Source: an optimization exercise on an open RTL-to-GDS flow (aim: small area). Production flows keep margins and buffers that such runs may drop.
Where RTL was checked, it was by simulation tests only, not by an equivalence proof against the original.
The series may have gaps, and a smaller design here may also do less where the tests do not look.
Function not checked in runs 1, 13 and 14: the RTL went through the layout flow alone.
Power is estimated from default activity; no workload was simulated.

===== design/flow/config.mk =====
export PLATFORM = sky130hd
export DESIGN_NAME = mul16_top
export DESIGN_NICKNAME = mul16_top
export VERILOG_FILES = /design/flow/design.v
export SDC_FILE = /design/flow/constraint.sdc
export NUM_CORES = 4
export LEC_CHECK = 0
export ABC_AREA = 1
export CAP_MARGIN = 20
export CORE_MARGIN = 2
export CORE_UTILIZATION = 55
export CTS_BUF_LIST = sky130_fd_sc_hd__clkbuf_4 sky130_fd_sc_hd__clkbuf_8
export CTS_CLUSTER_SIZE = 16
export SLEW_MARGIN = 20
export SYNTH_HIERARCHICAL = 1

===== design/flow/standard.sh =====
#!/bin/bash
# synth_recipe.tcl (not shown) runs the flow's synth.tcl, then flattens the netlist and writes it again
# the make line also repeats each setting of config.mk as NAME=value (left out here)
make -C /OpenROAD-flow-scripts/flow DESIGN_CONFIG=/design/flow/config.mk WORK_HOME=/design/flow/orfs CLKGATE_MAP_FILE= SYNTH_SCRIPT=/design/flow/synth_recipe.tcl "${@:-finish}"

===== design/flow/flow/run.sh =====
#!/bin/bash
# Standard ORFS layout (standard.sh, unchanged synthesis), except that the
# port buffers inserted before global placement are the smallest buffer cell
# instead of the resizer's default choice. Full make/tool output goes to
# standard.log; ORFS keeps each step's own log under orfs/logs/.
set -euo pipefail
export BUFFER_PORTS_ARGS="-buffer_cell sky130_fd_sc_hd__buf_1"
bash standard.sh > standard.log 2>&1

===== design/flow/design.v =====
module half_adder(input wire a, input wire b, output wire s, output wire co);
    assign s  = a ^ b;
    assign co = a & b;
endmodule
module full_adder(input wire a, input wire b, input wire ci, output wire s, output wire co);
    assign s  = a ^ b ^ ci;
    assign co = (a & b) | (a & ci) | (b & ci);
endmodule
module booth_sel(input wire one, input wire two, input wire neg, input wire a, input wire am1, output wire x);
    assign x = ((one & a) | (two & am1)) ^ neg;
endmodule
module booth_sel1(input wire one, input wire neg, input wire a, output wire x);
    assign x = (one & a) ^ neg;
endmodule
module booth_selm(input wire one, input wire two, input wire neg, input wire a, output wire xn);
    assign xn = ~(((one | two) & a) ^ neg);
endmodule
module multi16x16(
    input   wire            a_signed,
    input   wire            b_signed,
    input   wire    [15:0]  mula,
    input   wire    [15:0]  mulb,
    output  wire    [31:0]  out
);
    wire a_top = a_signed & mula[15];
    wire b_top = b_signed & mulb[15];
    wire one0 = mulb[0];
    wire two0 = mulb[1] & ~mulb[0];
    wire neg0 = mulb[1];
    wire n1;
    assign n1 = (one0 & mula[0]) ^ neg0;
    wire n2;
    assign n2 = ((one0 & mula[1]) | (two0 & mula[0])) ^ neg0;
    wire n3;
    assign n3 = ((one0 & mula[2]) | (two0 & mula[1])) ^ neg0;
    wire n4;
    assign n4 = ((one0 & mula[3]) | (two0 & mula[2])) ^ neg0;
    wire n5;
    assign n5 = ((one0 & mula[4]) | (two0 & mula[3])) ^ neg0;
    wire n6;
    assign n6 = ((one0 & mula[5]) | (two0 & mula[4])) ^ neg0;
    wire n7;
    assign n7 = ((one0 & mula[6]) | (two0 & mula[5])) ^ neg0;
    wire n8;
    assign n8 = ((one0 & mula[7]) | (two0 & mula[6])) ^ neg0;
    wire n9;
    assign n9 = ((one0 & mula[8]) | (two0 & mula[7])) ^ neg0;
    wire n10;
    assign n10 = ((one0 & mula[9]) | (two0 & mula[8])) ^ neg0;
    wire n11;
    assign n11 = ((one0 & mula[10]) | (two0 & mula[9])) ^ neg0;
    wire n12;
    assign n12 = ((one0 & mula[11]) | (two0 & mula[10])) ^ neg0;
    wire n13;
    assign n13 = ((one0 & mula[12]) | (two0 & mula[11])) ^ neg0;
    wire n14;
    assign n14 = ((one0 & mula[13]) | (two0 & mula[12])) ^ neg0;
    wire n15;
    assign n15 = ((one0 & mula[14]) | (two0 & mula[13])) ^ neg0;
    wire n16;
    assign n16 = ((one0 & mula[15]) | (two0 & mula[14])) ^ neg0;
    wire n17;
    assign n17 = ((one0 & a_top) | (two0 & mula[15])) ^ neg0;
    wire n18;
    assign n18 = ~(((one0 | two0) & a_top) ^ neg0);
    wire one1 = mulb[2] ^ mulb[1];
    wire two1 = (mulb[3] & ~mulb[2] & ~mulb[1]) | (~mulb[3] & mulb[2] & mulb[1]);
    wire neg1 = mulb[3];
    wire n19;
    assign n19 = (one1 & mula[0]) ^ neg1;
    wire n20;
    assign n20 = ((one1 & mula[1]) | (two1 & mula[0])) ^ neg1;
    wire n21;
    assign n21 = ((one1 & mula[2]) | (two1 & mula[1])) ^ neg1;
    wire n22;
    assign n22 = ((one1 & mula[3]) | (two1 & mula[2])) ^ neg1;
    wire n23;
    assign n23 = ((one1 & mula[4]) | (two1 & mula[3])) ^ neg1;
    wire n24;
    assign n24 = ((one1 & mula[5]) | (two1 & mula[4])) ^ neg1;
    wire n25;
    assign n25 = ((one1 & mula[6]) | (two1 & mula[5])) ^ neg1;
    wire n26;
    assign n26 = ((one1 & mula[7]) | (two1 & mula[6])) ^ neg1;
    wire n27;
    assign n27 = ((one1 & mula[8]) | (two1 & mula[7])) ^ neg1;
    wire n28;
    assign n28 = ((one1 & mula[9]) | (two1 & mula[8])) ^ neg1;
    wire n29;
    assign n29 = ((one1 & mula[10]) | (two1 & mula[9])) ^ neg1;
    wire n30;
    assign n30 = ((one1 & mula[11]) | (two1 & mula[10])) ^ neg1;
    wire n31;
    assign n31 = ((one1 & mula[12]) | (two1 & mula[11])) ^ neg1;
    wire n32;
    assign n32 = ((one1 & mula[13]) | (two1 & mula[12])) ^ neg1;
    wire n33;
    assign n33 = ((one1 & mula[14]) | (two1 & mula[13])) ^ neg1;
    wire n34;
    assign n34 = ((one1 & mula[15]) | (two1 & mula[14])) ^ neg1;
    wire n35;
    assign n35 = ((one1 & a_top) | (two1 & mula[15])) ^ neg1;
    wire n36;
    assign n36 = ~(((one1 | two1) & a_top) ^ neg1);
    wire one2 = mulb[4] ^ mulb[3];
    wire two2 = (mulb[5] & ~mulb[4] & ~mulb[3]) | (~mulb[5] & mulb[4] & mulb[3]);
    wire neg2 = mulb[5];
    wire n37;
    assign n37 = (one2 & mula[0]) ^ neg2;
    wire n38;
    assign n38 = ((one2 & mula[1]) | (two2 & mula[0])) ^ neg2;
    wire n39;
    assign n39 = ((one2 & mula[2]) | (two2 & mula[1])) ^ neg2;
    wire n40;
    assign n40 = ((one2 & mula[3]) | (two2 & mula[2])) ^ neg2;
    wire n41;
    assign n41 = ((one2 & mula[4]) | (two2 & mula[3])) ^ neg2;
    wire n42;
    assign n42 = ((one2 & mula[5]) | (two2 & mula[4])) ^ neg2;
    wire n43;
    assign n43 = ((one2 & mula[6]) | (two2 & mula[5])) ^ neg2;
    wire n44;
    assign n44 = ((one2 & mula[7]) | (two2 & mula[6])) ^ neg2;
    wire n45;
    assign n45 = ((one2 & mula[8]) | (two2 & mula[7])) ^ neg2;
    wire n46;
    assign n46 = ((one2 & mula[9]) | (two2 & mula[8])) ^ neg2;
    wire n47;
    assign n47 = ((one2 & mula[10]) | (two2 & mula[9])) ^ neg2;
    wire n48;
    assign n48 = ((one2 & mula[11]) | (two2 & mula[10])) ^ neg2;
    wire n49;
    assign n49 = ((one2 & mula[12]) | (two2 & mula[11])) ^ neg2;
    wire n50;
    assign n50 = ((one2 & mula[13]) | (two2 & mula[12])) ^ neg2;
    wire n51;
    assign n51 = ((one2 & mula[14]) | (two2 & mula[13])) ^ neg2;
    wire n52;
    assign n52 = ((one2 & mula[15]) | (two2 & mula[14])) ^ neg2;
    wire n53;
    assign n53 = ((one2 & a_top) | (two2 & mula[15])) ^ neg2;
    wire n54;
    assign n54 = ~(((one2 | two2) & a_top) ^ neg2);
    wire one3 = mulb[6] ^ mulb[5];
    wire two3 = (mulb[7] & ~mulb[6] & ~mulb[5]) | (~mulb[7] & mulb[6] & mulb[5]);
    wire neg3 = mulb[7];
    wire n55;
    assign n55 = (one3 & mula[0]) ^ neg3;
    wire n56;
    assign n56 = ((one3 & mula[1]) | (two3 & mula[0])) ^ neg3;
    wire n57;
    assign n57 = ((one3 & mula[2]) | (two3 & mula[1])) ^ neg3;
    wire n58;
    assign n58 = ((one3 & mula[3]) | (two3 & mula[2])) ^ neg3;
    wire n59;
    assign n59 = ((one3 & mula[4]) | (two3 & mula[3])) ^ neg3;
    wire n60;
    assign n60 = ((one3 & mula[5]) | (two3 & mula[4])) ^ neg3;
    wire n61;
    assign n61 = ((one3 & mula[6]) | (two3 & mula[5])) ^ neg3;
    wire n62;
    assign n62 = ((one3 & mula[7]) | (two3 & mula[6])) ^ neg3;
    wire n63;
    assign n63 = ((one3 & mula[8]) | (two3 & mula[7])) ^ neg3;
    wire n64;
    assign n64 = ((one3 & mula[9]) | (two3 & mula[8])) ^ neg3;
    wire n65;
    assign n65 = ((one3 & mula[10]) | (two3 & mula[9])) ^ neg3;
    wire n66;
    assign n66 = ((one3 & mula[11]) | (two3 & mula[10])) ^ neg3;
    wire n67;
    assign n67 = ((one3 & mula[12]) | (two3 & mula[11])) ^ neg3;
    wire n68;
    assign n68 = ((one3 & mula[13]) | (two3 & mula[12])) ^ neg3;
    wire n69;
    assign n69 = ((one3 & mula[14]) | (two3 & mula[13])) ^ neg3;
    wire n70;
    assign n70 = ((one3 & mula[15]) | (two3 & mula[14])) ^ neg3;
    wire n71;
    assign n71 = ((one3 & a_top) | (two3 & mula[15])) ^ neg3;
    wire n72;
    assign n72 = ~(((one3 | two3) & a_top) ^ neg3);
    wire one4 = mulb[8] ^ mulb[7];
    wire two4 = (mulb[9] & ~mulb[8] & ~mulb[7]) | (~mulb[9] & mulb[8] & mulb[7]);
    wire neg4 = mulb[9];
    wire n73;
    assign n73 = (one4 & mula[0]) ^ neg4;
    wire n74;
    assign n74 = ((one4 & mula[1]) | (two4 & mula[0])) ^ neg4;
    wire n75;
    assign n75 = ((one4 & mula[2]) | (two4 & mula[1])) ^ neg4;
    wire n76;
    assign n76 = ((one4 & mula[3]) | (two4 & mula[2])) ^ neg4;
    wire n77;
    assign n77 = ((one4 & mula[4]) | (two4 & mula[3])) ^ neg4;
    wire n78;
    assign n78 = ((one4 & mula[5]) | (two4 & mula[4])) ^ neg4;
    wire n79;
    assign n79 = ((one4 & mula[6]) | (two4 & mula[5])) ^ neg4;
    wire n80;
    assign n80 = ((one4 & mula[7]) | (two4 & mula[6])) ^ neg4;
    wire n81;
    assign n81 = ((one4 & mula[8]) | (two4 & mula[7])) ^ neg4;
    wire n82;
    assign n82 = ((one4 & mula[9]) | (two4 & mula[8])) ^ neg4;
    wire n83;
    assign n83 = ((one4 & mula[10]) | (two4 & mula[9])) ^ neg4;
    wire n84;
    assign n84 = ((one4 & mula[11]) | (two4 & mula[10])) ^ neg4;
    wire n85;
    assign n85 = ((one4 & mula[12]) | (two4 & mula[11])) ^ neg4;
    wire n86;
    assign n86 = ((one4 & mula[13]) | (two4 & mula[12])) ^ neg4;
    wire n87;
    assign n87 = ((one4 & mula[14]) | (two4 & mula[13])) ^ neg4;
    wire n88;
    assign n88 = ((one4 & mula[15]) | (two4 & mula[14])) ^ neg4;
    wire n89;
    assign n89 = ((one4 & a_top) | (two4 & mula[15])) ^ neg4;
    wire n90;
    assign n90 = ~(((one4 | two4) & a_top) ^ neg4);
    wire one5 = mulb[10] ^ mulb[9];
    wire two5 = (mulb[11] & ~mulb[10] & ~mulb[9]) | (~mulb[11] & mulb[10] & mulb[9]);
    wire neg5 = mulb[11];
    wire n91;
    assign n91 = (one5 & mula[0]) ^ neg5;
    wire n92;
    assign n92 = ((one5 & mula[1]) | (two5 & mula[0])) ^ neg5;
    wire n93;
    assign n93 = ((one5 & mula[2]) | (two5 & mula[1])) ^ neg5;
    wire n94;
    assign n94 = ((one5 & mula[3]) | (two5 & mula[2])) ^ neg5;
    wire n95;
    assign n95 = ((one5 & mula[4]) | (two5 & mula[3])) ^ neg5;
    wire n96;
    assign n96 = ((one5 & mula[5]) | (two5 & mula[4])) ^ neg5;
    wire n97;
    assign n97 = ((one5 & mula[6]) | (two5 & mula[5])) ^ neg5;
    wire n98;
    assign n98 = ((one5 & mula[7]) | (two5 & mula[6])) ^ neg5;
    wire n99;
    assign n99 = ((one5 & mula[8]) | (two5 & mula[7])) ^ neg5;
    wire n100;
    assign n100 = ((one5 & mula[9]) | (two5 & mula[8])) ^ neg5;
    wire n101;
    assign n101 = ((one5 & mula[10]) | (two5 & mula[9])) ^ neg5;
    wire n102;
    assign n102 = ((one5 & mula[11]) | (two5 & mula[10])) ^ neg5;
    wire n103;
    assign n103 = ((one5 & mula[12]) | (two5 & mula[11])) ^ neg5;
    wire n104;
    assign n104 = ((one5 & mula[13]) | (two5 & mula[12])) ^ neg5;
    wire n105;
    assign n105 = ((one5 & mula[14]) | (two5 & mula[13])) ^ neg5;
    wire n106;
    assign n106 = ((one5 & mula[15]) | (two5 & mula[14])) ^ neg5;
    wire n107;
    assign n107 = ((one5 & a_top) | (two5 & mula[15])) ^ neg5;
    wire n108;
    assign n108 = ~(((one5 | two5) & a_top) ^ neg5);
    wire one6 = mulb[12] ^ mulb[11];
    wire two6 = (mulb[13] & ~mulb[12] & ~mulb[11]) | (~mulb[13] & mulb[12] & mulb[11]);
    wire neg6 = mulb[13];
    wire n109;
    assign n109 = (one6 & mula[0]) ^ neg6;
    wire n110;
    assign n110 = ((one6 & mula[1]) | (two6 & mula[0])) ^ neg6;
    wire n111;
    assign n111 = ((one6 & mula[2]) | (two6 & mula[1])) ^ neg6;
    wire n112;
    assign n112 = ((one6 & mula[3]) | (two6 & mula[2])) ^ neg6;
    wire n113;
    assign n113 = ((one6 & mula[4]) | (two6 & mula[3])) ^ neg6;
    wire n114;
    assign n114 = ((one6 & mula[5]) | (two6 & mula[4])) ^ neg6;
    wire n115;
    assign n115 = ((one6 & mula[6]) | (two6 & mula[5])) ^ neg6;
    wire n116;
    assign n116 = ((one6 & mula[7]) | (two6 & mula[6])) ^ neg6;
    wire n117;
    assign n117 = ((one6 & mula[8]) | (two6 & mula[7])) ^ neg6;
    wire n118;
    assign n118 = ((one6 & mula[9]) | (two6 & mula[8])) ^ neg6;
    wire n119;
    assign n119 = ((one6 & mula[10]) | (two6 & mula[9])) ^ neg6;
    wire n120;
    assign n120 = ((one6 & mula[11]) | (two6 & mula[10])) ^ neg6;
    wire n121;
    assign n121 = ((one6 & mula[12]) | (two6 & mula[11])) ^ neg6;
    wire n122;
    assign n122 = ((one6 & mula[13]) | (two6 & mula[12])) ^ neg6;
    wire n123;
    assign n123 = ((one6 & mula[14]) | (two6 & mula[13])) ^ neg6;
    wire n124;
    assign n124 = ((one6 & mula[15]) | (two6 & mula[14])) ^ neg6;
    wire n125;
    assign n125 = ((one6 & a_top) | (two6 & mula[15])) ^ neg6;
    wire n126;
    assign n126 = ~(((one6 | two6) & a_top) ^ neg6);
    wire one7 = mulb[14] ^ mulb[13];
    wire two7 = (mulb[15] & ~mulb[14] & ~mulb[13]) | (~mulb[15] & mulb[14] & mulb[13]);
    wire neg7 = mulb[15];
    wire n127;
    assign n127 = (one7 & mula[0]) ^ neg7;
    wire n128;
    assign n128 = ((one7 & mula[1]) | (two7 & mula[0])) ^ neg7;
    wire n129;
    assign n129 = ((one7 & mula[2]) | (two7 & mula[1])) ^ neg7;
    wire n130;
    assign n130 = ((one7 & mula[3]) | (two7 & mula[2])) ^ neg7;
    wire n131;
    assign n131 = ((one7 & mula[4]) | (two7 & mula[3])) ^ neg7;
    wire n132;
    assign n132 = ((one7 & mula[5]) | (two7 & mula[4])) ^ neg7;
    wire n133;
    assign n133 = ((one7 & mula[6]) | (two7 & mula[5])) ^ neg7;
    wire n134;
    assign n134 = ((one7 & mula[7]) | (two7 & mula[6])) ^ neg7;
    wire n135;
    assign n135 = ((one7 & mula[8]) | (two7 & mula[7])) ^ neg7;
    wire n136;
    assign n136 = ((one7 & mula[9]) | (two7 & mula[8])) ^ neg7;
    wire n137;
    assign n137 = ((one7 & mula[10]) | (two7 & mula[9])) ^ neg7;
    wire n138;
    assign n138 = ((one7 & mula[11]) | (two7 & mula[10])) ^ neg7;
    wire n139;
    assign n139 = ((one7 & mula[12]) | (two7 & mula[11])) ^ neg7;
    wire n140;
    assign n140 = ((one7 & mula[13]) | (two7 & mula[12])) ^ neg7;
    wire n141;
    assign n141 = ((one7 & mula[14]) | (two7 & mula[13])) ^ neg7;
    wire n142;
    assign n142 = ((one7 & mula[15]) | (two7 & mula[14])) ^ neg7;
    wire n143;
    assign n143 = ((one7 & a_top) | (two7 & mula[15])) ^ neg7;
    wire n144;
    assign n144 = ~(((one7 | two7) & a_top) ^ neg7);
    wire one8 = b_top ^ mulb[15];
    wire neg8 = b_top;
    wire n145;
    assign n145 = (one8 & mula[0]) ^ neg8;
    wire n146;
    assign n146 = (one8 & mula[1]) ^ neg8;
    wire n147;
    assign n147 = (one8 & mula[2]) ^ neg8;
    wire n148;
    assign n148 = (one8 & mula[3]) ^ neg8;
    wire n149;
    assign n149 = (one8 & mula[4]) ^ neg8;
    wire n150;
    assign n150 = (one8 & mula[5]) ^ neg8;
    wire n151;
    assign n151 = (one8 & mula[6]) ^ neg8;
    wire n152;
    assign n152 = (one8 & mula[7]) ^ neg8;
    wire n153;
    assign n153 = (one8 & mula[8]) ^ neg8;
    wire n154;
    assign n154 = (one8 & mula[9]) ^ neg8;
    wire n155;
    assign n155 = (one8 & mula[10]) ^ neg8;
    wire n156;
    assign n156 = (one8 & mula[11]) ^ neg8;
    wire n157;
    assign n157 = (one8 & mula[12]) ^ neg8;
    wire n158;
    assign n158 = (one8 & mula[13]) ^ neg8;
    wire n159;
    assign n159 = (one8 & mula[14]) ^ neg8;
    wire n160;
    assign n160 = (one8 & mula[15]) ^ neg8;
    wire n161, n162;
    half_adder ha1 (.a(neg0), .b(n1), .s(n161), .co(n162));
    wire n163, n164;
    half_adder ha2 (.a(n2), .b(n162), .s(n163), .co(n164));
    wire n165, n166;
    full_adder fa1 (.a(neg1), .b(n3), .ci(n19), .s(n165), .co(n166));
    wire n167, n168;
    half_adder ha3 (.a(n164), .b(n165), .s(n167), .co(n168));
    wire n169, n170;
    full_adder fa2 (.a(n4), .b(n20), .ci(n166), .s(n169), .co(n170));
    wire n171, n172;
    half_adder ha4 (.a(n168), .b(n169), .s(n171), .co(n172));
    wire n173, n174;
    full_adder fa3 (.a(neg2), .b(n5), .ci(n21), .s(n173), .co(n174));
    wire n175, n176;
    full_adder fa4 (.a(n37), .b(n173), .ci(n170), .s(n175), .co(n176));
    wire n177, n178;
    half_adder ha5 (.a(n172), .b(n175), .s(n177), .co(n178));
    wire n179, n180;
    full_adder fa5 (.a(n6), .b(n22), .ci(n38), .s(n179), .co(n180));
    wire n181, n182;
    full_adder fa6 (.a(n174), .b(n179), .ci(n176), .s(n181), .co(n182));
    wire n183, n184;
    half_adder ha6 (.a(n178), .b(n181), .s(n183), .co(n184));
    wire n185, n186;
    full_adder fa7 (.a(neg3), .b(n7), .ci(n23), .s(n185), .co(n186));
    wire n187, n188;
    full_adder fa8 (.a(n39), .b(n55), .ci(n180), .s(n187), .co(n188));
    wire n189, n190;
    full_adder fa9 (.a(n185), .b(n187), .ci(n182), .s(n189), .co(n190));
    wire n191, n192;
    half_adder ha7 (.a(n184), .b(n189), .s(n191), .co(n192));
    wire n193, n194;
    full_adder fa10 (.a(n8), .b(n24), .ci(n40), .s(n193), .co(n194));
    wire n195, n196;
    full_adder fa11 (.a(n56), .b(n186), .ci(n193), .s(n195), .co(n196));
    wire n197, n198;
    full_adder fa12 (.a(n188), .b(n195), .ci(n190), .s(n197), .co(n198));
    wire n199, n200;
    half_adder ha8 (.a(n192), .b(n197), .s(n199), .co(n200));
    wire n201, n202;
    full_adder fa13 (.a(neg4), .b(n9), .ci(n25), .s(n201), .co(n202));
    wire n203, n204;
    full_adder fa14 (.a(n41), .b(n57), .ci(n73), .s(n203), .co(n204));
    wire n205, n206;
    full_adder fa15 (.a(n194), .b(n201), .ci(n203), .s(n205), .co(n206));
    wire n207, n208;
    full_adder fa16 (.a(n196), .b(n205), .ci(n198), .s(n207), .co(n208));
    wire n209, n210;
    full_adder fa17 (.a(n10), .b(n26), .ci(n42), .s(n209), .co(n210));
    wire n211, n212;
    full_adder fa18 (.a(n58), .b(n74), .ci(n202), .s(n211), .co(n212));
    wire n213, n214;
    full_adder fa19 (.a(n204), .b(n209), .ci(n211), .s(n213), .co(n214));
    wire n215, n216;
    half_adder ha9 (.a(n206), .b(n213), .s(n215), .co(n216));
    wire n217, n218;
    full_adder fa20 (.a(neg5), .b(n11), .ci(n27), .s(n217), .co(n218));
    wire n219, n220;
    full_adder fa21 (.a(n43), .b(n59), .ci(n75), .s(n219), .co(n220));
    wire n221, n222;
    full_adder fa22 (.a(n91), .b(n210), .ci(n217), .s(n221), .co(n222));
    wire n223, n224;
    full_adder fa23 (.a(n219), .b(n212), .ci(n221), .s(n223), .co(n224));
    wire n225, n226;
    full_adder fa24 (.a(n214), .b(n223), .ci(n216), .s(n225), .co(n226));
    wire n227, n228;
    full_adder fa25 (.a(n12), .b(n28), .ci(n44), .s(n227), .co(n228));
    wire n229, n230;
    full_adder fa26 (.a(n60), .b(n76), .ci(n92), .s(n229), .co(n230));
    wire n231, n232;
    full_adder fa27 (.a(n218), .b(n220), .ci(n227), .s(n231), .co(n232));
    wire n233, n234;
    full_adder fa28 (.a(n229), .b(n222), .ci(n231), .s(n233), .co(n234));
    wire n235, n236;
    full_adder fa29 (.a(n224), .b(n233), .ci(n226), .s(n235), .co(n236));
    wire n237, n238;
    full_adder fa30 (.a(neg6), .b(n13), .ci(n29), .s(n237), .co(n238));
    wire n239, n240;
    full_adder fa31 (.a(n45), .b(n61), .ci(n77), .s(n239), .co(n240));
    wire n241, n242;
    full_adder fa32 (.a(n93), .b(n109), .ci(n228), .s(n241), .co(n242));
    wire n243, n244;
    full_adder fa33 (.a(n230), .b(n237), .ci(n239), .s(n243), .co(n244));
    wire n245, n246;
    full_adder fa34 (.a(n241), .b(n232), .ci(n243), .s(n245), .co(n246));
    wire n247, n248;
    half_adder ha10 (.a(n234), .b(n245), .s(n247), .co(n248));
    wire n249, n250;
    full_adder fa35 (.a(n14), .b(n30), .ci(n46), .s(n249), .co(n250));
    wire n251, n252;
    full_adder fa36 (.a(n62), .b(n78), .ci(n94), .s(n251), .co(n252));
    wire n253, n254;
    full_adder fa37 (.a(n110), .b(n238), .ci(n240), .s(n253), .co(n254));
    wire n255, n256;
    full_adder fa38 (.a(n249), .b(n251), .ci(n242), .s(n255), .co(n256));
    wire n257, n258;
    full_adder fa39 (.a(n244), .b(n253), .ci(n255), .s(n257), .co(n258));
    wire n259, n260;
    full_adder fa40 (.a(n246), .b(n257), .ci(n248), .s(n259), .co(n260));
    wire n261, n262;
    full_adder fa41 (.a(neg7), .b(n15), .ci(n31), .s(n261), .co(n262));
    wire n263, n264;
    full_adder fa42 (.a(n47), .b(n63), .ci(n79), .s(n263), .co(n264));
    wire n265, n266;
    full_adder fa43 (.a(n95), .b(n111), .ci(n127), .s(n265), .co(n266));
    wire n267, n268;
    full_adder fa44 (.a(n250), .b(n252), .ci(n261), .s(n267), .co(n268));
    wire n269, n270;
    full_adder fa45 (.a(n263), .b(n265), .ci(n254), .s(n269), .co(n270));
    wire n271, n272;
    full_adder fa46 (.a(n267), .b(n256), .ci(n269), .s(n271), .co(n272));
    wire n273, n274;
    full_adder fa47 (.a(n258), .b(n271), .ci(n260), .s(n273), .co(n274));
    wire n275, n276;
    full_adder fa48 (.a(n16), .b(n32), .ci(n48), .s(n275), .co(n276));
    wire n277, n278;
    full_adder fa49 (.a(n64), .b(n80), .ci(n96), .s(n277), .co(n278));
    wire n279, n280;
    full_adder fa50 (.a(n112), .b(n128), .ci(n262), .s(n279), .co(n280));
    wire n281, n282;
    full_adder fa51 (.a(n264), .b(n266), .ci(n275), .s(n281), .co(n282));
    wire n283, n284;
    full_adder fa52 (.a(n277), .b(n279), .ci(n268), .s(n283), .co(n284));
    wire n285, n286;
    full_adder fa53 (.a(n281), .b(n270), .ci(n283), .s(n285), .co(n286));
    wire n287, n288;
    half_adder ha11 (.a(n272), .b(n285), .s(n287), .co(n288));
    wire n289, n290;
    full_adder fa54 (.a(neg8), .b(n17), .ci(n33), .s(n289), .co(n290));
    wire n291, n292;
    full_adder fa55 (.a(n49), .b(n65), .ci(n81), .s(n291), .co(n292));
    wire n293, n294;
    full_adder fa56 (.a(n97), .b(n113), .ci(n129), .s(n293), .co(n294));
    wire n295, n296;
    full_adder fa57 (.a(n145), .b(n276), .ci(n278), .s(n295), .co(n296));
    wire n297, n298;
    full_adder fa58 (.a(n289), .b(n291), .ci(n293), .s(n297), .co(n298));
    wire n299, n300;
    full_adder fa59 (.a(n280), .b(n282), .ci(n295), .s(n299), .co(n300));
    wire n301, n302;
    full_adder fa60 (.a(n297), .b(n284), .ci(n299), .s(n301), .co(n302));
    wire n303, n304;
    full_adder fa61 (.a(n286), .b(n301), .ci(n288), .s(n303), .co(n304));
    wire n305 = ~n18;
    wire n306, n307;
    full_adder fa62 (.a(n34), .b(n50), .ci(n66), .s(n306), .co(n307));
    wire n308, n309;
    full_adder fa63 (.a(n82), .b(n98), .ci(n114), .s(n308), .co(n309));
    wire n310, n311;
    full_adder fa64 (.a(n130), .b(n146), .ci(n305), .s(n310), .co(n311));
    wire n312, n313;
    full_adder fa65 (.a(n290), .b(n292), .ci(n294), .s(n312), .co(n313));
    wire n314, n315;
    full_adder fa66 (.a(n306), .b(n308), .ci(n310), .s(n314), .co(n315));
    wire n316, n317;
    full_adder fa67 (.a(n296), .b(n298), .ci(n312), .s(n316), .co(n317));
    wire n318, n319;
    full_adder fa68 (.a(n314), .b(n300), .ci(n316), .s(n318), .co(n319));
    wire n320, n321;
    half_adder ha12 (.a(n302), .b(n318), .s(n320), .co(n321));
    wire n322 = ~n35;
    wire n323, n324;
    full_adder fa69 (.a(n51), .b(n67), .ci(n83), .s(n323), .co(n324));
    wire n325, n326;
    full_adder fa70 (.a(n99), .b(n115), .ci(n131), .s(n325), .co(n326));
    wire n327, n328;
    full_adder fa71 (.a(n147), .b(n18), .ci(n322), .s(n327), .co(n328));
    wire n329, n330;
    full_adder fa72 (.a(n307), .b(n309), .ci(n311), .s(n329), .co(n330));
    wire n331, n332;
    full_adder fa73 (.a(n323), .b(n325), .ci(n327), .s(n331), .co(n332));
    wire n333, n334;
    full_adder fa74 (.a(n313), .b(n315), .ci(n329), .s(n333), .co(n334));
    wire n335, n336;
    full_adder fa75 (.a(n331), .b(n317), .ci(n333), .s(n335), .co(n336));
    wire n337, n338;
    full_adder fa76 (.a(n319), .b(n335), .ci(n321), .s(n337), .co(n338));
    wire n339, n340;
    full_adder fa77 (.a(n36), .b(n52), .ci(n68), .s(n339), .co(n340));
    wire n341, n342;
    full_adder fa78 (.a(n84), .b(n100), .ci(n116), .s(n341), .co(n342));
    wire n343, n344;
    full_adder fa79 (.a(n132), .b(n148), .ci(n35), .s(n343), .co(n344));
    wire n345, n346;
    full_adder fa80 (.a(n324), .b(n326), .ci(n328), .s(n345), .co(n346));
    wire n347, n348;
    full_adder fa81 (.a(n339), .b(n341), .ci(n343), .s(n347), .co(n348));
    wire n349, n350;
    full_adder fa82 (.a(n330), .b(n332), .ci(n345), .s(n349), .co(n350));
    wire n351, n352;
    full_adder fa83 (.a(n347), .b(n334), .ci(n349), .s(n351), .co(n352));
    wire n353, n354;
    half_adder ha13 (.a(n336), .b(n351), .s(n353), .co(n354));
    wire n355 = ~n53;
    wire n356, n357;
    full_adder fa84 (.a(n69), .b(n85), .ci(n101), .s(n356), .co(n357));
    wire n358, n359;
    full_adder fa85 (.a(n117), .b(n133), .ci(n149), .s(n358), .co(n359));
    wire n360, n361;
    full_adder fa86 (.a(n355), .b(n340), .ci(n342), .s(n360), .co(n361));
    wire n362, n363;
    full_adder fa87 (.a(n344), .b(n356), .ci(n358), .s(n362), .co(n363));
    wire n364, n365;
    full_adder fa88 (.a(n346), .b(n348), .ci(n360), .s(n364), .co(n365));
    wire n366, n367;
    full_adder fa89 (.a(n362), .b(n350), .ci(n364), .s(n366), .co(n367));
    wire n368, n369;
    full_adder fa90 (.a(n352), .b(n366), .ci(n354), .s(n368), .co(n369));
    wire n370, n371;
    full_adder fa91 (.a(n54), .b(n70), .ci(n86), .s(n370), .co(n371));
    wire n372, n373;
    full_adder fa92 (.a(n102), .b(n118), .ci(n134), .s(n372), .co(n373));
    wire n374, n375;
    full_adder fa93 (.a(n150), .b(n53), .ci(n357), .s(n374), .co(n375));
    wire n376, n377;
    full_adder fa94 (.a(n359), .b(n370), .ci(n372), .s(n376), .co(n377));
    wire n378, n379;
    full_adder fa95 (.a(n361), .b(n374), .ci(n363), .s(n378), .co(n379));
    wire n380, n381;
    full_adder fa96 (.a(n376), .b(n365), .ci(n378), .s(n380), .co(n381));
    wire n382, n383;
    half_adder ha14 (.a(n367), .b(n380), .s(n382), .co(n383));
    wire n384 = ~n71;
    wire n385, n386;
    full_adder fa97 (.a(n87), .b(n103), .ci(n119), .s(n385), .co(n386));
    wire n387, n388;
    full_adder fa98 (.a(n135), .b(n151), .ci(n384), .s(n387), .co(n388));
    wire n389, n390;
    full_adder fa99 (.a(n371), .b(n373), .ci(n385), .s(n389), .co(n390));
    wire n391, n392;
    full_adder fa100 (.a(n387), .b(n375), .ci(n377), .s(n391), .co(n392));
    wire n393, n394;
    full_adder fa101 (.a(n389), .b(n379), .ci(n391), .s(n393), .co(n394));
    wire n395, n396;
    full_adder fa102 (.a(n381), .b(n393), .ci(n383), .s(n395), .co(n396));
    wire n397, n398;
    full_adder fa103 (.a(n72), .b(n88), .ci(n104), .s(n397), .co(n398));
    wire n399, n400;
    full_adder fa104 (.a(n120), .b(n136), .ci(n152), .s(n399), .co(n400));
    wire n401, n402;
    full_adder fa105 (.a(n71), .b(n386), .ci(n388), .s(n401), .co(n402));
    wire n403, n404;
    full_adder fa106 (.a(n397), .b(n399), .ci(n390), .s(n403), .co(n404));
    wire n405, n406;
    full_adder fa107 (.a(n401), .b(n392), .ci(n403), .s(n405), .co(n406));
    wire n407, n408;
    half_adder ha15 (.a(n394), .b(n405), .s(n407), .co(n408));
    wire n409 = ~n89;
    wire n410, n411;
    full_adder fa108 (.a(n105), .b(n121), .ci(n137), .s(n410), .co(n411));
    wire n412, n413;
    full_adder fa109 (.a(n153), .b(n409), .ci(n398), .s(n412), .co(n413));
    wire n414, n415;
    full_adder fa110 (.a(n400), .b(n410), .ci(n402), .s(n414), .co(n415));
    wire n416, n417;
    full_adder fa111 (.a(n412), .b(n414), .ci(n404), .s(n416), .co(n417));
    wire n418, n419;
    full_adder fa112 (.a(n406), .b(n416), .ci(n408), .s(n418), .co(n419));
    wire n420, n421;
    full_adder fa113 (.a(n90), .b(n106), .ci(n122), .s(n420), .co(n421));
    wire n422, n423;
    full_adder fa114 (.a(n138), .b(n154), .ci(n89), .s(n422), .co(n423));
    wire n424, n425;
    full_adder fa115 (.a(n411), .b(n420), .ci(n422), .s(n424), .co(n425));
    wire n426, n427;
    full_adder fa116 (.a(n413), .b(n424), .ci(n415), .s(n426), .co(n427));
    wire n428, n429;
    half_adder ha16 (.a(n426), .b(n417), .s(n428), .co(n429));
    wire n430 = ~n107;
    wire n431, n432;
    full_adder fa117 (.a(n123), .b(n139), .ci(n155), .s(n431), .co(n432));
    wire n433, n434;
    full_adder fa118 (.a(n430), .b(n421), .ci(n423), .s(n433), .co(n434));
    wire n435, n436;
    full_adder fa119 (.a(n431), .b(n425), .ci(n433), .s(n435), .co(n436));
    wire n437, n438;
    full_adder fa120 (.a(n435), .b(n427), .ci(n429), .s(n437), .co(n438));
    wire n439, n440;
    full_adder fa121 (.a(n108), .b(n124), .ci(n140), .s(n439), .co(n440));
    wire n441, n442;
    full_adder fa122 (.a(n156), .b(n107), .ci(n432), .s(n441), .co(n442));
    wire n443, n444;
    full_adder fa123 (.a(n439), .b(n434), .ci(n441), .s(n443), .co(n444));
    wire n445, n446;
    half_adder ha17 (.a(n436), .b(n443), .s(n445), .co(n446));
    wire n447 = ~n125;
    wire n448, n449;
    full_adder fa124 (.a(n141), .b(n157), .ci(n447), .s(n448), .co(n449));
    wire n450, n451;
    full_adder fa125 (.a(n440), .b(n448), .ci(n442), .s(n450), .co(n451));
    wire n452, n453;
    full_adder fa126 (.a(n444), .b(n450), .ci(n446), .s(n452), .co(n453));
    wire n454, n455;
    full_adder fa127 (.a(n126), .b(n142), .ci(n158), .s(n454), .co(n455));
    wire n456, n457;
    full_adder fa128 (.a(n125), .b(n449), .ci(n454), .s(n456), .co(n457));
    wire n458, n459;
    full_adder fa129 (.a(n456), .b(n451), .ci(n453), .s(n458), .co(n459));
    wire n460 = ~n143;
    wire n461, n462;
    full_adder fa130 (.a(n159), .b(n460), .ci(n455), .s(n461), .co(n462));
    wire n463, n464;
    half_adder ha18 (.a(n461), .b(n457), .s(n463), .co(n464));
    wire n465, n466;
    full_adder fa131 (.a(n144), .b(n160), .ci(n143), .s(n465), .co(n466));
    wire n467, n468;
    full_adder fa132 (.a(n465), .b(n462), .ci(n464), .s(n467), .co(n468));
    wire n469, n470;
    half_adder ha19 (.a(n200), .b(n207), .s(n469), .co(n470));
    wire n471, n472;
    half_adder ha20 (.a(n208), .b(n215), .s(n471), .co(n472));
    wire n473, n474;
    half_adder ha21 (.a(n236), .b(n247), .s(n473), .co(n474));
    wire n475, n476;
    half_adder ha22 (.a(n274), .b(n287), .s(n475), .co(n476));
    wire n477, n478;
    half_adder ha23 (.a(n304), .b(n320), .s(n477), .co(n478));
    wire n479, n480;
    half_adder ha24 (.a(n338), .b(n353), .s(n479), .co(n480));
    wire n481, n482;
    half_adder ha25 (.a(n369), .b(n382), .s(n481), .co(n482));
    wire n483, n484;
    half_adder ha26 (.a(n396), .b(n407), .s(n483), .co(n484));
    wire n485, n486;
    half_adder ha27 (.a(n419), .b(n428), .s(n485), .co(n486));
    wire n487, n488;
    half_adder ha28 (.a(n438), .b(n445), .s(n487), .co(n488));
    wire n489, n490;
    half_adder ha29 (.a(n459), .b(n463), .s(n489), .co(n490));
    wire n491 = n472 | (n471 & n470);
    wire n492 = n471 & n469;
    wire n493 = n235 & n225;
    wire n494 = n259 & n474;
    wire n495 = n259 & n473;
    wire n496 = n475 & n273;
    wire n497 = n477 & n303;
    wire n498 = n479 & n337;
    wire n499 = n481 & n368;
    wire n500 = n483 & n395;
    wire n501 = n485 & n418;
    wire n502 = n487 & n437;
    wire n503 = n458 & n452;
    wire n504 = n467 & n490;
    wire n505 = n467 & n489;
    wire n506 = n493 & n491;
    wire n507 = n493 & n492;
    wire n508 = n476 | (n496 & n494);
    wire n509 = n496 & n495;
    wire n510 = n480 | (n498 & n478);
    wire n511 = n498 & n497;
    wire n512 = n484 | (n500 & n482);
    wire n513 = n500 & n499;
    wire n514 = n488 | (n502 & n486);
    wire n515 = n502 & n501;
    wire n516 = n505 & n503;
    wire n517 = n508 | (n509 & n506);
    wire n518 = n509 & n507;
    wire n519 = n512 | (n513 & n510);
    wire n520 = n513 & n511;
    wire n521 = n504 | (n516 & n514);
    wire n522 = n516 & n515;
    wire n523 = n519 | (n520 & n517);
    wire n524 = n520 & n518;
    wire n525 = n521 | (n522 & n523);
    wire n526 = n522 & n524;
    wire n527 = n510 | (n511 & n517);
    wire n528 = n511 & n518;
    wire n529 = n514 | (n515 & n523);
    wire n530 = n515 & n524;
    wire n531 = n494 | (n495 & n506);
    wire n532 = n495 & n507;
    wire n533 = n478 | (n497 & n517);
    wire n534 = n497 & n518;
    wire n535 = n482 | (n499 & n527);
    wire n536 = n499 & n528;
    wire n537 = n486 | (n501 & n523);
    wire n538 = n501 & n524;
    wire n539 = n503 & n529;
    wire n540 = n503 & n530;
    wire n541 = n225 & n491;
    wire n542 = n225 & n492;
    wire n543 = n474 | (n473 & n506);
    wire n544 = n473 & n507;
    wire n545 = n273 & n531;
    wire n546 = n273 & n532;
    wire n547 = n303 & n517;
    wire n548 = n303 & n518;
    wire n549 = n337 & n533;
    wire n550 = n337 & n534;
    wire n551 = n368 & n527;
    wire n552 = n368 & n528;
    wire n553 = n395 & n535;
    wire n554 = n395 & n536;
    wire n555 = n418 & n523;
    wire n556 = n418 & n524;
    wire n557 = n437 & n537;
    wire n558 = n437 & n538;
    wire n559 = n452 & n529;
    wire n560 = n452 & n530;
    wire n561 = n490 | (n489 & n539);
    wire n562 = n489 & n540;
    wire n563 = n471 ^ n470;
    wire n564 = n225 ^ n491;
    wire n565 = n235 ^ n541;
    wire n566 = n473 ^ n506;
    wire n567 = n259 ^ n543;
    wire n568 = n273 ^ n531;
    wire n569 = n475 ^ n545;
    wire n570 = n303 ^ n517;
    wire n571 = n477 ^ n547;
    wire n572 = n337 ^ n533;
    wire n573 = n479 ^ n549;
    wire n574 = n368 ^ n527;
    wire n575 = n481 ^ n551;
    wire n576 = n395 ^ n535;
    wire n577 = n483 ^ n553;
    wire n578 = n418 ^ n523;
    wire n579 = n485 ^ n555;
    wire n580 = n437 ^ n537;
    wire n581 = n487 ^ n557;
    wire n582 = n452 ^ n529;
    wire n583 = n458 ^ n559;
    wire n584 = n489 ^ n539;
    wire n585 = n467 ^ n561;
    assign out[0] = n161;  
    assign out[1] = n163;  
    assign out[2] = n167;  
    assign out[3] = n171;  
    assign out[4] = n177;  
    assign out[5] = n183;  
    assign out[6] = n191;  
    assign out[7] = n199;  
    assign out[8] = n469;  
    assign out[9] = n563;  
    assign out[10] = n564;  
    assign out[11] = n565;  
    assign out[12] = n566;  
    assign out[13] = n567;  
    assign out[14] = n568;  
    assign out[15] = n569;  
    assign out[16] = n570;  
    assign out[17] = n571;  
    assign out[18] = n572;  
    assign out[19] = n573;  
    assign out[20] = n574;  
    assign out[21] = n575;  
    assign out[22] = n576;  
    assign out[23] = n577;  
    assign out[24] = n578;  
    assign out[25] = n579;  
    assign out[26] = n580;  
    assign out[27] = n581;  
    assign out[28] = n582;  
    assign out[29] = n583;  
    assign out[30] = n584;  
    assign out[31] = n585;  
endmodule
module mul16_top(
    input   wire            clk,
    input   wire            a_signed,
    input   wire            b_signed,
    input   wire    [15:0]  mula,
    input   wire    [15:0]  mulb,
    output  reg     [31:0]  p
);
reg             a_signed_q, b_signed_q;
reg     [15:0]  mula_q, mulb_q;
wire    [31:0]  prod;
always @(posedge clk) begin
    a_signed_q <= a_signed;
    b_signed_q <= b_signed;
    mula_q     <= mula;
    mulb_q     <= mulb;
    p          <= prod;
end
multi16x16 mult(
    .a_signed(a_signed_q),
    .b_signed(b_signed_q),
    .mula(mula_q),
    .mulb(mulb_q),
    .out(prod)
);
endmodule

===== design/flow/constraint.sdc =====
create_clock -name core_clock -period 6.5 [get_ports {clk}]
set_input_delay 1.3000 -clock core_clock [delete_from_list [all_inputs] [get_ports {clk}]]
set_output_delay 1.3000 -clock core_clock [all_outputs]
set_load 0.01 [all_outputs]

Figure 1. The clock tree on the layout (run 1).
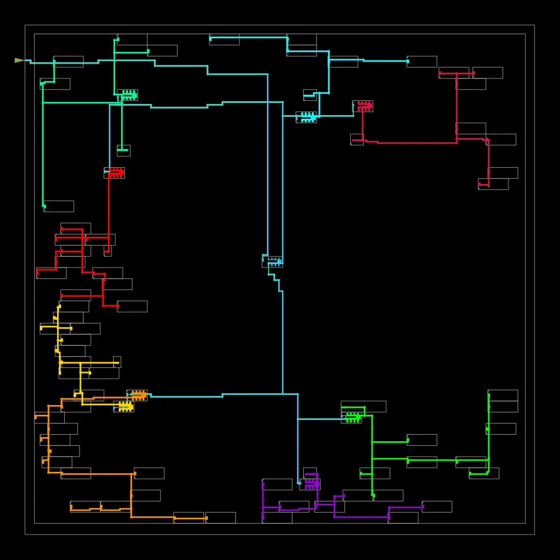
Root Driver: clkbuf_8
count of flip-flops and latches: 66
CTS Sinks: 66
H-tree depth: 3
Num CTS Buffers: 9

Figure 2. Ports around the boundary (run 1).
Pins as bars across the die edge, other pins in grey.
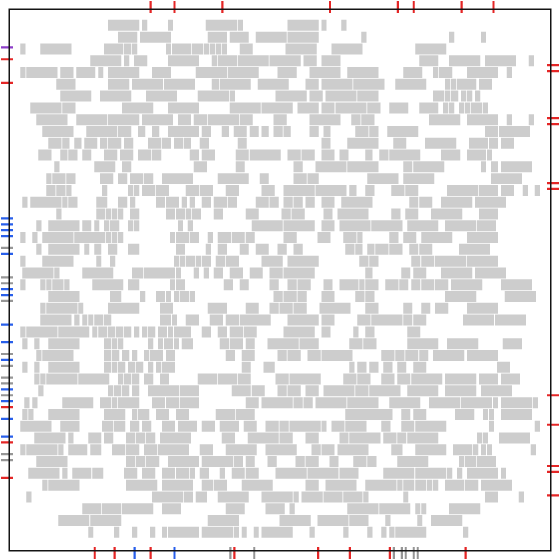
colour	port	pins	direction	edge
purple	clk	1	input	west
red	p	32	output	11 east, 8 south, 8 north, 5 west
blue	mulb	16	input	14 west, 2 south

==> flow_summary.ini, run 1 <==
[final_layout]
final_cell_mix = 144 x xor2_1, 132 x fa_1, 111 x o22ai_1
final_core_util_pct = 57.7
final.clkbuf_count = 9
post-route-cell-area_um2 = 8290
signal_buffers = 86
seq_area_um2 = 1320
drive_above_1_share_pct = 8.26
multi_input_area_share_pct = 72.4
inv_count = 38
multi_input_area_um2 = 6000
area_share_nonclk_buffers_pct = 4.80
diodes = 0
reg.largest.list = p: 32 flops, mula_q: 16 flops, mulb_q: 16 flops
nMultiInputCombCells = 593
layout_commonest_cell = xor2_1
stdcell_count = 983

[critical_path]
critical_path.startpoint = mulb_q[1]
rrSetupSlack_ns = 0.57
cp.arrival_ns = 6.23
critPathMaxFanout = 15
r2r_end = p[31]
required_ns = 6.80
crit_path_start_kind = register
setup.worst_path.end_class = register
critical_path_class = register to register
timing.rr.start = mulb_q[1]

[yosys]
yosysWarnings = 7
synth_xor_area_share_pct = 16.0
synth_top_family_by_area = adder cells
syn_area_per_cell_um2 = 10.2
synth_compound_area_share_pct = 13.9
ys_types = 31
synthSimpleGateAreaFrac_pct = 5.68
synthAdderAreaFrac_pct = 39.5
synth.mux.area_fraction_pct = 0
synth_top_cell_area_share_pct = 33.0
yosysTopAreaCell = fa_1
synth_top_cells_by_area = fa_1 33%, dfxtp_1 17%, xor2_1 16%
mappedNetlistNets = 989

[global_routing]
met2_usage_pct = 38.6
grt_use_met1_pct = 36.0
grt_pass1_vias = 5795
antenna_found_initial = 0
track_usage_pct = 25.2
grt_pass1_wl_um = 30700
grt_max_degree = 22
busiest_layer = met2

[hold_path]
hp-class = register to register
holdPathStages = 1
hold_path_end = p[0]
holdCritStartpoint = mulb_q[1]

[timing]
hold_viol_final = 0
fin_crit_sh_pct = 91.2
whs_ns = 0.813
rsz0062_at_grt = no
fin_ws_ns = 0.574
finalMaxSlewViolations = 0
finalSetupTns_ns = 0
min_period_ns = 5.93
fmaxAchievable_mhz = 169
finClkSkew_ns = 0.0111

[placement]
dp_cells = 967
port-buffer-count = 66
dp_hpwl_um = 14500
place_ws_ns = 0.640
globalplace.congestion = 0.870

[clocking]
cts_hold_buf = 0
insertion_delay_ns = 0.38
cts_max_path_buffers = 2
clkTransAtPathRegs_ns = 0.08
post-cts-setup-buffer-count = 0
cts_tree = done

[pwr]
power_leakage_nw = 3.52
finalPower_mw = 5.29
powerDensity_nw_per_um2 = 638

[floorplanning]
nWellTaps = 184
die_area_um2 = 15500
die_y_um = 125
io_pins = 67
rows = 44

[routing]
antenna_left = 0
routed_wl_um = 18900
routed.top_layer = met4
drc = 0
drtIter0Drc = 437
first_pass_iters = 5
wl_met2_um = 8640
vias_per_cell = 5.75

[run]
maxCapViolCount = 0

[run_status]
status = finished clean
Figure 3. Wiring by layer (run 1).
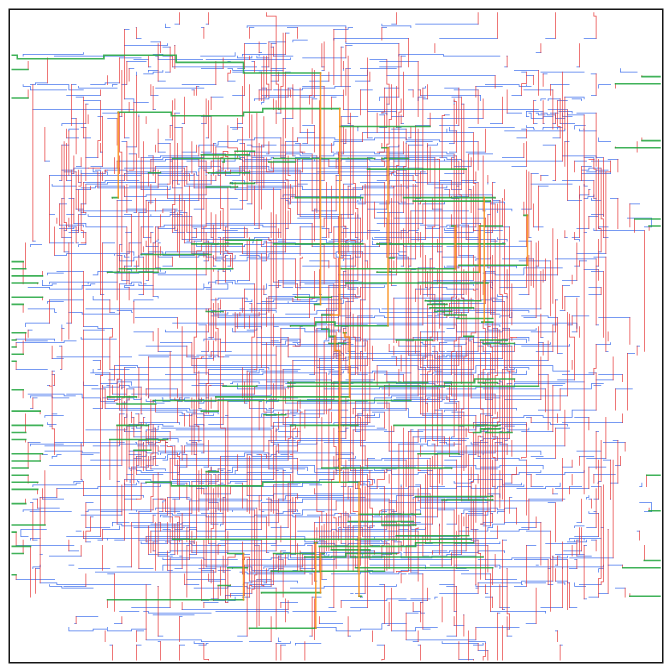
colour	layer	wire length
blue	M1	8,570 µm
green	M3	1,360 µm
red	M2	8,640 µm
orange	M4	283 µm

run 1: worst max-delay path, stage by stage (launching register included):
cell     delay (ns)
dfxtp_1        0.59
or2_4          0.22
nand2_2        0.06
buf_4          0.21
o22ai_2        0.16
xor2_1         0.20
fa_1           0.46
fa_1           0.42
fa_1           0.41
fa_1           0.42
fa_1           0.43
fa_1           0.40
ha_1           0.30
ha_1           0.17
nor2_1         0.20
nor2_1         0.10
nand2_1        0.07
nand2_1        0.13
nand2_1        0.10
nand2_1        0.13
nand2_1        0.14
a21oi_1        0.07
ha_1           0.18
nor2_1         0.13
xnor2_1        0.13
run 1: report_power, final:
| group | switching (mW) | internal, mW | leakage, nW | total [mW] |
|---|---|---|---|---|
| Sequential | 0.0304 | 0.639 | 0.557 | 0.669 |
| Clock | 0.181 | 0.180 | 0.104 | 0.360 |
| Combinational | 2.36 | 1.90 | 2.86 | 4.26 |
run 1: cells in the mapped netlist, drive strengths merged:
library cell	n
a21oi	25
a22oi	1
a31o	1
a31oi	7
buf	69
clkbuf	15
clkinv	9
dfxtp	66
fa	132
ha	41
inv	29
nand2	66
nand3	2
nand4	1
nor2	27
o21ai	10
o21bai	3
o22ai	123
o31ai	1
or2	7
xnor2	2
xor2	144
--- run 2 (changed files replaced; the others as in run 1) ---
==> design/flow/design.v <==
module half_adder(input wire a, input wire b, output wire s, output wire co);
    assign s  = a ^ b;
    assign co = a & b;
endmodule
module full_adder(input wire a, input wire b, input wire ci, output wire s, output wire co);
    assign s  = a ^ b ^ ci;
    assign co = (a & b) | (a & ci) | (b & ci);
endmodule
module booth_sel(input wire one, input wire two, input wire neg, input wire a, input wire am1, output wire x);
    assign x = ((one & a) | (two & am1)) ^ neg;
endmodule
module booth_sel1(input wire one, input wire neg, input wire a, output wire x);
    assign x = (one & a) ^ neg;
endmodule
module booth_selm(input wire one, input wire two, input wire neg, input wire a, output wire xn);
    assign xn = ~(((one | two) & a) ^ neg);
endmodule
module multi16x16(
    input   wire            a_signed,
    input   wire            b_signed,
    input   wire    [15:0]  mula,
    input   wire    [15:0]  mulb,
    output  wire    [31:0]  out
);
    wire a_top = a_signed & mula[15];
    wire b_top = b_signed & mulb[15];
    wire one0 = mulb[0];
    wire two0 = mulb[1] & ~mulb[0];
    wire neg0 = mulb[1];
    wire n1;
    assign n1 = (one0 & mula[0]) ^ neg0;
    wire n2;
    assign n2 = ((one0 & mula[1]) | (two0 & mula[0])) ^ neg0;
    wire n3;
    assign n3 = ((one0 & mula[2]) | (two0 & mula[1])) ^ neg0;
    wire n4;
    assign n4 = ((one0 & mula[3]) | (two0 & mula[2])) ^ neg0;
    wire n5;
    assign n5 = ((one0 & mula[4]) | (two0 & mula[3])) ^ neg0;
    wire n6;
    assign n6 = ((one0 & mula[5]) | (two0 & mula[4])) ^ neg0;
    wire n7;
    assign n7 = ((one0 & mula[6]) | (two0 & mula[5])) ^ neg0;
    wire n8;
    assign n8 = ((one0 & mula[7]) | (two0 & mula[6])) ^ neg0;
    wire n9;
    assign n9 = ((one0 & mula[8]) | (two0 & mula[7])) ^ neg0;
    wire n10;
    assign n10 = ((one0 & mula[9]) | (two0 & mula[8])) ^ neg0;
    wire n11;
    assign n11 = ((one0 & mula[10]) | (two0 & mula[9])) ^ neg0;
    wire n12;
    assign n12 = ((one0 & mula[11]) | (two0 & mula[10])) ^ neg0;
    wire n13;
    assign n13 = ((one0 & mula[12]) | (two0 & mula[11])) ^ neg0;
    wire n14;
    assign n14 = ((one0 & mula[13]) | (two0 & mula[12])) ^ neg0;
    wire n15;
    assign n15 = ((one0 & mula[14]) | (two0 & mula[13])) ^ neg0;
    wire n16;
    assign n16 = ((one0 & mula[15]) | (two0 & mula[14])) ^ neg0;
    wire n17;
    assign n17 = ((one0 & a_top) | (two0 & mula[15])) ^ neg0;
    wire n18;
    assign n18 = ~(((one0 | two0) & a_top) ^ neg0);
    wire one1 = mulb[2] ^ mulb[1];
    wire two1 = (mulb[3] & ~mulb[2] & ~mulb[1]) | (~mulb[3] & mulb[2] & mulb[1]);
    wire neg1 = mulb[3];
    wire n19;
    assign n19 = (one1 & mula[0]) ^ neg1;
    wire n20;
    assign n20 = ((one1 & mula[1]) | (two1 & mula[0])) ^ neg1;
    wire n21;
    assign n21 = ((one1 & mula[2]) | (two1 & mula[1])) ^ neg1;
    wire n22;
    assign n22 = ((one1 & mula[3]) | (two1 & mula[2])) ^ neg1;
    wire n23;
    assign n23 = ((one1 & mula[4]) | (two1 & mula[3])) ^ neg1;
    wire n24;
    assign n24 = ((one1 & mula[5]) | (two1 & mula[4])) ^ neg1;
    wire n25;
    assign n25 = ((one1 & mula[6]) | (two1 & mula[5])) ^ neg1;
    wire n26;
    assign n26 = ((one1 & mula[7]) | (two1 & mula[6])) ^ neg1;
    wire n27;
    assign n27 = ((one1 & mula[8]) | (two1 & mula[7])) ^ neg1;
    wire n28;
    assign n28 = ((one1 & mula[9]) | (two1 & mula[8])) ^ neg1;
    wire n29;
    assign n29 = ((one1 & mula[10]) | (two1 & mula[9])) ^ neg1;
    wire n30;
    assign n30 = ((one1 & mula[11]) | (two1 & mula[10])) ^ neg1;
    wire n31;
    assign n31 = ((one1 & mula[12]) | (two1 & mula[11])) ^ neg1;
    wire n32;
    assign n32 = ((one1 & mula[13]) | (two1 & mula[12])) ^ neg1;
    wire n33;
    assign n33 = ((one1 & mula[14]) | (two1 & mula[13])) ^ neg1;
    wire n34;
    assign n34 = ((one1 & mula[15]) | (two1 & mula[14])) ^ neg1;
    wire n35;
    assign n35 = ((one1 & a_top) | (two1 & mula[15])) ^ neg1;
    wire n36;
    assign n36 = ~(((one1 | two1) & a_top) ^ neg1);
    wire one2 = mulb[4] ^ mulb[3];
    wire two2 = (mulb[5] & ~mulb[4] & ~mulb[3]) | (~mulb[5] & mulb[4] & mulb[3]);
    wire neg2 = mulb[5];
    wire n37;
    assign n37 = (one2 & mula[0]) ^ neg2;
    wire n38;
    assign n38 = ((one2 & mula[1]) | (two2 & mula[0])) ^ neg2;
    wire n39;
    assign n39 = ((one2 & mula[2]) | (two2 & mula[1])) ^ neg2;
    wire n40;
    assign n40 = ((one2 & mula[3]) | (two2 & mula[2])) ^ neg2;
    wire n41;
    assign n41 = ((one2 & mula[4]) | (two2 & mula[3])) ^ neg2;
    wire n42;
    assign n42 = ((one2 & mula[5]) | (two2 & mula[4])) ^ neg2;
    wire n43;
    assign n43 = ((one2 & mula[6]) | (two2 & mula[5])) ^ neg2;
    wire n44;
    assign n44 = ((one2 & mula[7]) | (two2 & mula[6])) ^ neg2;
    wire n45;
    assign n45 = ((one2 & mula[8]) | (two2 & mula[7])) ^ neg2;
    wire n46;
    assign n46 = ((one2 & mula[9]) | (two2 & mula[8])) ^ neg2;
    wire n47;
    assign n47 = ((one2 & mula[10]) | (two2 & mula[9])) ^ neg2;
    wire n48;
    assign n48 = ((one2 & mula[11]) | (two2 & mula[10])) ^ neg2;
    wire n49;
    assign n49 = ((one2 & mula[12]) | (two2 & mula[11])) ^ neg2;
    wire n50;
    assign n50 = ((one2 & mula[13]) | (two2 & mula[12])) ^ neg2;
    wire n51;
    assign n51 = ((one2 & mula[14]) | (two2 & mula[13])) ^ neg2;
    wire n52;
    assign n52 = ((one2 & mula[15]) | (two2 & mula[14])) ^ neg2;
    wire n53;
    assign n53 = ((one2 & a_top) | (two2 & mula[15])) ^ neg2;
    wire n54;
    assign n54 = ~(((one2 | two2) & a_top) ^ neg2);
    wire one3 = mulb[6] ^ mulb[5];
    wire two3 = (mulb[7] & ~mulb[6] & ~mulb[5]) | (~mulb[7] & mulb[6] & mulb[5]);
    wire neg3 = mulb[7];
    wire n55;
    assign n55 = (one3 & mula[0]) ^ neg3;
    wire n56;
    assign n56 = ((one3 & mula[1]) | (two3 & mula[0])) ^ neg3;
    wire n57;
    assign n57 = ((one3 & mula[2]) | (two3 & mula[1])) ^ neg3;
    wire n58;
    assign n58 = ((one3 & mula[3]) | (two3 & mula[2])) ^ neg3;
    wire n59;
    assign n59 = ((one3 & mula[4]) | (two3 & mula[3])) ^ neg3;
    wire n60;
    assign n60 = ((one3 & mula[5]) | (two3 & mula[4])) ^ neg3;
    wire n61;
    assign n61 = ((one3 & mula[6]) | (two3 & mula[5])) ^ neg3;
    wire n62;
    assign n62 = ((one3 & mula[7]) | (two3 & mula[6])) ^ neg3;
    wire n63;
    assign n63 = ((one3 & mula[8]) | (two3 & mula[7])) ^ neg3;
    wire n64;
    assign n64 = ((one3 & mula[9]) | (two3 & mula[8])) ^ neg3;
    wire n65;
    assign n65 = ((one3 & mula[10]) | (two3 & mula[9])) ^ neg3;
    wire n66;
    assign n66 = ((one3 & mula[11]) | (two3 & mula[10])) ^ neg3;
    wire n67;
    assign n67 = ((one3 & mula[12]) | (two3 & mula[11])) ^ neg3;
    wire n68;
    assign n68 = ((one3 & mula[13]) | (two3 & mula[12])) ^ neg3;
    wire n69;
    assign n69 = ((one3 & mula[14]) | (two3 & mula[13])) ^ neg3;
    wire n70;
    assign n70 = ((one3 & mula[15]) | (two3 & mula[14])) ^ neg3;
    wire n71;
    assign n71 = ((one3 & a_top) | (two3 & mula[15])) ^ neg3;
    wire n72;
    assign n72 = ~(((one3 | two3) & a_top) ^ neg3);
    wire one4 = mulb[8] ^ mulb[7];
    wire two4 = (mulb[9] & ~mulb[8] & ~mulb[7]) | (~mulb[9] & mulb[8] & mulb[7]);
    wire neg4 = mulb[9];
    wire n73;
    assign n73 = (one4 & mula[0]) ^ neg4;
    wire n74;
    assign n74 = ((one4 & mula[1]) | (two4 & mula[0])) ^ neg4;
    wire n75;
    assign n75 = ((one4 & mula[2]) | (two4 & mula[1])) ^ neg4;
    wire n76;
    assign n76 = ((one4 & mula[3]) | (two4 & mula[2])) ^ neg4;
    wire n77;
    assign n77 = ((one4 & mula[4]) | (two4 & mula[3])) ^ neg4;
    wire n78;
    assign n78 = ((one4 & mula[5]) | (two4 & mula[4])) ^ neg4;
    wire n79;
    assign n79 = ((one4 & mula[6]) | (two4 & mula[5])) ^ neg4;
    wire n80;
    assign n80 = ((one4 & mula[7]) | (two4 & mula[6])) ^ neg4;
    wire n81;
    assign n81 = ((one4 & mula[8]) | (two4 & mula[7])) ^ neg4;
    wire n82;
    assign n82 = ((one4 & mula[9]) | (two4 & mula[8])) ^ neg4;
    wire n83;
    assign n83 = ((one4 & mula[10]) | (two4 & mula[9])) ^ neg4;
    wire n84;
    assign n84 = ((one4 & mula[11]) | (two4 & mula[10])) ^ neg4;
    wire n85;
    assign n85 = ((one4 & mula[12]) | (two4 & mula[11])) ^ neg4;
    wire n86;
    assign n86 = ((one4 & mula[13]) | (two4 & mula[12])) ^ neg4;
    wire n87;
    assign n87 = ((one4 & mula[14]) | (two4 & mula[13])) ^ neg4;
    wire n88;
    assign n88 = ((one4 & mula[15]) | (two4 & mula[14])) ^ neg4;
    wire n89;
    assign n89 = ((one4 & a_top) | (two4 & mula[15])) ^ neg4;
    wire n90;
    assign n90 = ~(((one4 | two4) & a_top) ^ neg4);
    wire one5 = mulb[10] ^ mulb[9];
    wire two5 = (mulb[11] & ~mulb[10] & ~mulb[9]) | (~mulb[11] & mulb[10] & mulb[9]);
    wire neg5 = mulb[11];
    wire n91;
    assign n91 = (one5 & mula[0]) ^ neg5;
    wire n92;
    assign n92 = ((one5 & mula[1]) | (two5 & mula[0])) ^ neg5;
    wire n93;
    assign n93 = ((one5 & mula[2]) | (two5 & mula[1])) ^ neg5;
    wire n94;
    assign n94 = ((one5 & mula[3]) | (two5 & mula[2])) ^ neg5;
    wire n95;
    assign n95 = ((one5 & mula[4]) | (two5 & mula[3])) ^ neg5;
    wire n96;
    assign n96 = ((one5 & mula[5]) | (two5 & mula[4])) ^ neg5;
    wire n97;
    assign n97 = ((one5 & mula[6]) | (two5 & mula[5])) ^ neg5;
    wire n98;
    assign n98 = ((one5 & mula[7]) | (two5 & mula[6])) ^ neg5;
    wire n99;
    assign n99 = ((one5 & mula[8]) | (two5 & mula[7])) ^ neg5;
    wire n100;
    assign n100 = ((one5 & mula[9]) | (two5 & mula[8])) ^ neg5;
    wire n101;
    assign n101 = ((one5 & mula[10]) | (two5 & mula[9])) ^ neg5;
    wire n102;
    assign n102 = ((one5 & mula[11]) | (two5 & mula[10])) ^ neg5;
    wire n103;
    assign n103 = ((one5 & mula[12]) | (two5 & mula[11])) ^ neg5;
    wire n104;
    assign n104 = ((one5 & mula[13]) | (two5 & mula[12])) ^ neg5;
    wire n105;
    assign n105 = ((one5 & mula[14]) | (two5 & mula[13])) ^ neg5;
    wire n106;
    assign n106 = ((one5 & mula[15]) | (two5 & mula[14])) ^ neg5;
    wire n107;
    assign n107 = ((one5 & a_top) | (two5 & mula[15])) ^ neg5;
    wire n108;
    assign n108 = ~(((one5 | two5) & a_top) ^ neg5);
    wire one6 = mulb[12] ^ mulb[11];
    wire two6 = (mulb[13] & ~mulb[12] & ~mulb[11]) | (~mulb[13] & mulb[12] & mulb[11]);
    wire neg6 = mulb[13];
    wire n109;
    assign n109 = (one6 & mula[0]) ^ neg6;
    wire n110;
    assign n110 = ((one6 & mula[1]) | (two6 & mula[0])) ^ neg6;
    wire n111;
    assign n111 = ((one6 & mula[2]) | (two6 & mula[1])) ^ neg6;
    wire n112;
    assign n112 = ((one6 & mula[3]) | (two6 & mula[2])) ^ neg6;
    wire n113;
    assign n113 = ((one6 & mula[4]) | (two6 & mula[3])) ^ neg6;
    wire n114;
    assign n114 = ((one6 & mula[5]) | (two6 & mula[4])) ^ neg6;
    wire n115;
    assign n115 = ((one6 & mula[6]) | (two6 & mula[5])) ^ neg6;
    wire n116;
    assign n116 = ((one6 & mula[7]) | (two6 & mula[6])) ^ neg6;
    wire n117;
    assign n117 = ((one6 & mula[8]) | (two6 & mula[7])) ^ neg6;
    wire n118;
    assign n118 = ((one6 & mula[9]) | (two6 & mula[8])) ^ neg6;
    wire n119;
    assign n119 = ((one6 & mula[10]) | (two6 & mula[9])) ^ neg6;
    wire n120;
    assign n120 = ((one6 & mula[11]) | (two6 & mula[10])) ^ neg6;
    wire n121;
    assign n121 = ((one6 & mula[12]) | (two6 & mula[11])) ^ neg6;
    wire n122;
    assign n122 = ((one6 & mula[13]) | (two6 & mula[12])) ^ neg6;
    wire n123;
    assign n123 = ((one6 & mula[14]) | (two6 & mula[13])) ^ neg6;
    wire n124;
    assign n124 = ((one6 & mula[15]) | (two6 & mula[14])) ^ neg6;
    wire n125;
    assign n125 = ((one6 & a_top) | (two6 & mula[15])) ^ neg6;
    wire n126;
    assign n126 = ~(((one6 | two6) & a_top) ^ neg6);
    wire one7 = mulb[14] ^ mulb[13];
    wire two7 = (mulb[15] & ~mulb[14] & ~mulb[13]) | (~mulb[15] & mulb[14] & mulb[13]);
    wire neg7 = mulb[15];
    wire n127;
    assign n127 = (one7 & mula[0]) ^ neg7;
    wire n128;
    assign n128 = ((one7 & mula[1]) | (two7 & mula[0])) ^ neg7;
    wire n129;
    assign n129 = ((one7 & mula[2]) | (two7 & mula[1])) ^ neg7;
    wire n130;
    assign n130 = ((one7 & mula[3]) | (two7 & mula[2])) ^ neg7;
    wire n131;
    assign n131 = ((one7 & mula[4]) | (two7 & mula[3])) ^ neg7;
    wire n132;
    assign n132 = ((one7 & mula[5]) | (two7 & mula[4])) ^ neg7;
    wire n133;
    assign n133 = ((one7 & mula[6]) | (two7 & mula[5])) ^ neg7;
    wire n134;
    assign n134 = ((one7 & mula[7]) | (two7 & mula[6])) ^ neg7;
    wire n135;
    assign n135 = ((one7 & mula[8]) | (two7 & mula[7])) ^ neg7;
    wire n136;
    assign n136 = ((one7 & mula[9]) | (two7 & mula[8])) ^ neg7;
    wire n137;
    assign n137 = ((one7 & mula[10]) | (two7 & mula[9])) ^ neg7;
    wire n138;
    assign n138 = ((one7 & mula[11]) | (two7 & mula[10])) ^ neg7;
    wire n139;
    assign n139 = ((one7 & mula[12]) | (two7 & mula[11])) ^ neg7;
    wire n140;
    assign n140 = ((one7 & mula[13]) | (two7 & mula[12])) ^ neg7;
    wire n141;
    assign n141 = ((one7 & mula[14]) | (two7 & mula[13])) ^ neg7;
    wire n142;
    assign n142 = ((one7 & mula[15]) | (two7 & mula[14])) ^ neg7;
    wire n143;
    assign n143 = ((one7 & a_top) | (two7 & mula[15])) ^ neg7;
    wire n144;
    assign n144 = ~(((one7 | two7) & a_top) ^ neg7);
    wire one8 = b_top ^ mulb[15];
    wire neg8 = b_top;
    wire n145;
    assign n145 = (one8 & mula[0]) ^ neg8;
    wire n146;
    assign n146 = (one8 & mula[1]) ^ neg8;
    wire n147;
    assign n147 = (one8 & mula[2]) ^ neg8;
    wire n148;
    assign n148 = (one8 & mula[3]) ^ neg8;
    wire n149;
    assign n149 = (one8 & mula[4]) ^ neg8;
    wire n150;
    assign n150 = (one8 & mula[5]) ^ neg8;
    wire n151;
    assign n151 = (one8 & mula[6]) ^ neg8;
    wire n152;
    assign n152 = (one8 & mula[7]) ^ neg8;
    wire n153;
    assign n153 = (one8 & mula[8]) ^ neg8;
    wire n154;
    assign n154 = (one8 & mula[9]) ^ neg8;
    wire n155;
    assign n155 = (one8 & mula[10]) ^ neg8;
    wire n156;
    assign n156 = (one8 & mula[11]) ^ neg8;
    wire n157;
    assign n157 = (one8 & mula[12]) ^ neg8;
    wire n158;
    assign n158 = (one8 & mula[13]) ^ neg8;
    wire n159;
    assign n159 = (one8 & mula[14]) ^ neg8;
    wire n160;
    assign n160 = (one8 & mula[15]) ^ neg8;
    wire n161, n162;
    half_adder ha1 (.a(neg0), .b(n1), .s(n161), .co(n162));
    wire n163, n164;
    half_adder ha2 (.a(n2), .b(n162), .s(n163), .co(n164));
    wire n165, n166;
    full_adder fa1 (.a(neg1), .b(n3), .ci(n19), .s(n165), .co(n166));
    wire n167, n168;
    half_adder ha3 (.a(n164), .b(n165), .s(n167), .co(n168));
    wire n169, n170;
    full_adder fa2 (.a(n4), .b(n20), .ci(n166), .s(n169), .co(n170));
    wire n171, n172;
    half_adder ha4 (.a(n168), .b(n169), .s(n171), .co(n172));
    wire n173, n174;
    full_adder fa3 (.a(neg2), .b(n5), .ci(n21), .s(n173), .co(n174));
    wire n175, n176;
    full_adder fa4 (.a(n37), .b(n173), .ci(n170), .s(n175), .co(n176));
    wire n177, n178;
    half_adder ha5 (.a(n172), .b(n175), .s(n177), .co(n178));
    wire n179, n180;
    full_adder fa5 (.a(n6), .b(n22), .ci(n38), .s(n179), .co(n180));
    wire n181, n182;
    full_adder fa6 (.a(n174), .b(n179), .ci(n176), .s(n181), .co(n182));
    wire n183, n184;
    half_adder ha6 (.a(n178), .b(n181), .s(n183), .co(n184));
    wire n185, n186;
    full_adder fa7 (.a(neg3), .b(n7), .ci(n23), .s(n185), .co(n186));
    wire n187, n188;
    full_adder fa8 (.a(n39), .b(n55), .ci(n180), .s(n187), .co(n188));
    wire n189, n190;
    full_adder fa9 (.a(n185), .b(n187), .ci(n182), .s(n189), .co(n190));
    wire n191, n192;
    full_adder fa10 (.a(n8), .b(n24), .ci(n40), .s(n191), .co(n192));
    wire n193, n194;
    full_adder fa11 (.a(n56), .b(n186), .ci(n191), .s(n193), .co(n194));
    wire n195, n196;
    full_adder fa12 (.a(n188), .b(n193), .ci(n190), .s(n195), .co(n196));
    wire n197, n198;
    full_adder fa13 (.a(neg4), .b(n9), .ci(n25), .s(n197), .co(n198));
    wire n199, n200;
    full_adder fa14 (.a(n41), .b(n57), .ci(n73), .s(n199), .co(n200));
    wire n201, n202;
    full_adder fa15 (.a(n192), .b(n197), .ci(n199), .s(n201), .co(n202));
    wire n203, n204;
    half_adder ha7 (.a(n194), .b(n201), .s(n203), .co(n204));
    wire n205, n206;
    full_adder fa16 (.a(n10), .b(n26), .ci(n42), .s(n205), .co(n206));
    wire n207, n208;
    full_adder fa17 (.a(n58), .b(n74), .ci(n198), .s(n207), .co(n208));
    wire n209, n210;
    full_adder fa18 (.a(n200), .b(n205), .ci(n207), .s(n209), .co(n210));
    wire n211, n212;
    full_adder fa19 (.a(n202), .b(n209), .ci(n204), .s(n211), .co(n212));
    wire n213, n214;
    full_adder fa20 (.a(neg5), .b(n11), .ci(n27), .s(n213), .co(n214));
    wire n215, n216;
    full_adder fa21 (.a(n43), .b(n59), .ci(n75), .s(n215), .co(n216));
    wire n217, n218;
    full_adder fa22 (.a(n91), .b(n206), .ci(n213), .s(n217), .co(n218));
    wire n219, n220;
    full_adder fa23 (.a(n215), .b(n208), .ci(n217), .s(n219), .co(n220));
    wire n221, n222;
    full_adder fa24 (.a(n210), .b(n219), .ci(n212), .s(n221), .co(n222));
    wire n223, n224;
    full_adder fa25 (.a(n12), .b(n28), .ci(n44), .s(n223), .co(n224));
    wire n225, n226;
    full_adder fa26 (.a(n60), .b(n76), .ci(n92), .s(n225), .co(n226));
    wire n227, n228;
    full_adder fa27 (.a(n214), .b(n216), .ci(n223), .s(n227), .co(n228));
    wire n229, n230;
    full_adder fa28 (.a(n225), .b(n218), .ci(n227), .s(n229), .co(n230));
    wire n231, n232;
    full_adder fa29 (.a(n220), .b(n229), .ci(n222), .s(n231), .co(n232));
    wire n233, n234;
    full_adder fa30 (.a(neg6), .b(n13), .ci(n29), .s(n233), .co(n234));
    wire n235, n236;
    full_adder fa31 (.a(n45), .b(n61), .ci(n77), .s(n235), .co(n236));
    wire n237, n238;
    full_adder fa32 (.a(n93), .b(n109), .ci(n224), .s(n237), .co(n238));
    wire n239, n240;
    full_adder fa33 (.a(n226), .b(n233), .ci(n235), .s(n239), .co(n240));
    wire n241, n242;
    full_adder fa34 (.a(n237), .b(n228), .ci(n239), .s(n241), .co(n242));
    wire n243, n244;
    half_adder ha8 (.a(n230), .b(n241), .s(n243), .co(n244));
    wire n245, n246;
    full_adder fa35 (.a(n14), .b(n30), .ci(n46), .s(n245), .co(n246));
    wire n247, n248;
    full_adder fa36 (.a(n62), .b(n78), .ci(n94), .s(n247), .co(n248));
    wire n249, n250;
    full_adder fa37 (.a(n110), .b(n234), .ci(n236), .s(n249), .co(n250));
    wire n251, n252;
    full_adder fa38 (.a(n245), .b(n247), .ci(n238), .s(n251), .co(n252));
    wire n253, n254;
    full_adder fa39 (.a(n240), .b(n249), .ci(n251), .s(n253), .co(n254));
    wire n255, n256;
    full_adder fa40 (.a(n242), .b(n253), .ci(n244), .s(n255), .co(n256));
    wire n257, n258;
    full_adder fa41 (.a(neg7), .b(n15), .ci(n31), .s(n257), .co(n258));
    wire n259, n260;
    full_adder fa42 (.a(n47), .b(n63), .ci(n79), .s(n259), .co(n260));
    wire n261, n262;
    full_adder fa43 (.a(n95), .b(n111), .ci(n127), .s(n261), .co(n262));
    wire n263, n264;
    full_adder fa44 (.a(n246), .b(n248), .ci(n257), .s(n263), .co(n264));
    wire n265, n266;
    full_adder fa45 (.a(n259), .b(n261), .ci(n250), .s(n265), .co(n266));
    wire n267, n268;
    full_adder fa46 (.a(n263), .b(n252), .ci(n265), .s(n267), .co(n268));
    wire n269, n270;
    full_adder fa47 (.a(n254), .b(n267), .ci(n256), .s(n269), .co(n270));
    wire n271, n272;
    full_adder fa48 (.a(n16), .b(n32), .ci(n48), .s(n271), .co(n272));
    wire n273, n274;
    full_adder fa49 (.a(n64), .b(n80), .ci(n96), .s(n273), .co(n274));
    wire n275, n276;
    full_adder fa50 (.a(n112), .b(n128), .ci(n258), .s(n275), .co(n276));
    wire n277, n278;
    full_adder fa51 (.a(n260), .b(n262), .ci(n271), .s(n277), .co(n278));
    wire n279, n280;
    full_adder fa52 (.a(n273), .b(n275), .ci(n264), .s(n279), .co(n280));
    wire n281, n282;
    full_adder fa53 (.a(n277), .b(n266), .ci(n279), .s(n281), .co(n282));
    wire n283, n284;
    half_adder ha9 (.a(n268), .b(n281), .s(n283), .co(n284));
    wire n285, n286;
    full_adder fa54 (.a(neg8), .b(n17), .ci(n33), .s(n285), .co(n286));
    wire n287, n288;
    full_adder fa55 (.a(n49), .b(n65), .ci(n81), .s(n287), .co(n288));
    wire n289, n290;
    full_adder fa56 (.a(n97), .b(n113), .ci(n129), .s(n289), .co(n290));
    wire n291, n292;
    full_adder fa57 (.a(n145), .b(n272), .ci(n274), .s(n291), .co(n292));
    wire n293, n294;
    full_adder fa58 (.a(n285), .b(n287), .ci(n289), .s(n293), .co(n294));
    wire n295, n296;
    full_adder fa59 (.a(n276), .b(n278), .ci(n291), .s(n295), .co(n296));
    wire n297, n298;
    full_adder fa60 (.a(n293), .b(n280), .ci(n295), .s(n297), .co(n298));
    wire n299, n300;
    full_adder fa61 (.a(n282), .b(n297), .ci(n284), .s(n299), .co(n300));
    wire n301 = ~n18;
    wire n302, n303;
    full_adder fa62 (.a(n34), .b(n50), .ci(n66), .s(n302), .co(n303));
    wire n304, n305;
    full_adder fa63 (.a(n82), .b(n98), .ci(n114), .s(n304), .co(n305));
    wire n306, n307;
    full_adder fa64 (.a(n130), .b(n146), .ci(n301), .s(n306), .co(n307));
    wire n308, n309;
    full_adder fa65 (.a(n286), .b(n288), .ci(n290), .s(n308), .co(n309));
    wire n310, n311;
    full_adder fa66 (.a(n302), .b(n304), .ci(n306), .s(n310), .co(n311));
    wire n312, n313;
    full_adder fa67 (.a(n292), .b(n294), .ci(n308), .s(n312), .co(n313));
    wire n314, n315;
    full_adder fa68 (.a(n310), .b(n296), .ci(n312), .s(n314), .co(n315));
    wire n316, n317;
    half_adder ha10 (.a(n298), .b(n314), .s(n316), .co(n317));
    wire n318 = ~n35;
    wire n319, n320;
    full_adder fa69 (.a(n51), .b(n67), .ci(n83), .s(n319), .co(n320));
    wire n321, n322;
    full_adder fa70 (.a(n99), .b(n115), .ci(n131), .s(n321), .co(n322));
    wire n323, n324;
    full_adder fa71 (.a(n147), .b(n18), .ci(n318), .s(n323), .co(n324));
    wire n325, n326;
    full_adder fa72 (.a(n303), .b(n305), .ci(n307), .s(n325), .co(n326));
    wire n327, n328;
    full_adder fa73 (.a(n319), .b(n321), .ci(n323), .s(n327), .co(n328));
    wire n329, n330;
    full_adder fa74 (.a(n309), .b(n311), .ci(n325), .s(n329), .co(n330));
    wire n331, n332;
    full_adder fa75 (.a(n327), .b(n313), .ci(n329), .s(n331), .co(n332));
    wire n333, n334;
    full_adder fa76 (.a(n315), .b(n331), .ci(n317), .s(n333), .co(n334));
    wire n335, n336;
    full_adder fa77 (.a(n36), .b(n52), .ci(n68), .s(n335), .co(n336));
    wire n337, n338;
    full_adder fa78 (.a(n84), .b(n100), .ci(n116), .s(n337), .co(n338));
    wire n339, n340;
    full_adder fa79 (.a(n132), .b(n148), .ci(n35), .s(n339), .co(n340));
    wire n341, n342;
    full_adder fa80 (.a(n320), .b(n322), .ci(n324), .s(n341), .co(n342));
    wire n343, n344;
    full_adder fa81 (.a(n335), .b(n337), .ci(n339), .s(n343), .co(n344));
    wire n345, n346;
    full_adder fa82 (.a(n326), .b(n328), .ci(n341), .s(n345), .co(n346));
    wire n347, n348;
    full_adder fa83 (.a(n343), .b(n330), .ci(n345), .s(n347), .co(n348));
    wire n349, n350;
    half_adder ha11 (.a(n332), .b(n347), .s(n349), .co(n350));
    wire n351 = ~n53;
    wire n352, n353;
    full_adder fa84 (.a(n69), .b(n85), .ci(n101), .s(n352), .co(n353));
    wire n354, n355;
    full_adder fa85 (.a(n117), .b(n133), .ci(n149), .s(n354), .co(n355));
    wire n356, n357;
    full_adder fa86 (.a(n351), .b(n336), .ci(n338), .s(n356), .co(n357));
    wire n358, n359;
    full_adder fa87 (.a(n340), .b(n352), .ci(n354), .s(n358), .co(n359));
    wire n360, n361;
    full_adder fa88 (.a(n342), .b(n344), .ci(n356), .s(n360), .co(n361));
    wire n362, n363;
    full_adder fa89 (.a(n358), .b(n346), .ci(n360), .s(n362), .co(n363));
    wire n364, n365;
    full_adder fa90 (.a(n348), .b(n362), .ci(n350), .s(n364), .co(n365));
    wire n366, n367;
    full_adder fa91 (.a(n54), .b(n70), .ci(n86), .s(n366), .co(n367));
    wire n368, n369;
    full_adder fa92 (.a(n102), .b(n118), .ci(n134), .s(n368), .co(n369));
    wire n370, n371;
    full_adder fa93 (.a(n150), .b(n53), .ci(n353), .s(n370), .co(n371));
    wire n372, n373;
    full_adder fa94 (.a(n355), .b(n366), .ci(n368), .s(n372), .co(n373));
    wire n374, n375;
    full_adder fa95 (.a(n357), .b(n370), .ci(n359), .s(n374), .co(n375));
    wire n376, n377;
    full_adder fa96 (.a(n372), .b(n361), .ci(n374), .s(n376), .co(n377));
    wire n378, n379;
    half_adder ha12 (.a(n363), .b(n376), .s(n378), .co(n379));
    wire n380 = ~n71;
    wire n381, n382;
    full_adder fa97 (.a(n87), .b(n103), .ci(n119), .s(n381), .co(n382));
    wire n383, n384;
    full_adder fa98 (.a(n135), .b(n151), .ci(n380), .s(n383), .co(n384));
    wire n385, n386;
    full_adder fa99 (.a(n367), .b(n369), .ci(n381), .s(n385), .co(n386));
    wire n387, n388;
    full_adder fa100 (.a(n383), .b(n371), .ci(n373), .s(n387), .co(n388));
    wire n389, n390;
    full_adder fa101 (.a(n385), .b(n375), .ci(n387), .s(n389), .co(n390));
    wire n391, n392;
    full_adder fa102 (.a(n377), .b(n389), .ci(n379), .s(n391), .co(n392));
    wire n393, n394;
    full_adder fa103 (.a(n72), .b(n88), .ci(n104), .s(n393), .co(n394));
    wire n395, n396;
    full_adder fa104 (.a(n120), .b(n136), .ci(n152), .s(n395), .co(n396));
    wire n397, n398;
    full_adder fa105 (.a(n71), .b(n382), .ci(n384), .s(n397), .co(n398));
    wire n399, n400;
    full_adder fa106 (.a(n393), .b(n395), .ci(n386), .s(n399), .co(n400));
    wire n401, n402;
    full_adder fa107 (.a(n397), .b(n388), .ci(n399), .s(n401), .co(n402));
    wire n403, n404;
    half_adder ha13 (.a(n390), .b(n401), .s(n403), .co(n404));
    wire n405 = ~n89;
    wire n406, n407;
    full_adder fa108 (.a(n105), .b(n121), .ci(n137), .s(n406), .co(n407));
    wire n408, n409;
    full_adder fa109 (.a(n153), .b(n405), .ci(n394), .s(n408), .co(n409));
    wire n410, n411;
    full_adder fa110 (.a(n396), .b(n406), .ci(n398), .s(n410), .co(n411));
    wire n412, n413;
    full_adder fa111 (.a(n408), .b(n410), .ci(n400), .s(n412), .co(n413));
    wire n414, n415;
    full_adder fa112 (.a(n402), .b(n412), .ci(n404), .s(n414), .co(n415));
    wire n416, n417;
    full_adder fa113 (.a(n90), .b(n106), .ci(n122), .s(n416), .co(n417));
    wire n418, n419;
    full_adder fa114 (.a(n138), .b(n154), .ci(n89), .s(n418), .co(n419));
    wire n420, n421;
    full_adder fa115 (.a(n407), .b(n416), .ci(n418), .s(n420), .co(n421));
    wire n422, n423;
    full_adder fa116 (.a(n409), .b(n420), .ci(n411), .s(n422), .co(n423));
    wire n424, n425;
    half_adder ha14 (.a(n422), .b(n413), .s(n424), .co(n425));
    wire n426 = ~n107;
    wire n427, n428;
    full_adder fa117 (.a(n123), .b(n139), .ci(n155), .s(n427), .co(n428));
    wire n429, n430;
    full_adder fa118 (.a(n426), .b(n417), .ci(n419), .s(n429), .co(n430));
    wire n431, n432;
    full_adder fa119 (.a(n427), .b(n421), .ci(n429), .s(n431), .co(n432));
    wire n433, n434;
    full_adder fa120 (.a(n431), .b(n423), .ci(n425), .s(n433), .co(n434));
    wire n435, n436;
    full_adder fa121 (.a(n108), .b(n124), .ci(n140), .s(n435), .co(n436));
    wire n437, n438;
    full_adder fa122 (.a(n156), .b(n107), .ci(n428), .s(n437), .co(n438));
    wire n439, n440;
    full_adder fa123 (.a(n435), .b(n430), .ci(n437), .s(n439), .co(n440));
    wire n441, n442;
    half_adder ha15 (.a(n432), .b(n439), .s(n441), .co(n442));
    wire n443 = ~n125;
    wire n444, n445;
    full_adder fa124 (.a(n141), .b(n157), .ci(n443), .s(n444), .co(n445));
    wire n446, n447;
    full_adder fa125 (.a(n436), .b(n444), .ci(n438), .s(n446), .co(n447));
    wire n448, n449;
    full_adder fa126 (.a(n440), .b(n446), .ci(n442), .s(n448), .co(n449));
    wire n450, n451;
    full_adder fa127 (.a(n126), .b(n142), .ci(n158), .s(n450), .co(n451));
    wire n452, n453;
    full_adder fa128 (.a(n125), .b(n445), .ci(n450), .s(n452), .co(n453));
    wire n454, n455;
    full_adder fa129 (.a(n452), .b(n447), .ci(n449), .s(n454), .co(n455));
    wire n456 = ~n143;
    wire n457, n458;
    full_adder fa130 (.a(n159), .b(n456), .ci(n451), .s(n457), .co(n458));
    wire n459, n460;
    half_adder ha16 (.a(n457), .b(n453), .s(n459), .co(n460));
    wire n461, n462;
    full_adder fa131 (.a(n144), .b(n160), .ci(n143), .s(n461), .co(n462));
    wire n463, n464;
    full_adder fa132 (.a(n461), .b(n458), .ci(n460), .s(n463), .co(n464));
    wire n465, n466;
    half_adder ha17 (.a(n184), .b(n189), .s(n465), .co(n466));
    wire n467, n468;
    half_adder ha18 (.a(n196), .b(n203), .s(n467), .co(n468));
    wire n469, n470;
    half_adder ha19 (.a(n232), .b(n243), .s(n469), .co(n470));
    wire n471, n472;
    half_adder ha20 (.a(n270), .b(n283), .s(n471), .co(n472));
    wire n473, n474;
    half_adder ha21 (.a(n300), .b(n316), .s(n473), .co(n474));
    wire n475, n476;
    half_adder ha22 (.a(n334), .b(n349), .s(n475), .co(n476));
    wire n477, n478;
    half_adder ha23 (.a(n365), .b(n378), .s(n477), .co(n478));
    wire n479, n480;
    half_adder ha24 (.a(n392), .b(n403), .s(n479), .co(n480));
    wire n481, n482;
    half_adder ha25 (.a(n415), .b(n424), .s(n481), .co(n482));
    wire n483, n484;
    half_adder ha26 (.a(n434), .b(n441), .s(n483), .co(n484));
    wire n485, n486;
    half_adder ha27 (.a(n455), .b(n459), .s(n485), .co(n486));
    wire n487 = n195 & n466;
    wire n488 = n195 & n465;
    wire n489 = n211 & n468;
    wire n490 = n211 & n467;
    wire n491 = n231 & n221;
    wire n492 = n255 & n470;
    wire n493 = n255 & n469;
    wire n494 = n471 & n269;
    wire n495 = n473 & n299;
    wire n496 = n475 & n333;
    wire n497 = n477 & n364;
    wire n498 = n479 & n391;
    wire n499 = n481 & n414;
    wire n500 = n483 & n433;
    wire n501 = n454 & n448;
    wire n502 = n463 & n486;
    wire n503 = n463 & n485;
    wire n504 = n489 | (n490 & n487);
    wire n505 = n490 & n488;
    wire n506 = n493 & n491;
    wire n507 = n474 | (n495 & n472);
    wire n508 = n495 & n494;
    wire n509 = n478 | (n497 & n476);
    wire n510 = n497 & n496;
    wire n511 = n482 | (n499 & n480);
    wire n512 = n499 & n498;
    wire n513 = n501 & n484;
    wire n514 = n501 & n500;
    wire n515 = n492 | (n506 & n504);
    wire n516 = n506 & n505;
    wire n517 = n509 | (n510 & n507);
    wire n518 = n510 & n508;
    wire n519 = n513 | (n514 & n511);
    wire n520 = n514 & n512;
    wire n521 = n517 | (n518 & n515);
    wire n522 = n518 & n516;
    wire n523 = n519 | (n520 & n521);
    wire n524 = n520 & n522;
    wire n525 = n507 | (n508 & n515);
    wire n526 = n508 & n516;
    wire n527 = n511 | (n512 & n521);
    wire n528 = n512 & n522;
    wire n529 = n491 & n504;
    wire n530 = n491 & n505;
    wire n531 = n472 | (n494 & n515);
    wire n532 = n494 & n516;
    wire n533 = n476 | (n496 & n525);
    wire n534 = n496 & n526;
    wire n535 = n480 | (n498 & n521);
    wire n536 = n498 & n522;
    wire n537 = n484 | (n500 & n527);
    wire n538 = n500 & n528;
    wire n539 = n502 | (n503 & n523);
    wire n540 = n503 & n524;
    wire n541 = n468 | (n467 & n487);
    wire n542 = n467 & n488;
    wire n543 = n221 & n504;
    wire n544 = n221 & n505;
    wire n545 = n470 | (n469 & n529);
    wire n546 = n469 & n530;
    wire n547 = n269 & n515;
    wire n548 = n269 & n516;
    wire n549 = n299 & n531;
    wire n550 = n299 & n532;
    wire n551 = n333 & n525;
    wire n552 = n333 & n526;
    wire n553 = n364 & n533;
    wire n554 = n364 & n534;
    wire n555 = n391 & n521;
    wire n556 = n391 & n522;
    wire n557 = n414 & n535;
    wire n558 = n414 & n536;
    wire n559 = n433 & n527;
    wire n560 = n433 & n528;
    wire n561 = n448 & n537;
    wire n562 = n448 & n538;
    wire n563 = n486 | (n485 & n523);
    wire n564 = n485 & n524;
    wire n565 = n195 ^ n466;
    wire n566 = n467 ^ n487;
    wire n567 = n211 ^ n541;
    wire n568 = n221 ^ n504;
    wire n569 = n231 ^ n543;
    wire n570 = n469 ^ n529;
    wire n571 = n255 ^ n545;
    wire n572 = n269 ^ n515;
    wire n573 = n471 ^ n547;
    wire n574 = n299 ^ n531;
    wire n575 = n473 ^ n549;
    wire n576 = n333 ^ n525;
    wire n577 = n475 ^ n551;
    wire n578 = n364 ^ n533;
    wire n579 = n477 ^ n553;
    wire n580 = n391 ^ n521;
    wire n581 = n479 ^ n555;
    wire n582 = n414 ^ n535;
    wire n583 = n481 ^ n557;
    wire n584 = n433 ^ n527;
    wire n585 = n483 ^ n559;
    wire n586 = n448 ^ n537;
    wire n587 = n454 ^ n561;
    wire n588 = n485 ^ n523;
    wire n589 = n463 ^ n563;
    assign out[0] = n161;  
    assign out[1] = n163;  
    assign out[2] = n167;  
    assign out[3] = n171;  
    assign out[4] = n177;  
    assign out[5] = n183;  
    assign out[6] = n465;  
    assign out[7] = n565;  
    assign out[8] = n566;  
    assign out[9] = n567;  
    assign out[10] = n568;  
    assign out[11] = n569;  
    assign out[12] = n570;  
    assign out[13] = n571;  
    assign out[14] = n572;  
    assign out[15] = n573;  
    assign out[16] = n574;  
    assign out[17] = n575;  
    assign out[18] = n576;  
    assign out[19] = n577;  
    assign out[20] = n578;  
    assign out[21] = n579;  
    assign out[22] = n580;  
    assign out[23] = n581;  
    assign out[24] = n582;  
    assign out[25] = n583;  
    assign out[26] = n584;  
    assign out[27] = n585;  
    assign out[28] = n586;  
    assign out[29] = n587;  
    assign out[30] = n588;  
    assign out[31] = n589;  
endmodule
module mul16_top(
    input   wire            clk,
    input   wire            a_signed,
    input   wire            b_signed,
    input   wire    [15:0]  mula,
    input   wire    [15:0]  mulb,
    output  reg     [31:0]  p
);
reg             a_signed_q, b_signed_q;
reg     [15:0]  mula_q, mulb_q;
wire    [31:0]  prod;
always @(posedge clk) begin
    a_signed_q <= a_signed;
    b_signed_q <= b_signed;
    mula_q     <= mula;
    mulb_q     <= mulb;
    p          <= prod;
end
multi16x16 mult(
    .a_signed(a_signed_q),
    .b_signed(b_signed_q),
    .mula(mula_q),
    .mulb(mulb_q),
    .out(prod)
);
endmodule
Figure 4. The routed nets (run 2).
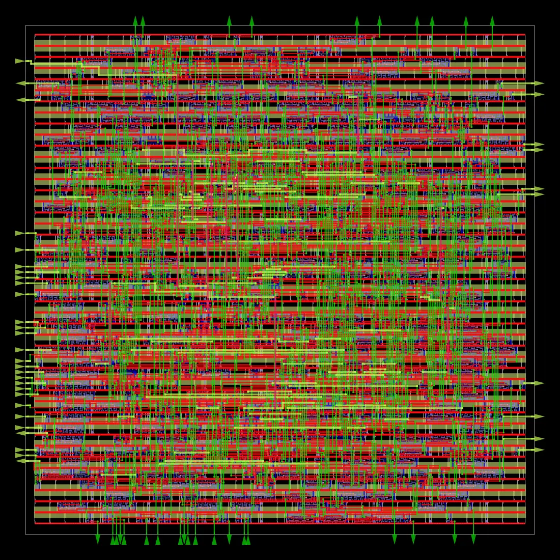
Met3 Routed Length: 1220 µm
met1 WL: 8430 µm
routed vias: 5,665
gr usage total: 25.6%
metal2 WL: 9140 µm

==> run 2 against run 1 <==
Against the previous run: clock-buffer cell count did not move; final cell count decreased by 0.81%; routed wire length increased by 1.1%; sequential share of layout area rose by 0.19 points; register-to-register slack improved by 0.06 ns; clock skew fell by 0.0017 ns; global-route usage grew 0.47 points; via count up 0.16%; core utilization is 0.70 points lower; power up 0.91%; non-clock buffer count down 11; flip-flop and latch count did not move.
==> flow_summary.ini, run 2 <==
[pwr]
power.group.top = combinational logic
pg_clk_mw = 0.355
switchingPower_mw = 2.60
p_comb_mw = 4.31
p_seq_share_pct = 12.6

[clocking]
root_buffer = clkbuf_8
cts_sinks = 66
cts_max_path_buffers = 2
cts_tree = done
cts_hold_buf = 0
insertion_delay_ns = 0.38
cts_buffers = 9

[timing]
hold_viol_final = 0
whs_ns = 0.660
rsz0062_at_grt = no
fmaxAchievable_mhz = 170
finalMaxSlewViolations = 0

[yosys]
async_reset_ff_share_pct = 0
synth_top_cell_area_share_pct = 33.0
synthAdderAreaFrac_pct = 39.3
yosysWarnings = 7
synth_top_cells_by_area = fa_1 33%, dfxtp_1 17%, xor2_1 15%
yosysTopAreaCell = fa_1
synth_top_family_by_area = adder cells

[critical_path]
r2r_end = p[31]
critical_path.startpoint = mulb_q[0]
critical_path_class = register to register

[routing]
drtIter0Drc = 369
routed_wl_um = 19100
first_pass_iters = 6
drc = 0

[final_layout]
post-route-cell-area_um2 = 8190
drive_above_1_share_pct = 6.19
reg.largest.list = p: 32 flops, mula_q: 16 flops, mulb_q: 16 flops

[placement]
dp_cells = 960
globalplace.congestion = 0.894

[global_routing]
grt_pass1_wl_um = 31300
busiest_layer = met2
grt_max_degree = 22
met2_usage_pct = 42.0

[run]
maxCapViolCount = 0

[hold_path]
hold_path_end = p[1]
holdPathStages = 2

[run_status]
status = finished clean
Figure 5. The clock tree on the layout (run 2).
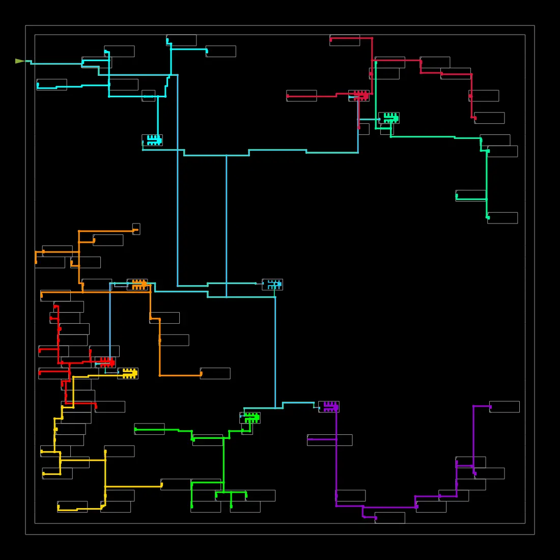

run 2: cell types whose count changed in the layout (fill, tap and decap cells not counted), moves of 5 or more:
| cell | change |
|---|---|
| nand2_2 | -5 |
| o21ai_0 | -6 |
| clkinv_1 | -8 |
| o22ai_1 | -10 |
| buf_4 | -11 |
| nand2_1 | +20 |
| xor2_1 | -9 |
| inv_1 | +9 |
| o221ai_1 | +13 |
run 2: worst max-delay path, cell delays in order (launching register included):
cell     delay (ns)
dfxtp_1        0.45
inv_1          0.08
nor2_1         0.72
o21ai_0        0.49
fa_1           0.60
fa_1           0.41
fa_1           0.53
fa_1           0.42
ha_1           0.20
fa_1           0.37
ha_1           0.32
nand2_1        0.07
nor2_1         0.11
inv_1          0.05
nor2_1         0.08
nand2_1        0.06
nand2_1        0.19
nand3_1        0.10
o21ai_0        0.13
ha_1           0.21
nor2_1         0.05
xnor2_1        0.11
run 2: layout make-up:
class / instances / area, µm² / share of cell area (%)
clock buffers: 9 / 124 / 1.51
clock inverters: 6 / 67.6 / 0.825
inverters: 39 / 146 / 1.79
multi-input cells: 596 / 5980 / 73.1
flip-flops and latches: 66 / 1320 / 16.1
well taps: 184 / 230 / 2.81
repair buffers: 75 / 315 / 3.85
==> inputs of run 3 (changes only) <==
==> design/flow/flow/run.sh (replaced) <==
#!/bin/bash
# Standard ORFS layout (standard.sh, unchanged synthesis), except:
#  - the port buffers inserted before global placement are the smallest buffer
#    cell instead of the resizer's default choice;
#  - clock tree synthesis does not add dummy loads to balance the tree.
# Full make/tool output goes to standard.log; ORFS keeps each step's own log
# under orfs/logs/.
set -euo pipefail
export BUFFER_PORTS_ARGS="-buffer_cell sky130_fd_sc_hd__buf_1"
export CTS_ARGS="-sink_clustering_enable -repair_clock_nets -dont_use_dummy_load -sink_clustering_size 16 -buf_list {sky130_fd_sc_hd__clkbuf_4 sky130_fd_sc_hd__clkbuf_8}"
bash standard.sh > standard.log 2>&1
Figure 6. Cell sizes after repair (run 3).
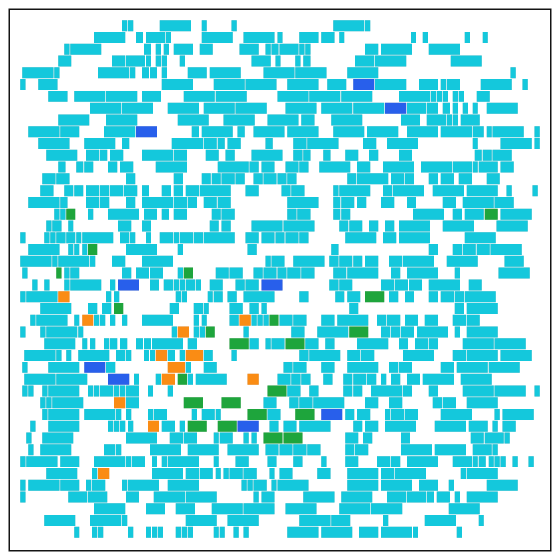
colour	size	cells	share
green	x2	22	2.8%
orange	x3 and x4	12	1.5%
blue	x6 and larger	9	1.1%
cyan	x1 and smaller	742	95%

==> run 3 against run 2 <==
Against the previous run: still clean on timing, DRC and antenna; synthesized cell count did not move; non-clock buffer count did not move; global-route usage barely moved; clock skew rose by 0.013 ns; final area fell by 0.82%; maximum frequency fell by 0.28%; clock power fell by 23%; via count rose by 0.19%; final cell count fell by 0.62%; critical path type unchanged; critical endpoint unchanged; largest power group unchanged.
==> flow_summary.ini, run 3 <==
[critical_path]
critical_path_class = register to register
cp_slowest_cell = nor2_1
worstPathCellList = inv_1 -> nor2_1 -> o21ai_0 -> fa_1 -> fa_1 -> fa_1 -> fa_1 -> ha_1 -> fa_1 -> ha_1 -> nand2_1 -> nor2_1 -> inv_1 -> nor2_1 -> nand2_1 -> nand2_1 -> nand3_1 -> o21ai_0 -> ha_1 -> nor2_1 -> xnor2_1
crit_buf_inv = 2
slowest_delay_ns = 0.71
path_common_cell = fa_1
r2r_end = p[31]
cp.arrival_ns = 6.13
cp_top_family = adder cells

[clocking]
root_buffer = clkbuf_8
cts_hold_buf = 0
post-cts-setup-buffer-count = 0
cts_max_path_buffers = 2
cts_sinks = 66
cts.htree.levels = 3
insertion_delay_ns = 0.38
cts_buffers = 9

[run]
maxCapViolCount = 0

[yosys]
mappedNetlistNets = 991
async_reset_ff_share_pct = 0
yosysTopAreaCell = fa_1
synth_top_cell_area_share_pct = 33.0
synthAdderAreaFrac_pct = 39.3
synth_compound_area_share_pct = 14.0
synth_top_family_by_area = adder cells
netlist_area_um2 = 8010
yosysWarnings = 7
synth_top_cells_by_area = fa_1 33%, dfxtp_1 17%, xor2_1 15%

[global_routing]
grt_pass1_wl_um = 31300
busiest_layer = met2
grt_max_degree = 22
track_usage_pct = 25.6
met2_usage_pct = 41.9

[routing]
antenna_left = 0
routed_wl_um = 19000
drtIter0Drc = 376
met1_length_um = 8380
wl_met3_um = 1320
wl_met2_um = 9130
vias = 5676
drc = 0
first_pass_iters = 5

[timing]
min_period_ns = 5.88
setup-violations-final = 0
slew-limit-headroom_pct = 37.4
hold_viol_final = 0
finalMaxSlewViolations = 0
fmaxAchievable_mhz = 170
rsz0062_at_grt = no
whs_ns = 0.665

[placement]
port-buffer-count = 66
globalplace.congestion = 0.894
dp_cells = 960

[hold_path]
hold_path_end = p[1]
holdPathStages = 2

[final_layout]
reg.largest.list = p: 32 flops, mula_q: 16 flops, mulb_q: 16 flops
drive_above_1_share_pct = 5.48
post-route-cell-area_um2 = 8120
largest_register = p

[pwr]
p_seq_share_pct = 12.8
switchingPower_mw = 2.57
p_int_mw = 2.68

[run_status]
status = finished clean

[floorplanning]
rows = 44
Figure 7. The clock tree on the layout (run 3).
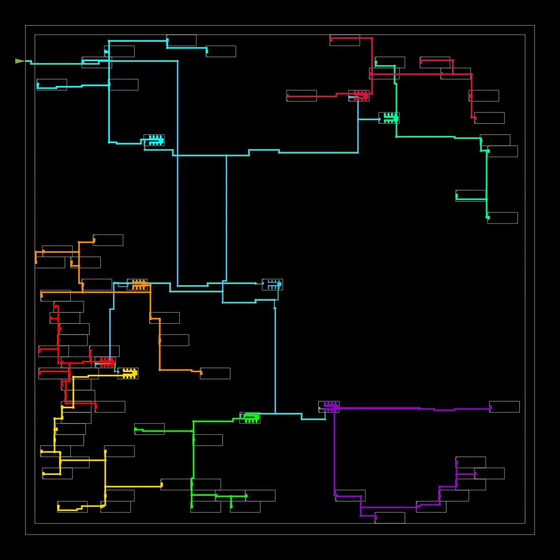

[run 3: tightest hold or removal path, stage by stage, from the launching register on]
cell and delay (ns):
dfxtp_1 0.32, o221ai_1 0.18, ha_1 0.13
[run 3: how the worst max path moves through the flow]
stage | start | endpoint | slack (ns) | cells past startpoint
final | mulb_q[0] | p[31] | 0.62 | 21
after CTS | mulb_q[0] | p[31] | 0.63 | 21
after detailed placement | mulb_q[0] | p[31] | 0.67 | 21
after floorplan | mulb_q[1] | p[31] | 1.40 | 25
after global routing | mulb_q[0] | p[31] | 0.20 | 21
after global placement | mulb_q[0] | p[31] | 0.83 | 21
[run 3: power groups by stage]
stage,Combinational [mW],Sequential [mW],Clock [mW]
after floorplan,4.88,0.738,0
after CTS,4.41,0.673,0.283
after global routing,5.10,0.682,0.300
after global placement,4.26,0.678,0
after detailed placement,4.35,0.682,0
final,4.30,0.671,0.275
[run 3: final cells by class]
class	count	area, µm²
clock buffers	9	124
repair buffers	75	315
multi-input cells	596	5980
fillers	1297	6250
flip-flops and latches	66	1320
well taps	184	230
inverters	39	146
Figure 8. Ports around the boundary (run 3).
Pins as bars across the die edge, other pins in grey.
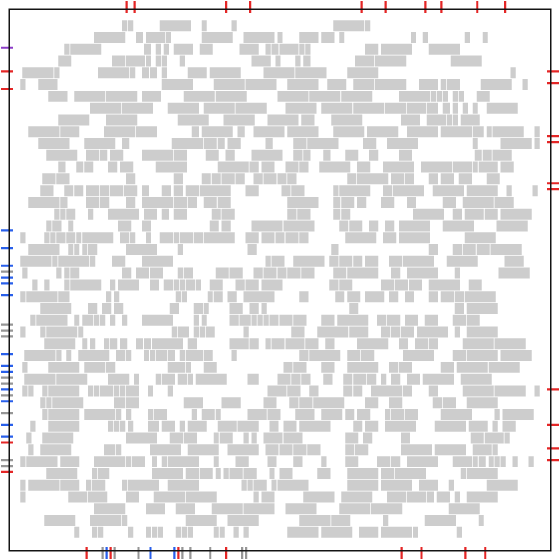

==> inputs of run 4 (changes only) <==
--- a/design/flow/flow/run.sh
+++ b/design/flow/flow/run.sh
@@ -7,5 +7,5 @@
 # under orfs/logs/.
 set -euo pipefail
 export BUFFER_PORTS_ARGS="-buffer_cell sky130_fd_sc_hd__buf_1"
-export CTS_ARGS="-sink_clustering_enable -repair_clock_nets -dont_use_dummy_load -sink_clustering_size 16 -buf_list {sky130_fd_sc_hd__clkbuf_4 sky130_fd_sc_hd__clkbuf_8}"
+export CTS_ARGS="-sink_clustering_enable -repair_clock_nets -dont_use_dummy_load -sink_clustering_size 12 -root_buf sky130_fd_sc_hd__clkbuf_4 -buf_list {sky130_fd_sc_hd__clkbuf_4}"
 bash standard.sh > standard.log 2>&1
Figure 9. Ports around the boundary (run 4).
Pins as bars across the die edge, other pins in grey.
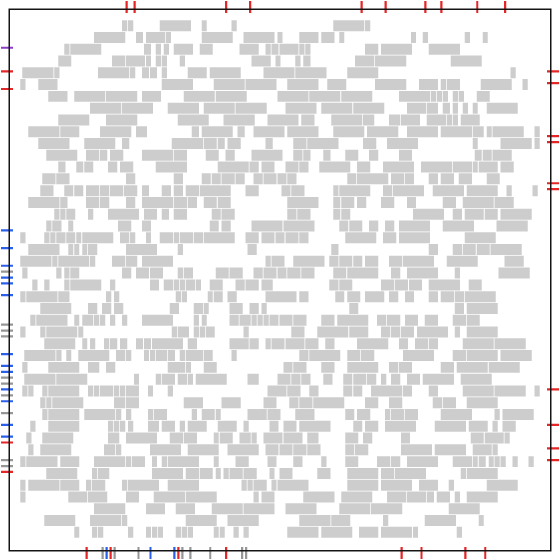
colour	port	pins	direction	edge
red	p	32	output	10 east, 10 north, 8 south, 4 west
blue	mulb	16	input	13 west, 3 south
purple	clk	1	input	west
all pins by edge	28 west, 19 south, 10 east, 10 north

Figure 10. Cell classes on the final placement (run 4).
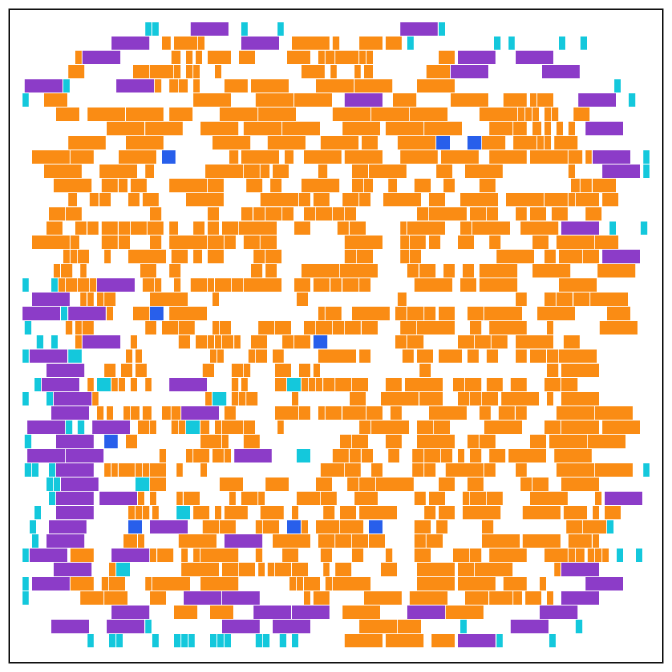
colour	class	cells
orange	remaining logic cells	635
purple	registers	66
cyan	remaining buffers and delay cells	75
blue	clock-net drivers	9

==> run 4 against run 3 <==
Against the previous run: sequential power is essentially flat; power shrank 1.1%; critical endpoint unchanged; maximum frequency hardly changed; critical path depth is the same; register-to-register slack about the same; routed wire length about the same; via count fell by 0.78%; die area did not move; clock skew is 0.010 ns higher; largest power group unchanged; non-clock buffer count unchanged; final area shrank 0.63%.
==> flow_summary.ini, run 4 <==
[pwr]
pg_seq_mw = 0.670
switching_share_pct = 49.4
powerDensity_nw_per_um2 = 643
ir_worst_vdd_mv = 0.523
power.group.top = combinational logic
p_comb_mw = 4.32
switchingPower_mw = 2.56
finalPower_mw = 5.19
pg_clk_mw = 0.203
p_seq_share_pct = 12.9
p_int_mw = 2.63

[critical_path]
cp_slowest_cell = nor2_1
cp_top_family = adder cells
worstPathCellList = inv_1 -> nor2_1 -> o21ai_0 -> fa_1 -> fa_1 -> fa_1 -> fa_1 -> ha_1 -> fa_1 -> ha_1 -> nand2_1 -> nor2_1 -> inv_1 -> nor2_1 -> nand2_1 -> nand2_1 -> nand3_1 -> o21ai_0 -> ha_1 -> nor2_1 -> xnor2_1
slowest_delay_ns = 0.69
crit_buf_inv = 2
rrSetupSlack_ns = 0.62
r2r_end = p[31]
cp.arrival_ns = 6.21
setup.worst_path.end_class = register
critical_path_class = register to register
path_common_cell = fa_1
rr_worst_depth = 21

[placement]
port-buffer-count = 66
dp_cells = 960
globalplace.congestion = 0.894

[yosys]
synthSimpleGateAreaFrac_pct = 6.42
netlist_area_um2 = 8010
mappedNetlistNets = 991
synth_top_family_by_area = adder cells
async_reset_ff_share_pct = 0
netlist_top_cells_count = 135 x xor2_1, 132 x fa_1, 101 x o22ai_1
synth_top_cell_area_share_pct = 33.0
synth_top_cells_by_area = fa_1 33%, dfxtp_1 17%, xor2_1 15%
synth.most_common_cell = xor2_1
synth.mux.area_fraction_pct = 0
synth_compound_area_share_pct = 14.0
yosysWarnings = 7
syn_inst = 784
yosysTopAreaCell = fa_1
synthAdderAreaFrac_pct = 39.3

[routing]
first_pass_iters = 5
drc = 0
drtIter0Drc = 352
antenna_left = 0
routed_wl_um = 19000
vias = 5632

[final_layout]
largest_register = p
reg.largest.list = p: 32 flops, mula_q: 16 flops, mulb_q: 16 flops
drive_above_1_share_pct = 5.48
layout.nets = 994
post-route-cell-area_um2 = 8070

[timing]
hold_viol_final = 0
worst_slew_pin_slew_ns = 0.905
min_period_ns = 5.88
rsz0062_at_grt = no
fin_crit_sh_pct = 90.4
setup-violations-final = 0
finalMaxSlewViolations = 0
whs_ns = 0.667
fmaxAchievable_mhz = 170
slew-limit-headroom_pct = 39.5

[floorplanning]
rows = 44
start_util_pct = 55.7
die_y_um = 125

[clocking]
insertion_delay_ns = 0.45
cts_buffers = 9
cts_sinks = 66
cts.htree.levels = 3
cts_max_path_buffers = 2
cts_hold_buf = 0
post-cts-setup-buffer-count = 0
root_buffer = clkbuf_4

[hold_path]
hold_path_end = p[1]
holdPathStages = 2

[run_status]
status = finished clean

[global_routing]
grt_pass1_wl_um = 31300
grt_max_degree = 22
track_usage_pct = 25.7

[run]
maxCapViolCount = 0
-- run 4: cell counts after synthesis --
Identical to the previous run, type by type.
-- run 4: final cells by class --
class	instances	area, µm²
Clock buffer	9	67.6
Tap cell	184	230
Multi-Input combinational cell	596	5980
Antenna cell	2	5.00
Fill cell	1307	6300
Timing Repair Buffer	75	315
Inverter	39	146
Sequential cell	66	1320
-- run 4: worst max-delay path by stage --
stage              start  cells after the start     to
6_report       mulb_q[0]                     21  p[31]
5_1_grt        mulb_q[0]                     21  p[31]
4_1_cts        mulb_q[0]                     21  p[31]
3_5_place_dp   mulb_q[0]                     21  p[31]
3_3_place_gp   mulb_q[0]                     21  p[31]
2_1_floorplan  mulb_q[1]                     25  p[31]
-- run 4: worst min-delay path: stages, from the launching register on --
cell and delay (ns):
dfxtp_1 0.34, o221ai_1 0.18, ha_1 0.13
-- run 4: per-layer routing --
layer	share of wire [%]	vias to the layer above	wire length [µm]	GRT usage, %
met1	45	2812	8500	35.0
met3	6.3	20	1200	6.53
li1	-	2613	-	-
met4	1.3	0	252	5.29
met2	48	187	9080	41.8
met5	0	-	0	0
Figure 11. Cell sizes after repair (run 4).
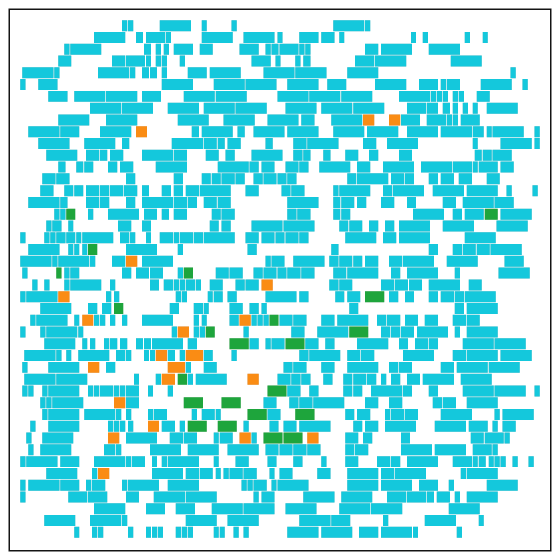

==> inputs of run 5 (changes only) <==
--- a/design/flow/config.mk
+++ b/design/flow/config.mk
@@ -8,7 +8,7 @@
 export ABC_AREA = 1
 export CAP_MARGIN = 20
 export CORE_MARGIN = 2
-export CORE_UTILIZATION = 55
+export CORE_UTILIZATION = 70
 export CTS_BUF_LIST = sky130_fd_sc_hd__clkbuf_4 sky130_fd_sc_hd__clkbuf_8
 export CTS_CLUSTER_SIZE = 16
 export SLEW_MARGIN = 20
Figure 12. Cell sizes after repair (run 5).
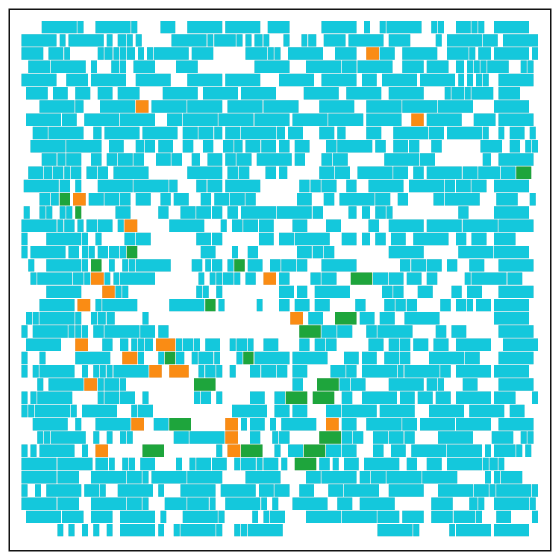
post-route cell area: 8020 µm²
synth-to-layout area growth: 0.172%
Buffers excl. clock: 76

Figure 13. The routed nets (run 5).
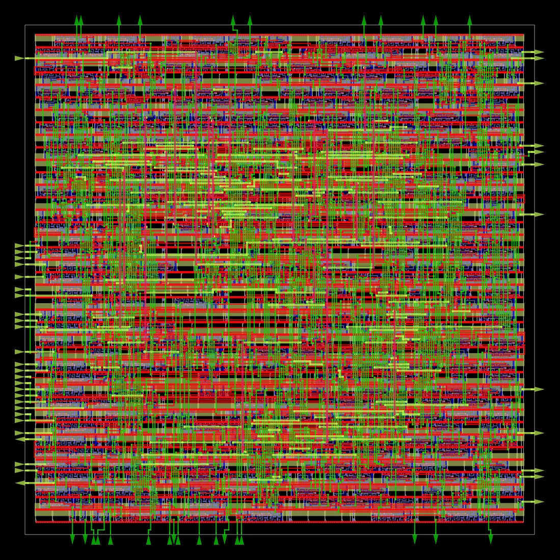
routed vias: 5,790
met1 WL: 7870 µm
drt total wl: 18,300 µm
Met3 Routed Length: 1420 µm
gr usage total: 31.5%

==> run 5 against run 4 <==
Against the previous run: clock-buffer cell count unchanged; maximum frequency is 1.4% lower; sequential share of layout area grew 0.10 points; non-clock buffer count is 1 higher; highest routed layer unchanged.
==> flow_summary.ini, run 5 <==
[run_status]
status = finished clean

[final_layout]
seq_cells = 66
drive_above_1_share_pct = 5.60
dominant_cells = multi-input combinational cells
multi_input_area_share_pct = 74.6
final.clkbuf_count = 9
inv_count = 39
seq_area_um2 = 1320
area_share_nonclk_buffers_pct = 4.02
reg.largest.list = p: 32 flops, mula_q: 16 flops, mulb_q: 16 flops
multi_input_area_um2 = 5980
seq_share_pct = 16.5
diodes = 0
layout.nets = 995
clkCellAreaFrac_pct = 0.842

[pwr]
finalPower_mw = 5.24
p_int_mw = 2.63
p_seq_share_pct = 12.8
power.group.top = combinational logic
ir_worst_vdd_mv = 1.20
switchingPower_mw = 2.61
switching_share_pct = 49.9
powerDensity_nw_per_um2 = 654

[yosys]
netlist_area_um2 = 8010
netlist_top_cells_count = 135 x xor2_1, 132 x fa_1, 101 x o22ai_1
yosysTopAreaCell = fa_1
synth_top_cells_by_area = fa_1 33%, dfxtp_1 17%, xor2_1 15%
synth.most_common_cell = xor2_1
mappedNetlistNets = 991
yosysWarnings = 7
synth_top_cell_area_share_pct = 33.0

[routing]
antenna_left = 0
first_pass_iters = 5
drc = 0

[run]
maxCapViolCount = 0

[timing]
whs_ns = 0.653
hold_viol_final = 0
rsz0062_at_grt = no
fmaxAchievable_mhz = 168
slew-limit-headroom_pct = 37.3
worst_slew_pin_slew_ns = 0.936
finalMaxSlewViolations = 0
fin_crit_sh_pct = 91.7

[clocking]
root_buffer = clkbuf_4
cts.htree.levels = 3
cts_buffers = 9
cts_max_path_buffers = 2
insertion_delay_ns = 0.46
cts_sinks = 66
cts_hold_buf = 0

[global_routing]
grt_pass1_wl_um = 30200
grt_max_degree = 23

[critical_path]
cp.arrival_ns = 6.28
rrSetupSlack_ns = 0.54
cp_top_family = adder cells
path_common_cell = fa_1
cp_slowest_cell = fa_1
setup.worst_path.end_class = register
worstPathCellList = buf_4 -> or2_1 -> nand2_1 -> o22ai_1 -> xor2_1 -> fa_1 -> fa_1 -> fa_1 -> fa_1 -> ha_1 -> fa_1 -> ha_1 -> nand2_1 -> nor2_1 -> inv_1 -> nor2_1 -> nand2_1 -> nand2_1 -> nand3_1 -> o21ai_0 -> ha_1 -> nor2_1 -> xnor2_1
critical_path_class = register to register
slowest_delay_ns = 0.54

[placement]
port-buffer-count = 66
dp_cells = 920
globalplace.congestion = 0.943

[floorplanning]
nWellTaps = 143
start_util_pct = 71.0
die_y_um = 111
==> run 5: cell counts after synthesis <==
Identical to the previous run, type by type.
==> run 5: Yosys stat by module, one instance, submodules excluded <==
module	flops+latches	copies in the design	cells	area [µm²]
multi16x16	0	1	559	3710
mul16_top	66	1	66	1320
full_adder	0	132	1	20.0
half_adder	0	27	1	12.5
==> run 5: cells by family (layout without fill, tap and decap cells) <==
family	Yosys count	in the layout	synth area share, %
AOI/OAI and AO/OA	165	165	14.0
xor gates and xnor gates	138	138	15.1
adders and majority gates	172	172	39.2
buffers and inverters	122	124	8.77
DFF	66	66	16.5
and+or+nand+nor	121	121	6.42
==> run 5: path summary, 6_finish.rpt <==
kind | from | cells after the start | to
max | mulb_q[5] | 23 | p[31]
min | mula_q[0] | 2 | p[1]
max reg2reg | mulb_q[5] | 23 | p[31]
min reg2reg | mula_q[0] | 2 | p[1]
==> run 5: metal layers <==
layer  track usage [%]  vias up  share of wire, %
met5                 0        -                 0
met4              12.4        0               2.8
met3              5.41       41               7.7
met2              49.2      283                47
met1              44.3     2853                43
li1                  -     2613                 -
==> inputs of run 6 (changes only) <==
--- a/design/flow/flow/run.sh
+++ b/design/flow/flow/run.sh
@@ -7,5 +7,5 @@
 # under orfs/logs/.
 set -euo pipefail
 export BUFFER_PORTS_ARGS="-buffer_cell sky130_fd_sc_hd__buf_1"
-export CTS_ARGS="-sink_clustering_enable -repair_clock_nets -dont_use_dummy_load -sink_clustering_size 12 -root_buf sky130_fd_sc_hd__clkbuf_4 -buf_list {sky130_fd_sc_hd__clkbuf_4}"
+export CTS_ARGS="-sink_clustering_enable -repair_clock_nets -dont_use_dummy_load -sink_clustering_size 12 -buf_list {sky130_fd_sc_hd__clkbuf_2 sky130_fd_sc_hd__clkbuf_4}"
 bash standard.sh > standard.log 2>&1
--- a/design/flow/config.mk
+++ b/design/flow/config.mk
@@ -8,7 +8,7 @@
 export ABC_AREA = 1
 export CAP_MARGIN = 20
 export CORE_MARGIN = 2
-export CORE_UTILIZATION = 70
+export CORE_UTILIZATION = 55
 export CTS_BUF_LIST = sky130_fd_sc_hd__clkbuf_4 sky130_fd_sc_hd__clkbuf_8
 export CTS_CLUSTER_SIZE = 16
 export SLEW_MARGIN = 20
Figure 14. The clock tree on the layout (run 6).
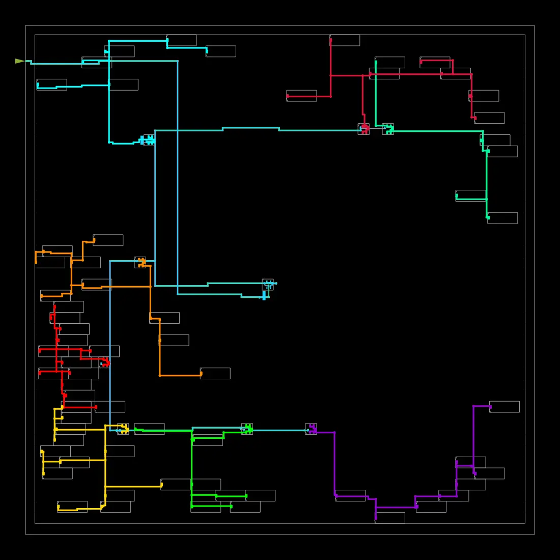
Root Driver: clkbuf_4

Figure 15. The routed nets (run 6).
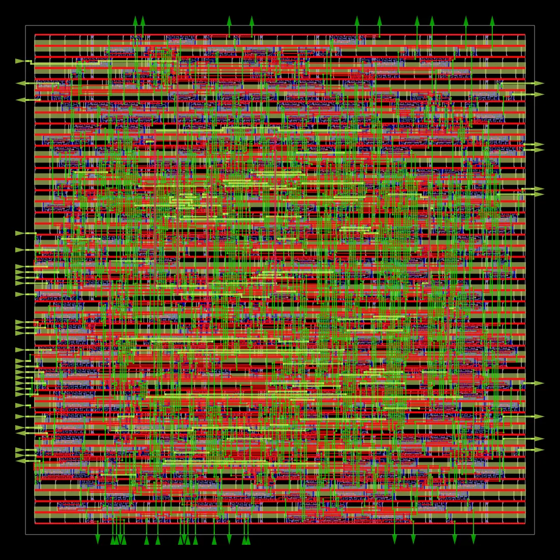
drt wl/cell: 19.6 µm
drt total wl: 19,000 µm
Met3 Routed Length: 1200 µm
routed vias: 5,632
gr usage total: 25.7%

==> run 6 against run 5 <==
Against the previous run: sequential power about the same; routed wire length up 4.0%; flip-flop and latch count stayed put; synthesized cell count unchanged; via count down 2.7%; critical path depth fell by 2; clock skew fell by 0.0067 ns; setup slack better by 0.084 ns; synthesized area unchanged; non-clock buffer count decreased by 1; register-to-register slack improved by 0.08 ns; core utilization down 15 points.
==> flow_summary.ini, run 6 <==
[pwr]
ir_worst_vdd_mv = 0.523
clockPowerShare_pct = 3.9
p_int_mw = 2.63
switching_share_pct = 49.4
pg_seq_mw = 0.670
finalPower_mw = 5.19
switchingPower_mw = 2.56
power.group.top = combinational logic
p_seq_share_pct = 12.9
powerDensity_nw_per_um2 = 643

[placement]
place_ws_ns = 0.671
dp_hpwl_um = 14400
dp_cells = 960
port-buffer-count = 66
globalplace.congestion = 0.894

[critical_path]
cp.arrival_ns = 6.21
cp_slowest_cell = nor2_1
critical_path_class = register to register
required_ns = 6.83
crit_path_start_kind = register
setup.worst_path.end_class = register
cp_top_family = adder cells
path_common_cell = fa_1
slowest_delay_ns = 0.69
crit_buf_inv = 2
worstPathCellList = inv_1 -> nor2_1 -> o21ai_0 -> fa_1 -> fa_1 -> fa_1 -> fa_1 -> ha_1 -> fa_1 -> ha_1 -> nand2_1 -> nor2_1 -> inv_1 -> nor2_1 -> nand2_1 -> nand2_1 -> nand3_1 -> o21ai_0 -> ha_1 -> nor2_1 -> xnor2_1

[timing]
setup-violations-final = 0
whs_ns = 0.667
finClkSkew_ns = 0.0324
fmaxAchievable_mhz = 170
slew-limit-headroom_pct = 39.5
finalMaxSlewViolations = 0
hold_viol_final = 0
rsz0062_at_grt = no
finalSetupTns_ns = 0
fin_crit_sh_pct = 90.4
worst_slew_pin_slew_ns = 0.905

[routing]
drc = 0
drtIter0Drc = 352
antenna_left = 0
first_pass_iters = 5

[global_routing]
grt_use_met1_pct = 35.0
grt_max_degree = 22
busiest_layer = met2
antenna_found_initial = 2
grt_pass1_wl_um = 31300
use_met3_pct = 6.53
met2_usage_pct = 41.8
grt_pass1_vias = 5930

[yosys]
mappedNetlistNets = 991
synth_top_cells_by_area = fa_1 33%, dfxtp_1 17%, xor2_1 15%
synth.most_common_cell = xor2_1
ys_types = 30
syn_area_per_cell_um2 = 10.2
ys_seq_area_share_pct = 16.5
yosysWarnings = 7
netlist_top_cells_count = 135 x xor2_1, 132 x fa_1, 101 x o22ai_1
yosysTopAreaCell = fa_1
synth_top_cell_area_share_pct = 33.0
async_reset_ff_share_pct = 0
ys.flop_type = dfxtp_1
netlist_area_um2 = 8010

[clocking]
cts_max_path_buffers = 2
insertion_delay_ns = 0.45
cts.htree.levels = 3
cts-resized-gates = 0
cts_hold_buf = 0
post-cts-setup-buffer-count = 0
cts_buffers = 9
cts_sinks = 66

[final_layout]
area_growth_pct = 0.781
drive_above_1_share_pct = 5.48
layout_commonest_cell = xor2_1
layout.nets = 994
multi_input_area_um2 = 5980
final_core_util_pct = 56.2
seq_area_um2 = 1320
reg.largest.list = p: 32 flops, mula_q: 16 flops, mulb_q: 16 flops
largest_reg_flops = 32
post-route-cell-area_um2 = 8070

[floorplanning]
start_util_pct = 55.7
die_w_um = 125
die_area_um2 = 15500
die_y_um = 125

[run_status]
status = finished clean

[run]
maxCapViolCount = 0
[run 6: Yosys stat by module (local to each module, per instance)]
module      cells inside  area [µm²]  copies in the design  flops+latches
full_adder             1        20.0                   132              0
half_adder             1        12.5                    27              0
multi16x16           559        3710                     1              0
mul16_top             66        1320                     1             66
[run 6: cell type report]
type	count	share of cell area [%]
sequential	66	16.4
multi-input combinational	596	74.2
timing repair buffer	75	3.91
tap	184	2.85
clock buffer	9	0.837
inverter	39	1.81
antenna	2	0.0620
[run 6: logic make-up after synthesis]
family / Yosys count / share of synthesized area, %
fa+ha+maj: 172 / 39.2
compound gates: 165 / 14.0
xor+xnor: 138 / 15.1
buf+inv: 122 / 8.77
simple gates: 121 / 6.42
flops: 66 / 16.5
[run 6: worst paths after layout]
path | startpoint | to | slack (ns) | cells after the start
worst max register to register | mulb_q[0] | p[31] | 0.62 | 21
worst min-delay path | mula_q[0] | p[1] | 0.67 | 2
worst max-delay path | mulb_q[0] | p[31] | 0.62 | 21
worst min register to register | mula_q[0] | p[1] | 0.67 | 2
[run 6: layer usage]
metal | wire (µm) | up-vias
met1 | 8500 | 2812
met5 | 0 | -
met3 | 1200 | 20
met2 | 9080 | 187
met4 | 252 | 0
li1 | - | 2613
==> inputs of run 7 (changes only) <==
--- a/design/flow/flow/run.sh
+++ b/design/flow/flow/run.sh
@@ -7,5 +7,5 @@
 # under orfs/logs/.
 set -euo pipefail
 export BUFFER_PORTS_ARGS="-buffer_cell sky130_fd_sc_hd__buf_1"
-export CTS_ARGS="-sink_clustering_enable -repair_clock_nets -dont_use_dummy_load -sink_clustering_size 12 -buf_list {sky130_fd_sc_hd__clkbuf_2 sky130_fd_sc_hd__clkbuf_4}"
+export CTS_ARGS="-sink_clustering_enable -repair_clock_nets -dont_use_dummy_load -sink_clustering_size 8 -root_buf sky130_fd_sc_hd__clkbuf_4 -buf_list {sky130_fd_sc_hd__clkbuf_4}"
 bash standard.sh > standard.log 2>&1
Figure 16. Wiring by layer (run 7).
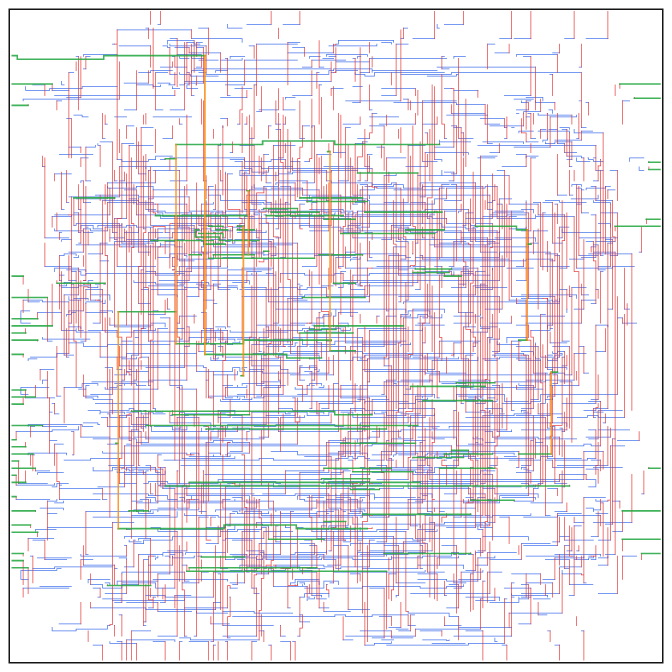
colour	layer	wire length
green	M3	1,200 µm
orange	M4	252 µm
blue	M1	8,500 µm
red	M2	9,080 µm

==> run 7 against run 6 <==
Against the previous run: global-route usage unchanged; routed wire length unchanged; synthesized area unchanged; still clean on timing, DRC and antenna; critical path type unchanged; non-clock buffer count unchanged; largest power group unchanged; via count unchanged; final cell count unchanged; synthesized cell count unchanged.
==> flow_summary.ini, run 7 <==
[routing]
first_pass_iters = 5
antenna_left = 0
routed_wl_um = 19000
post_drt_wl_per_cell_um = 19.6
drc = 0
drtIter0Drc = 352

[final_layout]
dominant_cells = multi-input combinational cells
clkCellAreaFrac_pct = 0.837
inv_count = 39
drive_above_1_share_pct = 5.48
multi_input_area_share_pct = 74.2
seq_cells = 66
final.clkbuf_count = 9
post-route-cell-area_um2 = 8070
seq_area_um2 = 1320
layout.nets = 994
nMultiInputCombCells = 596
final_core_util_pct = 56.2
diodes = 2
reg.largest.list = p: 32 flops, mula_q: 16 flops, mulb_q: 16 flops
largest_reg_flops = 32
layout_commonest_cell = xor2_1
area_share_nonclk_buffers_pct = 3.91
area_growth_pct = 0.781
seq_share_pct = 16.4
signal_buffers = 75

[yosys]
netlist_area_um2 = 8010
ys_seq_area_share_pct = 16.5
synth_top_family_by_area = adder cells
synth_xor_area_share_pct = 15.1
synth_top_cells_by_area = fa_1 33%, dfxtp_1 17%, xor2_1 15%
async_reset_ff_share_pct = 0
synthAdderAreaFrac_pct = 39.3
syn_area_per_cell_um2 = 10.2
synth.mux.area_fraction_pct = 0
synth.most_common_cell = xor2_1
ys.flop_type = dfxtp_1
synth_compound_area_share_pct = 14.0
mappedNetlistNets = 991
netlist_top_cells_count = 135 x xor2_1, 132 x fa_1, 101 x o22ai_1
synthSimpleGateAreaFrac_pct = 6.42

[global_routing]
grt_pass1_vias = 5930
grt_max_degree = 22
antenna_found_initial = 2
track_usage_pct = 25.7
grt_pass1_wl_um = 31300

[placement]
place_ws_ns = 0.671
dp_cells = 960
port-buffer-count = 66
globalplace.congestion = 0.894
dp_hpwl_um = 14400

[timing]
fin_crit_sh_pct = 90.4
slew-limit-headroom_pct = 39.5
hold_viol_final = 0
fmaxAchievable_mhz = 170
finClkSkew_ns = 0.0324
finalSetupTns_ns = 0
rsz0062_at_grt = no
setup-violations-final = 0

[clocking]
post-cts-setup-buffer-count = 0
cts_max_path_buffers = 2
cts.htree.levels = 3
cts-resized-gates = 0
root_buffer = clkbuf_4
insertion_delay_ns = 0.45
cts_hold_buf = 0
cts_buffers = 9
cts_sinks = 66

[critical_path]
slowest_delay_ns = 0.69
critical_path.startpoint = mulb_q[0]
worstPathCellList = inv_1 -> nor2_1 -> o21ai_0 -> fa_1 -> fa_1 -> fa_1 -> fa_1 -> ha_1 -> fa_1 -> ha_1 -> nand2_1 -> nor2_1 -> inv_1 -> nor2_1 -> nand2_1 -> nand2_1 -> nand3_1 -> o21ai_0 -> ha_1 -> nor2_1 -> xnor2_1
setup.worst_path.end_class = register
r2r_end = p[31]
required_ns = 6.83
crit_path_start_kind = register
timing.rr.start = mulb_q[0]
rrSetupSlack_ns = 0.62
critical_path_class = register to register
cp_top_family = adder cells

[floorplanning]
die_area_um2 = 15500
start_util_pct = 55.7
die_y_um = 125
nWellTaps = 184
die_w_um = 125

[hold_path]
holdCritStartpoint = mula_q[0]
holdPathStages = 2

[pwr]
powerDensity_nw_per_um2 = 643
power_leakage_nw = 3.43
finalPower_mw = 5.19
ir_worst_vdd_mv = 0.523

[run_status]
status = finished clean

[run]
maxCapViolCount = 0
## run 7: layer usage
| metal | vias up | routed length, µm | GRT usage (%) |
|---|---|---|---|
| met5 | - | 0 | 0 |
| met4 | 0 | 252 | 5.29 |
| met3 | 20 | 1200 | 6.53 |
| met2 | 187 | 9080 | 41.8 |
| met1 | 2812 | 8500 | 35.0 |
| li1 | 2613 | - | - |
## run 7: tightest hold or removal path, stage by stage (launching register included)
cell	delay, ns
dfxtp_1	0.34
o221ai_1	0.18
ha_1	0.13
## run 7: cell families after synthesis
family                     count (synthesis)
xor gates and xnor gates                 138
buffers and inverters                    122
and+or+nand+nor                          121
adders and majority gates                172
DFF                                       66
AOI/OAI and AO/OA                        165
## run 7: worst max path at each step
stage          slack, ns    end  cells after the start
2_1_floorplan       1.40  p[31]                     25
3_3_place_gp        0.83  p[31]                     21
3_5_place_dp        0.67  p[31]                     21
4_1_cts             0.62  p[31]                     21
5_1_grt             0.18  p[31]                     21
6_report            0.62  p[31]                     21
## run 7: where the power goes
part / internal, mW / leakage [nW] / switching [mW]
Clock: 0.0641 / 0.0414 / 0.139
Sequential: 0.636 / 0.557 / 0.0340
Combinational: 1.93 / 2.83 / 2.39
==> inputs of run 8 (changes only) <==
--- a/design/flow/flow/run.sh
+++ b/design/flow/flow/run.sh
@@ -7,5 +7,5 @@
 # under orfs/logs/.
 set -euo pipefail
 export BUFFER_PORTS_ARGS="-buffer_cell sky130_fd_sc_hd__buf_1"
-export CTS_ARGS="-sink_clustering_enable -repair_clock_nets -dont_use_dummy_load -sink_clustering_size 8 -root_buf sky130_fd_sc_hd__clkbuf_4 -buf_list {sky130_fd_sc_hd__clkbuf_4}"
+export CTS_ARGS="-sink_clustering_enable -repair_clock_nets -dont_use_dummy_load -sink_clustering_size 8 -sink_clustering_max_diameter 40 -root_buf sky130_fd_sc_hd__clkbuf_4 -buf_list {sky130_fd_sc_hd__clkbuf_4}"
 bash standard.sh > standard.log 2>&1
==> run 8 against run 7 <==
Against the previous run: worst hold slack is the same; non-clock buffer count stayed put; clock skew stayed put; sequential share of layout area unchanged; via count stayed put; clock power barely moved; power is the same; first-iteration DRC count unchanged; register-to-register slack hardly changed; sequential power about the same; core utilization is the same; final cell count did not move; critical endpoint unchanged.
==> flow_summary.ini, run 8 <==
[critical_path]
slowest_delay_ns = 0.69
cp_top_family = adder cells
required_ns = 6.83
critical_path_class = register to register
setup.worst_path.end_class = register
crit_path_start_kind = register
worstPathCellList = inv_1 -> nor2_1 -> o21ai_0 -> fa_1 -> fa_1 -> fa_1 -> fa_1 -> ha_1 -> fa_1 -> ha_1 -> nand2_1 -> nor2_1 -> inv_1 -> nor2_1 -> nand2_1 -> nand2_1 -> nand3_1 -> o21ai_0 -> ha_1 -> nor2_1 -> xnor2_1

[run_status]
status = finished clean

[routing]
post_drt_wl_per_cell_um = 19.6
first_pass_iters = 5
routed_wl_um = 19000
antenna_left = 0
wl_met2_um = 9080

[global_routing]
met2_usage_pct = 41.8
track_usage_pct = 25.7
use_met3_pct = 6.53
antenna_found_initial = 2
grt_pass1_vias = 5930
grt_pass1_wl_um = 31300
grt_use_met1_pct = 35.0
busiest_layer = met2

[pwr]
power_leakage_nw = 3.43
p_seq_share_pct = 12.9
pg_clk_mw = 0.203
switchingPower_mw = 2.56
p_int_mw = 2.63
p_comb_mw = 4.32
powerDensity_nw_per_um2 = 643
finalPower_mw = 5.19
clockPowerShare_pct = 3.9
pg_seq_mw = 0.670
ir_worst_vdd_mv = 0.523
power.group.top = combinational logic

[yosys]
netlist_area_um2 = 8010
synth_top_cells_by_area = fa_1 33%, dfxtp_1 17%, xor2_1 15%
netlist_top_cells_count = 135 x xor2_1, 132 x fa_1, 101 x o22ai_1
synth_xor_area_share_pct = 15.1
ys.flop_type = dfxtp_1
synth.most_common_cell = xor2_1
async_reset_ff_share_pct = 0
synth_top_family_by_area = adder cells
mappedNetlistNets = 991
syn_area_per_cell_um2 = 10.2

[clocking]
cts_hold_buf = 0
post-cts-setup-buffer-count = 0
insertion_delay_ns = 0.45
cts.htree.levels = 3
cts_buffers = 9
cts_max_path_buffers = 2
cts_sinks = 66

[final_layout]
reg.largest.list = p: 32 flops, mula_q: 16 flops, mulb_q: 16 flops
layout.nets = 994
largest_reg_flops = 32
layout_commonest_cell = xor2_1

[floorplanning]
die_w_um = 125
die_y_um = 125

[placement]
place_ws_ns = 0.671
dp_hpwl_um = 14400

[timing]
rsz0062_at_grt = no
fin_crit_sh_pct = 90.4
slew-limit-headroom_pct = 39.5
fmaxAchievable_mhz = 170

[run]
maxCapViolCount = 0
==> run 8: path summary, 6_finish.rpt <==
kind | start | slack, ns | depth (start not counted) | to
max | mulb_q[0] | 0.62 | 21 | p[31]
min | mula_q[0] | 0.67 | 2 | p[1]
max reg2reg | mulb_q[0] | 0.62 | 21 | p[31]
min reg2reg | mula_q[0] | 0.67 | 2 | p[1]
==> run 8: modules after synthesis (local to each module, per instance) <==
| module | cell area, µm² | copies in the design |
|---|---|---|
| full_adder | 20.0 | 132 |
| half_adder | 12.5 | 27 |
| mul16_top | 1320 | 1 |
| multi16x16 | 3710 | 1 |
==> run 8: stage by stage <==
step,utilization [%],instance area (µm²)
after global placement,55.7,8000
after CTS,56.1,8070
after detailed placement,55.7,8000
final,56.2,8070
after global routing,56.2,8070
after floorplan,-,8010
==> run 8: worst min-delay path, cell delays in order (launching register included) <==
cell      delay (ns)
dfxtp_1         0.34
o221ai_1        0.18
ha_1            0.13
==> run 8: layout make-up <==
type,instances,area (µm²)
multi-input cells,596,5980
well taps,184,230
fillers,1307,6300
clock buffers,9,67.6
flip-flops and latches,66,1320
inverters,39,146
repair buffers,75,315
diodes,2,5.00
==> inputs of run 9 (changes only) <==
==> design/flow/flow/run.sh (replaced) <==
#!/bin/bash
# Standard ORFS layout (standard.sh, unchanged synthesis), except:
#  - the port buffers inserted before global placement are the smallest buffer
#    cell instead of the resizer's default choice;
#  - clock tree synthesis does not add dummy loads to balance the tree;
#  - after global routing, gates off the critical paths are downsized
#    (ORFS RECOVER_POWER step).
# Full make/tool output goes to standard.log; ORFS keeps each step's own log
# under orfs/logs/.
set -euo pipefail
export BUFFER_PORTS_ARGS="-buffer_cell sky130_fd_sc_hd__buf_1"
export CTS_ARGS="-sink_clustering_enable -repair_clock_nets -dont_use_dummy_load -sink_clustering_size 16 -buf_list {sky130_fd_sc_hd__clkbuf_4 sky130_fd_sc_hd__clkbuf_8}"
export RECOVER_POWER=100
bash standard.sh > standard.log 2>&1
Figure 17. The routed nets (run 9).
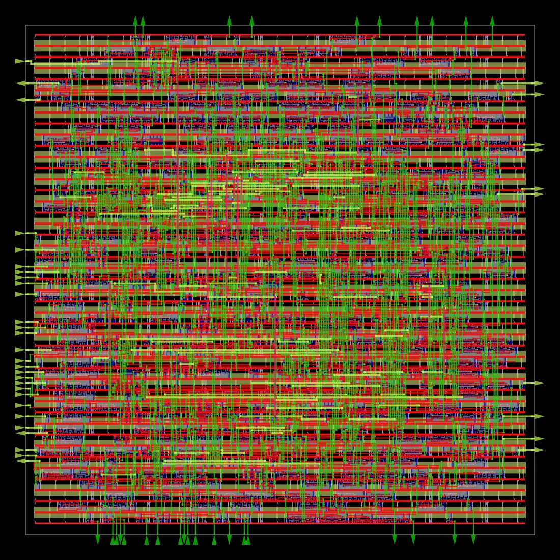
drt total wl: 19,000 µm
drt wl/cell: 19.6 µm

==> run 9 against run 8 <==
Against the previous run: via count rose by 0.53%; final area rose by 0.53%; synthesized cell count did not move; highest routed layer unchanged.
==> flow_summary.ini, run 9 <==
[yosys]
synth.most_common_cell = xor2_1
synth_xor_area_share_pct = 15.1
ys.flop_type = dfxtp_1
synthSimpleGateAreaFrac_pct = 6.42
synth_compound_area_share_pct = 14.0
netlist_area_um2 = 8010
synth_top_family_by_area = adder cells
mappedNetlistNets = 991
synth_seq_cells = 66
syn_area_per_cell_um2 = 10.2
synth_top_cells_by_area = fa_1 33%, dfxtp_1 17%, xor2_1 15%
netlist_top_cells_count = 135 x xor2_1, 132 x fa_1, 101 x o22ai_1
async_reset_ff_share_pct = 0
synth.mux.area_fraction_pct = 0
synthAdderAreaFrac_pct = 39.3

[floorplanning]
die_w_um = 125
die_y_um = 125
io_pins = 67

[pwr]
powerDensity_nw_per_um2 = 647
switchingPower_mw = 2.56
ir_worst_vdd_mv = 0.540
finalPower_mw = 5.25
p_seq_share_pct = 12.8
p_int_mw = 2.68
p_comb_share_pct = 82.0
power_leakage_nw = 3.45
clockPowerShare_pct = 5.2

[final_layout]
layout.nets = 994
area_growth_pct = 1.31
layout_commonest_cell = xor2_1
diodes = 0
reg.largest.list = p: 32 flops, mula_q: 16 flops, mulb_q: 16 flops
fillers = 1300
stdcell_count = 969
drive_above_1_share_pct = 5.22
largest_reg_flops = 32
post-route-cell-area_um2 = 8110

[critical_path]
critical_path.startpoint = mulb_q[1]
r2r_end = p[31]
rrSetupSlack_ns = 0.58
cp_slowest_cell = fa_1
setup.worst_path.end_class = register
path_common_cell = fa_1
critPathMaxFanout = 17
crit_path_start_kind = register
required_ns = 6.75
cp.arrival_ns = 6.17
critPathCapture = p[31]
crit_buf_inv = 1
critical_path_class = register to register
worstPathCellList = or2_4 -> nand2_1 -> o22ai_1 -> xor2_1 -> fa_1 -> fa_1 -> fa_1 -> fa_1 -> ha_1 -> fa_1 -> ha_1 -> nand2_1 -> nor2_1 -> inv_1 -> nor2_1 -> nand2_1 -> nand2_1 -> nand3_1 -> o21ai_0 -> ha_1 -> nor2_1 -> xnor2_1
worstSetupPathDepth = 22
timing.rr.start = mulb_q[1]
cp_top_family = adder cells
slowest_delay_ns = 0.54
rr_worst_depth = 22

[timing]
hold_viol_final = 0
fin_crit_sh_pct = 91.1
min_period_ns = 5.92
slew-limit-headroom_pct = 38.8
finClkSkew_ns = 0.0222
fmaxAchievable_mhz = 169
rsz0062_at_grt = no
finalMaxSlewViolations = 0
whs_ns = 0.660
worst_slew_pin_slew_ns = 0.915

[clocking]
cts-resized-gates = 0
post-cts-setup-buffer-count = 0
cts_tree = done
cts.htree.levels = 3
cts_sinks = 66
cts_buffers = 9
insertion_delay_ns = 0.37
clkTransAtPathRegs_ns = 0.08
cts_max_path_buffers = 2
cts_hold_buf = 0

[global_routing]
grt_overflow = 0
grt_pass1_wl_um = 31300
track_usage_pct = 25.6
grt_pass1_vias = 5940
antenna_found_initial = 0

[hold_path]
holdPathStages = 2
hp-class = register to register
holdCritStartpoint = mula_q[0]
hold_path_end = p[1]

[placement]
globalplace.congestion = 0.894
dpl_cell_area_um2 = 8000
dp_hpwl_um = 14400
dp_cells = 960
place_ws_ns = 0.671

[run_status]
status = finished clean

[routing]
vias = 5662
antenna_left = 0
first_pass_iters = 5

[run]
maxCapViolCount = 0
Figure 18. Cell classes on the final placement (run 9).
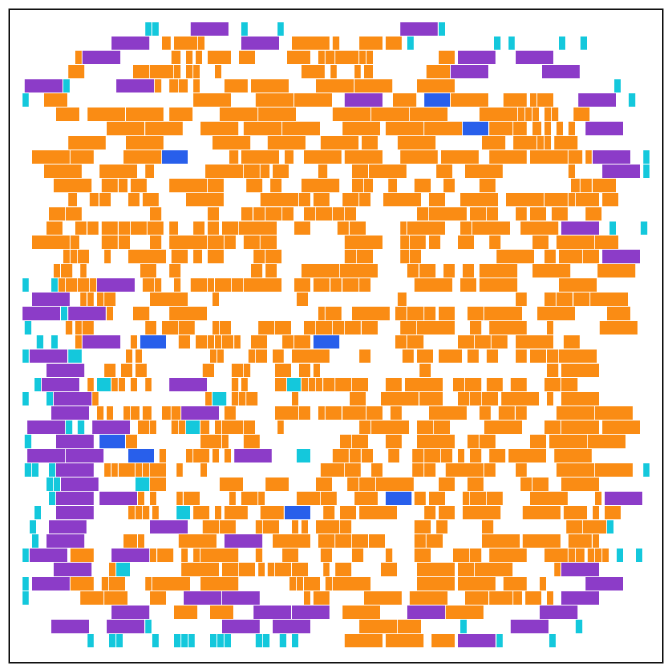
utilization after layout: 56.5%
Seq/total area: 16.3%
FP Rows: 44

[run 9: cell counts after synthesis]
No cell type changed its count.
[run 9: routing by layer]
layer  part of all wire [%]  track usage, %  wire (µm)  vias up
li1                       -               -          -     2606
met1                     45            35.2       8480     2834
met2                     48            41.9       9060      197
met3                    6.5            5.88       1240       25
met4                    1.3            5.49        250        0
met5                      0               0          0        -
[run 9: logic make-up after synthesis]
family / Yosys count
and+or+nand+nor: 121
AOI/OAI and AO/OA: 165
xor gates and xnor gates: 138
buffers and inverters: 122
adders and majority gates: 172
DFF: 66
[run 9: power by group through the flow]
stage | sequential, mW | clock [mW] | combinational (mW)
after global placement | 0.678 | 0 | 4.26
after detailed placement | 0.682 | 0 | 4.35
after floorplan | 0.738 | 0 | 4.88
after CTS | 0.673 | 0.283 | 4.41
final | 0.671 | 0.275 | 4.30
after global routing | 0.682 | 0.300 | 5.10
[run 9: final cells by class]
cell class              count  area [µm²]  area share, %
well taps                 184         230           2.84
repair buffers             75         315           3.89
clock buffers               9         124           1.53
flip-flops and latches     66        1320           16.3
multi-input cells         596        5980           73.7
inverters                  39         146           1.80
==> inputs of run 10 (changes only) <==
==> design/flow/flow/run.sh (replaced) <==
#!/bin/bash
# Standard ORFS layout (standard.sh, unchanged synthesis), except:
#  - the port buffers inserted before global placement are the smallest buffer
#    cell instead of the resizer's default choice;
#  - clock tree synthesis uses clkbuf_4 for the root and the leaves and does
#    not add dummy loads to balance the tree.
# Full make/tool output goes to standard.log; ORFS keeps each step's own log
# under orfs/logs/.
set -euo pipefail
export BUFFER_PORTS_ARGS="-buffer_cell sky130_fd_sc_hd__buf_1"
export CTS_ARGS="-sink_clustering_enable -repair_clock_nets -dont_use_dummy_load -sink_clustering_size 12 -sink_buffer_max_cap_derate 0.5 -root_buf sky130_fd_sc_hd__clkbuf_4 -buf_list {sky130_fd_sc_hd__clkbuf_4}"
bash standard.sh > standard.log 2>&1
==> run 10 against run 9 <==
Against the previous run: die area unchanged; critical path depth down 1; maximum frequency up 0.70%; sequential power about the same; core utilization down 0.30 points; final cell count up 0.21%; largest cell class unchanged; still clean on timing, DRC and antenna; routed wire length about the same; non-clock buffer count unchanged; worst hold slack better by 0.0074 ns; highest routed layer unchanged; via count down 0.53%.
==> flow_summary.ini, run 10 <==
[run_status]
status = finished clean

[global_routing]
antenna_found_initial = 2
grt_overflow = 0

[critical_path]
timing.rr.start = mulb_q[0]
rrSetupSlack_ns = 0.62
setup.worst_path.end_class = register
worstPathCellList = inv_1 -> nor2_1 -> o21ai_0 -> fa_1 -> fa_1 -> fa_1 -> fa_1 -> ha_1 -> fa_1 -> ha_1 -> nand2_1 -> nor2_1 -> inv_1 -> nor2_1 -> nand2_1 -> nand2_1 -> nand3_1 -> o21ai_0 -> ha_1 -> nor2_1 -> xnor2_1
cp_top_family = adder cells
rr_worst_depth = 21
cp.arrival_ns = 6.21
path_common_cell = fa_1
cp_slowest_cell = nor2_1
slowest_delay_ns = 0.69
crit_path_start_kind = register
critPathMaxFanout = 15
r2r_end = p[31]
critPathCapture = p[31]
critical_path.startpoint = mulb_q[0]
critical_path_class = register to register

[pwr]
powerDensity_nw_per_um2 = 643
power_leakage_nw = 3.43
finalPower_mw = 5.19

[final_layout]
reg.largest.list = p: 32 flops, mula_q: 16 flops, mulb_q: 16 flops
fillers = 1307
multi_input_area_um2 = 5980
seq_area_um2 = 1320
final_core_util_pct = 56.2
layout_commonest_cell = xor2_1
post-route-cell-area_um2 = 8070
drive_above_1_share_pct = 5.48

[clocking]
post-cts-setup-buffer-count = 0
cts_hold_buf = 0
cts-resized-gates = 0
insertion_delay_ns = 0.45
cts_tree = done
clkTransAtPathRegs_ns = 0.12

[floorplanning]
rows = 44
die_w_um = 125

[timing]
slew-limit-headroom_pct = 39.5
min_period_ns = 5.88
hold_viol_final = 0
worst_slew_pin_slew_ns = 0.905
whs_ns = 0.667
fmaxAchievable_mhz = 170

[routing]
first_pass_iters = 5
vias = 5632
post_drt_wl_per_cell_um = 19.6

[placement]
dpl_cell_area_um2 = 8000
place_ws_ns = 0.671

[hold_path]
hp-class = register to register
holdCritStartpoint = mula_q[0]
holdPathStages = 2

[yosys]
syn_area_per_cell_um2 = 10.2
async_reset_ff_share_pct = 0
mappedNetlistNets = 991
netlist_area_um2 = 8010

[run]
maxCapViolCount = 0
-- run 10: layout make-up --
| class | count | share of cell area, % |
|---|---|---|
| diodes | 2 | 0.0620 |
| clock buffers | 9 | 0.837 |
| inverters | 39 | 1.81 |
| multi-input cells | 596 | 74.2 |
| flip-flops and latches | 66 | 16.4 |
| well taps | 184 | 2.85 |
| repair buffers | 75 | 3.91 |
-- run 10: routing by layer --
| layer | global-route usage [%] | wire (µm) |
|---|---|---|
| met3 | 6.53 | 1200 |
| met1 | 35.0 | 8500 |
| met5 | 0 | 0 |
| met2 | 41.8 | 9080 |
| met4 | 5.29 | 252 |
-- run 10: kinds of logic after synthesis --
kind of cell,Yosys count,synth area share (%)
flip-flops,66,16.5
buffers and inverters,122,8.77
AO/OA/AOI/OAI,165,14.0
adder cells (fa/ha/maj),172,39.2
XOR/XNOR,138,15.1
AND/OR/NAND/NOR,121,6.42
-- run 10: power breakdown --
group / internal [mW] / switching (mW)
clock: 0.0641 / 0.139
sequential: 0.636 / 0.0340
combinational: 1.93 / 2.39
total: 2.63 / 2.56
==> inputs of run 11 (changes only) <==
--- a/design/flow/flow/run.sh
+++ b/design/flow/flow/run.sh
@@ -8,5 +8,5 @@
 # under orfs/logs/.
 set -euo pipefail
 export BUFFER_PORTS_ARGS="-buffer_cell sky130_fd_sc_hd__buf_1"
-export CTS_ARGS="-sink_clustering_enable -repair_clock_nets -dont_use_dummy_load -sink_clustering_size 12 -sink_buffer_max_cap_derate 0.5 -root_buf sky130_fd_sc_hd__clkbuf_4 -buf_list {sky130_fd_sc_hd__clkbuf_4}"
+export CTS_ARGS="-sink_clustering_enable -repair_clock_nets -dont_use_dummy_load -sink_clustering_size 12 -root_buf sky130_fd_sc_hd__clkbuf_4 -buf_list {sky130_fd_sc_hd__clkbuf_4}"
 bash standard.sh > standard.log 2>&1
==> run 11 against run 10 <==
Against the previous run: final cell count is the same; register-to-register slack barely moved; die area unchanged; synthesized area is the same; critical path type unchanged; highest routed layer unchanged.
==> flow_summary.ini, run 11 <==
[timing]
worst_slew_pin_slew_ns = 0.905
min_period_ns = 5.88
slew-limit-headroom_pct = 39.5
whs_ns = 0.667
hold_viol_final = 0
fmaxAchievable_mhz = 170

[yosys]
netlist_area_um2 = 8010
mappedNetlistNets = 991
async_reset_ff_share_pct = 0
syn_area_per_cell_um2 = 10.2

[pwr]
powerDensity_nw_per_um2 = 643
clockPowerShare_pct = 3.9
p_comb_mw = 4.32
p_seq_share_pct = 12.9
pg_clk_mw = 0.203
switching_share_pct = 49.4
switchingPower_mw = 2.56
p_int_mw = 2.63
finalPower_mw = 5.19
pg_seq_mw = 0.670
power.group.top = combinational logic
p_comb_share_pct = 83.2
power_leakage_nw = 3.43

[critical_path]
critPathMaxFanout = 15
cp_top_family = adder cells
cp_slowest_cell = nor2_1
worstPathCellList = inv_1 -> nor2_1 -> o21ai_0 -> fa_1 -> fa_1 -> fa_1 -> fa_1 -> ha_1 -> fa_1 -> ha_1 -> nand2_1 -> nor2_1 -> inv_1 -> nor2_1 -> nand2_1 -> nand2_1 -> nand3_1 -> o21ai_0 -> ha_1 -> nor2_1 -> xnor2_1
crit_path_start_kind = register
path_common_cell = fa_1
critical_path_class = register to register
setup.worst_path.end_class = register
cp.arrival_ns = 6.21

[floorplanning]
rows = 44
die_w_um = 125

[routing]
met1_length_um = 8500
antenna_left = 0
wl_met2_um = 9080
wl_met3_um = 1200
routed.top_layer = met4
vias = 5632
first_pass_iters = 5

[final_layout]
final_core_util_pct = 56.2
reg.largest.list = p: 32 flops, mula_q: 16 flops, mulb_q: 16 flops
drive_above_1_share_pct = 5.48
layout.nets = 994
post-route-cell-area_um2 = 8070

[global_routing]
grt_overflow = 0
antenna_found_initial = 2
use_met3_pct = 6.53
grt_use_met1_pct = 35.0
met2_usage_pct = 41.8

[clocking]
cts_hold_buf = 0
cts-resized-gates = 0
post-cts-setup-buffer-count = 0
clkTransAtPathRegs_ns = 0.12
insertion_delay_ns = 0.45
cts_max_path_buffers = 2
cts_tree = done

[placement]
dpl_cell_area_um2 = 8000
dp_hpwl_um = 14400
place_ws_ns = 0.671

[run]
maxCapViolCount = 0

[run_status]
status = finished clean

[hold_path]
hp-class = register to register
## run 11: cell counts after synthesis
No cell type changed its count.
## run 11: Yosys stat by module, one instance, submodules excluded
module      flip-flops and latches  times used
full_adder                       0         132
half_adder                       0          27
mul16_top                       66           1
multi16x16                       0           1
## run 11: logic make-up after synthesis
kind of cell | Yosys count | share of synthesized area (%)
and+or+nand+nor | 121 | 6.42
adders and majority gates | 172 | 39.2
buffers and inverters | 122 | 8.77
AOI/OAI and AO/OA | 165 | 14.0
xor gates and xnor gates | 138 | 15.1
DFF | 66 | 16.5
## run 11: cell type report
cell class / count / area (µm²)
inverters: 39 / 146
flip-flops and latches: 66 / 1320
well taps: 184 / 230
diodes: 2 / 5.00
multi-input cells: 596 / 5980
repair buffers: 75 / 315
clock buffers: 9 / 67.6
fillers: 1307 / 6300
## run 11: worst paths after layout
path | startpoint | end | slack [ns] | depth (start not counted)
worst max register to register | mulb_q[0] | p[31] | 0.62 | 21
worst min register to register | mula_q[0] | p[1] | 0.67 | 2
worst min-delay path | mula_q[0] | p[1] | 0.67 | 2
worst max-delay path | mulb_q[0] | p[31] | 0.62 | 21
## Run 12: files that changed since run 11, shown whole
==> design/flow/design.v <==
module half_adder(input wire a, input wire b, output wire s, output wire co);
    assign s  = a ^ b;
    assign co = a & b;
endmodule
module full_adder(input wire a, input wire b, input wire ci, output wire s, output wire co);
    assign s  = a ^ b ^ ci;
    assign co = (a & b) | (a & ci) | (b & ci);
endmodule
module booth_sel(input wire one, input wire two, input wire neg, input wire a, input wire am1, output wire x);
    assign x = ((one & a) | (two & am1)) ^ neg;
endmodule
module booth_sel1(input wire one, input wire neg, input wire a, output wire x);
    assign x = (one & a) ^ neg;
endmodule
module booth_selm(input wire one, input wire two, input wire neg, input wire a, output wire xn);
    assign xn = ~(((one | two) & a) ^ neg);
endmodule
module multi16x16(
    input   wire            a_signed,
    input   wire            b_signed,
    input   wire    [15:0]  mula,
    input   wire    [15:0]  mulb,
    output  wire    [31:0]  out
);
    wire a_top = a_signed & mula[15];
    wire b_top = b_signed & mulb[15];
    wire one0 = mulb[0];
    wire two0 = mulb[1] & ~mulb[0];
    wire neg0 = mulb[1];
    wire n1;
    assign n1 = (one0 & mula[0]) ^ neg0;
    wire n2;
    assign n2 = ((one0 & mula[1]) | (two0 & mula[0])) ^ neg0;
    wire n3;
    assign n3 = ((one0 & mula[2]) | (two0 & mula[1])) ^ neg0;
    wire n4;
    assign n4 = ((one0 & mula[3]) | (two0 & mula[2])) ^ neg0;
    wire n5;
    assign n5 = ((one0 & mula[4]) | (two0 & mula[3])) ^ neg0;
    wire n6;
    assign n6 = ((one0 & mula[5]) | (two0 & mula[4])) ^ neg0;
    wire n7;
    assign n7 = ((one0 & mula[6]) | (two0 & mula[5])) ^ neg0;
    wire n8;
    assign n8 = ((one0 & mula[7]) | (two0 & mula[6])) ^ neg0;
    wire n9;
    assign n9 = ((one0 & mula[8]) | (two0 & mula[7])) ^ neg0;
    wire n10;
    assign n10 = ((one0 & mula[9]) | (two0 & mula[8])) ^ neg0;
    wire n11;
    assign n11 = ((one0 & mula[10]) | (two0 & mula[9])) ^ neg0;
    wire n12;
    assign n12 = ((one0 & mula[11]) | (two0 & mula[10])) ^ neg0;
    wire n13;
    assign n13 = ((one0 & mula[12]) | (two0 & mula[11])) ^ neg0;
    wire n14;
    assign n14 = ((one0 & mula[13]) | (two0 & mula[12])) ^ neg0;
    wire n15;
    assign n15 = ((one0 & mula[14]) | (two0 & mula[13])) ^ neg0;
    wire n16;
    assign n16 = ((one0 & mula[15]) | (two0 & mula[14])) ^ neg0;
    wire n17;
    assign n17 = ((one0 & a_top) | (two0 & mula[15])) ^ neg0;
    wire n18;
    assign n18 = ~(((one0 | two0) & a_top) ^ neg0);
    wire one1 = mulb[2] ^ mulb[1];
    wire two1 = (mulb[3] & ~mulb[2] & ~mulb[1]) | (~mulb[3] & mulb[2] & mulb[1]);
    wire neg1 = mulb[3];
    wire n19;
    assign n19 = (one1 & mula[0]) ^ neg1;
    wire n20;
    assign n20 = ((one1 & mula[1]) | (two1 & mula[0])) ^ neg1;
    wire n21;
    assign n21 = ((one1 & mula[2]) | (two1 & mula[1])) ^ neg1;
    wire n22;
    assign n22 = ((one1 & mula[3]) | (two1 & mula[2])) ^ neg1;
    wire n23;
    assign n23 = ((one1 & mula[4]) | (two1 & mula[3])) ^ neg1;
    wire n24;
    assign n24 = ((one1 & mula[5]) | (two1 & mula[4])) ^ neg1;
    wire n25;
    assign n25 = ((one1 & mula[6]) | (two1 & mula[5])) ^ neg1;
    wire n26;
    assign n26 = ((one1 & mula[7]) | (two1 & mula[6])) ^ neg1;
    wire n27;
    assign n27 = ((one1 & mula[8]) | (two1 & mula[7])) ^ neg1;
    wire n28;
    assign n28 = ((one1 & mula[9]) | (two1 & mula[8])) ^ neg1;
    wire n29;
    assign n29 = ((one1 & mula[10]) | (two1 & mula[9])) ^ neg1;
    wire n30;
    assign n30 = ((one1 & mula[11]) | (two1 & mula[10])) ^ neg1;
    wire n31;
    assign n31 = ((one1 & mula[12]) | (two1 & mula[11])) ^ neg1;
    wire n32;
    assign n32 = ((one1 & mula[13]) | (two1 & mula[12])) ^ neg1;
    wire n33;
    assign n33 = ((one1 & mula[14]) | (two1 & mula[13])) ^ neg1;
    wire n34;
    assign n34 = ((one1 & mula[15]) | (two1 & mula[14])) ^ neg1;
    wire n35;
    assign n35 = ((one1 & a_top) | (two1 & mula[15])) ^ neg1;
    wire n36;
    assign n36 = ~(((one1 | two1) & a_top) ^ neg1);
    wire one2 = mulb[4] ^ mulb[3];
    wire two2 = (mulb[5] & ~mulb[4] & ~mulb[3]) | (~mulb[5] & mulb[4] & mulb[3]);
    wire neg2 = mulb[5];
    wire n37;
    assign n37 = (one2 & mula[0]) ^ neg2;
    wire n38;
    assign n38 = ((one2 & mula[1]) | (two2 & mula[0])) ^ neg2;
    wire n39;
    assign n39 = ((one2 & mula[2]) | (two2 & mula[1])) ^ neg2;
    wire n40;
    assign n40 = ((one2 & mula[3]) | (two2 & mula[2])) ^ neg2;
    wire n41;
    assign n41 = ((one2 & mula[4]) | (two2 & mula[3])) ^ neg2;
    wire n42;
    assign n42 = ((one2 & mula[5]) | (two2 & mula[4])) ^ neg2;
    wire n43;
    assign n43 = ((one2 & mula[6]) | (two2 & mula[5])) ^ neg2;
    wire n44;
    assign n44 = ((one2 & mula[7]) | (two2 & mula[6])) ^ neg2;
    wire n45;
    assign n45 = ((one2 & mula[8]) | (two2 & mula[7])) ^ neg2;
    wire n46;
    assign n46 = ((one2 & mula[9]) | (two2 & mula[8])) ^ neg2;
    wire n47;
    assign n47 = ((one2 & mula[10]) | (two2 & mula[9])) ^ neg2;
    wire n48;
    assign n48 = ((one2 & mula[11]) | (two2 & mula[10])) ^ neg2;
    wire n49;
    assign n49 = ((one2 & mula[12]) | (two2 & mula[11])) ^ neg2;
    wire n50;
    assign n50 = ((one2 & mula[13]) | (two2 & mula[12])) ^ neg2;
    wire n51;
    assign n51 = ((one2 & mula[14]) | (two2 & mula[13])) ^ neg2;
    wire n52;
    assign n52 = ((one2 & mula[15]) | (two2 & mula[14])) ^ neg2;
    wire n53;
    assign n53 = ((one2 & a_top) | (two2 & mula[15])) ^ neg2;
    wire n54;
    assign n54 = ~(((one2 | two2) & a_top) ^ neg2);
    wire one3 = mulb[6] ^ mulb[5];
    wire two3 = (mulb[7] & ~mulb[6] & ~mulb[5]) | (~mulb[7] & mulb[6] & mulb[5]);
    wire neg3 = mulb[7];
    wire n55;
    assign n55 = (one3 & mula[0]) ^ neg3;
    wire n56;
    assign n56 = ((one3 & mula[1]) | (two3 & mula[0])) ^ neg3;
    wire n57;
    assign n57 = ((one3 & mula[2]) | (two3 & mula[1])) ^ neg3;
    wire n58;
    assign n58 = ((one3 & mula[3]) | (two3 & mula[2])) ^ neg3;
    wire n59;
    assign n59 = ((one3 & mula[4]) | (two3 & mula[3])) ^ neg3;
    wire n60;
    assign n60 = ((one3 & mula[5]) | (two3 & mula[4])) ^ neg3;
    wire n61;
    assign n61 = ((one3 & mula[6]) | (two3 & mula[5])) ^ neg3;
    wire n62;
    assign n62 = ((one3 & mula[7]) | (two3 & mula[6])) ^ neg3;
    wire n63;
    assign n63 = ((one3 & mula[8]) | (two3 & mula[7])) ^ neg3;
    wire n64;
    assign n64 = ((one3 & mula[9]) | (two3 & mula[8])) ^ neg3;
    wire n65;
    assign n65 = ((one3 & mula[10]) | (two3 & mula[9])) ^ neg3;
    wire n66;
    assign n66 = ((one3 & mula[11]) | (two3 & mula[10])) ^ neg3;
    wire n67;
    assign n67 = ((one3 & mula[12]) | (two3 & mula[11])) ^ neg3;
    wire n68;
    assign n68 = ((one3 & mula[13]) | (two3 & mula[12])) ^ neg3;
    wire n69;
    assign n69 = ((one3 & mula[14]) | (two3 & mula[13])) ^ neg3;
    wire n70;
    assign n70 = ((one3 & mula[15]) | (two3 & mula[14])) ^ neg3;
    wire n71;
    assign n71 = ((one3 & a_top) | (two3 & mula[15])) ^ neg3;
    wire n72;
    assign n72 = ~(((one3 | two3) & a_top) ^ neg3);
    wire one4 = mulb[8] ^ mulb[7];
    wire two4 = (mulb[9] & ~mulb[8] & ~mulb[7]) | (~mulb[9] & mulb[8] & mulb[7]);
    wire neg4 = mulb[9];
    wire n73;
    assign n73 = (one4 & mula[0]) ^ neg4;
    wire n74;
    assign n74 = ((one4 & mula[1]) | (two4 & mula[0])) ^ neg4;
    wire n75;
    assign n75 = ((one4 & mula[2]) | (two4 & mula[1])) ^ neg4;
    wire n76;
    assign n76 = ((one4 & mula[3]) | (two4 & mula[2])) ^ neg4;
    wire n77;
    assign n77 = ((one4 & mula[4]) | (two4 & mula[3])) ^ neg4;
    wire n78;
    assign n78 = ((one4 & mula[5]) | (two4 & mula[4])) ^ neg4;
    wire n79;
    assign n79 = ((one4 & mula[6]) | (two4 & mula[5])) ^ neg4;
    wire n80;
    assign n80 = ((one4 & mula[7]) | (two4 & mula[6])) ^ neg4;
    wire n81;
    assign n81 = ((one4 & mula[8]) | (two4 & mula[7])) ^ neg4;
    wire n82;
    assign n82 = ((one4 & mula[9]) | (two4 & mula[8])) ^ neg4;
    wire n83;
    assign n83 = ((one4 & mula[10]) | (two4 & mula[9])) ^ neg4;
    wire n84;
    assign n84 = ((one4 & mula[11]) | (two4 & mula[10])) ^ neg4;
    wire n85;
    assign n85 = ((one4 & mula[12]) | (two4 & mula[11])) ^ neg4;
    wire n86;
    assign n86 = ((one4 & mula[13]) | (two4 & mula[12])) ^ neg4;
    wire n87;
    assign n87 = ((one4 & mula[14]) | (two4 & mula[13])) ^ neg4;
    wire n88;
    assign n88 = ((one4 & mula[15]) | (two4 & mula[14])) ^ neg4;
    wire n89;
    assign n89 = ((one4 & a_top) | (two4 & mula[15])) ^ neg4;
    wire n90;
    assign n90 = ~(((one4 | two4) & a_top) ^ neg4);
    wire one5 = mulb[10] ^ mulb[9];
    wire two5 = (mulb[11] & ~mulb[10] & ~mulb[9]) | (~mulb[11] & mulb[10] & mulb[9]);
    wire neg5 = mulb[11];
    wire n91;
    assign n91 = (one5 & mula[0]) ^ neg5;
    wire n92;
    assign n92 = ((one5 & mula[1]) | (two5 & mula[0])) ^ neg5;
    wire n93;
    assign n93 = ((one5 & mula[2]) | (two5 & mula[1])) ^ neg5;
    wire n94;
    assign n94 = ((one5 & mula[3]) | (two5 & mula[2])) ^ neg5;
    wire n95;
    assign n95 = ((one5 & mula[4]) | (two5 & mula[3])) ^ neg5;
    wire n96;
    assign n96 = ((one5 & mula[5]) | (two5 & mula[4])) ^ neg5;
    wire n97;
    assign n97 = ((one5 & mula[6]) | (two5 & mula[5])) ^ neg5;
    wire n98;
    assign n98 = ((one5 & mula[7]) | (two5 & mula[6])) ^ neg5;
    wire n99;
    assign n99 = ((one5 & mula[8]) | (two5 & mula[7])) ^ neg5;
    wire n100;
    assign n100 = ((one5 & mula[9]) | (two5 & mula[8])) ^ neg5;
    wire n101;
    assign n101 = ((one5 & mula[10]) | (two5 & mula[9])) ^ neg5;
    wire n102;
    assign n102 = ((one5 & mula[11]) | (two5 & mula[10])) ^ neg5;
    wire n103;
    assign n103 = ((one5 & mula[12]) | (two5 & mula[11])) ^ neg5;
    wire n104;
    assign n104 = ((one5 & mula[13]) | (two5 & mula[12])) ^ neg5;
    wire n105;
    assign n105 = ((one5 & mula[14]) | (two5 & mula[13])) ^ neg5;
    wire n106;
    assign n106 = ((one5 & mula[15]) | (two5 & mula[14])) ^ neg5;
    wire n107;
    assign n107 = ((one5 & a_top) | (two5 & mula[15])) ^ neg5;
    wire n108;
    assign n108 = ~(((one5 | two5) & a_top) ^ neg5);
    wire one6 = mulb[12] ^ mulb[11];
    wire two6 = (mulb[13] & ~mulb[12] & ~mulb[11]) | (~mulb[13] & mulb[12] & mulb[11]);
    wire neg6 = mulb[13];
    wire n109;
    assign n109 = (one6 & mula[0]) ^ neg6;
    wire n110;
    assign n110 = ((one6 & mula[1]) | (two6 & mula[0])) ^ neg6;
    wire n111;
    assign n111 = ((one6 & mula[2]) | (two6 & mula[1])) ^ neg6;
    wire n112;
    assign n112 = ((one6 & mula[3]) | (two6 & mula[2])) ^ neg6;
    wire n113;
    assign n113 = ((one6 & mula[4]) | (two6 & mula[3])) ^ neg6;
    wire n114;
    assign n114 = ((one6 & mula[5]) | (two6 & mula[4])) ^ neg6;
    wire n115;
    assign n115 = ((one6 & mula[6]) | (two6 & mula[5])) ^ neg6;
    wire n116;
    assign n116 = ((one6 & mula[7]) | (two6 & mula[6])) ^ neg6;
    wire n117;
    assign n117 = ((one6 & mula[8]) | (two6 & mula[7])) ^ neg6;
    wire n118;
    assign n118 = ((one6 & mula[9]) | (two6 & mula[8])) ^ neg6;
    wire n119;
    assign n119 = ((one6 & mula[10]) | (two6 & mula[9])) ^ neg6;
    wire n120;
    assign n120 = ((one6 & mula[11]) | (two6 & mula[10])) ^ neg6;
    wire n121;
    assign n121 = ((one6 & mula[12]) | (two6 & mula[11])) ^ neg6;
    wire n122;
    assign n122 = ((one6 & mula[13]) | (two6 & mula[12])) ^ neg6;
    wire n123;
    assign n123 = ((one6 & mula[14]) | (two6 & mula[13])) ^ neg6;
    wire n124;
    assign n124 = ((one6 & mula[15]) | (two6 & mula[14])) ^ neg6;
    wire n125;
    assign n125 = ((one6 & a_top) | (two6 & mula[15])) ^ neg6;
    wire n126;
    assign n126 = ~(((one6 | two6) & a_top) ^ neg6);
    wire one7 = mulb[14] ^ mulb[13];
    wire two7 = (mulb[15] & ~mulb[14] & ~mulb[13]) | (~mulb[15] & mulb[14] & mulb[13]);
    wire neg7 = mulb[15];
    wire n127;
    assign n127 = (one7 & mula[0]) ^ neg7;
    wire n128;
    assign n128 = ((one7 & mula[1]) | (two7 & mula[0])) ^ neg7;
    wire n129;
    assign n129 = ((one7 & mula[2]) | (two7 & mula[1])) ^ neg7;
    wire n130;
    assign n130 = ((one7 & mula[3]) | (two7 & mula[2])) ^ neg7;
    wire n131;
    assign n131 = ((one7 & mula[4]) | (two7 & mula[3])) ^ neg7;
    wire n132;
    assign n132 = ((one7 & mula[5]) | (two7 & mula[4])) ^ neg7;
    wire n133;
    assign n133 = ((one7 & mula[6]) | (two7 & mula[5])) ^ neg7;
    wire n134;
    assign n134 = ((one7 & mula[7]) | (two7 & mula[6])) ^ neg7;
    wire n135;
    assign n135 = ((one7 & mula[8]) | (two7 & mula[7])) ^ neg7;
    wire n136;
    assign n136 = ((one7 & mula[9]) | (two7 & mula[8])) ^ neg7;
    wire n137;
    assign n137 = ((one7 & mula[10]) | (two7 & mula[9])) ^ neg7;
    wire n138;
    assign n138 = ((one7 & mula[11]) | (two7 & mula[10])) ^ neg7;
    wire n139;
    assign n139 = ((one7 & mula[12]) | (two7 & mula[11])) ^ neg7;
    wire n140;
    assign n140 = ((one7 & mula[13]) | (two7 & mula[12])) ^ neg7;
    wire n141;
    assign n141 = ((one7 & mula[14]) | (two7 & mula[13])) ^ neg7;
    wire n142;
    assign n142 = ((one7 & mula[15]) | (two7 & mula[14])) ^ neg7;
    wire n143;
    assign n143 = ((one7 & a_top) | (two7 & mula[15])) ^ neg7;
    wire n144;
    assign n144 = ~(((one7 | two7) & a_top) ^ neg7);
    wire one8 = mulb[15] & ~b_top;
    wire n145;
    assign n145 = one8 & mula[0];
    wire n146;
    assign n146 = one8 & mula[1];
    wire n147;
    assign n147 = one8 & mula[2];
    wire n148;
    assign n148 = one8 & mula[3];
    wire n149;
    assign n149 = one8 & mula[4];
    wire n150;
    assign n150 = one8 & mula[5];
    wire n151;
    assign n151 = one8 & mula[6];
    wire n152;
    assign n152 = one8 & mula[7];
    wire n153;
    assign n153 = one8 & mula[8];
    wire n154;
    assign n154 = one8 & mula[9];
    wire n155;
    assign n155 = one8 & mula[10];
    wire n156;
    assign n156 = one8 & mula[11];
    wire n157;
    assign n157 = one8 & mula[12];
    wire n158;
    assign n158 = one8 & mula[13];
    wire n159;
    assign n159 = one8 & mula[14];
    wire n160;
    assign n160 = one8 & mula[15];
    wire n161, n162;
    half_adder ha1 (.a(neg0), .b(n1), .s(n161), .co(n162));
    wire n163, n164;
    half_adder ha2 (.a(n2), .b(n162), .s(n163), .co(n164));
    wire n165, n166;
    full_adder fa1 (.a(neg1), .b(n3), .ci(n19), .s(n165), .co(n166));
    wire n167, n168;
    half_adder ha3 (.a(n164), .b(n165), .s(n167), .co(n168));
    wire n169, n170;
    full_adder fa2 (.a(n4), .b(n20), .ci(n166), .s(n169), .co(n170));
    wire n171, n172;
    half_adder ha4 (.a(n168), .b(n169), .s(n171), .co(n172));
    wire n173, n174;
    full_adder fa3 (.a(neg2), .b(n5), .ci(n21), .s(n173), .co(n174));
    wire n175, n176;
    full_adder fa4 (.a(n37), .b(n173), .ci(n170), .s(n175), .co(n176));
    wire n177, n178;
    half_adder ha5 (.a(n172), .b(n175), .s(n177), .co(n178));
    wire n179, n180;
    full_adder fa5 (.a(n6), .b(n22), .ci(n38), .s(n179), .co(n180));
    wire n181, n182;
    full_adder fa6 (.a(n174), .b(n179), .ci(n176), .s(n181), .co(n182));
    wire n183, n184;
    half_adder ha6 (.a(n178), .b(n181), .s(n183), .co(n184));
    wire n185, n186;
    full_adder fa7 (.a(neg3), .b(n7), .ci(n23), .s(n185), .co(n186));
    wire n187, n188;
    full_adder fa8 (.a(n39), .b(n55), .ci(n180), .s(n187), .co(n188));
    wire n189, n190;
    full_adder fa9 (.a(n185), .b(n187), .ci(n182), .s(n189), .co(n190));
    wire n191, n192;
    half_adder ha7 (.a(n184), .b(n189), .s(n191), .co(n192));
    wire n193, n194;
    full_adder fa10 (.a(n8), .b(n24), .ci(n40), .s(n193), .co(n194));
    wire n195, n196;
    full_adder fa11 (.a(n56), .b(n186), .ci(n193), .s(n195), .co(n196));
    wire n197, n198;
    full_adder fa12 (.a(n188), .b(n195), .ci(n190), .s(n197), .co(n198));
    wire n199, n200;
    full_adder fa13 (.a(neg4), .b(n9), .ci(n25), .s(n199), .co(n200));
    wire n201, n202;
    full_adder fa14 (.a(n41), .b(n57), .ci(n73), .s(n201), .co(n202));
    wire n203, n204;
    full_adder fa15 (.a(n194), .b(n199), .ci(n201), .s(n203), .co(n204));
    wire n205, n206;
    half_adder ha8 (.a(n196), .b(n203), .s(n205), .co(n206));
    wire n207, n208;
    full_adder fa16 (.a(n10), .b(n26), .ci(n42), .s(n207), .co(n208));
    wire n209, n210;
    full_adder fa17 (.a(n58), .b(n74), .ci(n200), .s(n209), .co(n210));
    wire n211, n212;
    full_adder fa18 (.a(n202), .b(n207), .ci(n209), .s(n211), .co(n212));
    wire n213, n214;
    full_adder fa19 (.a(n204), .b(n211), .ci(n206), .s(n213), .co(n214));
    wire n215, n216;
    full_adder fa20 (.a(neg5), .b(n11), .ci(n27), .s(n215), .co(n216));
    wire n217, n218;
    full_adder fa21 (.a(n43), .b(n59), .ci(n75), .s(n217), .co(n218));
    wire n219, n220;
    full_adder fa22 (.a(n91), .b(n208), .ci(n215), .s(n219), .co(n220));
    wire n221, n222;
    full_adder fa23 (.a(n217), .b(n210), .ci(n219), .s(n221), .co(n222));
    wire n223, n224;
    full_adder fa24 (.a(n212), .b(n221), .ci(n214), .s(n223), .co(n224));
    wire n225, n226;
    full_adder fa25 (.a(n12), .b(n28), .ci(n44), .s(n225), .co(n226));
    wire n227, n228;
    full_adder fa26 (.a(n60), .b(n76), .ci(n92), .s(n227), .co(n228));
    wire n229, n230;
    full_adder fa27 (.a(n216), .b(n218), .ci(n225), .s(n229), .co(n230));
    wire n231, n232;
    full_adder fa28 (.a(n227), .b(n220), .ci(n229), .s(n231), .co(n232));
    wire n233, n234;
    full_adder fa29 (.a(n222), .b(n231), .ci(n224), .s(n233), .co(n234));
    wire n235, n236;
    full_adder fa30 (.a(neg6), .b(n13), .ci(n29), .s(n235), .co(n236));
    wire n237, n238;
    full_adder fa31 (.a(n45), .b(n61), .ci(n77), .s(n237), .co(n238));
    wire n239, n240;
    full_adder fa32 (.a(n93), .b(n109), .ci(n226), .s(n239), .co(n240));
    wire n241, n242;
    full_adder fa33 (.a(n228), .b(n235), .ci(n237), .s(n241), .co(n242));
    wire n243, n244;
    full_adder fa34 (.a(n239), .b(n230), .ci(n241), .s(n243), .co(n244));
    wire n245, n246;
    half_adder ha9 (.a(n232), .b(n243), .s(n245), .co(n246));
    wire n247, n248;
    full_adder fa35 (.a(n14), .b(n30), .ci(n46), .s(n247), .co(n248));
    wire n249, n250;
    full_adder fa36 (.a(n62), .b(n78), .ci(n94), .s(n249), .co(n250));
    wire n251, n252;
    full_adder fa37 (.a(n110), .b(n236), .ci(n238), .s(n251), .co(n252));
    wire n253, n254;
    full_adder fa38 (.a(n247), .b(n249), .ci(n240), .s(n253), .co(n254));
    wire n255, n256;
    full_adder fa39 (.a(n242), .b(n251), .ci(n253), .s(n255), .co(n256));
    wire n257, n258;
    full_adder fa40 (.a(n244), .b(n255), .ci(n246), .s(n257), .co(n258));
    wire n259, n260;
    full_adder fa41 (.a(neg7), .b(n15), .ci(n31), .s(n259), .co(n260));
    wire n261, n262;
    full_adder fa42 (.a(n47), .b(n63), .ci(n79), .s(n261), .co(n262));
    wire n263, n264;
    full_adder fa43 (.a(n95), .b(n111), .ci(n127), .s(n263), .co(n264));
    wire n265, n266;
    full_adder fa44 (.a(n248), .b(n250), .ci(n259), .s(n265), .co(n266));
    wire n267, n268;
    full_adder fa45 (.a(n261), .b(n263), .ci(n252), .s(n267), .co(n268));
    wire n269, n270;
    full_adder fa46 (.a(n265), .b(n254), .ci(n267), .s(n269), .co(n270));
    wire n271, n272;
    full_adder fa47 (.a(n256), .b(n269), .ci(n258), .s(n271), .co(n272));
    wire n273, n274;
    full_adder fa48 (.a(n16), .b(n32), .ci(n48), .s(n273), .co(n274));
    wire n275, n276;
    full_adder fa49 (.a(n64), .b(n80), .ci(n96), .s(n275), .co(n276));
    wire n277, n278;
    full_adder fa50 (.a(n112), .b(n128), .ci(n260), .s(n277), .co(n278));
    wire n279, n280;
    full_adder fa51 (.a(n262), .b(n264), .ci(n273), .s(n279), .co(n280));
    wire n281, n282;
    full_adder fa52 (.a(n275), .b(n277), .ci(n266), .s(n281), .co(n282));
    wire n283, n284;
    full_adder fa53 (.a(n279), .b(n268), .ci(n281), .s(n283), .co(n284));
    wire n285, n286;
    half_adder ha10 (.a(n270), .b(n283), .s(n285), .co(n286));
    wire n287, n288;
    full_adder fa54 (.a(n17), .b(n33), .ci(n49), .s(n287), .co(n288));
    wire n289, n290;
    full_adder fa55 (.a(n65), .b(n81), .ci(n97), .s(n289), .co(n290));
    wire n291, n292;
    full_adder fa56 (.a(n113), .b(n129), .ci(n145), .s(n291), .co(n292));
    wire n293, n294;
    full_adder fa57 (.a(n274), .b(n276), .ci(n287), .s(n293), .co(n294));
    wire n295, n296;
    full_adder fa58 (.a(n289), .b(n291), .ci(n278), .s(n295), .co(n296));
    wire n297, n298;
    full_adder fa59 (.a(n280), .b(n293), .ci(n295), .s(n297), .co(n298));
    wire n299, n300;
    full_adder fa60 (.a(n282), .b(n297), .ci(n284), .s(n299), .co(n300));
    wire n301 = ~n18;
    wire n302, n303;
    full_adder fa61 (.a(n34), .b(n50), .ci(n66), .s(n302), .co(n303));
    wire n304, n305;
    full_adder fa62 (.a(n82), .b(n98), .ci(n114), .s(n304), .co(n305));
    wire n306, n307;
    full_adder fa63 (.a(n130), .b(n146), .ci(n301), .s(n306), .co(n307));
    wire n308, n309;
    full_adder fa64 (.a(n288), .b(n290), .ci(n292), .s(n308), .co(n309));
    wire n310, n311;
    full_adder fa65 (.a(n302), .b(n304), .ci(n306), .s(n310), .co(n311));
    wire n312, n313;
    full_adder fa66 (.a(n294), .b(n308), .ci(n310), .s(n312), .co(n313));
    wire n314, n315;
    full_adder fa67 (.a(n296), .b(n312), .ci(n298), .s(n314), .co(n315));
    wire n316 = ~n35;
    wire n317, n318;
    full_adder fa68 (.a(n51), .b(n67), .ci(n83), .s(n317), .co(n318));
    wire n319, n320;
    full_adder fa69 (.a(n99), .b(n115), .ci(n131), .s(n319), .co(n320));
    wire n321, n322;
    full_adder fa70 (.a(n147), .b(n18), .ci(n316), .s(n321), .co(n322));
    wire n323, n324;
    full_adder fa71 (.a(n303), .b(n305), .ci(n307), .s(n323), .co(n324));
    wire n325, n326;
    full_adder fa72 (.a(n317), .b(n319), .ci(n321), .s(n325), .co(n326));
    wire n327, n328;
    full_adder fa73 (.a(n309), .b(n311), .ci(n323), .s(n327), .co(n328));
    wire n329, n330;
    full_adder fa74 (.a(n325), .b(n313), .ci(n327), .s(n329), .co(n330));
    wire n331, n332;
    full_adder fa75 (.a(n36), .b(n52), .ci(n68), .s(n331), .co(n332));
    wire n333, n334;
    full_adder fa76 (.a(n84), .b(n100), .ci(n116), .s(n333), .co(n334));
    wire n335, n336;
    full_adder fa77 (.a(n132), .b(n148), .ci(n35), .s(n335), .co(n336));
    wire n337, n338;
    full_adder fa78 (.a(n318), .b(n320), .ci(n322), .s(n337), .co(n338));
    wire n339, n340;
    full_adder fa79 (.a(n331), .b(n333), .ci(n335), .s(n339), .co(n340));
    wire n341, n342;
    full_adder fa80 (.a(n324), .b(n326), .ci(n337), .s(n341), .co(n342));
    wire n343, n344;
    full_adder fa81 (.a(n339), .b(n328), .ci(n341), .s(n343), .co(n344));
    wire n345 = ~n53;
    wire n346, n347;
    full_adder fa82 (.a(n69), .b(n85), .ci(n101), .s(n346), .co(n347));
    wire n348, n349;
    full_adder fa83 (.a(n117), .b(n133), .ci(n149), .s(n348), .co(n349));
    wire n350, n351;
    full_adder fa84 (.a(n345), .b(n332), .ci(n334), .s(n350), .co(n351));
    wire n352, n353;
    full_adder fa85 (.a(n336), .b(n346), .ci(n348), .s(n352), .co(n353));
    wire n354, n355;
    full_adder fa86 (.a(n338), .b(n340), .ci(n350), .s(n354), .co(n355));
    wire n356, n357;
    full_adder fa87 (.a(n352), .b(n342), .ci(n354), .s(n356), .co(n357));
    wire n358, n359;
    full_adder fa88 (.a(n54), .b(n70), .ci(n86), .s(n358), .co(n359));
    wire n360, n361;
    full_adder fa89 (.a(n102), .b(n118), .ci(n134), .s(n360), .co(n361));
    wire n362, n363;
    full_adder fa90 (.a(n150), .b(n53), .ci(n347), .s(n362), .co(n363));
    wire n364, n365;
    full_adder fa91 (.a(n349), .b(n358), .ci(n360), .s(n364), .co(n365));
    wire n366, n367;
    full_adder fa92 (.a(n351), .b(n362), .ci(n353), .s(n366), .co(n367));
    wire n368, n369;
    full_adder fa93 (.a(n364), .b(n355), .ci(n366), .s(n368), .co(n369));
    wire n370 = ~n71;
    wire n371, n372;
    full_adder fa94 (.a(n87), .b(n103), .ci(n119), .s(n371), .co(n372));
    wire n373, n374;
    full_adder fa95 (.a(n135), .b(n151), .ci(n370), .s(n373), .co(n374));
    wire n375, n376;
    full_adder fa96 (.a(n359), .b(n361), .ci(n371), .s(n375), .co(n376));
    wire n377, n378;
    full_adder fa97 (.a(n373), .b(n363), .ci(n365), .s(n377), .co(n378));
    wire n379, n380;
    full_adder fa98 (.a(n375), .b(n367), .ci(n377), .s(n379), .co(n380));
    wire n381, n382;
    full_adder fa99 (.a(n72), .b(n88), .ci(n104), .s(n381), .co(n382));
    wire n383, n384;
    full_adder fa100 (.a(n120), .b(n136), .ci(n152), .s(n383), .co(n384));
    wire n385, n386;
    full_adder fa101 (.a(n71), .b(n372), .ci(n374), .s(n385), .co(n386));
    wire n387, n388;
    full_adder fa102 (.a(n381), .b(n383), .ci(n376), .s(n387), .co(n388));
    wire n389, n390;
    full_adder fa103 (.a(n385), .b(n378), .ci(n387), .s(n389), .co(n390));
    wire n391 = ~n89;
    wire n392, n393;
    full_adder fa104 (.a(n105), .b(n121), .ci(n137), .s(n392), .co(n393));
    wire n394, n395;
    full_adder fa105 (.a(n153), .b(n391), .ci(n382), .s(n394), .co(n395));
    wire n396, n397;
    full_adder fa106 (.a(n384), .b(n392), .ci(n386), .s(n396), .co(n397));
    wire n398, n399;
    full_adder fa107 (.a(n394), .b(n396), .ci(n388), .s(n398), .co(n399));
    wire n400, n401;
    full_adder fa108 (.a(n90), .b(n106), .ci(n122), .s(n400), .co(n401));
    wire n402, n403;
    full_adder fa109 (.a(n138), .b(n154), .ci(n89), .s(n402), .co(n403));
    wire n404, n405;
    full_adder fa110 (.a(n393), .b(n400), .ci(n402), .s(n404), .co(n405));
    wire n406, n407;
    full_adder fa111 (.a(n395), .b(n404), .ci(n397), .s(n406), .co(n407));
    wire n408 = ~n107;
    wire n409, n410;
    full_adder fa112 (.a(n123), .b(n139), .ci(n155), .s(n409), .co(n410));
    wire n411, n412;
    full_adder fa113 (.a(n408), .b(n401), .ci(n403), .s(n411), .co(n412));
    wire n413, n414;
    full_adder fa114 (.a(n409), .b(n405), .ci(n411), .s(n413), .co(n414));
    wire n415, n416;
    full_adder fa115 (.a(n108), .b(n124), .ci(n140), .s(n415), .co(n416));
    wire n417, n418;
    full_adder fa116 (.a(n156), .b(n107), .ci(n410), .s(n417), .co(n418));
    wire n419, n420;
    full_adder fa117 (.a(n415), .b(n412), .ci(n417), .s(n419), .co(n420));
    wire n421 = ~n125;
    wire n422, n423;
    full_adder fa118 (.a(n141), .b(n157), .ci(n421), .s(n422), .co(n423));
    wire n424, n425;
    full_adder fa119 (.a(n416), .b(n422), .ci(n418), .s(n424), .co(n425));
    wire n426, n427;
    full_adder fa120 (.a(n126), .b(n142), .ci(n158), .s(n426), .co(n427));
    wire n428, n429;
    full_adder fa121 (.a(n125), .b(n423), .ci(n426), .s(n428), .co(n429));
    wire n430 = ~n143;
    wire n431, n432;
    full_adder fa122 (.a(n159), .b(n430), .ci(n427), .s(n431), .co(n432));
    wire n433, n434;
    full_adder fa123 (.a(n144), .b(n160), .ci(n143), .s(n433), .co(n434));
    wire n435, n436;
    half_adder ha11 (.a(n192), .b(n197), .s(n435), .co(n436));
    wire n437, n438;
    half_adder ha12 (.a(n198), .b(n205), .s(n437), .co(n438));
    wire n439, n440;
    half_adder ha13 (.a(n234), .b(n245), .s(n439), .co(n440));
    wire n441, n442;
    half_adder ha14 (.a(n272), .b(n285), .s(n441), .co(n442));
    wire n443, n444;
    half_adder ha15 (.a(n286), .b(n299), .s(n443), .co(n444));
    wire n445, n446;
    half_adder ha16 (.a(n300), .b(n314), .s(n445), .co(n446));
    wire n447, n448;
    half_adder ha17 (.a(n315), .b(n329), .s(n447), .co(n448));
    wire n449, n450;
    half_adder ha18 (.a(n330), .b(n343), .s(n449), .co(n450));
    wire n451, n452;
    half_adder ha19 (.a(n344), .b(n356), .s(n451), .co(n452));
    wire n453, n454;
    half_adder ha20 (.a(n357), .b(n368), .s(n453), .co(n454));
    wire n455, n456;
    half_adder ha21 (.a(n369), .b(n379), .s(n455), .co(n456));
    wire n457, n458;
    half_adder ha22 (.a(n380), .b(n389), .s(n457), .co(n458));
    wire n459, n460;
    half_adder ha23 (.a(n390), .b(n398), .s(n459), .co(n460));
    wire n461, n462;
    half_adder ha24 (.a(n399), .b(n406), .s(n461), .co(n462));
    wire n463, n464;
    half_adder ha25 (.a(n407), .b(n413), .s(n463), .co(n464));
    wire n465, n466;
    half_adder ha26 (.a(n414), .b(n419), .s(n465), .co(n466));
    wire n467, n468;
    half_adder ha27 (.a(n420), .b(n424), .s(n467), .co(n468));
    wire n469, n470;
    half_adder ha28 (.a(n425), .b(n428), .s(n469), .co(n470));
    wire n471, n472;
    half_adder ha29 (.a(n429), .b(n431), .s(n471), .co(n472));
    wire n473, n474;
    half_adder ha30 (.a(n432), .b(n433), .s(n473), .co(n474));
    wire n475 = n438 | (n437 & n436);
    wire n476 = n437 & n435;
    wire n477 = n223 & n213;
    wire n478 = n439 & n233;
    wire n479 = n271 & n257;
    wire n480 = n444 | (n443 & n442);
    wire n481 = n443 & n441;
    wire n482 = n448 | (n447 & n446);
    wire n483 = n447 & n445;
    wire n484 = n452 | (n451 & n450);
    wire n485 = n451 & n449;
    wire n486 = n456 | (n455 & n454);
    wire n487 = n455 & n453;
    wire n488 = n460 | (n459 & n458);
    wire n489 = n459 & n457;
    wire n490 = n464 | (n463 & n462);
    wire n491 = n463 & n461;
    wire n492 = n468 | (n467 & n466);
    wire n493 = n467 & n465;
    wire n494 = n472 | (n471 & n470);
    wire n495 = n471 & n469;
    wire n496 = n477 & n475;
    wire n497 = n477 & n476;
    wire n498 = n479 & n440;
    wire n499 = n479 & n478;
    wire n500 = n482 | (n483 & n480);
    wire n501 = n483 & n481;
    wire n502 = n486 | (n487 & n484);
    wire n503 = n487 & n485;
    wire n504 = n490 | (n491 & n488);
    wire n505 = n491 & n489;
    wire n506 = n494 | (n495 & n492);
    wire n507 = n495 & n493;
    wire n508 = n498 | (n499 & n496);
    wire n509 = n499 & n497;
    wire n510 = n502 | (n503 & n500);
    wire n511 = n503 & n501;
    wire n512 = n506 | (n507 & n504);
    wire n513 = n507 & n505;
    wire n514 = n510 | (n511 & n508);
    wire n515 = n511 & n509;
    wire n516 = n512 | (n513 & n514);
    wire n517 = n513 & n515;
    wire n518 = n500 | (n501 & n508);
    wire n519 = n501 & n509;
    wire n520 = n504 | (n505 & n514);
    wire n521 = n505 & n515;
    wire n522 = n440 | (n478 & n496);
    wire n523 = n478 & n497;
    wire n524 = n480 | (n481 & n508);
    wire n525 = n481 & n509;
    wire n526 = n484 | (n485 & n518);
    wire n527 = n485 & n519;
    wire n528 = n488 | (n489 & n514);
    wire n529 = n489 & n515;
    wire n530 = n492 | (n493 & n520);
    wire n531 = n493 & n521;
    wire n532 = n213 & n475;
    wire n533 = n213 & n476;
    wire n534 = n233 & n496;
    wire n535 = n233 & n497;
    wire n536 = n257 & n522;
    wire n537 = n257 & n523;
    wire n538 = n442 | (n441 & n508);
    wire n539 = n441 & n509;
    wire n540 = n446 | (n445 & n524);
    wire n541 = n445 & n525;
    wire n542 = n450 | (n449 & n518);
    wire n543 = n449 & n519;
    wire n544 = n454 | (n453 & n526);
    wire n545 = n453 & n527;
    wire n546 = n458 | (n457 & n514);
    wire n547 = n457 & n515;
    wire n548 = n462 | (n461 & n528);
    wire n549 = n461 & n529;
    wire n550 = n466 | (n465 & n520);
    wire n551 = n465 & n521;
    wire n552 = n470 | (n469 & n530);
    wire n553 = n469 & n531;
    wire n554 = n474 | (n473 & n516);
    wire n555 = n473 & n517;
    wire n556 = n437 ^ n436;
    wire n557 = n213 ^ n475;
    wire n558 = n223 ^ n532;
    wire n559 = n233 ^ n496;
    wire n560 = n439 ^ n534;
    wire n561 = n257 ^ n522;
    wire n562 = n271 ^ n536;
    wire n563 = n441 ^ n508;
    wire n564 = n443 ^ n538;
    wire n565 = n445 ^ n524;
    wire n566 = n447 ^ n540;
    wire n567 = n449 ^ n518;
    wire n568 = n451 ^ n542;
    wire n569 = n453 ^ n526;
    wire n570 = n455 ^ n544;
    wire n571 = n457 ^ n514;
    wire n572 = n459 ^ n546;
    wire n573 = n461 ^ n528;
    wire n574 = n463 ^ n548;
    wire n575 = n465 ^ n520;
    wire n576 = n467 ^ n550;
    wire n577 = n469 ^ n530;
    wire n578 = n471 ^ n552;
    wire n579 = n473 ^ n516;
    assign out[0] = n161;  
    assign out[1] = n163;  
    assign out[2] = n167;  
    assign out[3] = n171;  
    assign out[4] = n177;  
    assign out[5] = n183;  
    assign out[6] = n191;  
    assign out[7] = n435;  
    assign out[8] = n556;  
    assign out[9] = n557;  
    assign out[10] = n558;  
    assign out[11] = n559;  
    assign out[12] = n560;  
    assign out[13] = n561;  
    assign out[14] = n562;  
    assign out[15] = n563;  
    assign out[16] = n564;  
    assign out[17] = n565;  
    assign out[18] = n566;  
    assign out[19] = n567;  
    assign out[20] = n568;  
    assign out[21] = n569;  
    assign out[22] = n570;  
    assign out[23] = n571;  
    assign out[24] = n572;  
    assign out[25] = n573;  
    assign out[26] = n574;  
    assign out[27] = n575;  
    assign out[28] = n576;  
    assign out[29] = n577;  
    assign out[30] = n578;  
    assign out[31] = n579;  
endmodule
module mul16_top(
    input   wire            clk,
    input   wire            a_signed,
    input   wire            b_signed,
    input   wire    [15:0]  mula,
    input   wire    [15:0]  mulb,
    output  reg     [31:0]  p
);
reg             a_signed_q, b_signed_q;
reg     [15:0]  mula_q, mulb_q;
wire    [31:0]  prod;
always @(posedge clk) begin
    a_signed_q <= a_signed;
    b_signed_q <= b_signed;
    mula_q     <= mula;
    mulb_q     <= mulb;
    p          <= prod;
end
multi16x16 mult(
    .a_signed(a_signed_q),
    .b_signed(b_signed_q),
    .mula(mula_q),
    .mulb(mulb_q),
    .out(prod)
);
endmodule
==> design/flow/flow/run.sh <==
#!/bin/bash
# Standard ORFS layout (standard.sh, unchanged synthesis), except:
#  - the port buffers inserted before global placement are the smallest buffer
#    cell instead of the resizer's default choice;
#  - clock tree synthesis does not add dummy loads to balance the tree.
# Full make/tool output goes to standard.log; ORFS keeps each step's own log
# under orfs/logs/.
set -euo pipefail
export BUFFER_PORTS_ARGS="-buffer_cell sky130_fd_sc_hd__buf_1"
export CTS_ARGS="-sink_clustering_enable -repair_clock_nets -dont_use_dummy_load -sink_clustering_size 16 -buf_list {sky130_fd_sc_hd__clkbuf_4 sky130_fd_sc_hd__clkbuf_8}"
bash standard.sh > standard.log 2>&1
Figure 19. The routed nets (run 12).
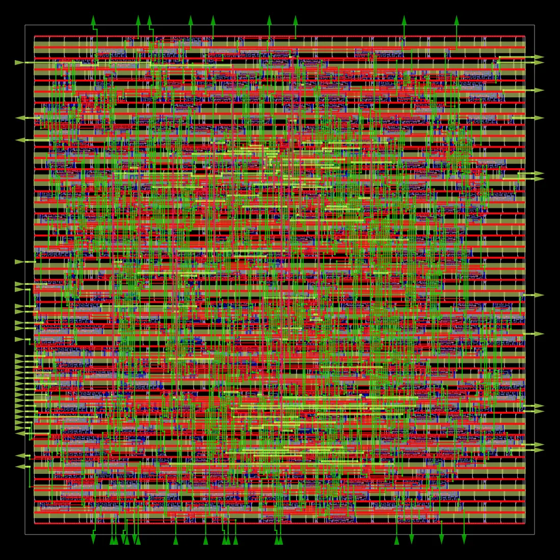
Max Used Layer: met4
routed vias: 5,655
met1 WL: 8170 µm

==> run 12 against run 11 <==
Against the previous run: power is 4.5% lower; flip-flop and latch count stayed put; global-route usage is 0.52 points lower; setup slack worse by 0.042 ns; clock-buffer cell count stayed put; synthesized cell count stayed put; first-iteration DRC count is 8.5% higher; critical path depth is 4 higher; die area is 0.82% higher; clock skew is 0.0018 ns lower; combinational power is 6.7% lower; sequential share of layout area is 0.35 points lower; critical path type unchanged; critical endpoint is now p[30].
==> flow_summary.ini, run 12 <==
[placement]
dp_hpwl_um = 14300
place_ws_ns = 0.613
dpl_cell_area_um2 = 8120

[hold_path]
hp-class = register to register
holdCritStartpoint = mulb_q[1]
hold_path_end = p[0]

[timing]
min_period_ns = 5.92
hold_viol_final = 0
whs_ns = 0.680
fmaxAchievable_mhz = 169
worst_slew_pin_slew_ns = 0.832

[critical_path]
cp.arrival_ns = 6.21
worstSetupPathDepth = 25
setup.worst_path.end_class = register
critPathMaxFanout = 17
critical_path.startpoint = mulb_q[0]
r2r_end = p[30]
rr_worst_depth = 25
cp_slowest_cell = fa_1
crit_path_start_kind = register
critical_path_class = register to register

[global_routing]
grt_use_met1_pct = 34.7
grt_overflow = 0
use_met3_pct = 3.94
met2_usage_pct = 40.4
antenna_found_initial = 0

[final_layout]
reg.largest.list = p: 32 flops, mula_q: 16 flops, mulb_q: 16 flops
diodes = 0
post-route-cell-area_um2 = 8250
layout.nets = 1000
drive_above_1_share_pct = 10.8

[pwr]
power.group.top = combinational logic
powerDensity_nw_per_um2 = 601
p_comb_mw = 4.03
pg_clk_mw = 0.278
p_seq_share_pct = 13.1
switching_share_pct = 48.5
clockPowerShare_pct = 5.6
power_leakage_nw = 3.46
p_comb_share_pct = 81.3
p_int_mw = 2.55

[clocking]
cts_hold_buf = 0
cts_tree = done
clkTransAtPathRegs_ns = 0.08
cts-resized-gates = 0
post-cts-setup-buffer-count = 0

[floorplanning]
rows = 44
die_w_um = 125

[yosys]
mappedNetlistNets = 984
syn_area_per_cell_um2 = 10.3
netlist_area_um2 = 8080

[run_status]
status = finished clean

[routing]
wl_met3_um = 962
antenna_left = 0
first_pass_iters = 5
wl_met2_um = 8900

[run]
maxCapViolCount = 0
Figure 20. The clock tree on the layout (run 12).
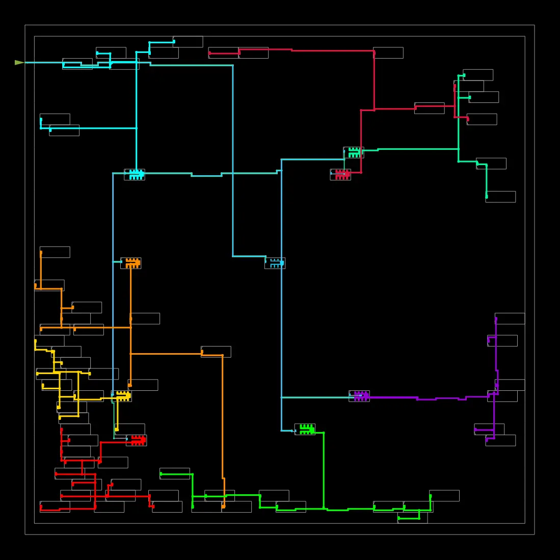
Root Driver: clkbuf_8

run 12: changes by cell type in the layout (fill, tap and decap cells not counted), moves of 10 or more:
cell and change:
nor2_1 +17, clkinv_1 +16, o221ai_1 -13, buf_4 +14, nand2_1 -37, a21oi_1 -10
run 12: Yosys stat by module, one instance, submodules excluded:
module,times used,flops+latches
half_adder,30,0
full_adder,123,0
multi16x16,1,0
mul16_top,1,66
run 12: area by class of cell:
cell class / instances / area (µm²) / area share, %
flip-flops and latches: 66 / 1320 / 16.0
multi-input cells: 582 / 5940 / 72.0
clock buffers: 9 / 124 / 1.50
inverters: 52 / 210 / 2.55
repair buffers: 89 / 420 / 5.10
well taps: 184 / 230 / 2.79
run 12: logic make-up after synthesis:
| kind of cell | count (synthesis) | synth area share, % |
|---|---|---|
| compound gates | 165 | 15.2 |
| xor+xnor | 145 | 15.7 |
| fa+ha+maj | 165 | 37.0 |
| buf+inv | 136 | 10.1 |
| flops | 66 | 16.4 |
| simple gates | 107 | 5.69 |
## Run 13: large edit since run 12, in outline
design/flow/design.v: 849 -> 846 lines; modules unchanged: 6
  multi16x16: edited, 806 -> 803 lines
Figure 21. Wiring by layer (run 13).
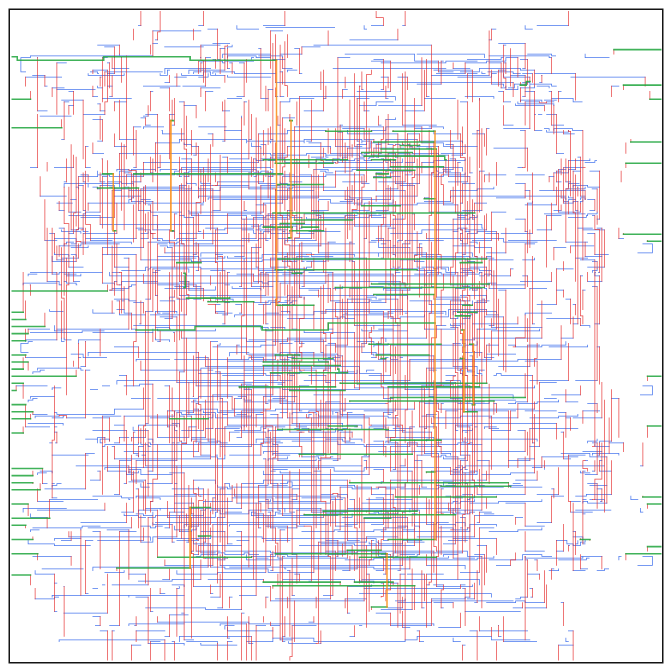
colour	layer	wire length
red	M2	8,490 µm
green	M3	1,270 µm
orange	M4	229 µm
blue	M1	8,460 µm

Figure 22. The clock tree on the layout (run 13).
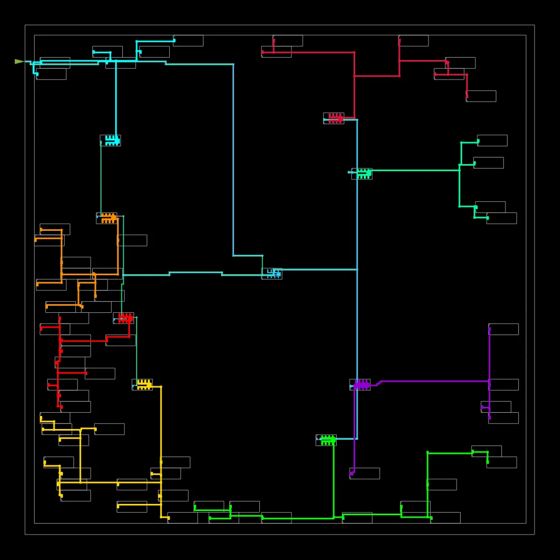

==> run 13 against run 12 <==
Against the previous run: synthesized cell count is 1.8% lower; core utilization up 0.55 points; highest routed layer unchanged; non-clock buffer count grew 15; power decreased by 2.5%; still clean; register-to-register slack worse by 0.16 ns.
==> flow_summary.ini, run 13 <==
[global_routing]
use_met3_pct = 4.47
met2_usage_pct = 37.9
antenna_found_initial = 0
grt_use_met1_pct = 35.6

[critical_path]
crit_path_start_kind = register
cp_slowest_cell = dfxtp_1
slowest_delay_ns = 0.60
critical_path_class = register to register
cp.arrival_ns = 6.35
critPathMaxFanout = 16
worstSetupPathDepth = 25
setup.worst_path.end_class = register
rr_worst_depth = 25

[routing]
first_pass_iters = 5
met1_length_um = 8460
vias = 5664
routed.top_layer = met4
wl_met3_um = 1270
antenna_left = 0
wl_met2_um = 8490

[final_layout]
reg.largest.list = p: 32 flops, mula_q: 16 flops, mulb_q: 16 flops
diodes = 0
layout.nets = 1001
drive_above_1_share_pct = 12.8
final_cell_mix = 138 x xor2_1, 124 x fa_1, 102 x o22ai_1
layout_commonest_cell = xor2_1
post-route-cell-area_um2 = 8330
multi_input_area_um2 = 5920
seq_area_um2 = 1320

[pwr]
powerDensity_nw_per_um2 = 580
p_seq_share_pct = 13.5
p_comb_share_pct = 81.0
switching_share_pct = 47.9
clockPowerShare_pct = 5.5
p_comb_mw = 3.91
power.group.top = combinational logic
p_int_mw = 2.52
power_leakage_nw = 3.50
pg_clk_mw = 0.267

[clocking]
cts-resized-gates = 0
cts_hold_buf = 0
post-cts-setup-buffer-count = 0
cts_buffers = 9
root_buffer = clkbuf_8
clkTransAtPathRegs_ns = 0.09
cts_tree = done
cts_sinks = 66

[yosys]
synth_top_cell_area_share_pct = 30.9
netlist_area_um2 = 8040
mappedNetlistNets = 970
async_reset_ff_share_pct = 0
syn_area_per_cell_um2 = 10.4

[run]
maxCapViolCount = 0

[floorplanning]
die_w_um = 125
start_util_pct = 55.7
rows = 44

[placement]
dp_hpwl_um = 14300
dpl_cell_area_um2 = 8200

[timing]
whs_ns = 0.625
hold_viol_final = 0
min_period_ns = 6.08
fmaxAchievable_mhz = 164
worst_slew_pin_slew_ns = 0.823

[run_status]
status = finished clean

[hold_path]
hp-class = register to register
## run 13: kinds of logic after synthesis
logic type,share of synthesized area (%)
adders and majority gates,37.3
AOI/OAI and AO/OA,15.3
xor gates and xnor gates,15.8
buffers and inverters,9.93
and+or+nand+nor,5.21
DFF,16.4
## run 13: per-stage QoR
| step | setup slack, ns | power [mW] |
|---|---|---|
| final | 0.420 | 4.83 |
| after global routing | 0.0686 | 5.48 |
| after CTS | 0.431 | 4.88 |
| after detailed placement | 0.500 | 4.57 |
| after global placement | 0.632 | 4.46 |
| after floorplan | 0.966 | 5.08 |
## run 13: layout make-up
class	instances	area share, %
Multi-Input combinational cell	571	71.1
Tap cell	184	2.77
Clock buffer	9	1.49
Inverter	49	2.39
Timing Repair Buffer	104	6.40
Sequential cell	66	15.9
## run 13: path summary, 6_finish.rpt
check,start,endpoint,slack [ns]
max,mulb_q[3],p[31],0.42
min,mulb_q[1],p[0],0.62
max reg2reg,mulb_q[3],p[31],0.42
min reg2reg,mulb_q[1],p[0],0.62
## Run 14: large edit since run 13, in outline
design/flow/design.v: 846 -> 850 lines; modules unchanged: 5
  multi16x16: edited, 803 -> 807 lines
  mul16_top: edited, 26 -> 26 lines
==> module mul16_top as of run 14 <==
module mul16_top(
    input   wire            clk,
    input   wire            a_signed,
    input   wire            b_signed,
    input   wire    [15:0]  mula,
    input   wire    [15:0]  mulb,
    output  reg     [31:0]  p
);
reg             a_signed_q, b_signed_q;
reg     [15:0]  mula_nq, mulb_q;
wire    [31:0]  prod;
always @(posedge clk) begin
    a_signed_q <= a_signed;
    b_signed_q <= b_signed;
    mula_nq    <= ~mula;
    mulb_q     <= mulb;
    p          <= prod;
end
multi16x16 mult(
    .a_signed(a_signed_q),
    .b_signed(b_signed_q),
    .mula_n(mula_nq),
    .mulb(mulb_q),
    .out(prod)
);
endmodule
==> design/flow/flow/run.sh (replaced) <==
#!/bin/bash
# Standard ORFS layout (standard.sh, unchanged synthesis), except:
#  - the port buffers inserted before global placement are the smallest buffer
#    cell instead of the resizer's default choice;
#  - clock tree synthesis uses clkbuf_4 for the root and the leaves and does
#    not add dummy loads to balance the tree.
# Full make/tool output goes to standard.log; ORFS keeps each step's own log
# under orfs/logs/.
set -euo pipefail
export BUFFER_PORTS_ARGS="-buffer_cell sky130_fd_sc_hd__buf_1"
export CTS_ARGS="-sink_clustering_enable -repair_clock_nets -dont_use_dummy_load -sink_clustering_size 12 -root_buf sky130_fd_sc_hd__clkbuf_4 -buf_list {sky130_fd_sc_hd__clkbuf_4}"
bash standard.sh > standard.log 2>&1
Figure 23. Ports around the boundary (run 14).
Pins as bars across the die edge, other pins in grey.
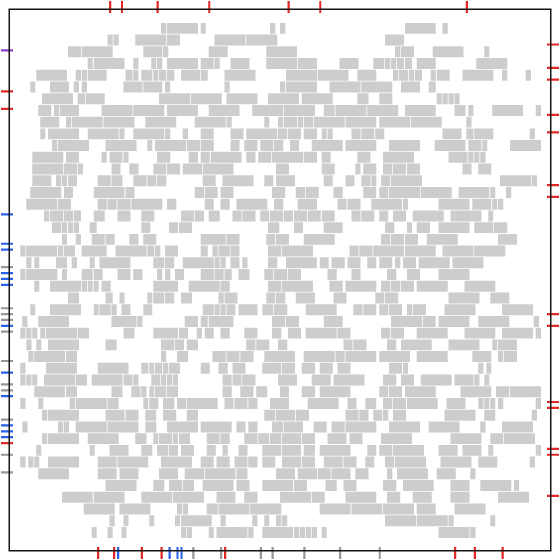
colour	port	pins	direction	edge
purple	clk	1	input	west
blue	mulb	16	input	12 west, 4 south
red	p	32	output	14 east, 8 south, 7 north, 3 west

==> run 14 against run 13 <==
Against the previous run: final area is 1.1% lower; core utilization is 0.84 points lower; setup slack better by 0.049 ns; sequential power hardly changed; die area is 0.66% higher; non-clock buffer count is 4 lower; via count is 1.2% lower.
==> flow_summary.ini, run 14 <==
[timing]
fmaxAchievable_mhz = 166
min_period_ns = 6.03
whs_ns = 0.623
worst_slew_pin_slew_ns = 0.838
hold_viol_final = 0

[routing]
first_pass_iters = 5
vias = 5598
wl_met2_um = 8640

[yosys]
netlist_area_um2 = 8090
synth_xor_area_share_pct = 15.7
synth_compound_area_share_pct = 15.2
async_reset_ff_share_pct = 0
synthAdderAreaFrac_pct = 37.1
synthSimpleGateAreaFrac_pct = 5.30
synth_top_cell_area_share_pct = 30.4
syn_area_per_cell_um2 = 10.2
synth_top_family_by_area = adder cells
synth.mux.area_fraction_pct = 0

[critical_path]
cp.arrival_ns = 6.40
cp_slowest_cell = dfxtp_1
setup.worst_path.end_class = register
slowest_delay_ns = 0.44
critPathMaxFanout = 17
critical_path_class = register to register
rr_worst_depth = 26
worstSetupPathDepth = 26

[pwr]
clockPowerShare_pct = 4.4
switching_share_pct = 48.4
p_seq_share_pct = 13.7
power_leakage_nw = 3.53
powerDensity_nw_per_um2 = 577

[final_layout]
multi_input_area_um2 = 5930
seq_share_pct = 16.0
area_share_nonclk_buffers_pct = 6.11
post-route-cell-area_um2 = 8240
dominant_cells = multi-input combinational cells
layout_commonest_cell = xor2_1
final.clkbuf_count = 9
diodes = 0
signal_buffers = 100
reg.largest.list = p: 32 flops, mula_nq: 16 flops, mulb_q: 16 flops
inv_count = 50

[clocking]
cts-resized-gates = 0
cts_buffers = 9
cts_hold_buf = 0
clkTransAtPathRegs_ns = 0.12
cts_sinks = 66
root_buffer = clkbuf_4

[floorplanning]
start_util_pct = 55.9
rows = 44

[hold_path]
hold_path_end = p[0]

[run_status]
status = finished clean

[global_routing]
antenna_found_initial = 0
met2_usage_pct = 39.6

[placement]
dpl_cell_area_um2 = 8170
Figure 24. Wiring by layer (run 14).
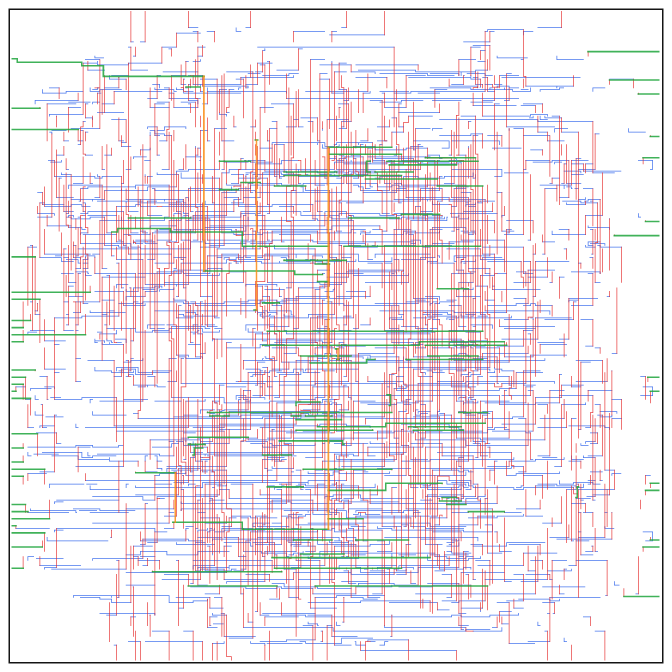
colour	layer	wire length
red	M2	8,640 µm
green	M3	1,120 µm
orange	M4	155 µm
blue	M1	8,100 µm

==> run 14: cell count changes after synthesis, sizes merged, moves of 2 or more <==
cell	change
inv	+17
ha	+2
clkinv	-16
buf	+8
clkbuf	+8
nor2	+3
==> run 14: per-stage QoR <==
stage	instances	power, mW
2_1_floorplan	791	5.11
3_3_place_gp	975	4.48
3_5_place_dp	975	4.60
4_1_cts	984	4.86
5_1_grt	984	5.54
6_report	984	4.75
==> run 14: power by group through the flow <==
stage	Sequential [mW]	Clock [mW]	Combinational, mW
after floorplan	0.719	0	4.39
after global placement	0.662	0	3.82
after detailed placement	0.663	0	3.94
after CTS	0.654	0.218	3.99
after global routing	0.663	0.239	4.64
final	0.652	0.207	3.89
==> run 14: how the worst max path moves through the flow <==
stage               slack (ns)      start  endpoint
floorplan                 0.93  mulb_q[1]     p[31]
CTS                       0.42  mulb_q[1]     p[31]
finish                    0.47  mulb_q[1]     p[31]
detailed placement        0.48  mulb_q[1]     p[31]
global route              0.07  mulb_q[1]     p[31]
global placement          0.59  mulb_q[1]     p[31]

-- separate check: timing with driven ports --
The results above use ideal ports. As a check the final layouts listed here were re-extracted and re-timed, cells and wires unchanged.
Step 1, drivers: a clkbuf_16 drives clk and a buf_2 each remaining input, both assumed.
Step 2 also shifts input and output timing later by t, the mid clock arrival at the registers, as if the neighbouring blocks saw the same clock.
Slacks: ideal / step 1 / step 2; pairs: ideal / step 1.
run	t (ns)	slack for setup (ns)	worst setup path after step 2
run 1	0.407	0.574 / 0.573 / 0.573	register to register
run 2	0.407	0.632 / 0.632 / 0.632	register to register
run 3	0.402	0.616 / 0.616 / 0.616	register to register
run 4	0.476	0.621 / 0.621 / 0.621	register to register
run 5	0.470	0.537 / 0.537 / 0.537	register to register
run 6	0.476	0.621 / 0.621 / 0.621	register to register
run 7	0.476	0.621 / 0.621 / 0.621	register to register
run 8	0.476	0.621 / 0.621 / 0.621	register to register
run 9	0.401	0.580 / 0.580 / 0.580	register to register
run 10	0.476	0.621 / 0.621 / 0.621	register to register
run 11	0.476	0.621 / 0.621 / 0.621	register to register
run 12	0.395	0.579 / 0.579 / 0.579	register to register
run 13	0.391	0.420 / 0.420 / 0.420	register to register
run 14	0.476	0.469 / 0.469 / 0.469	register to register
After both steps setup and hold are still met in every run listed. For run 1, which loses most, drivers alone change the setup slack by -0.001 ns; drivers and shift together by -0.001 ns.
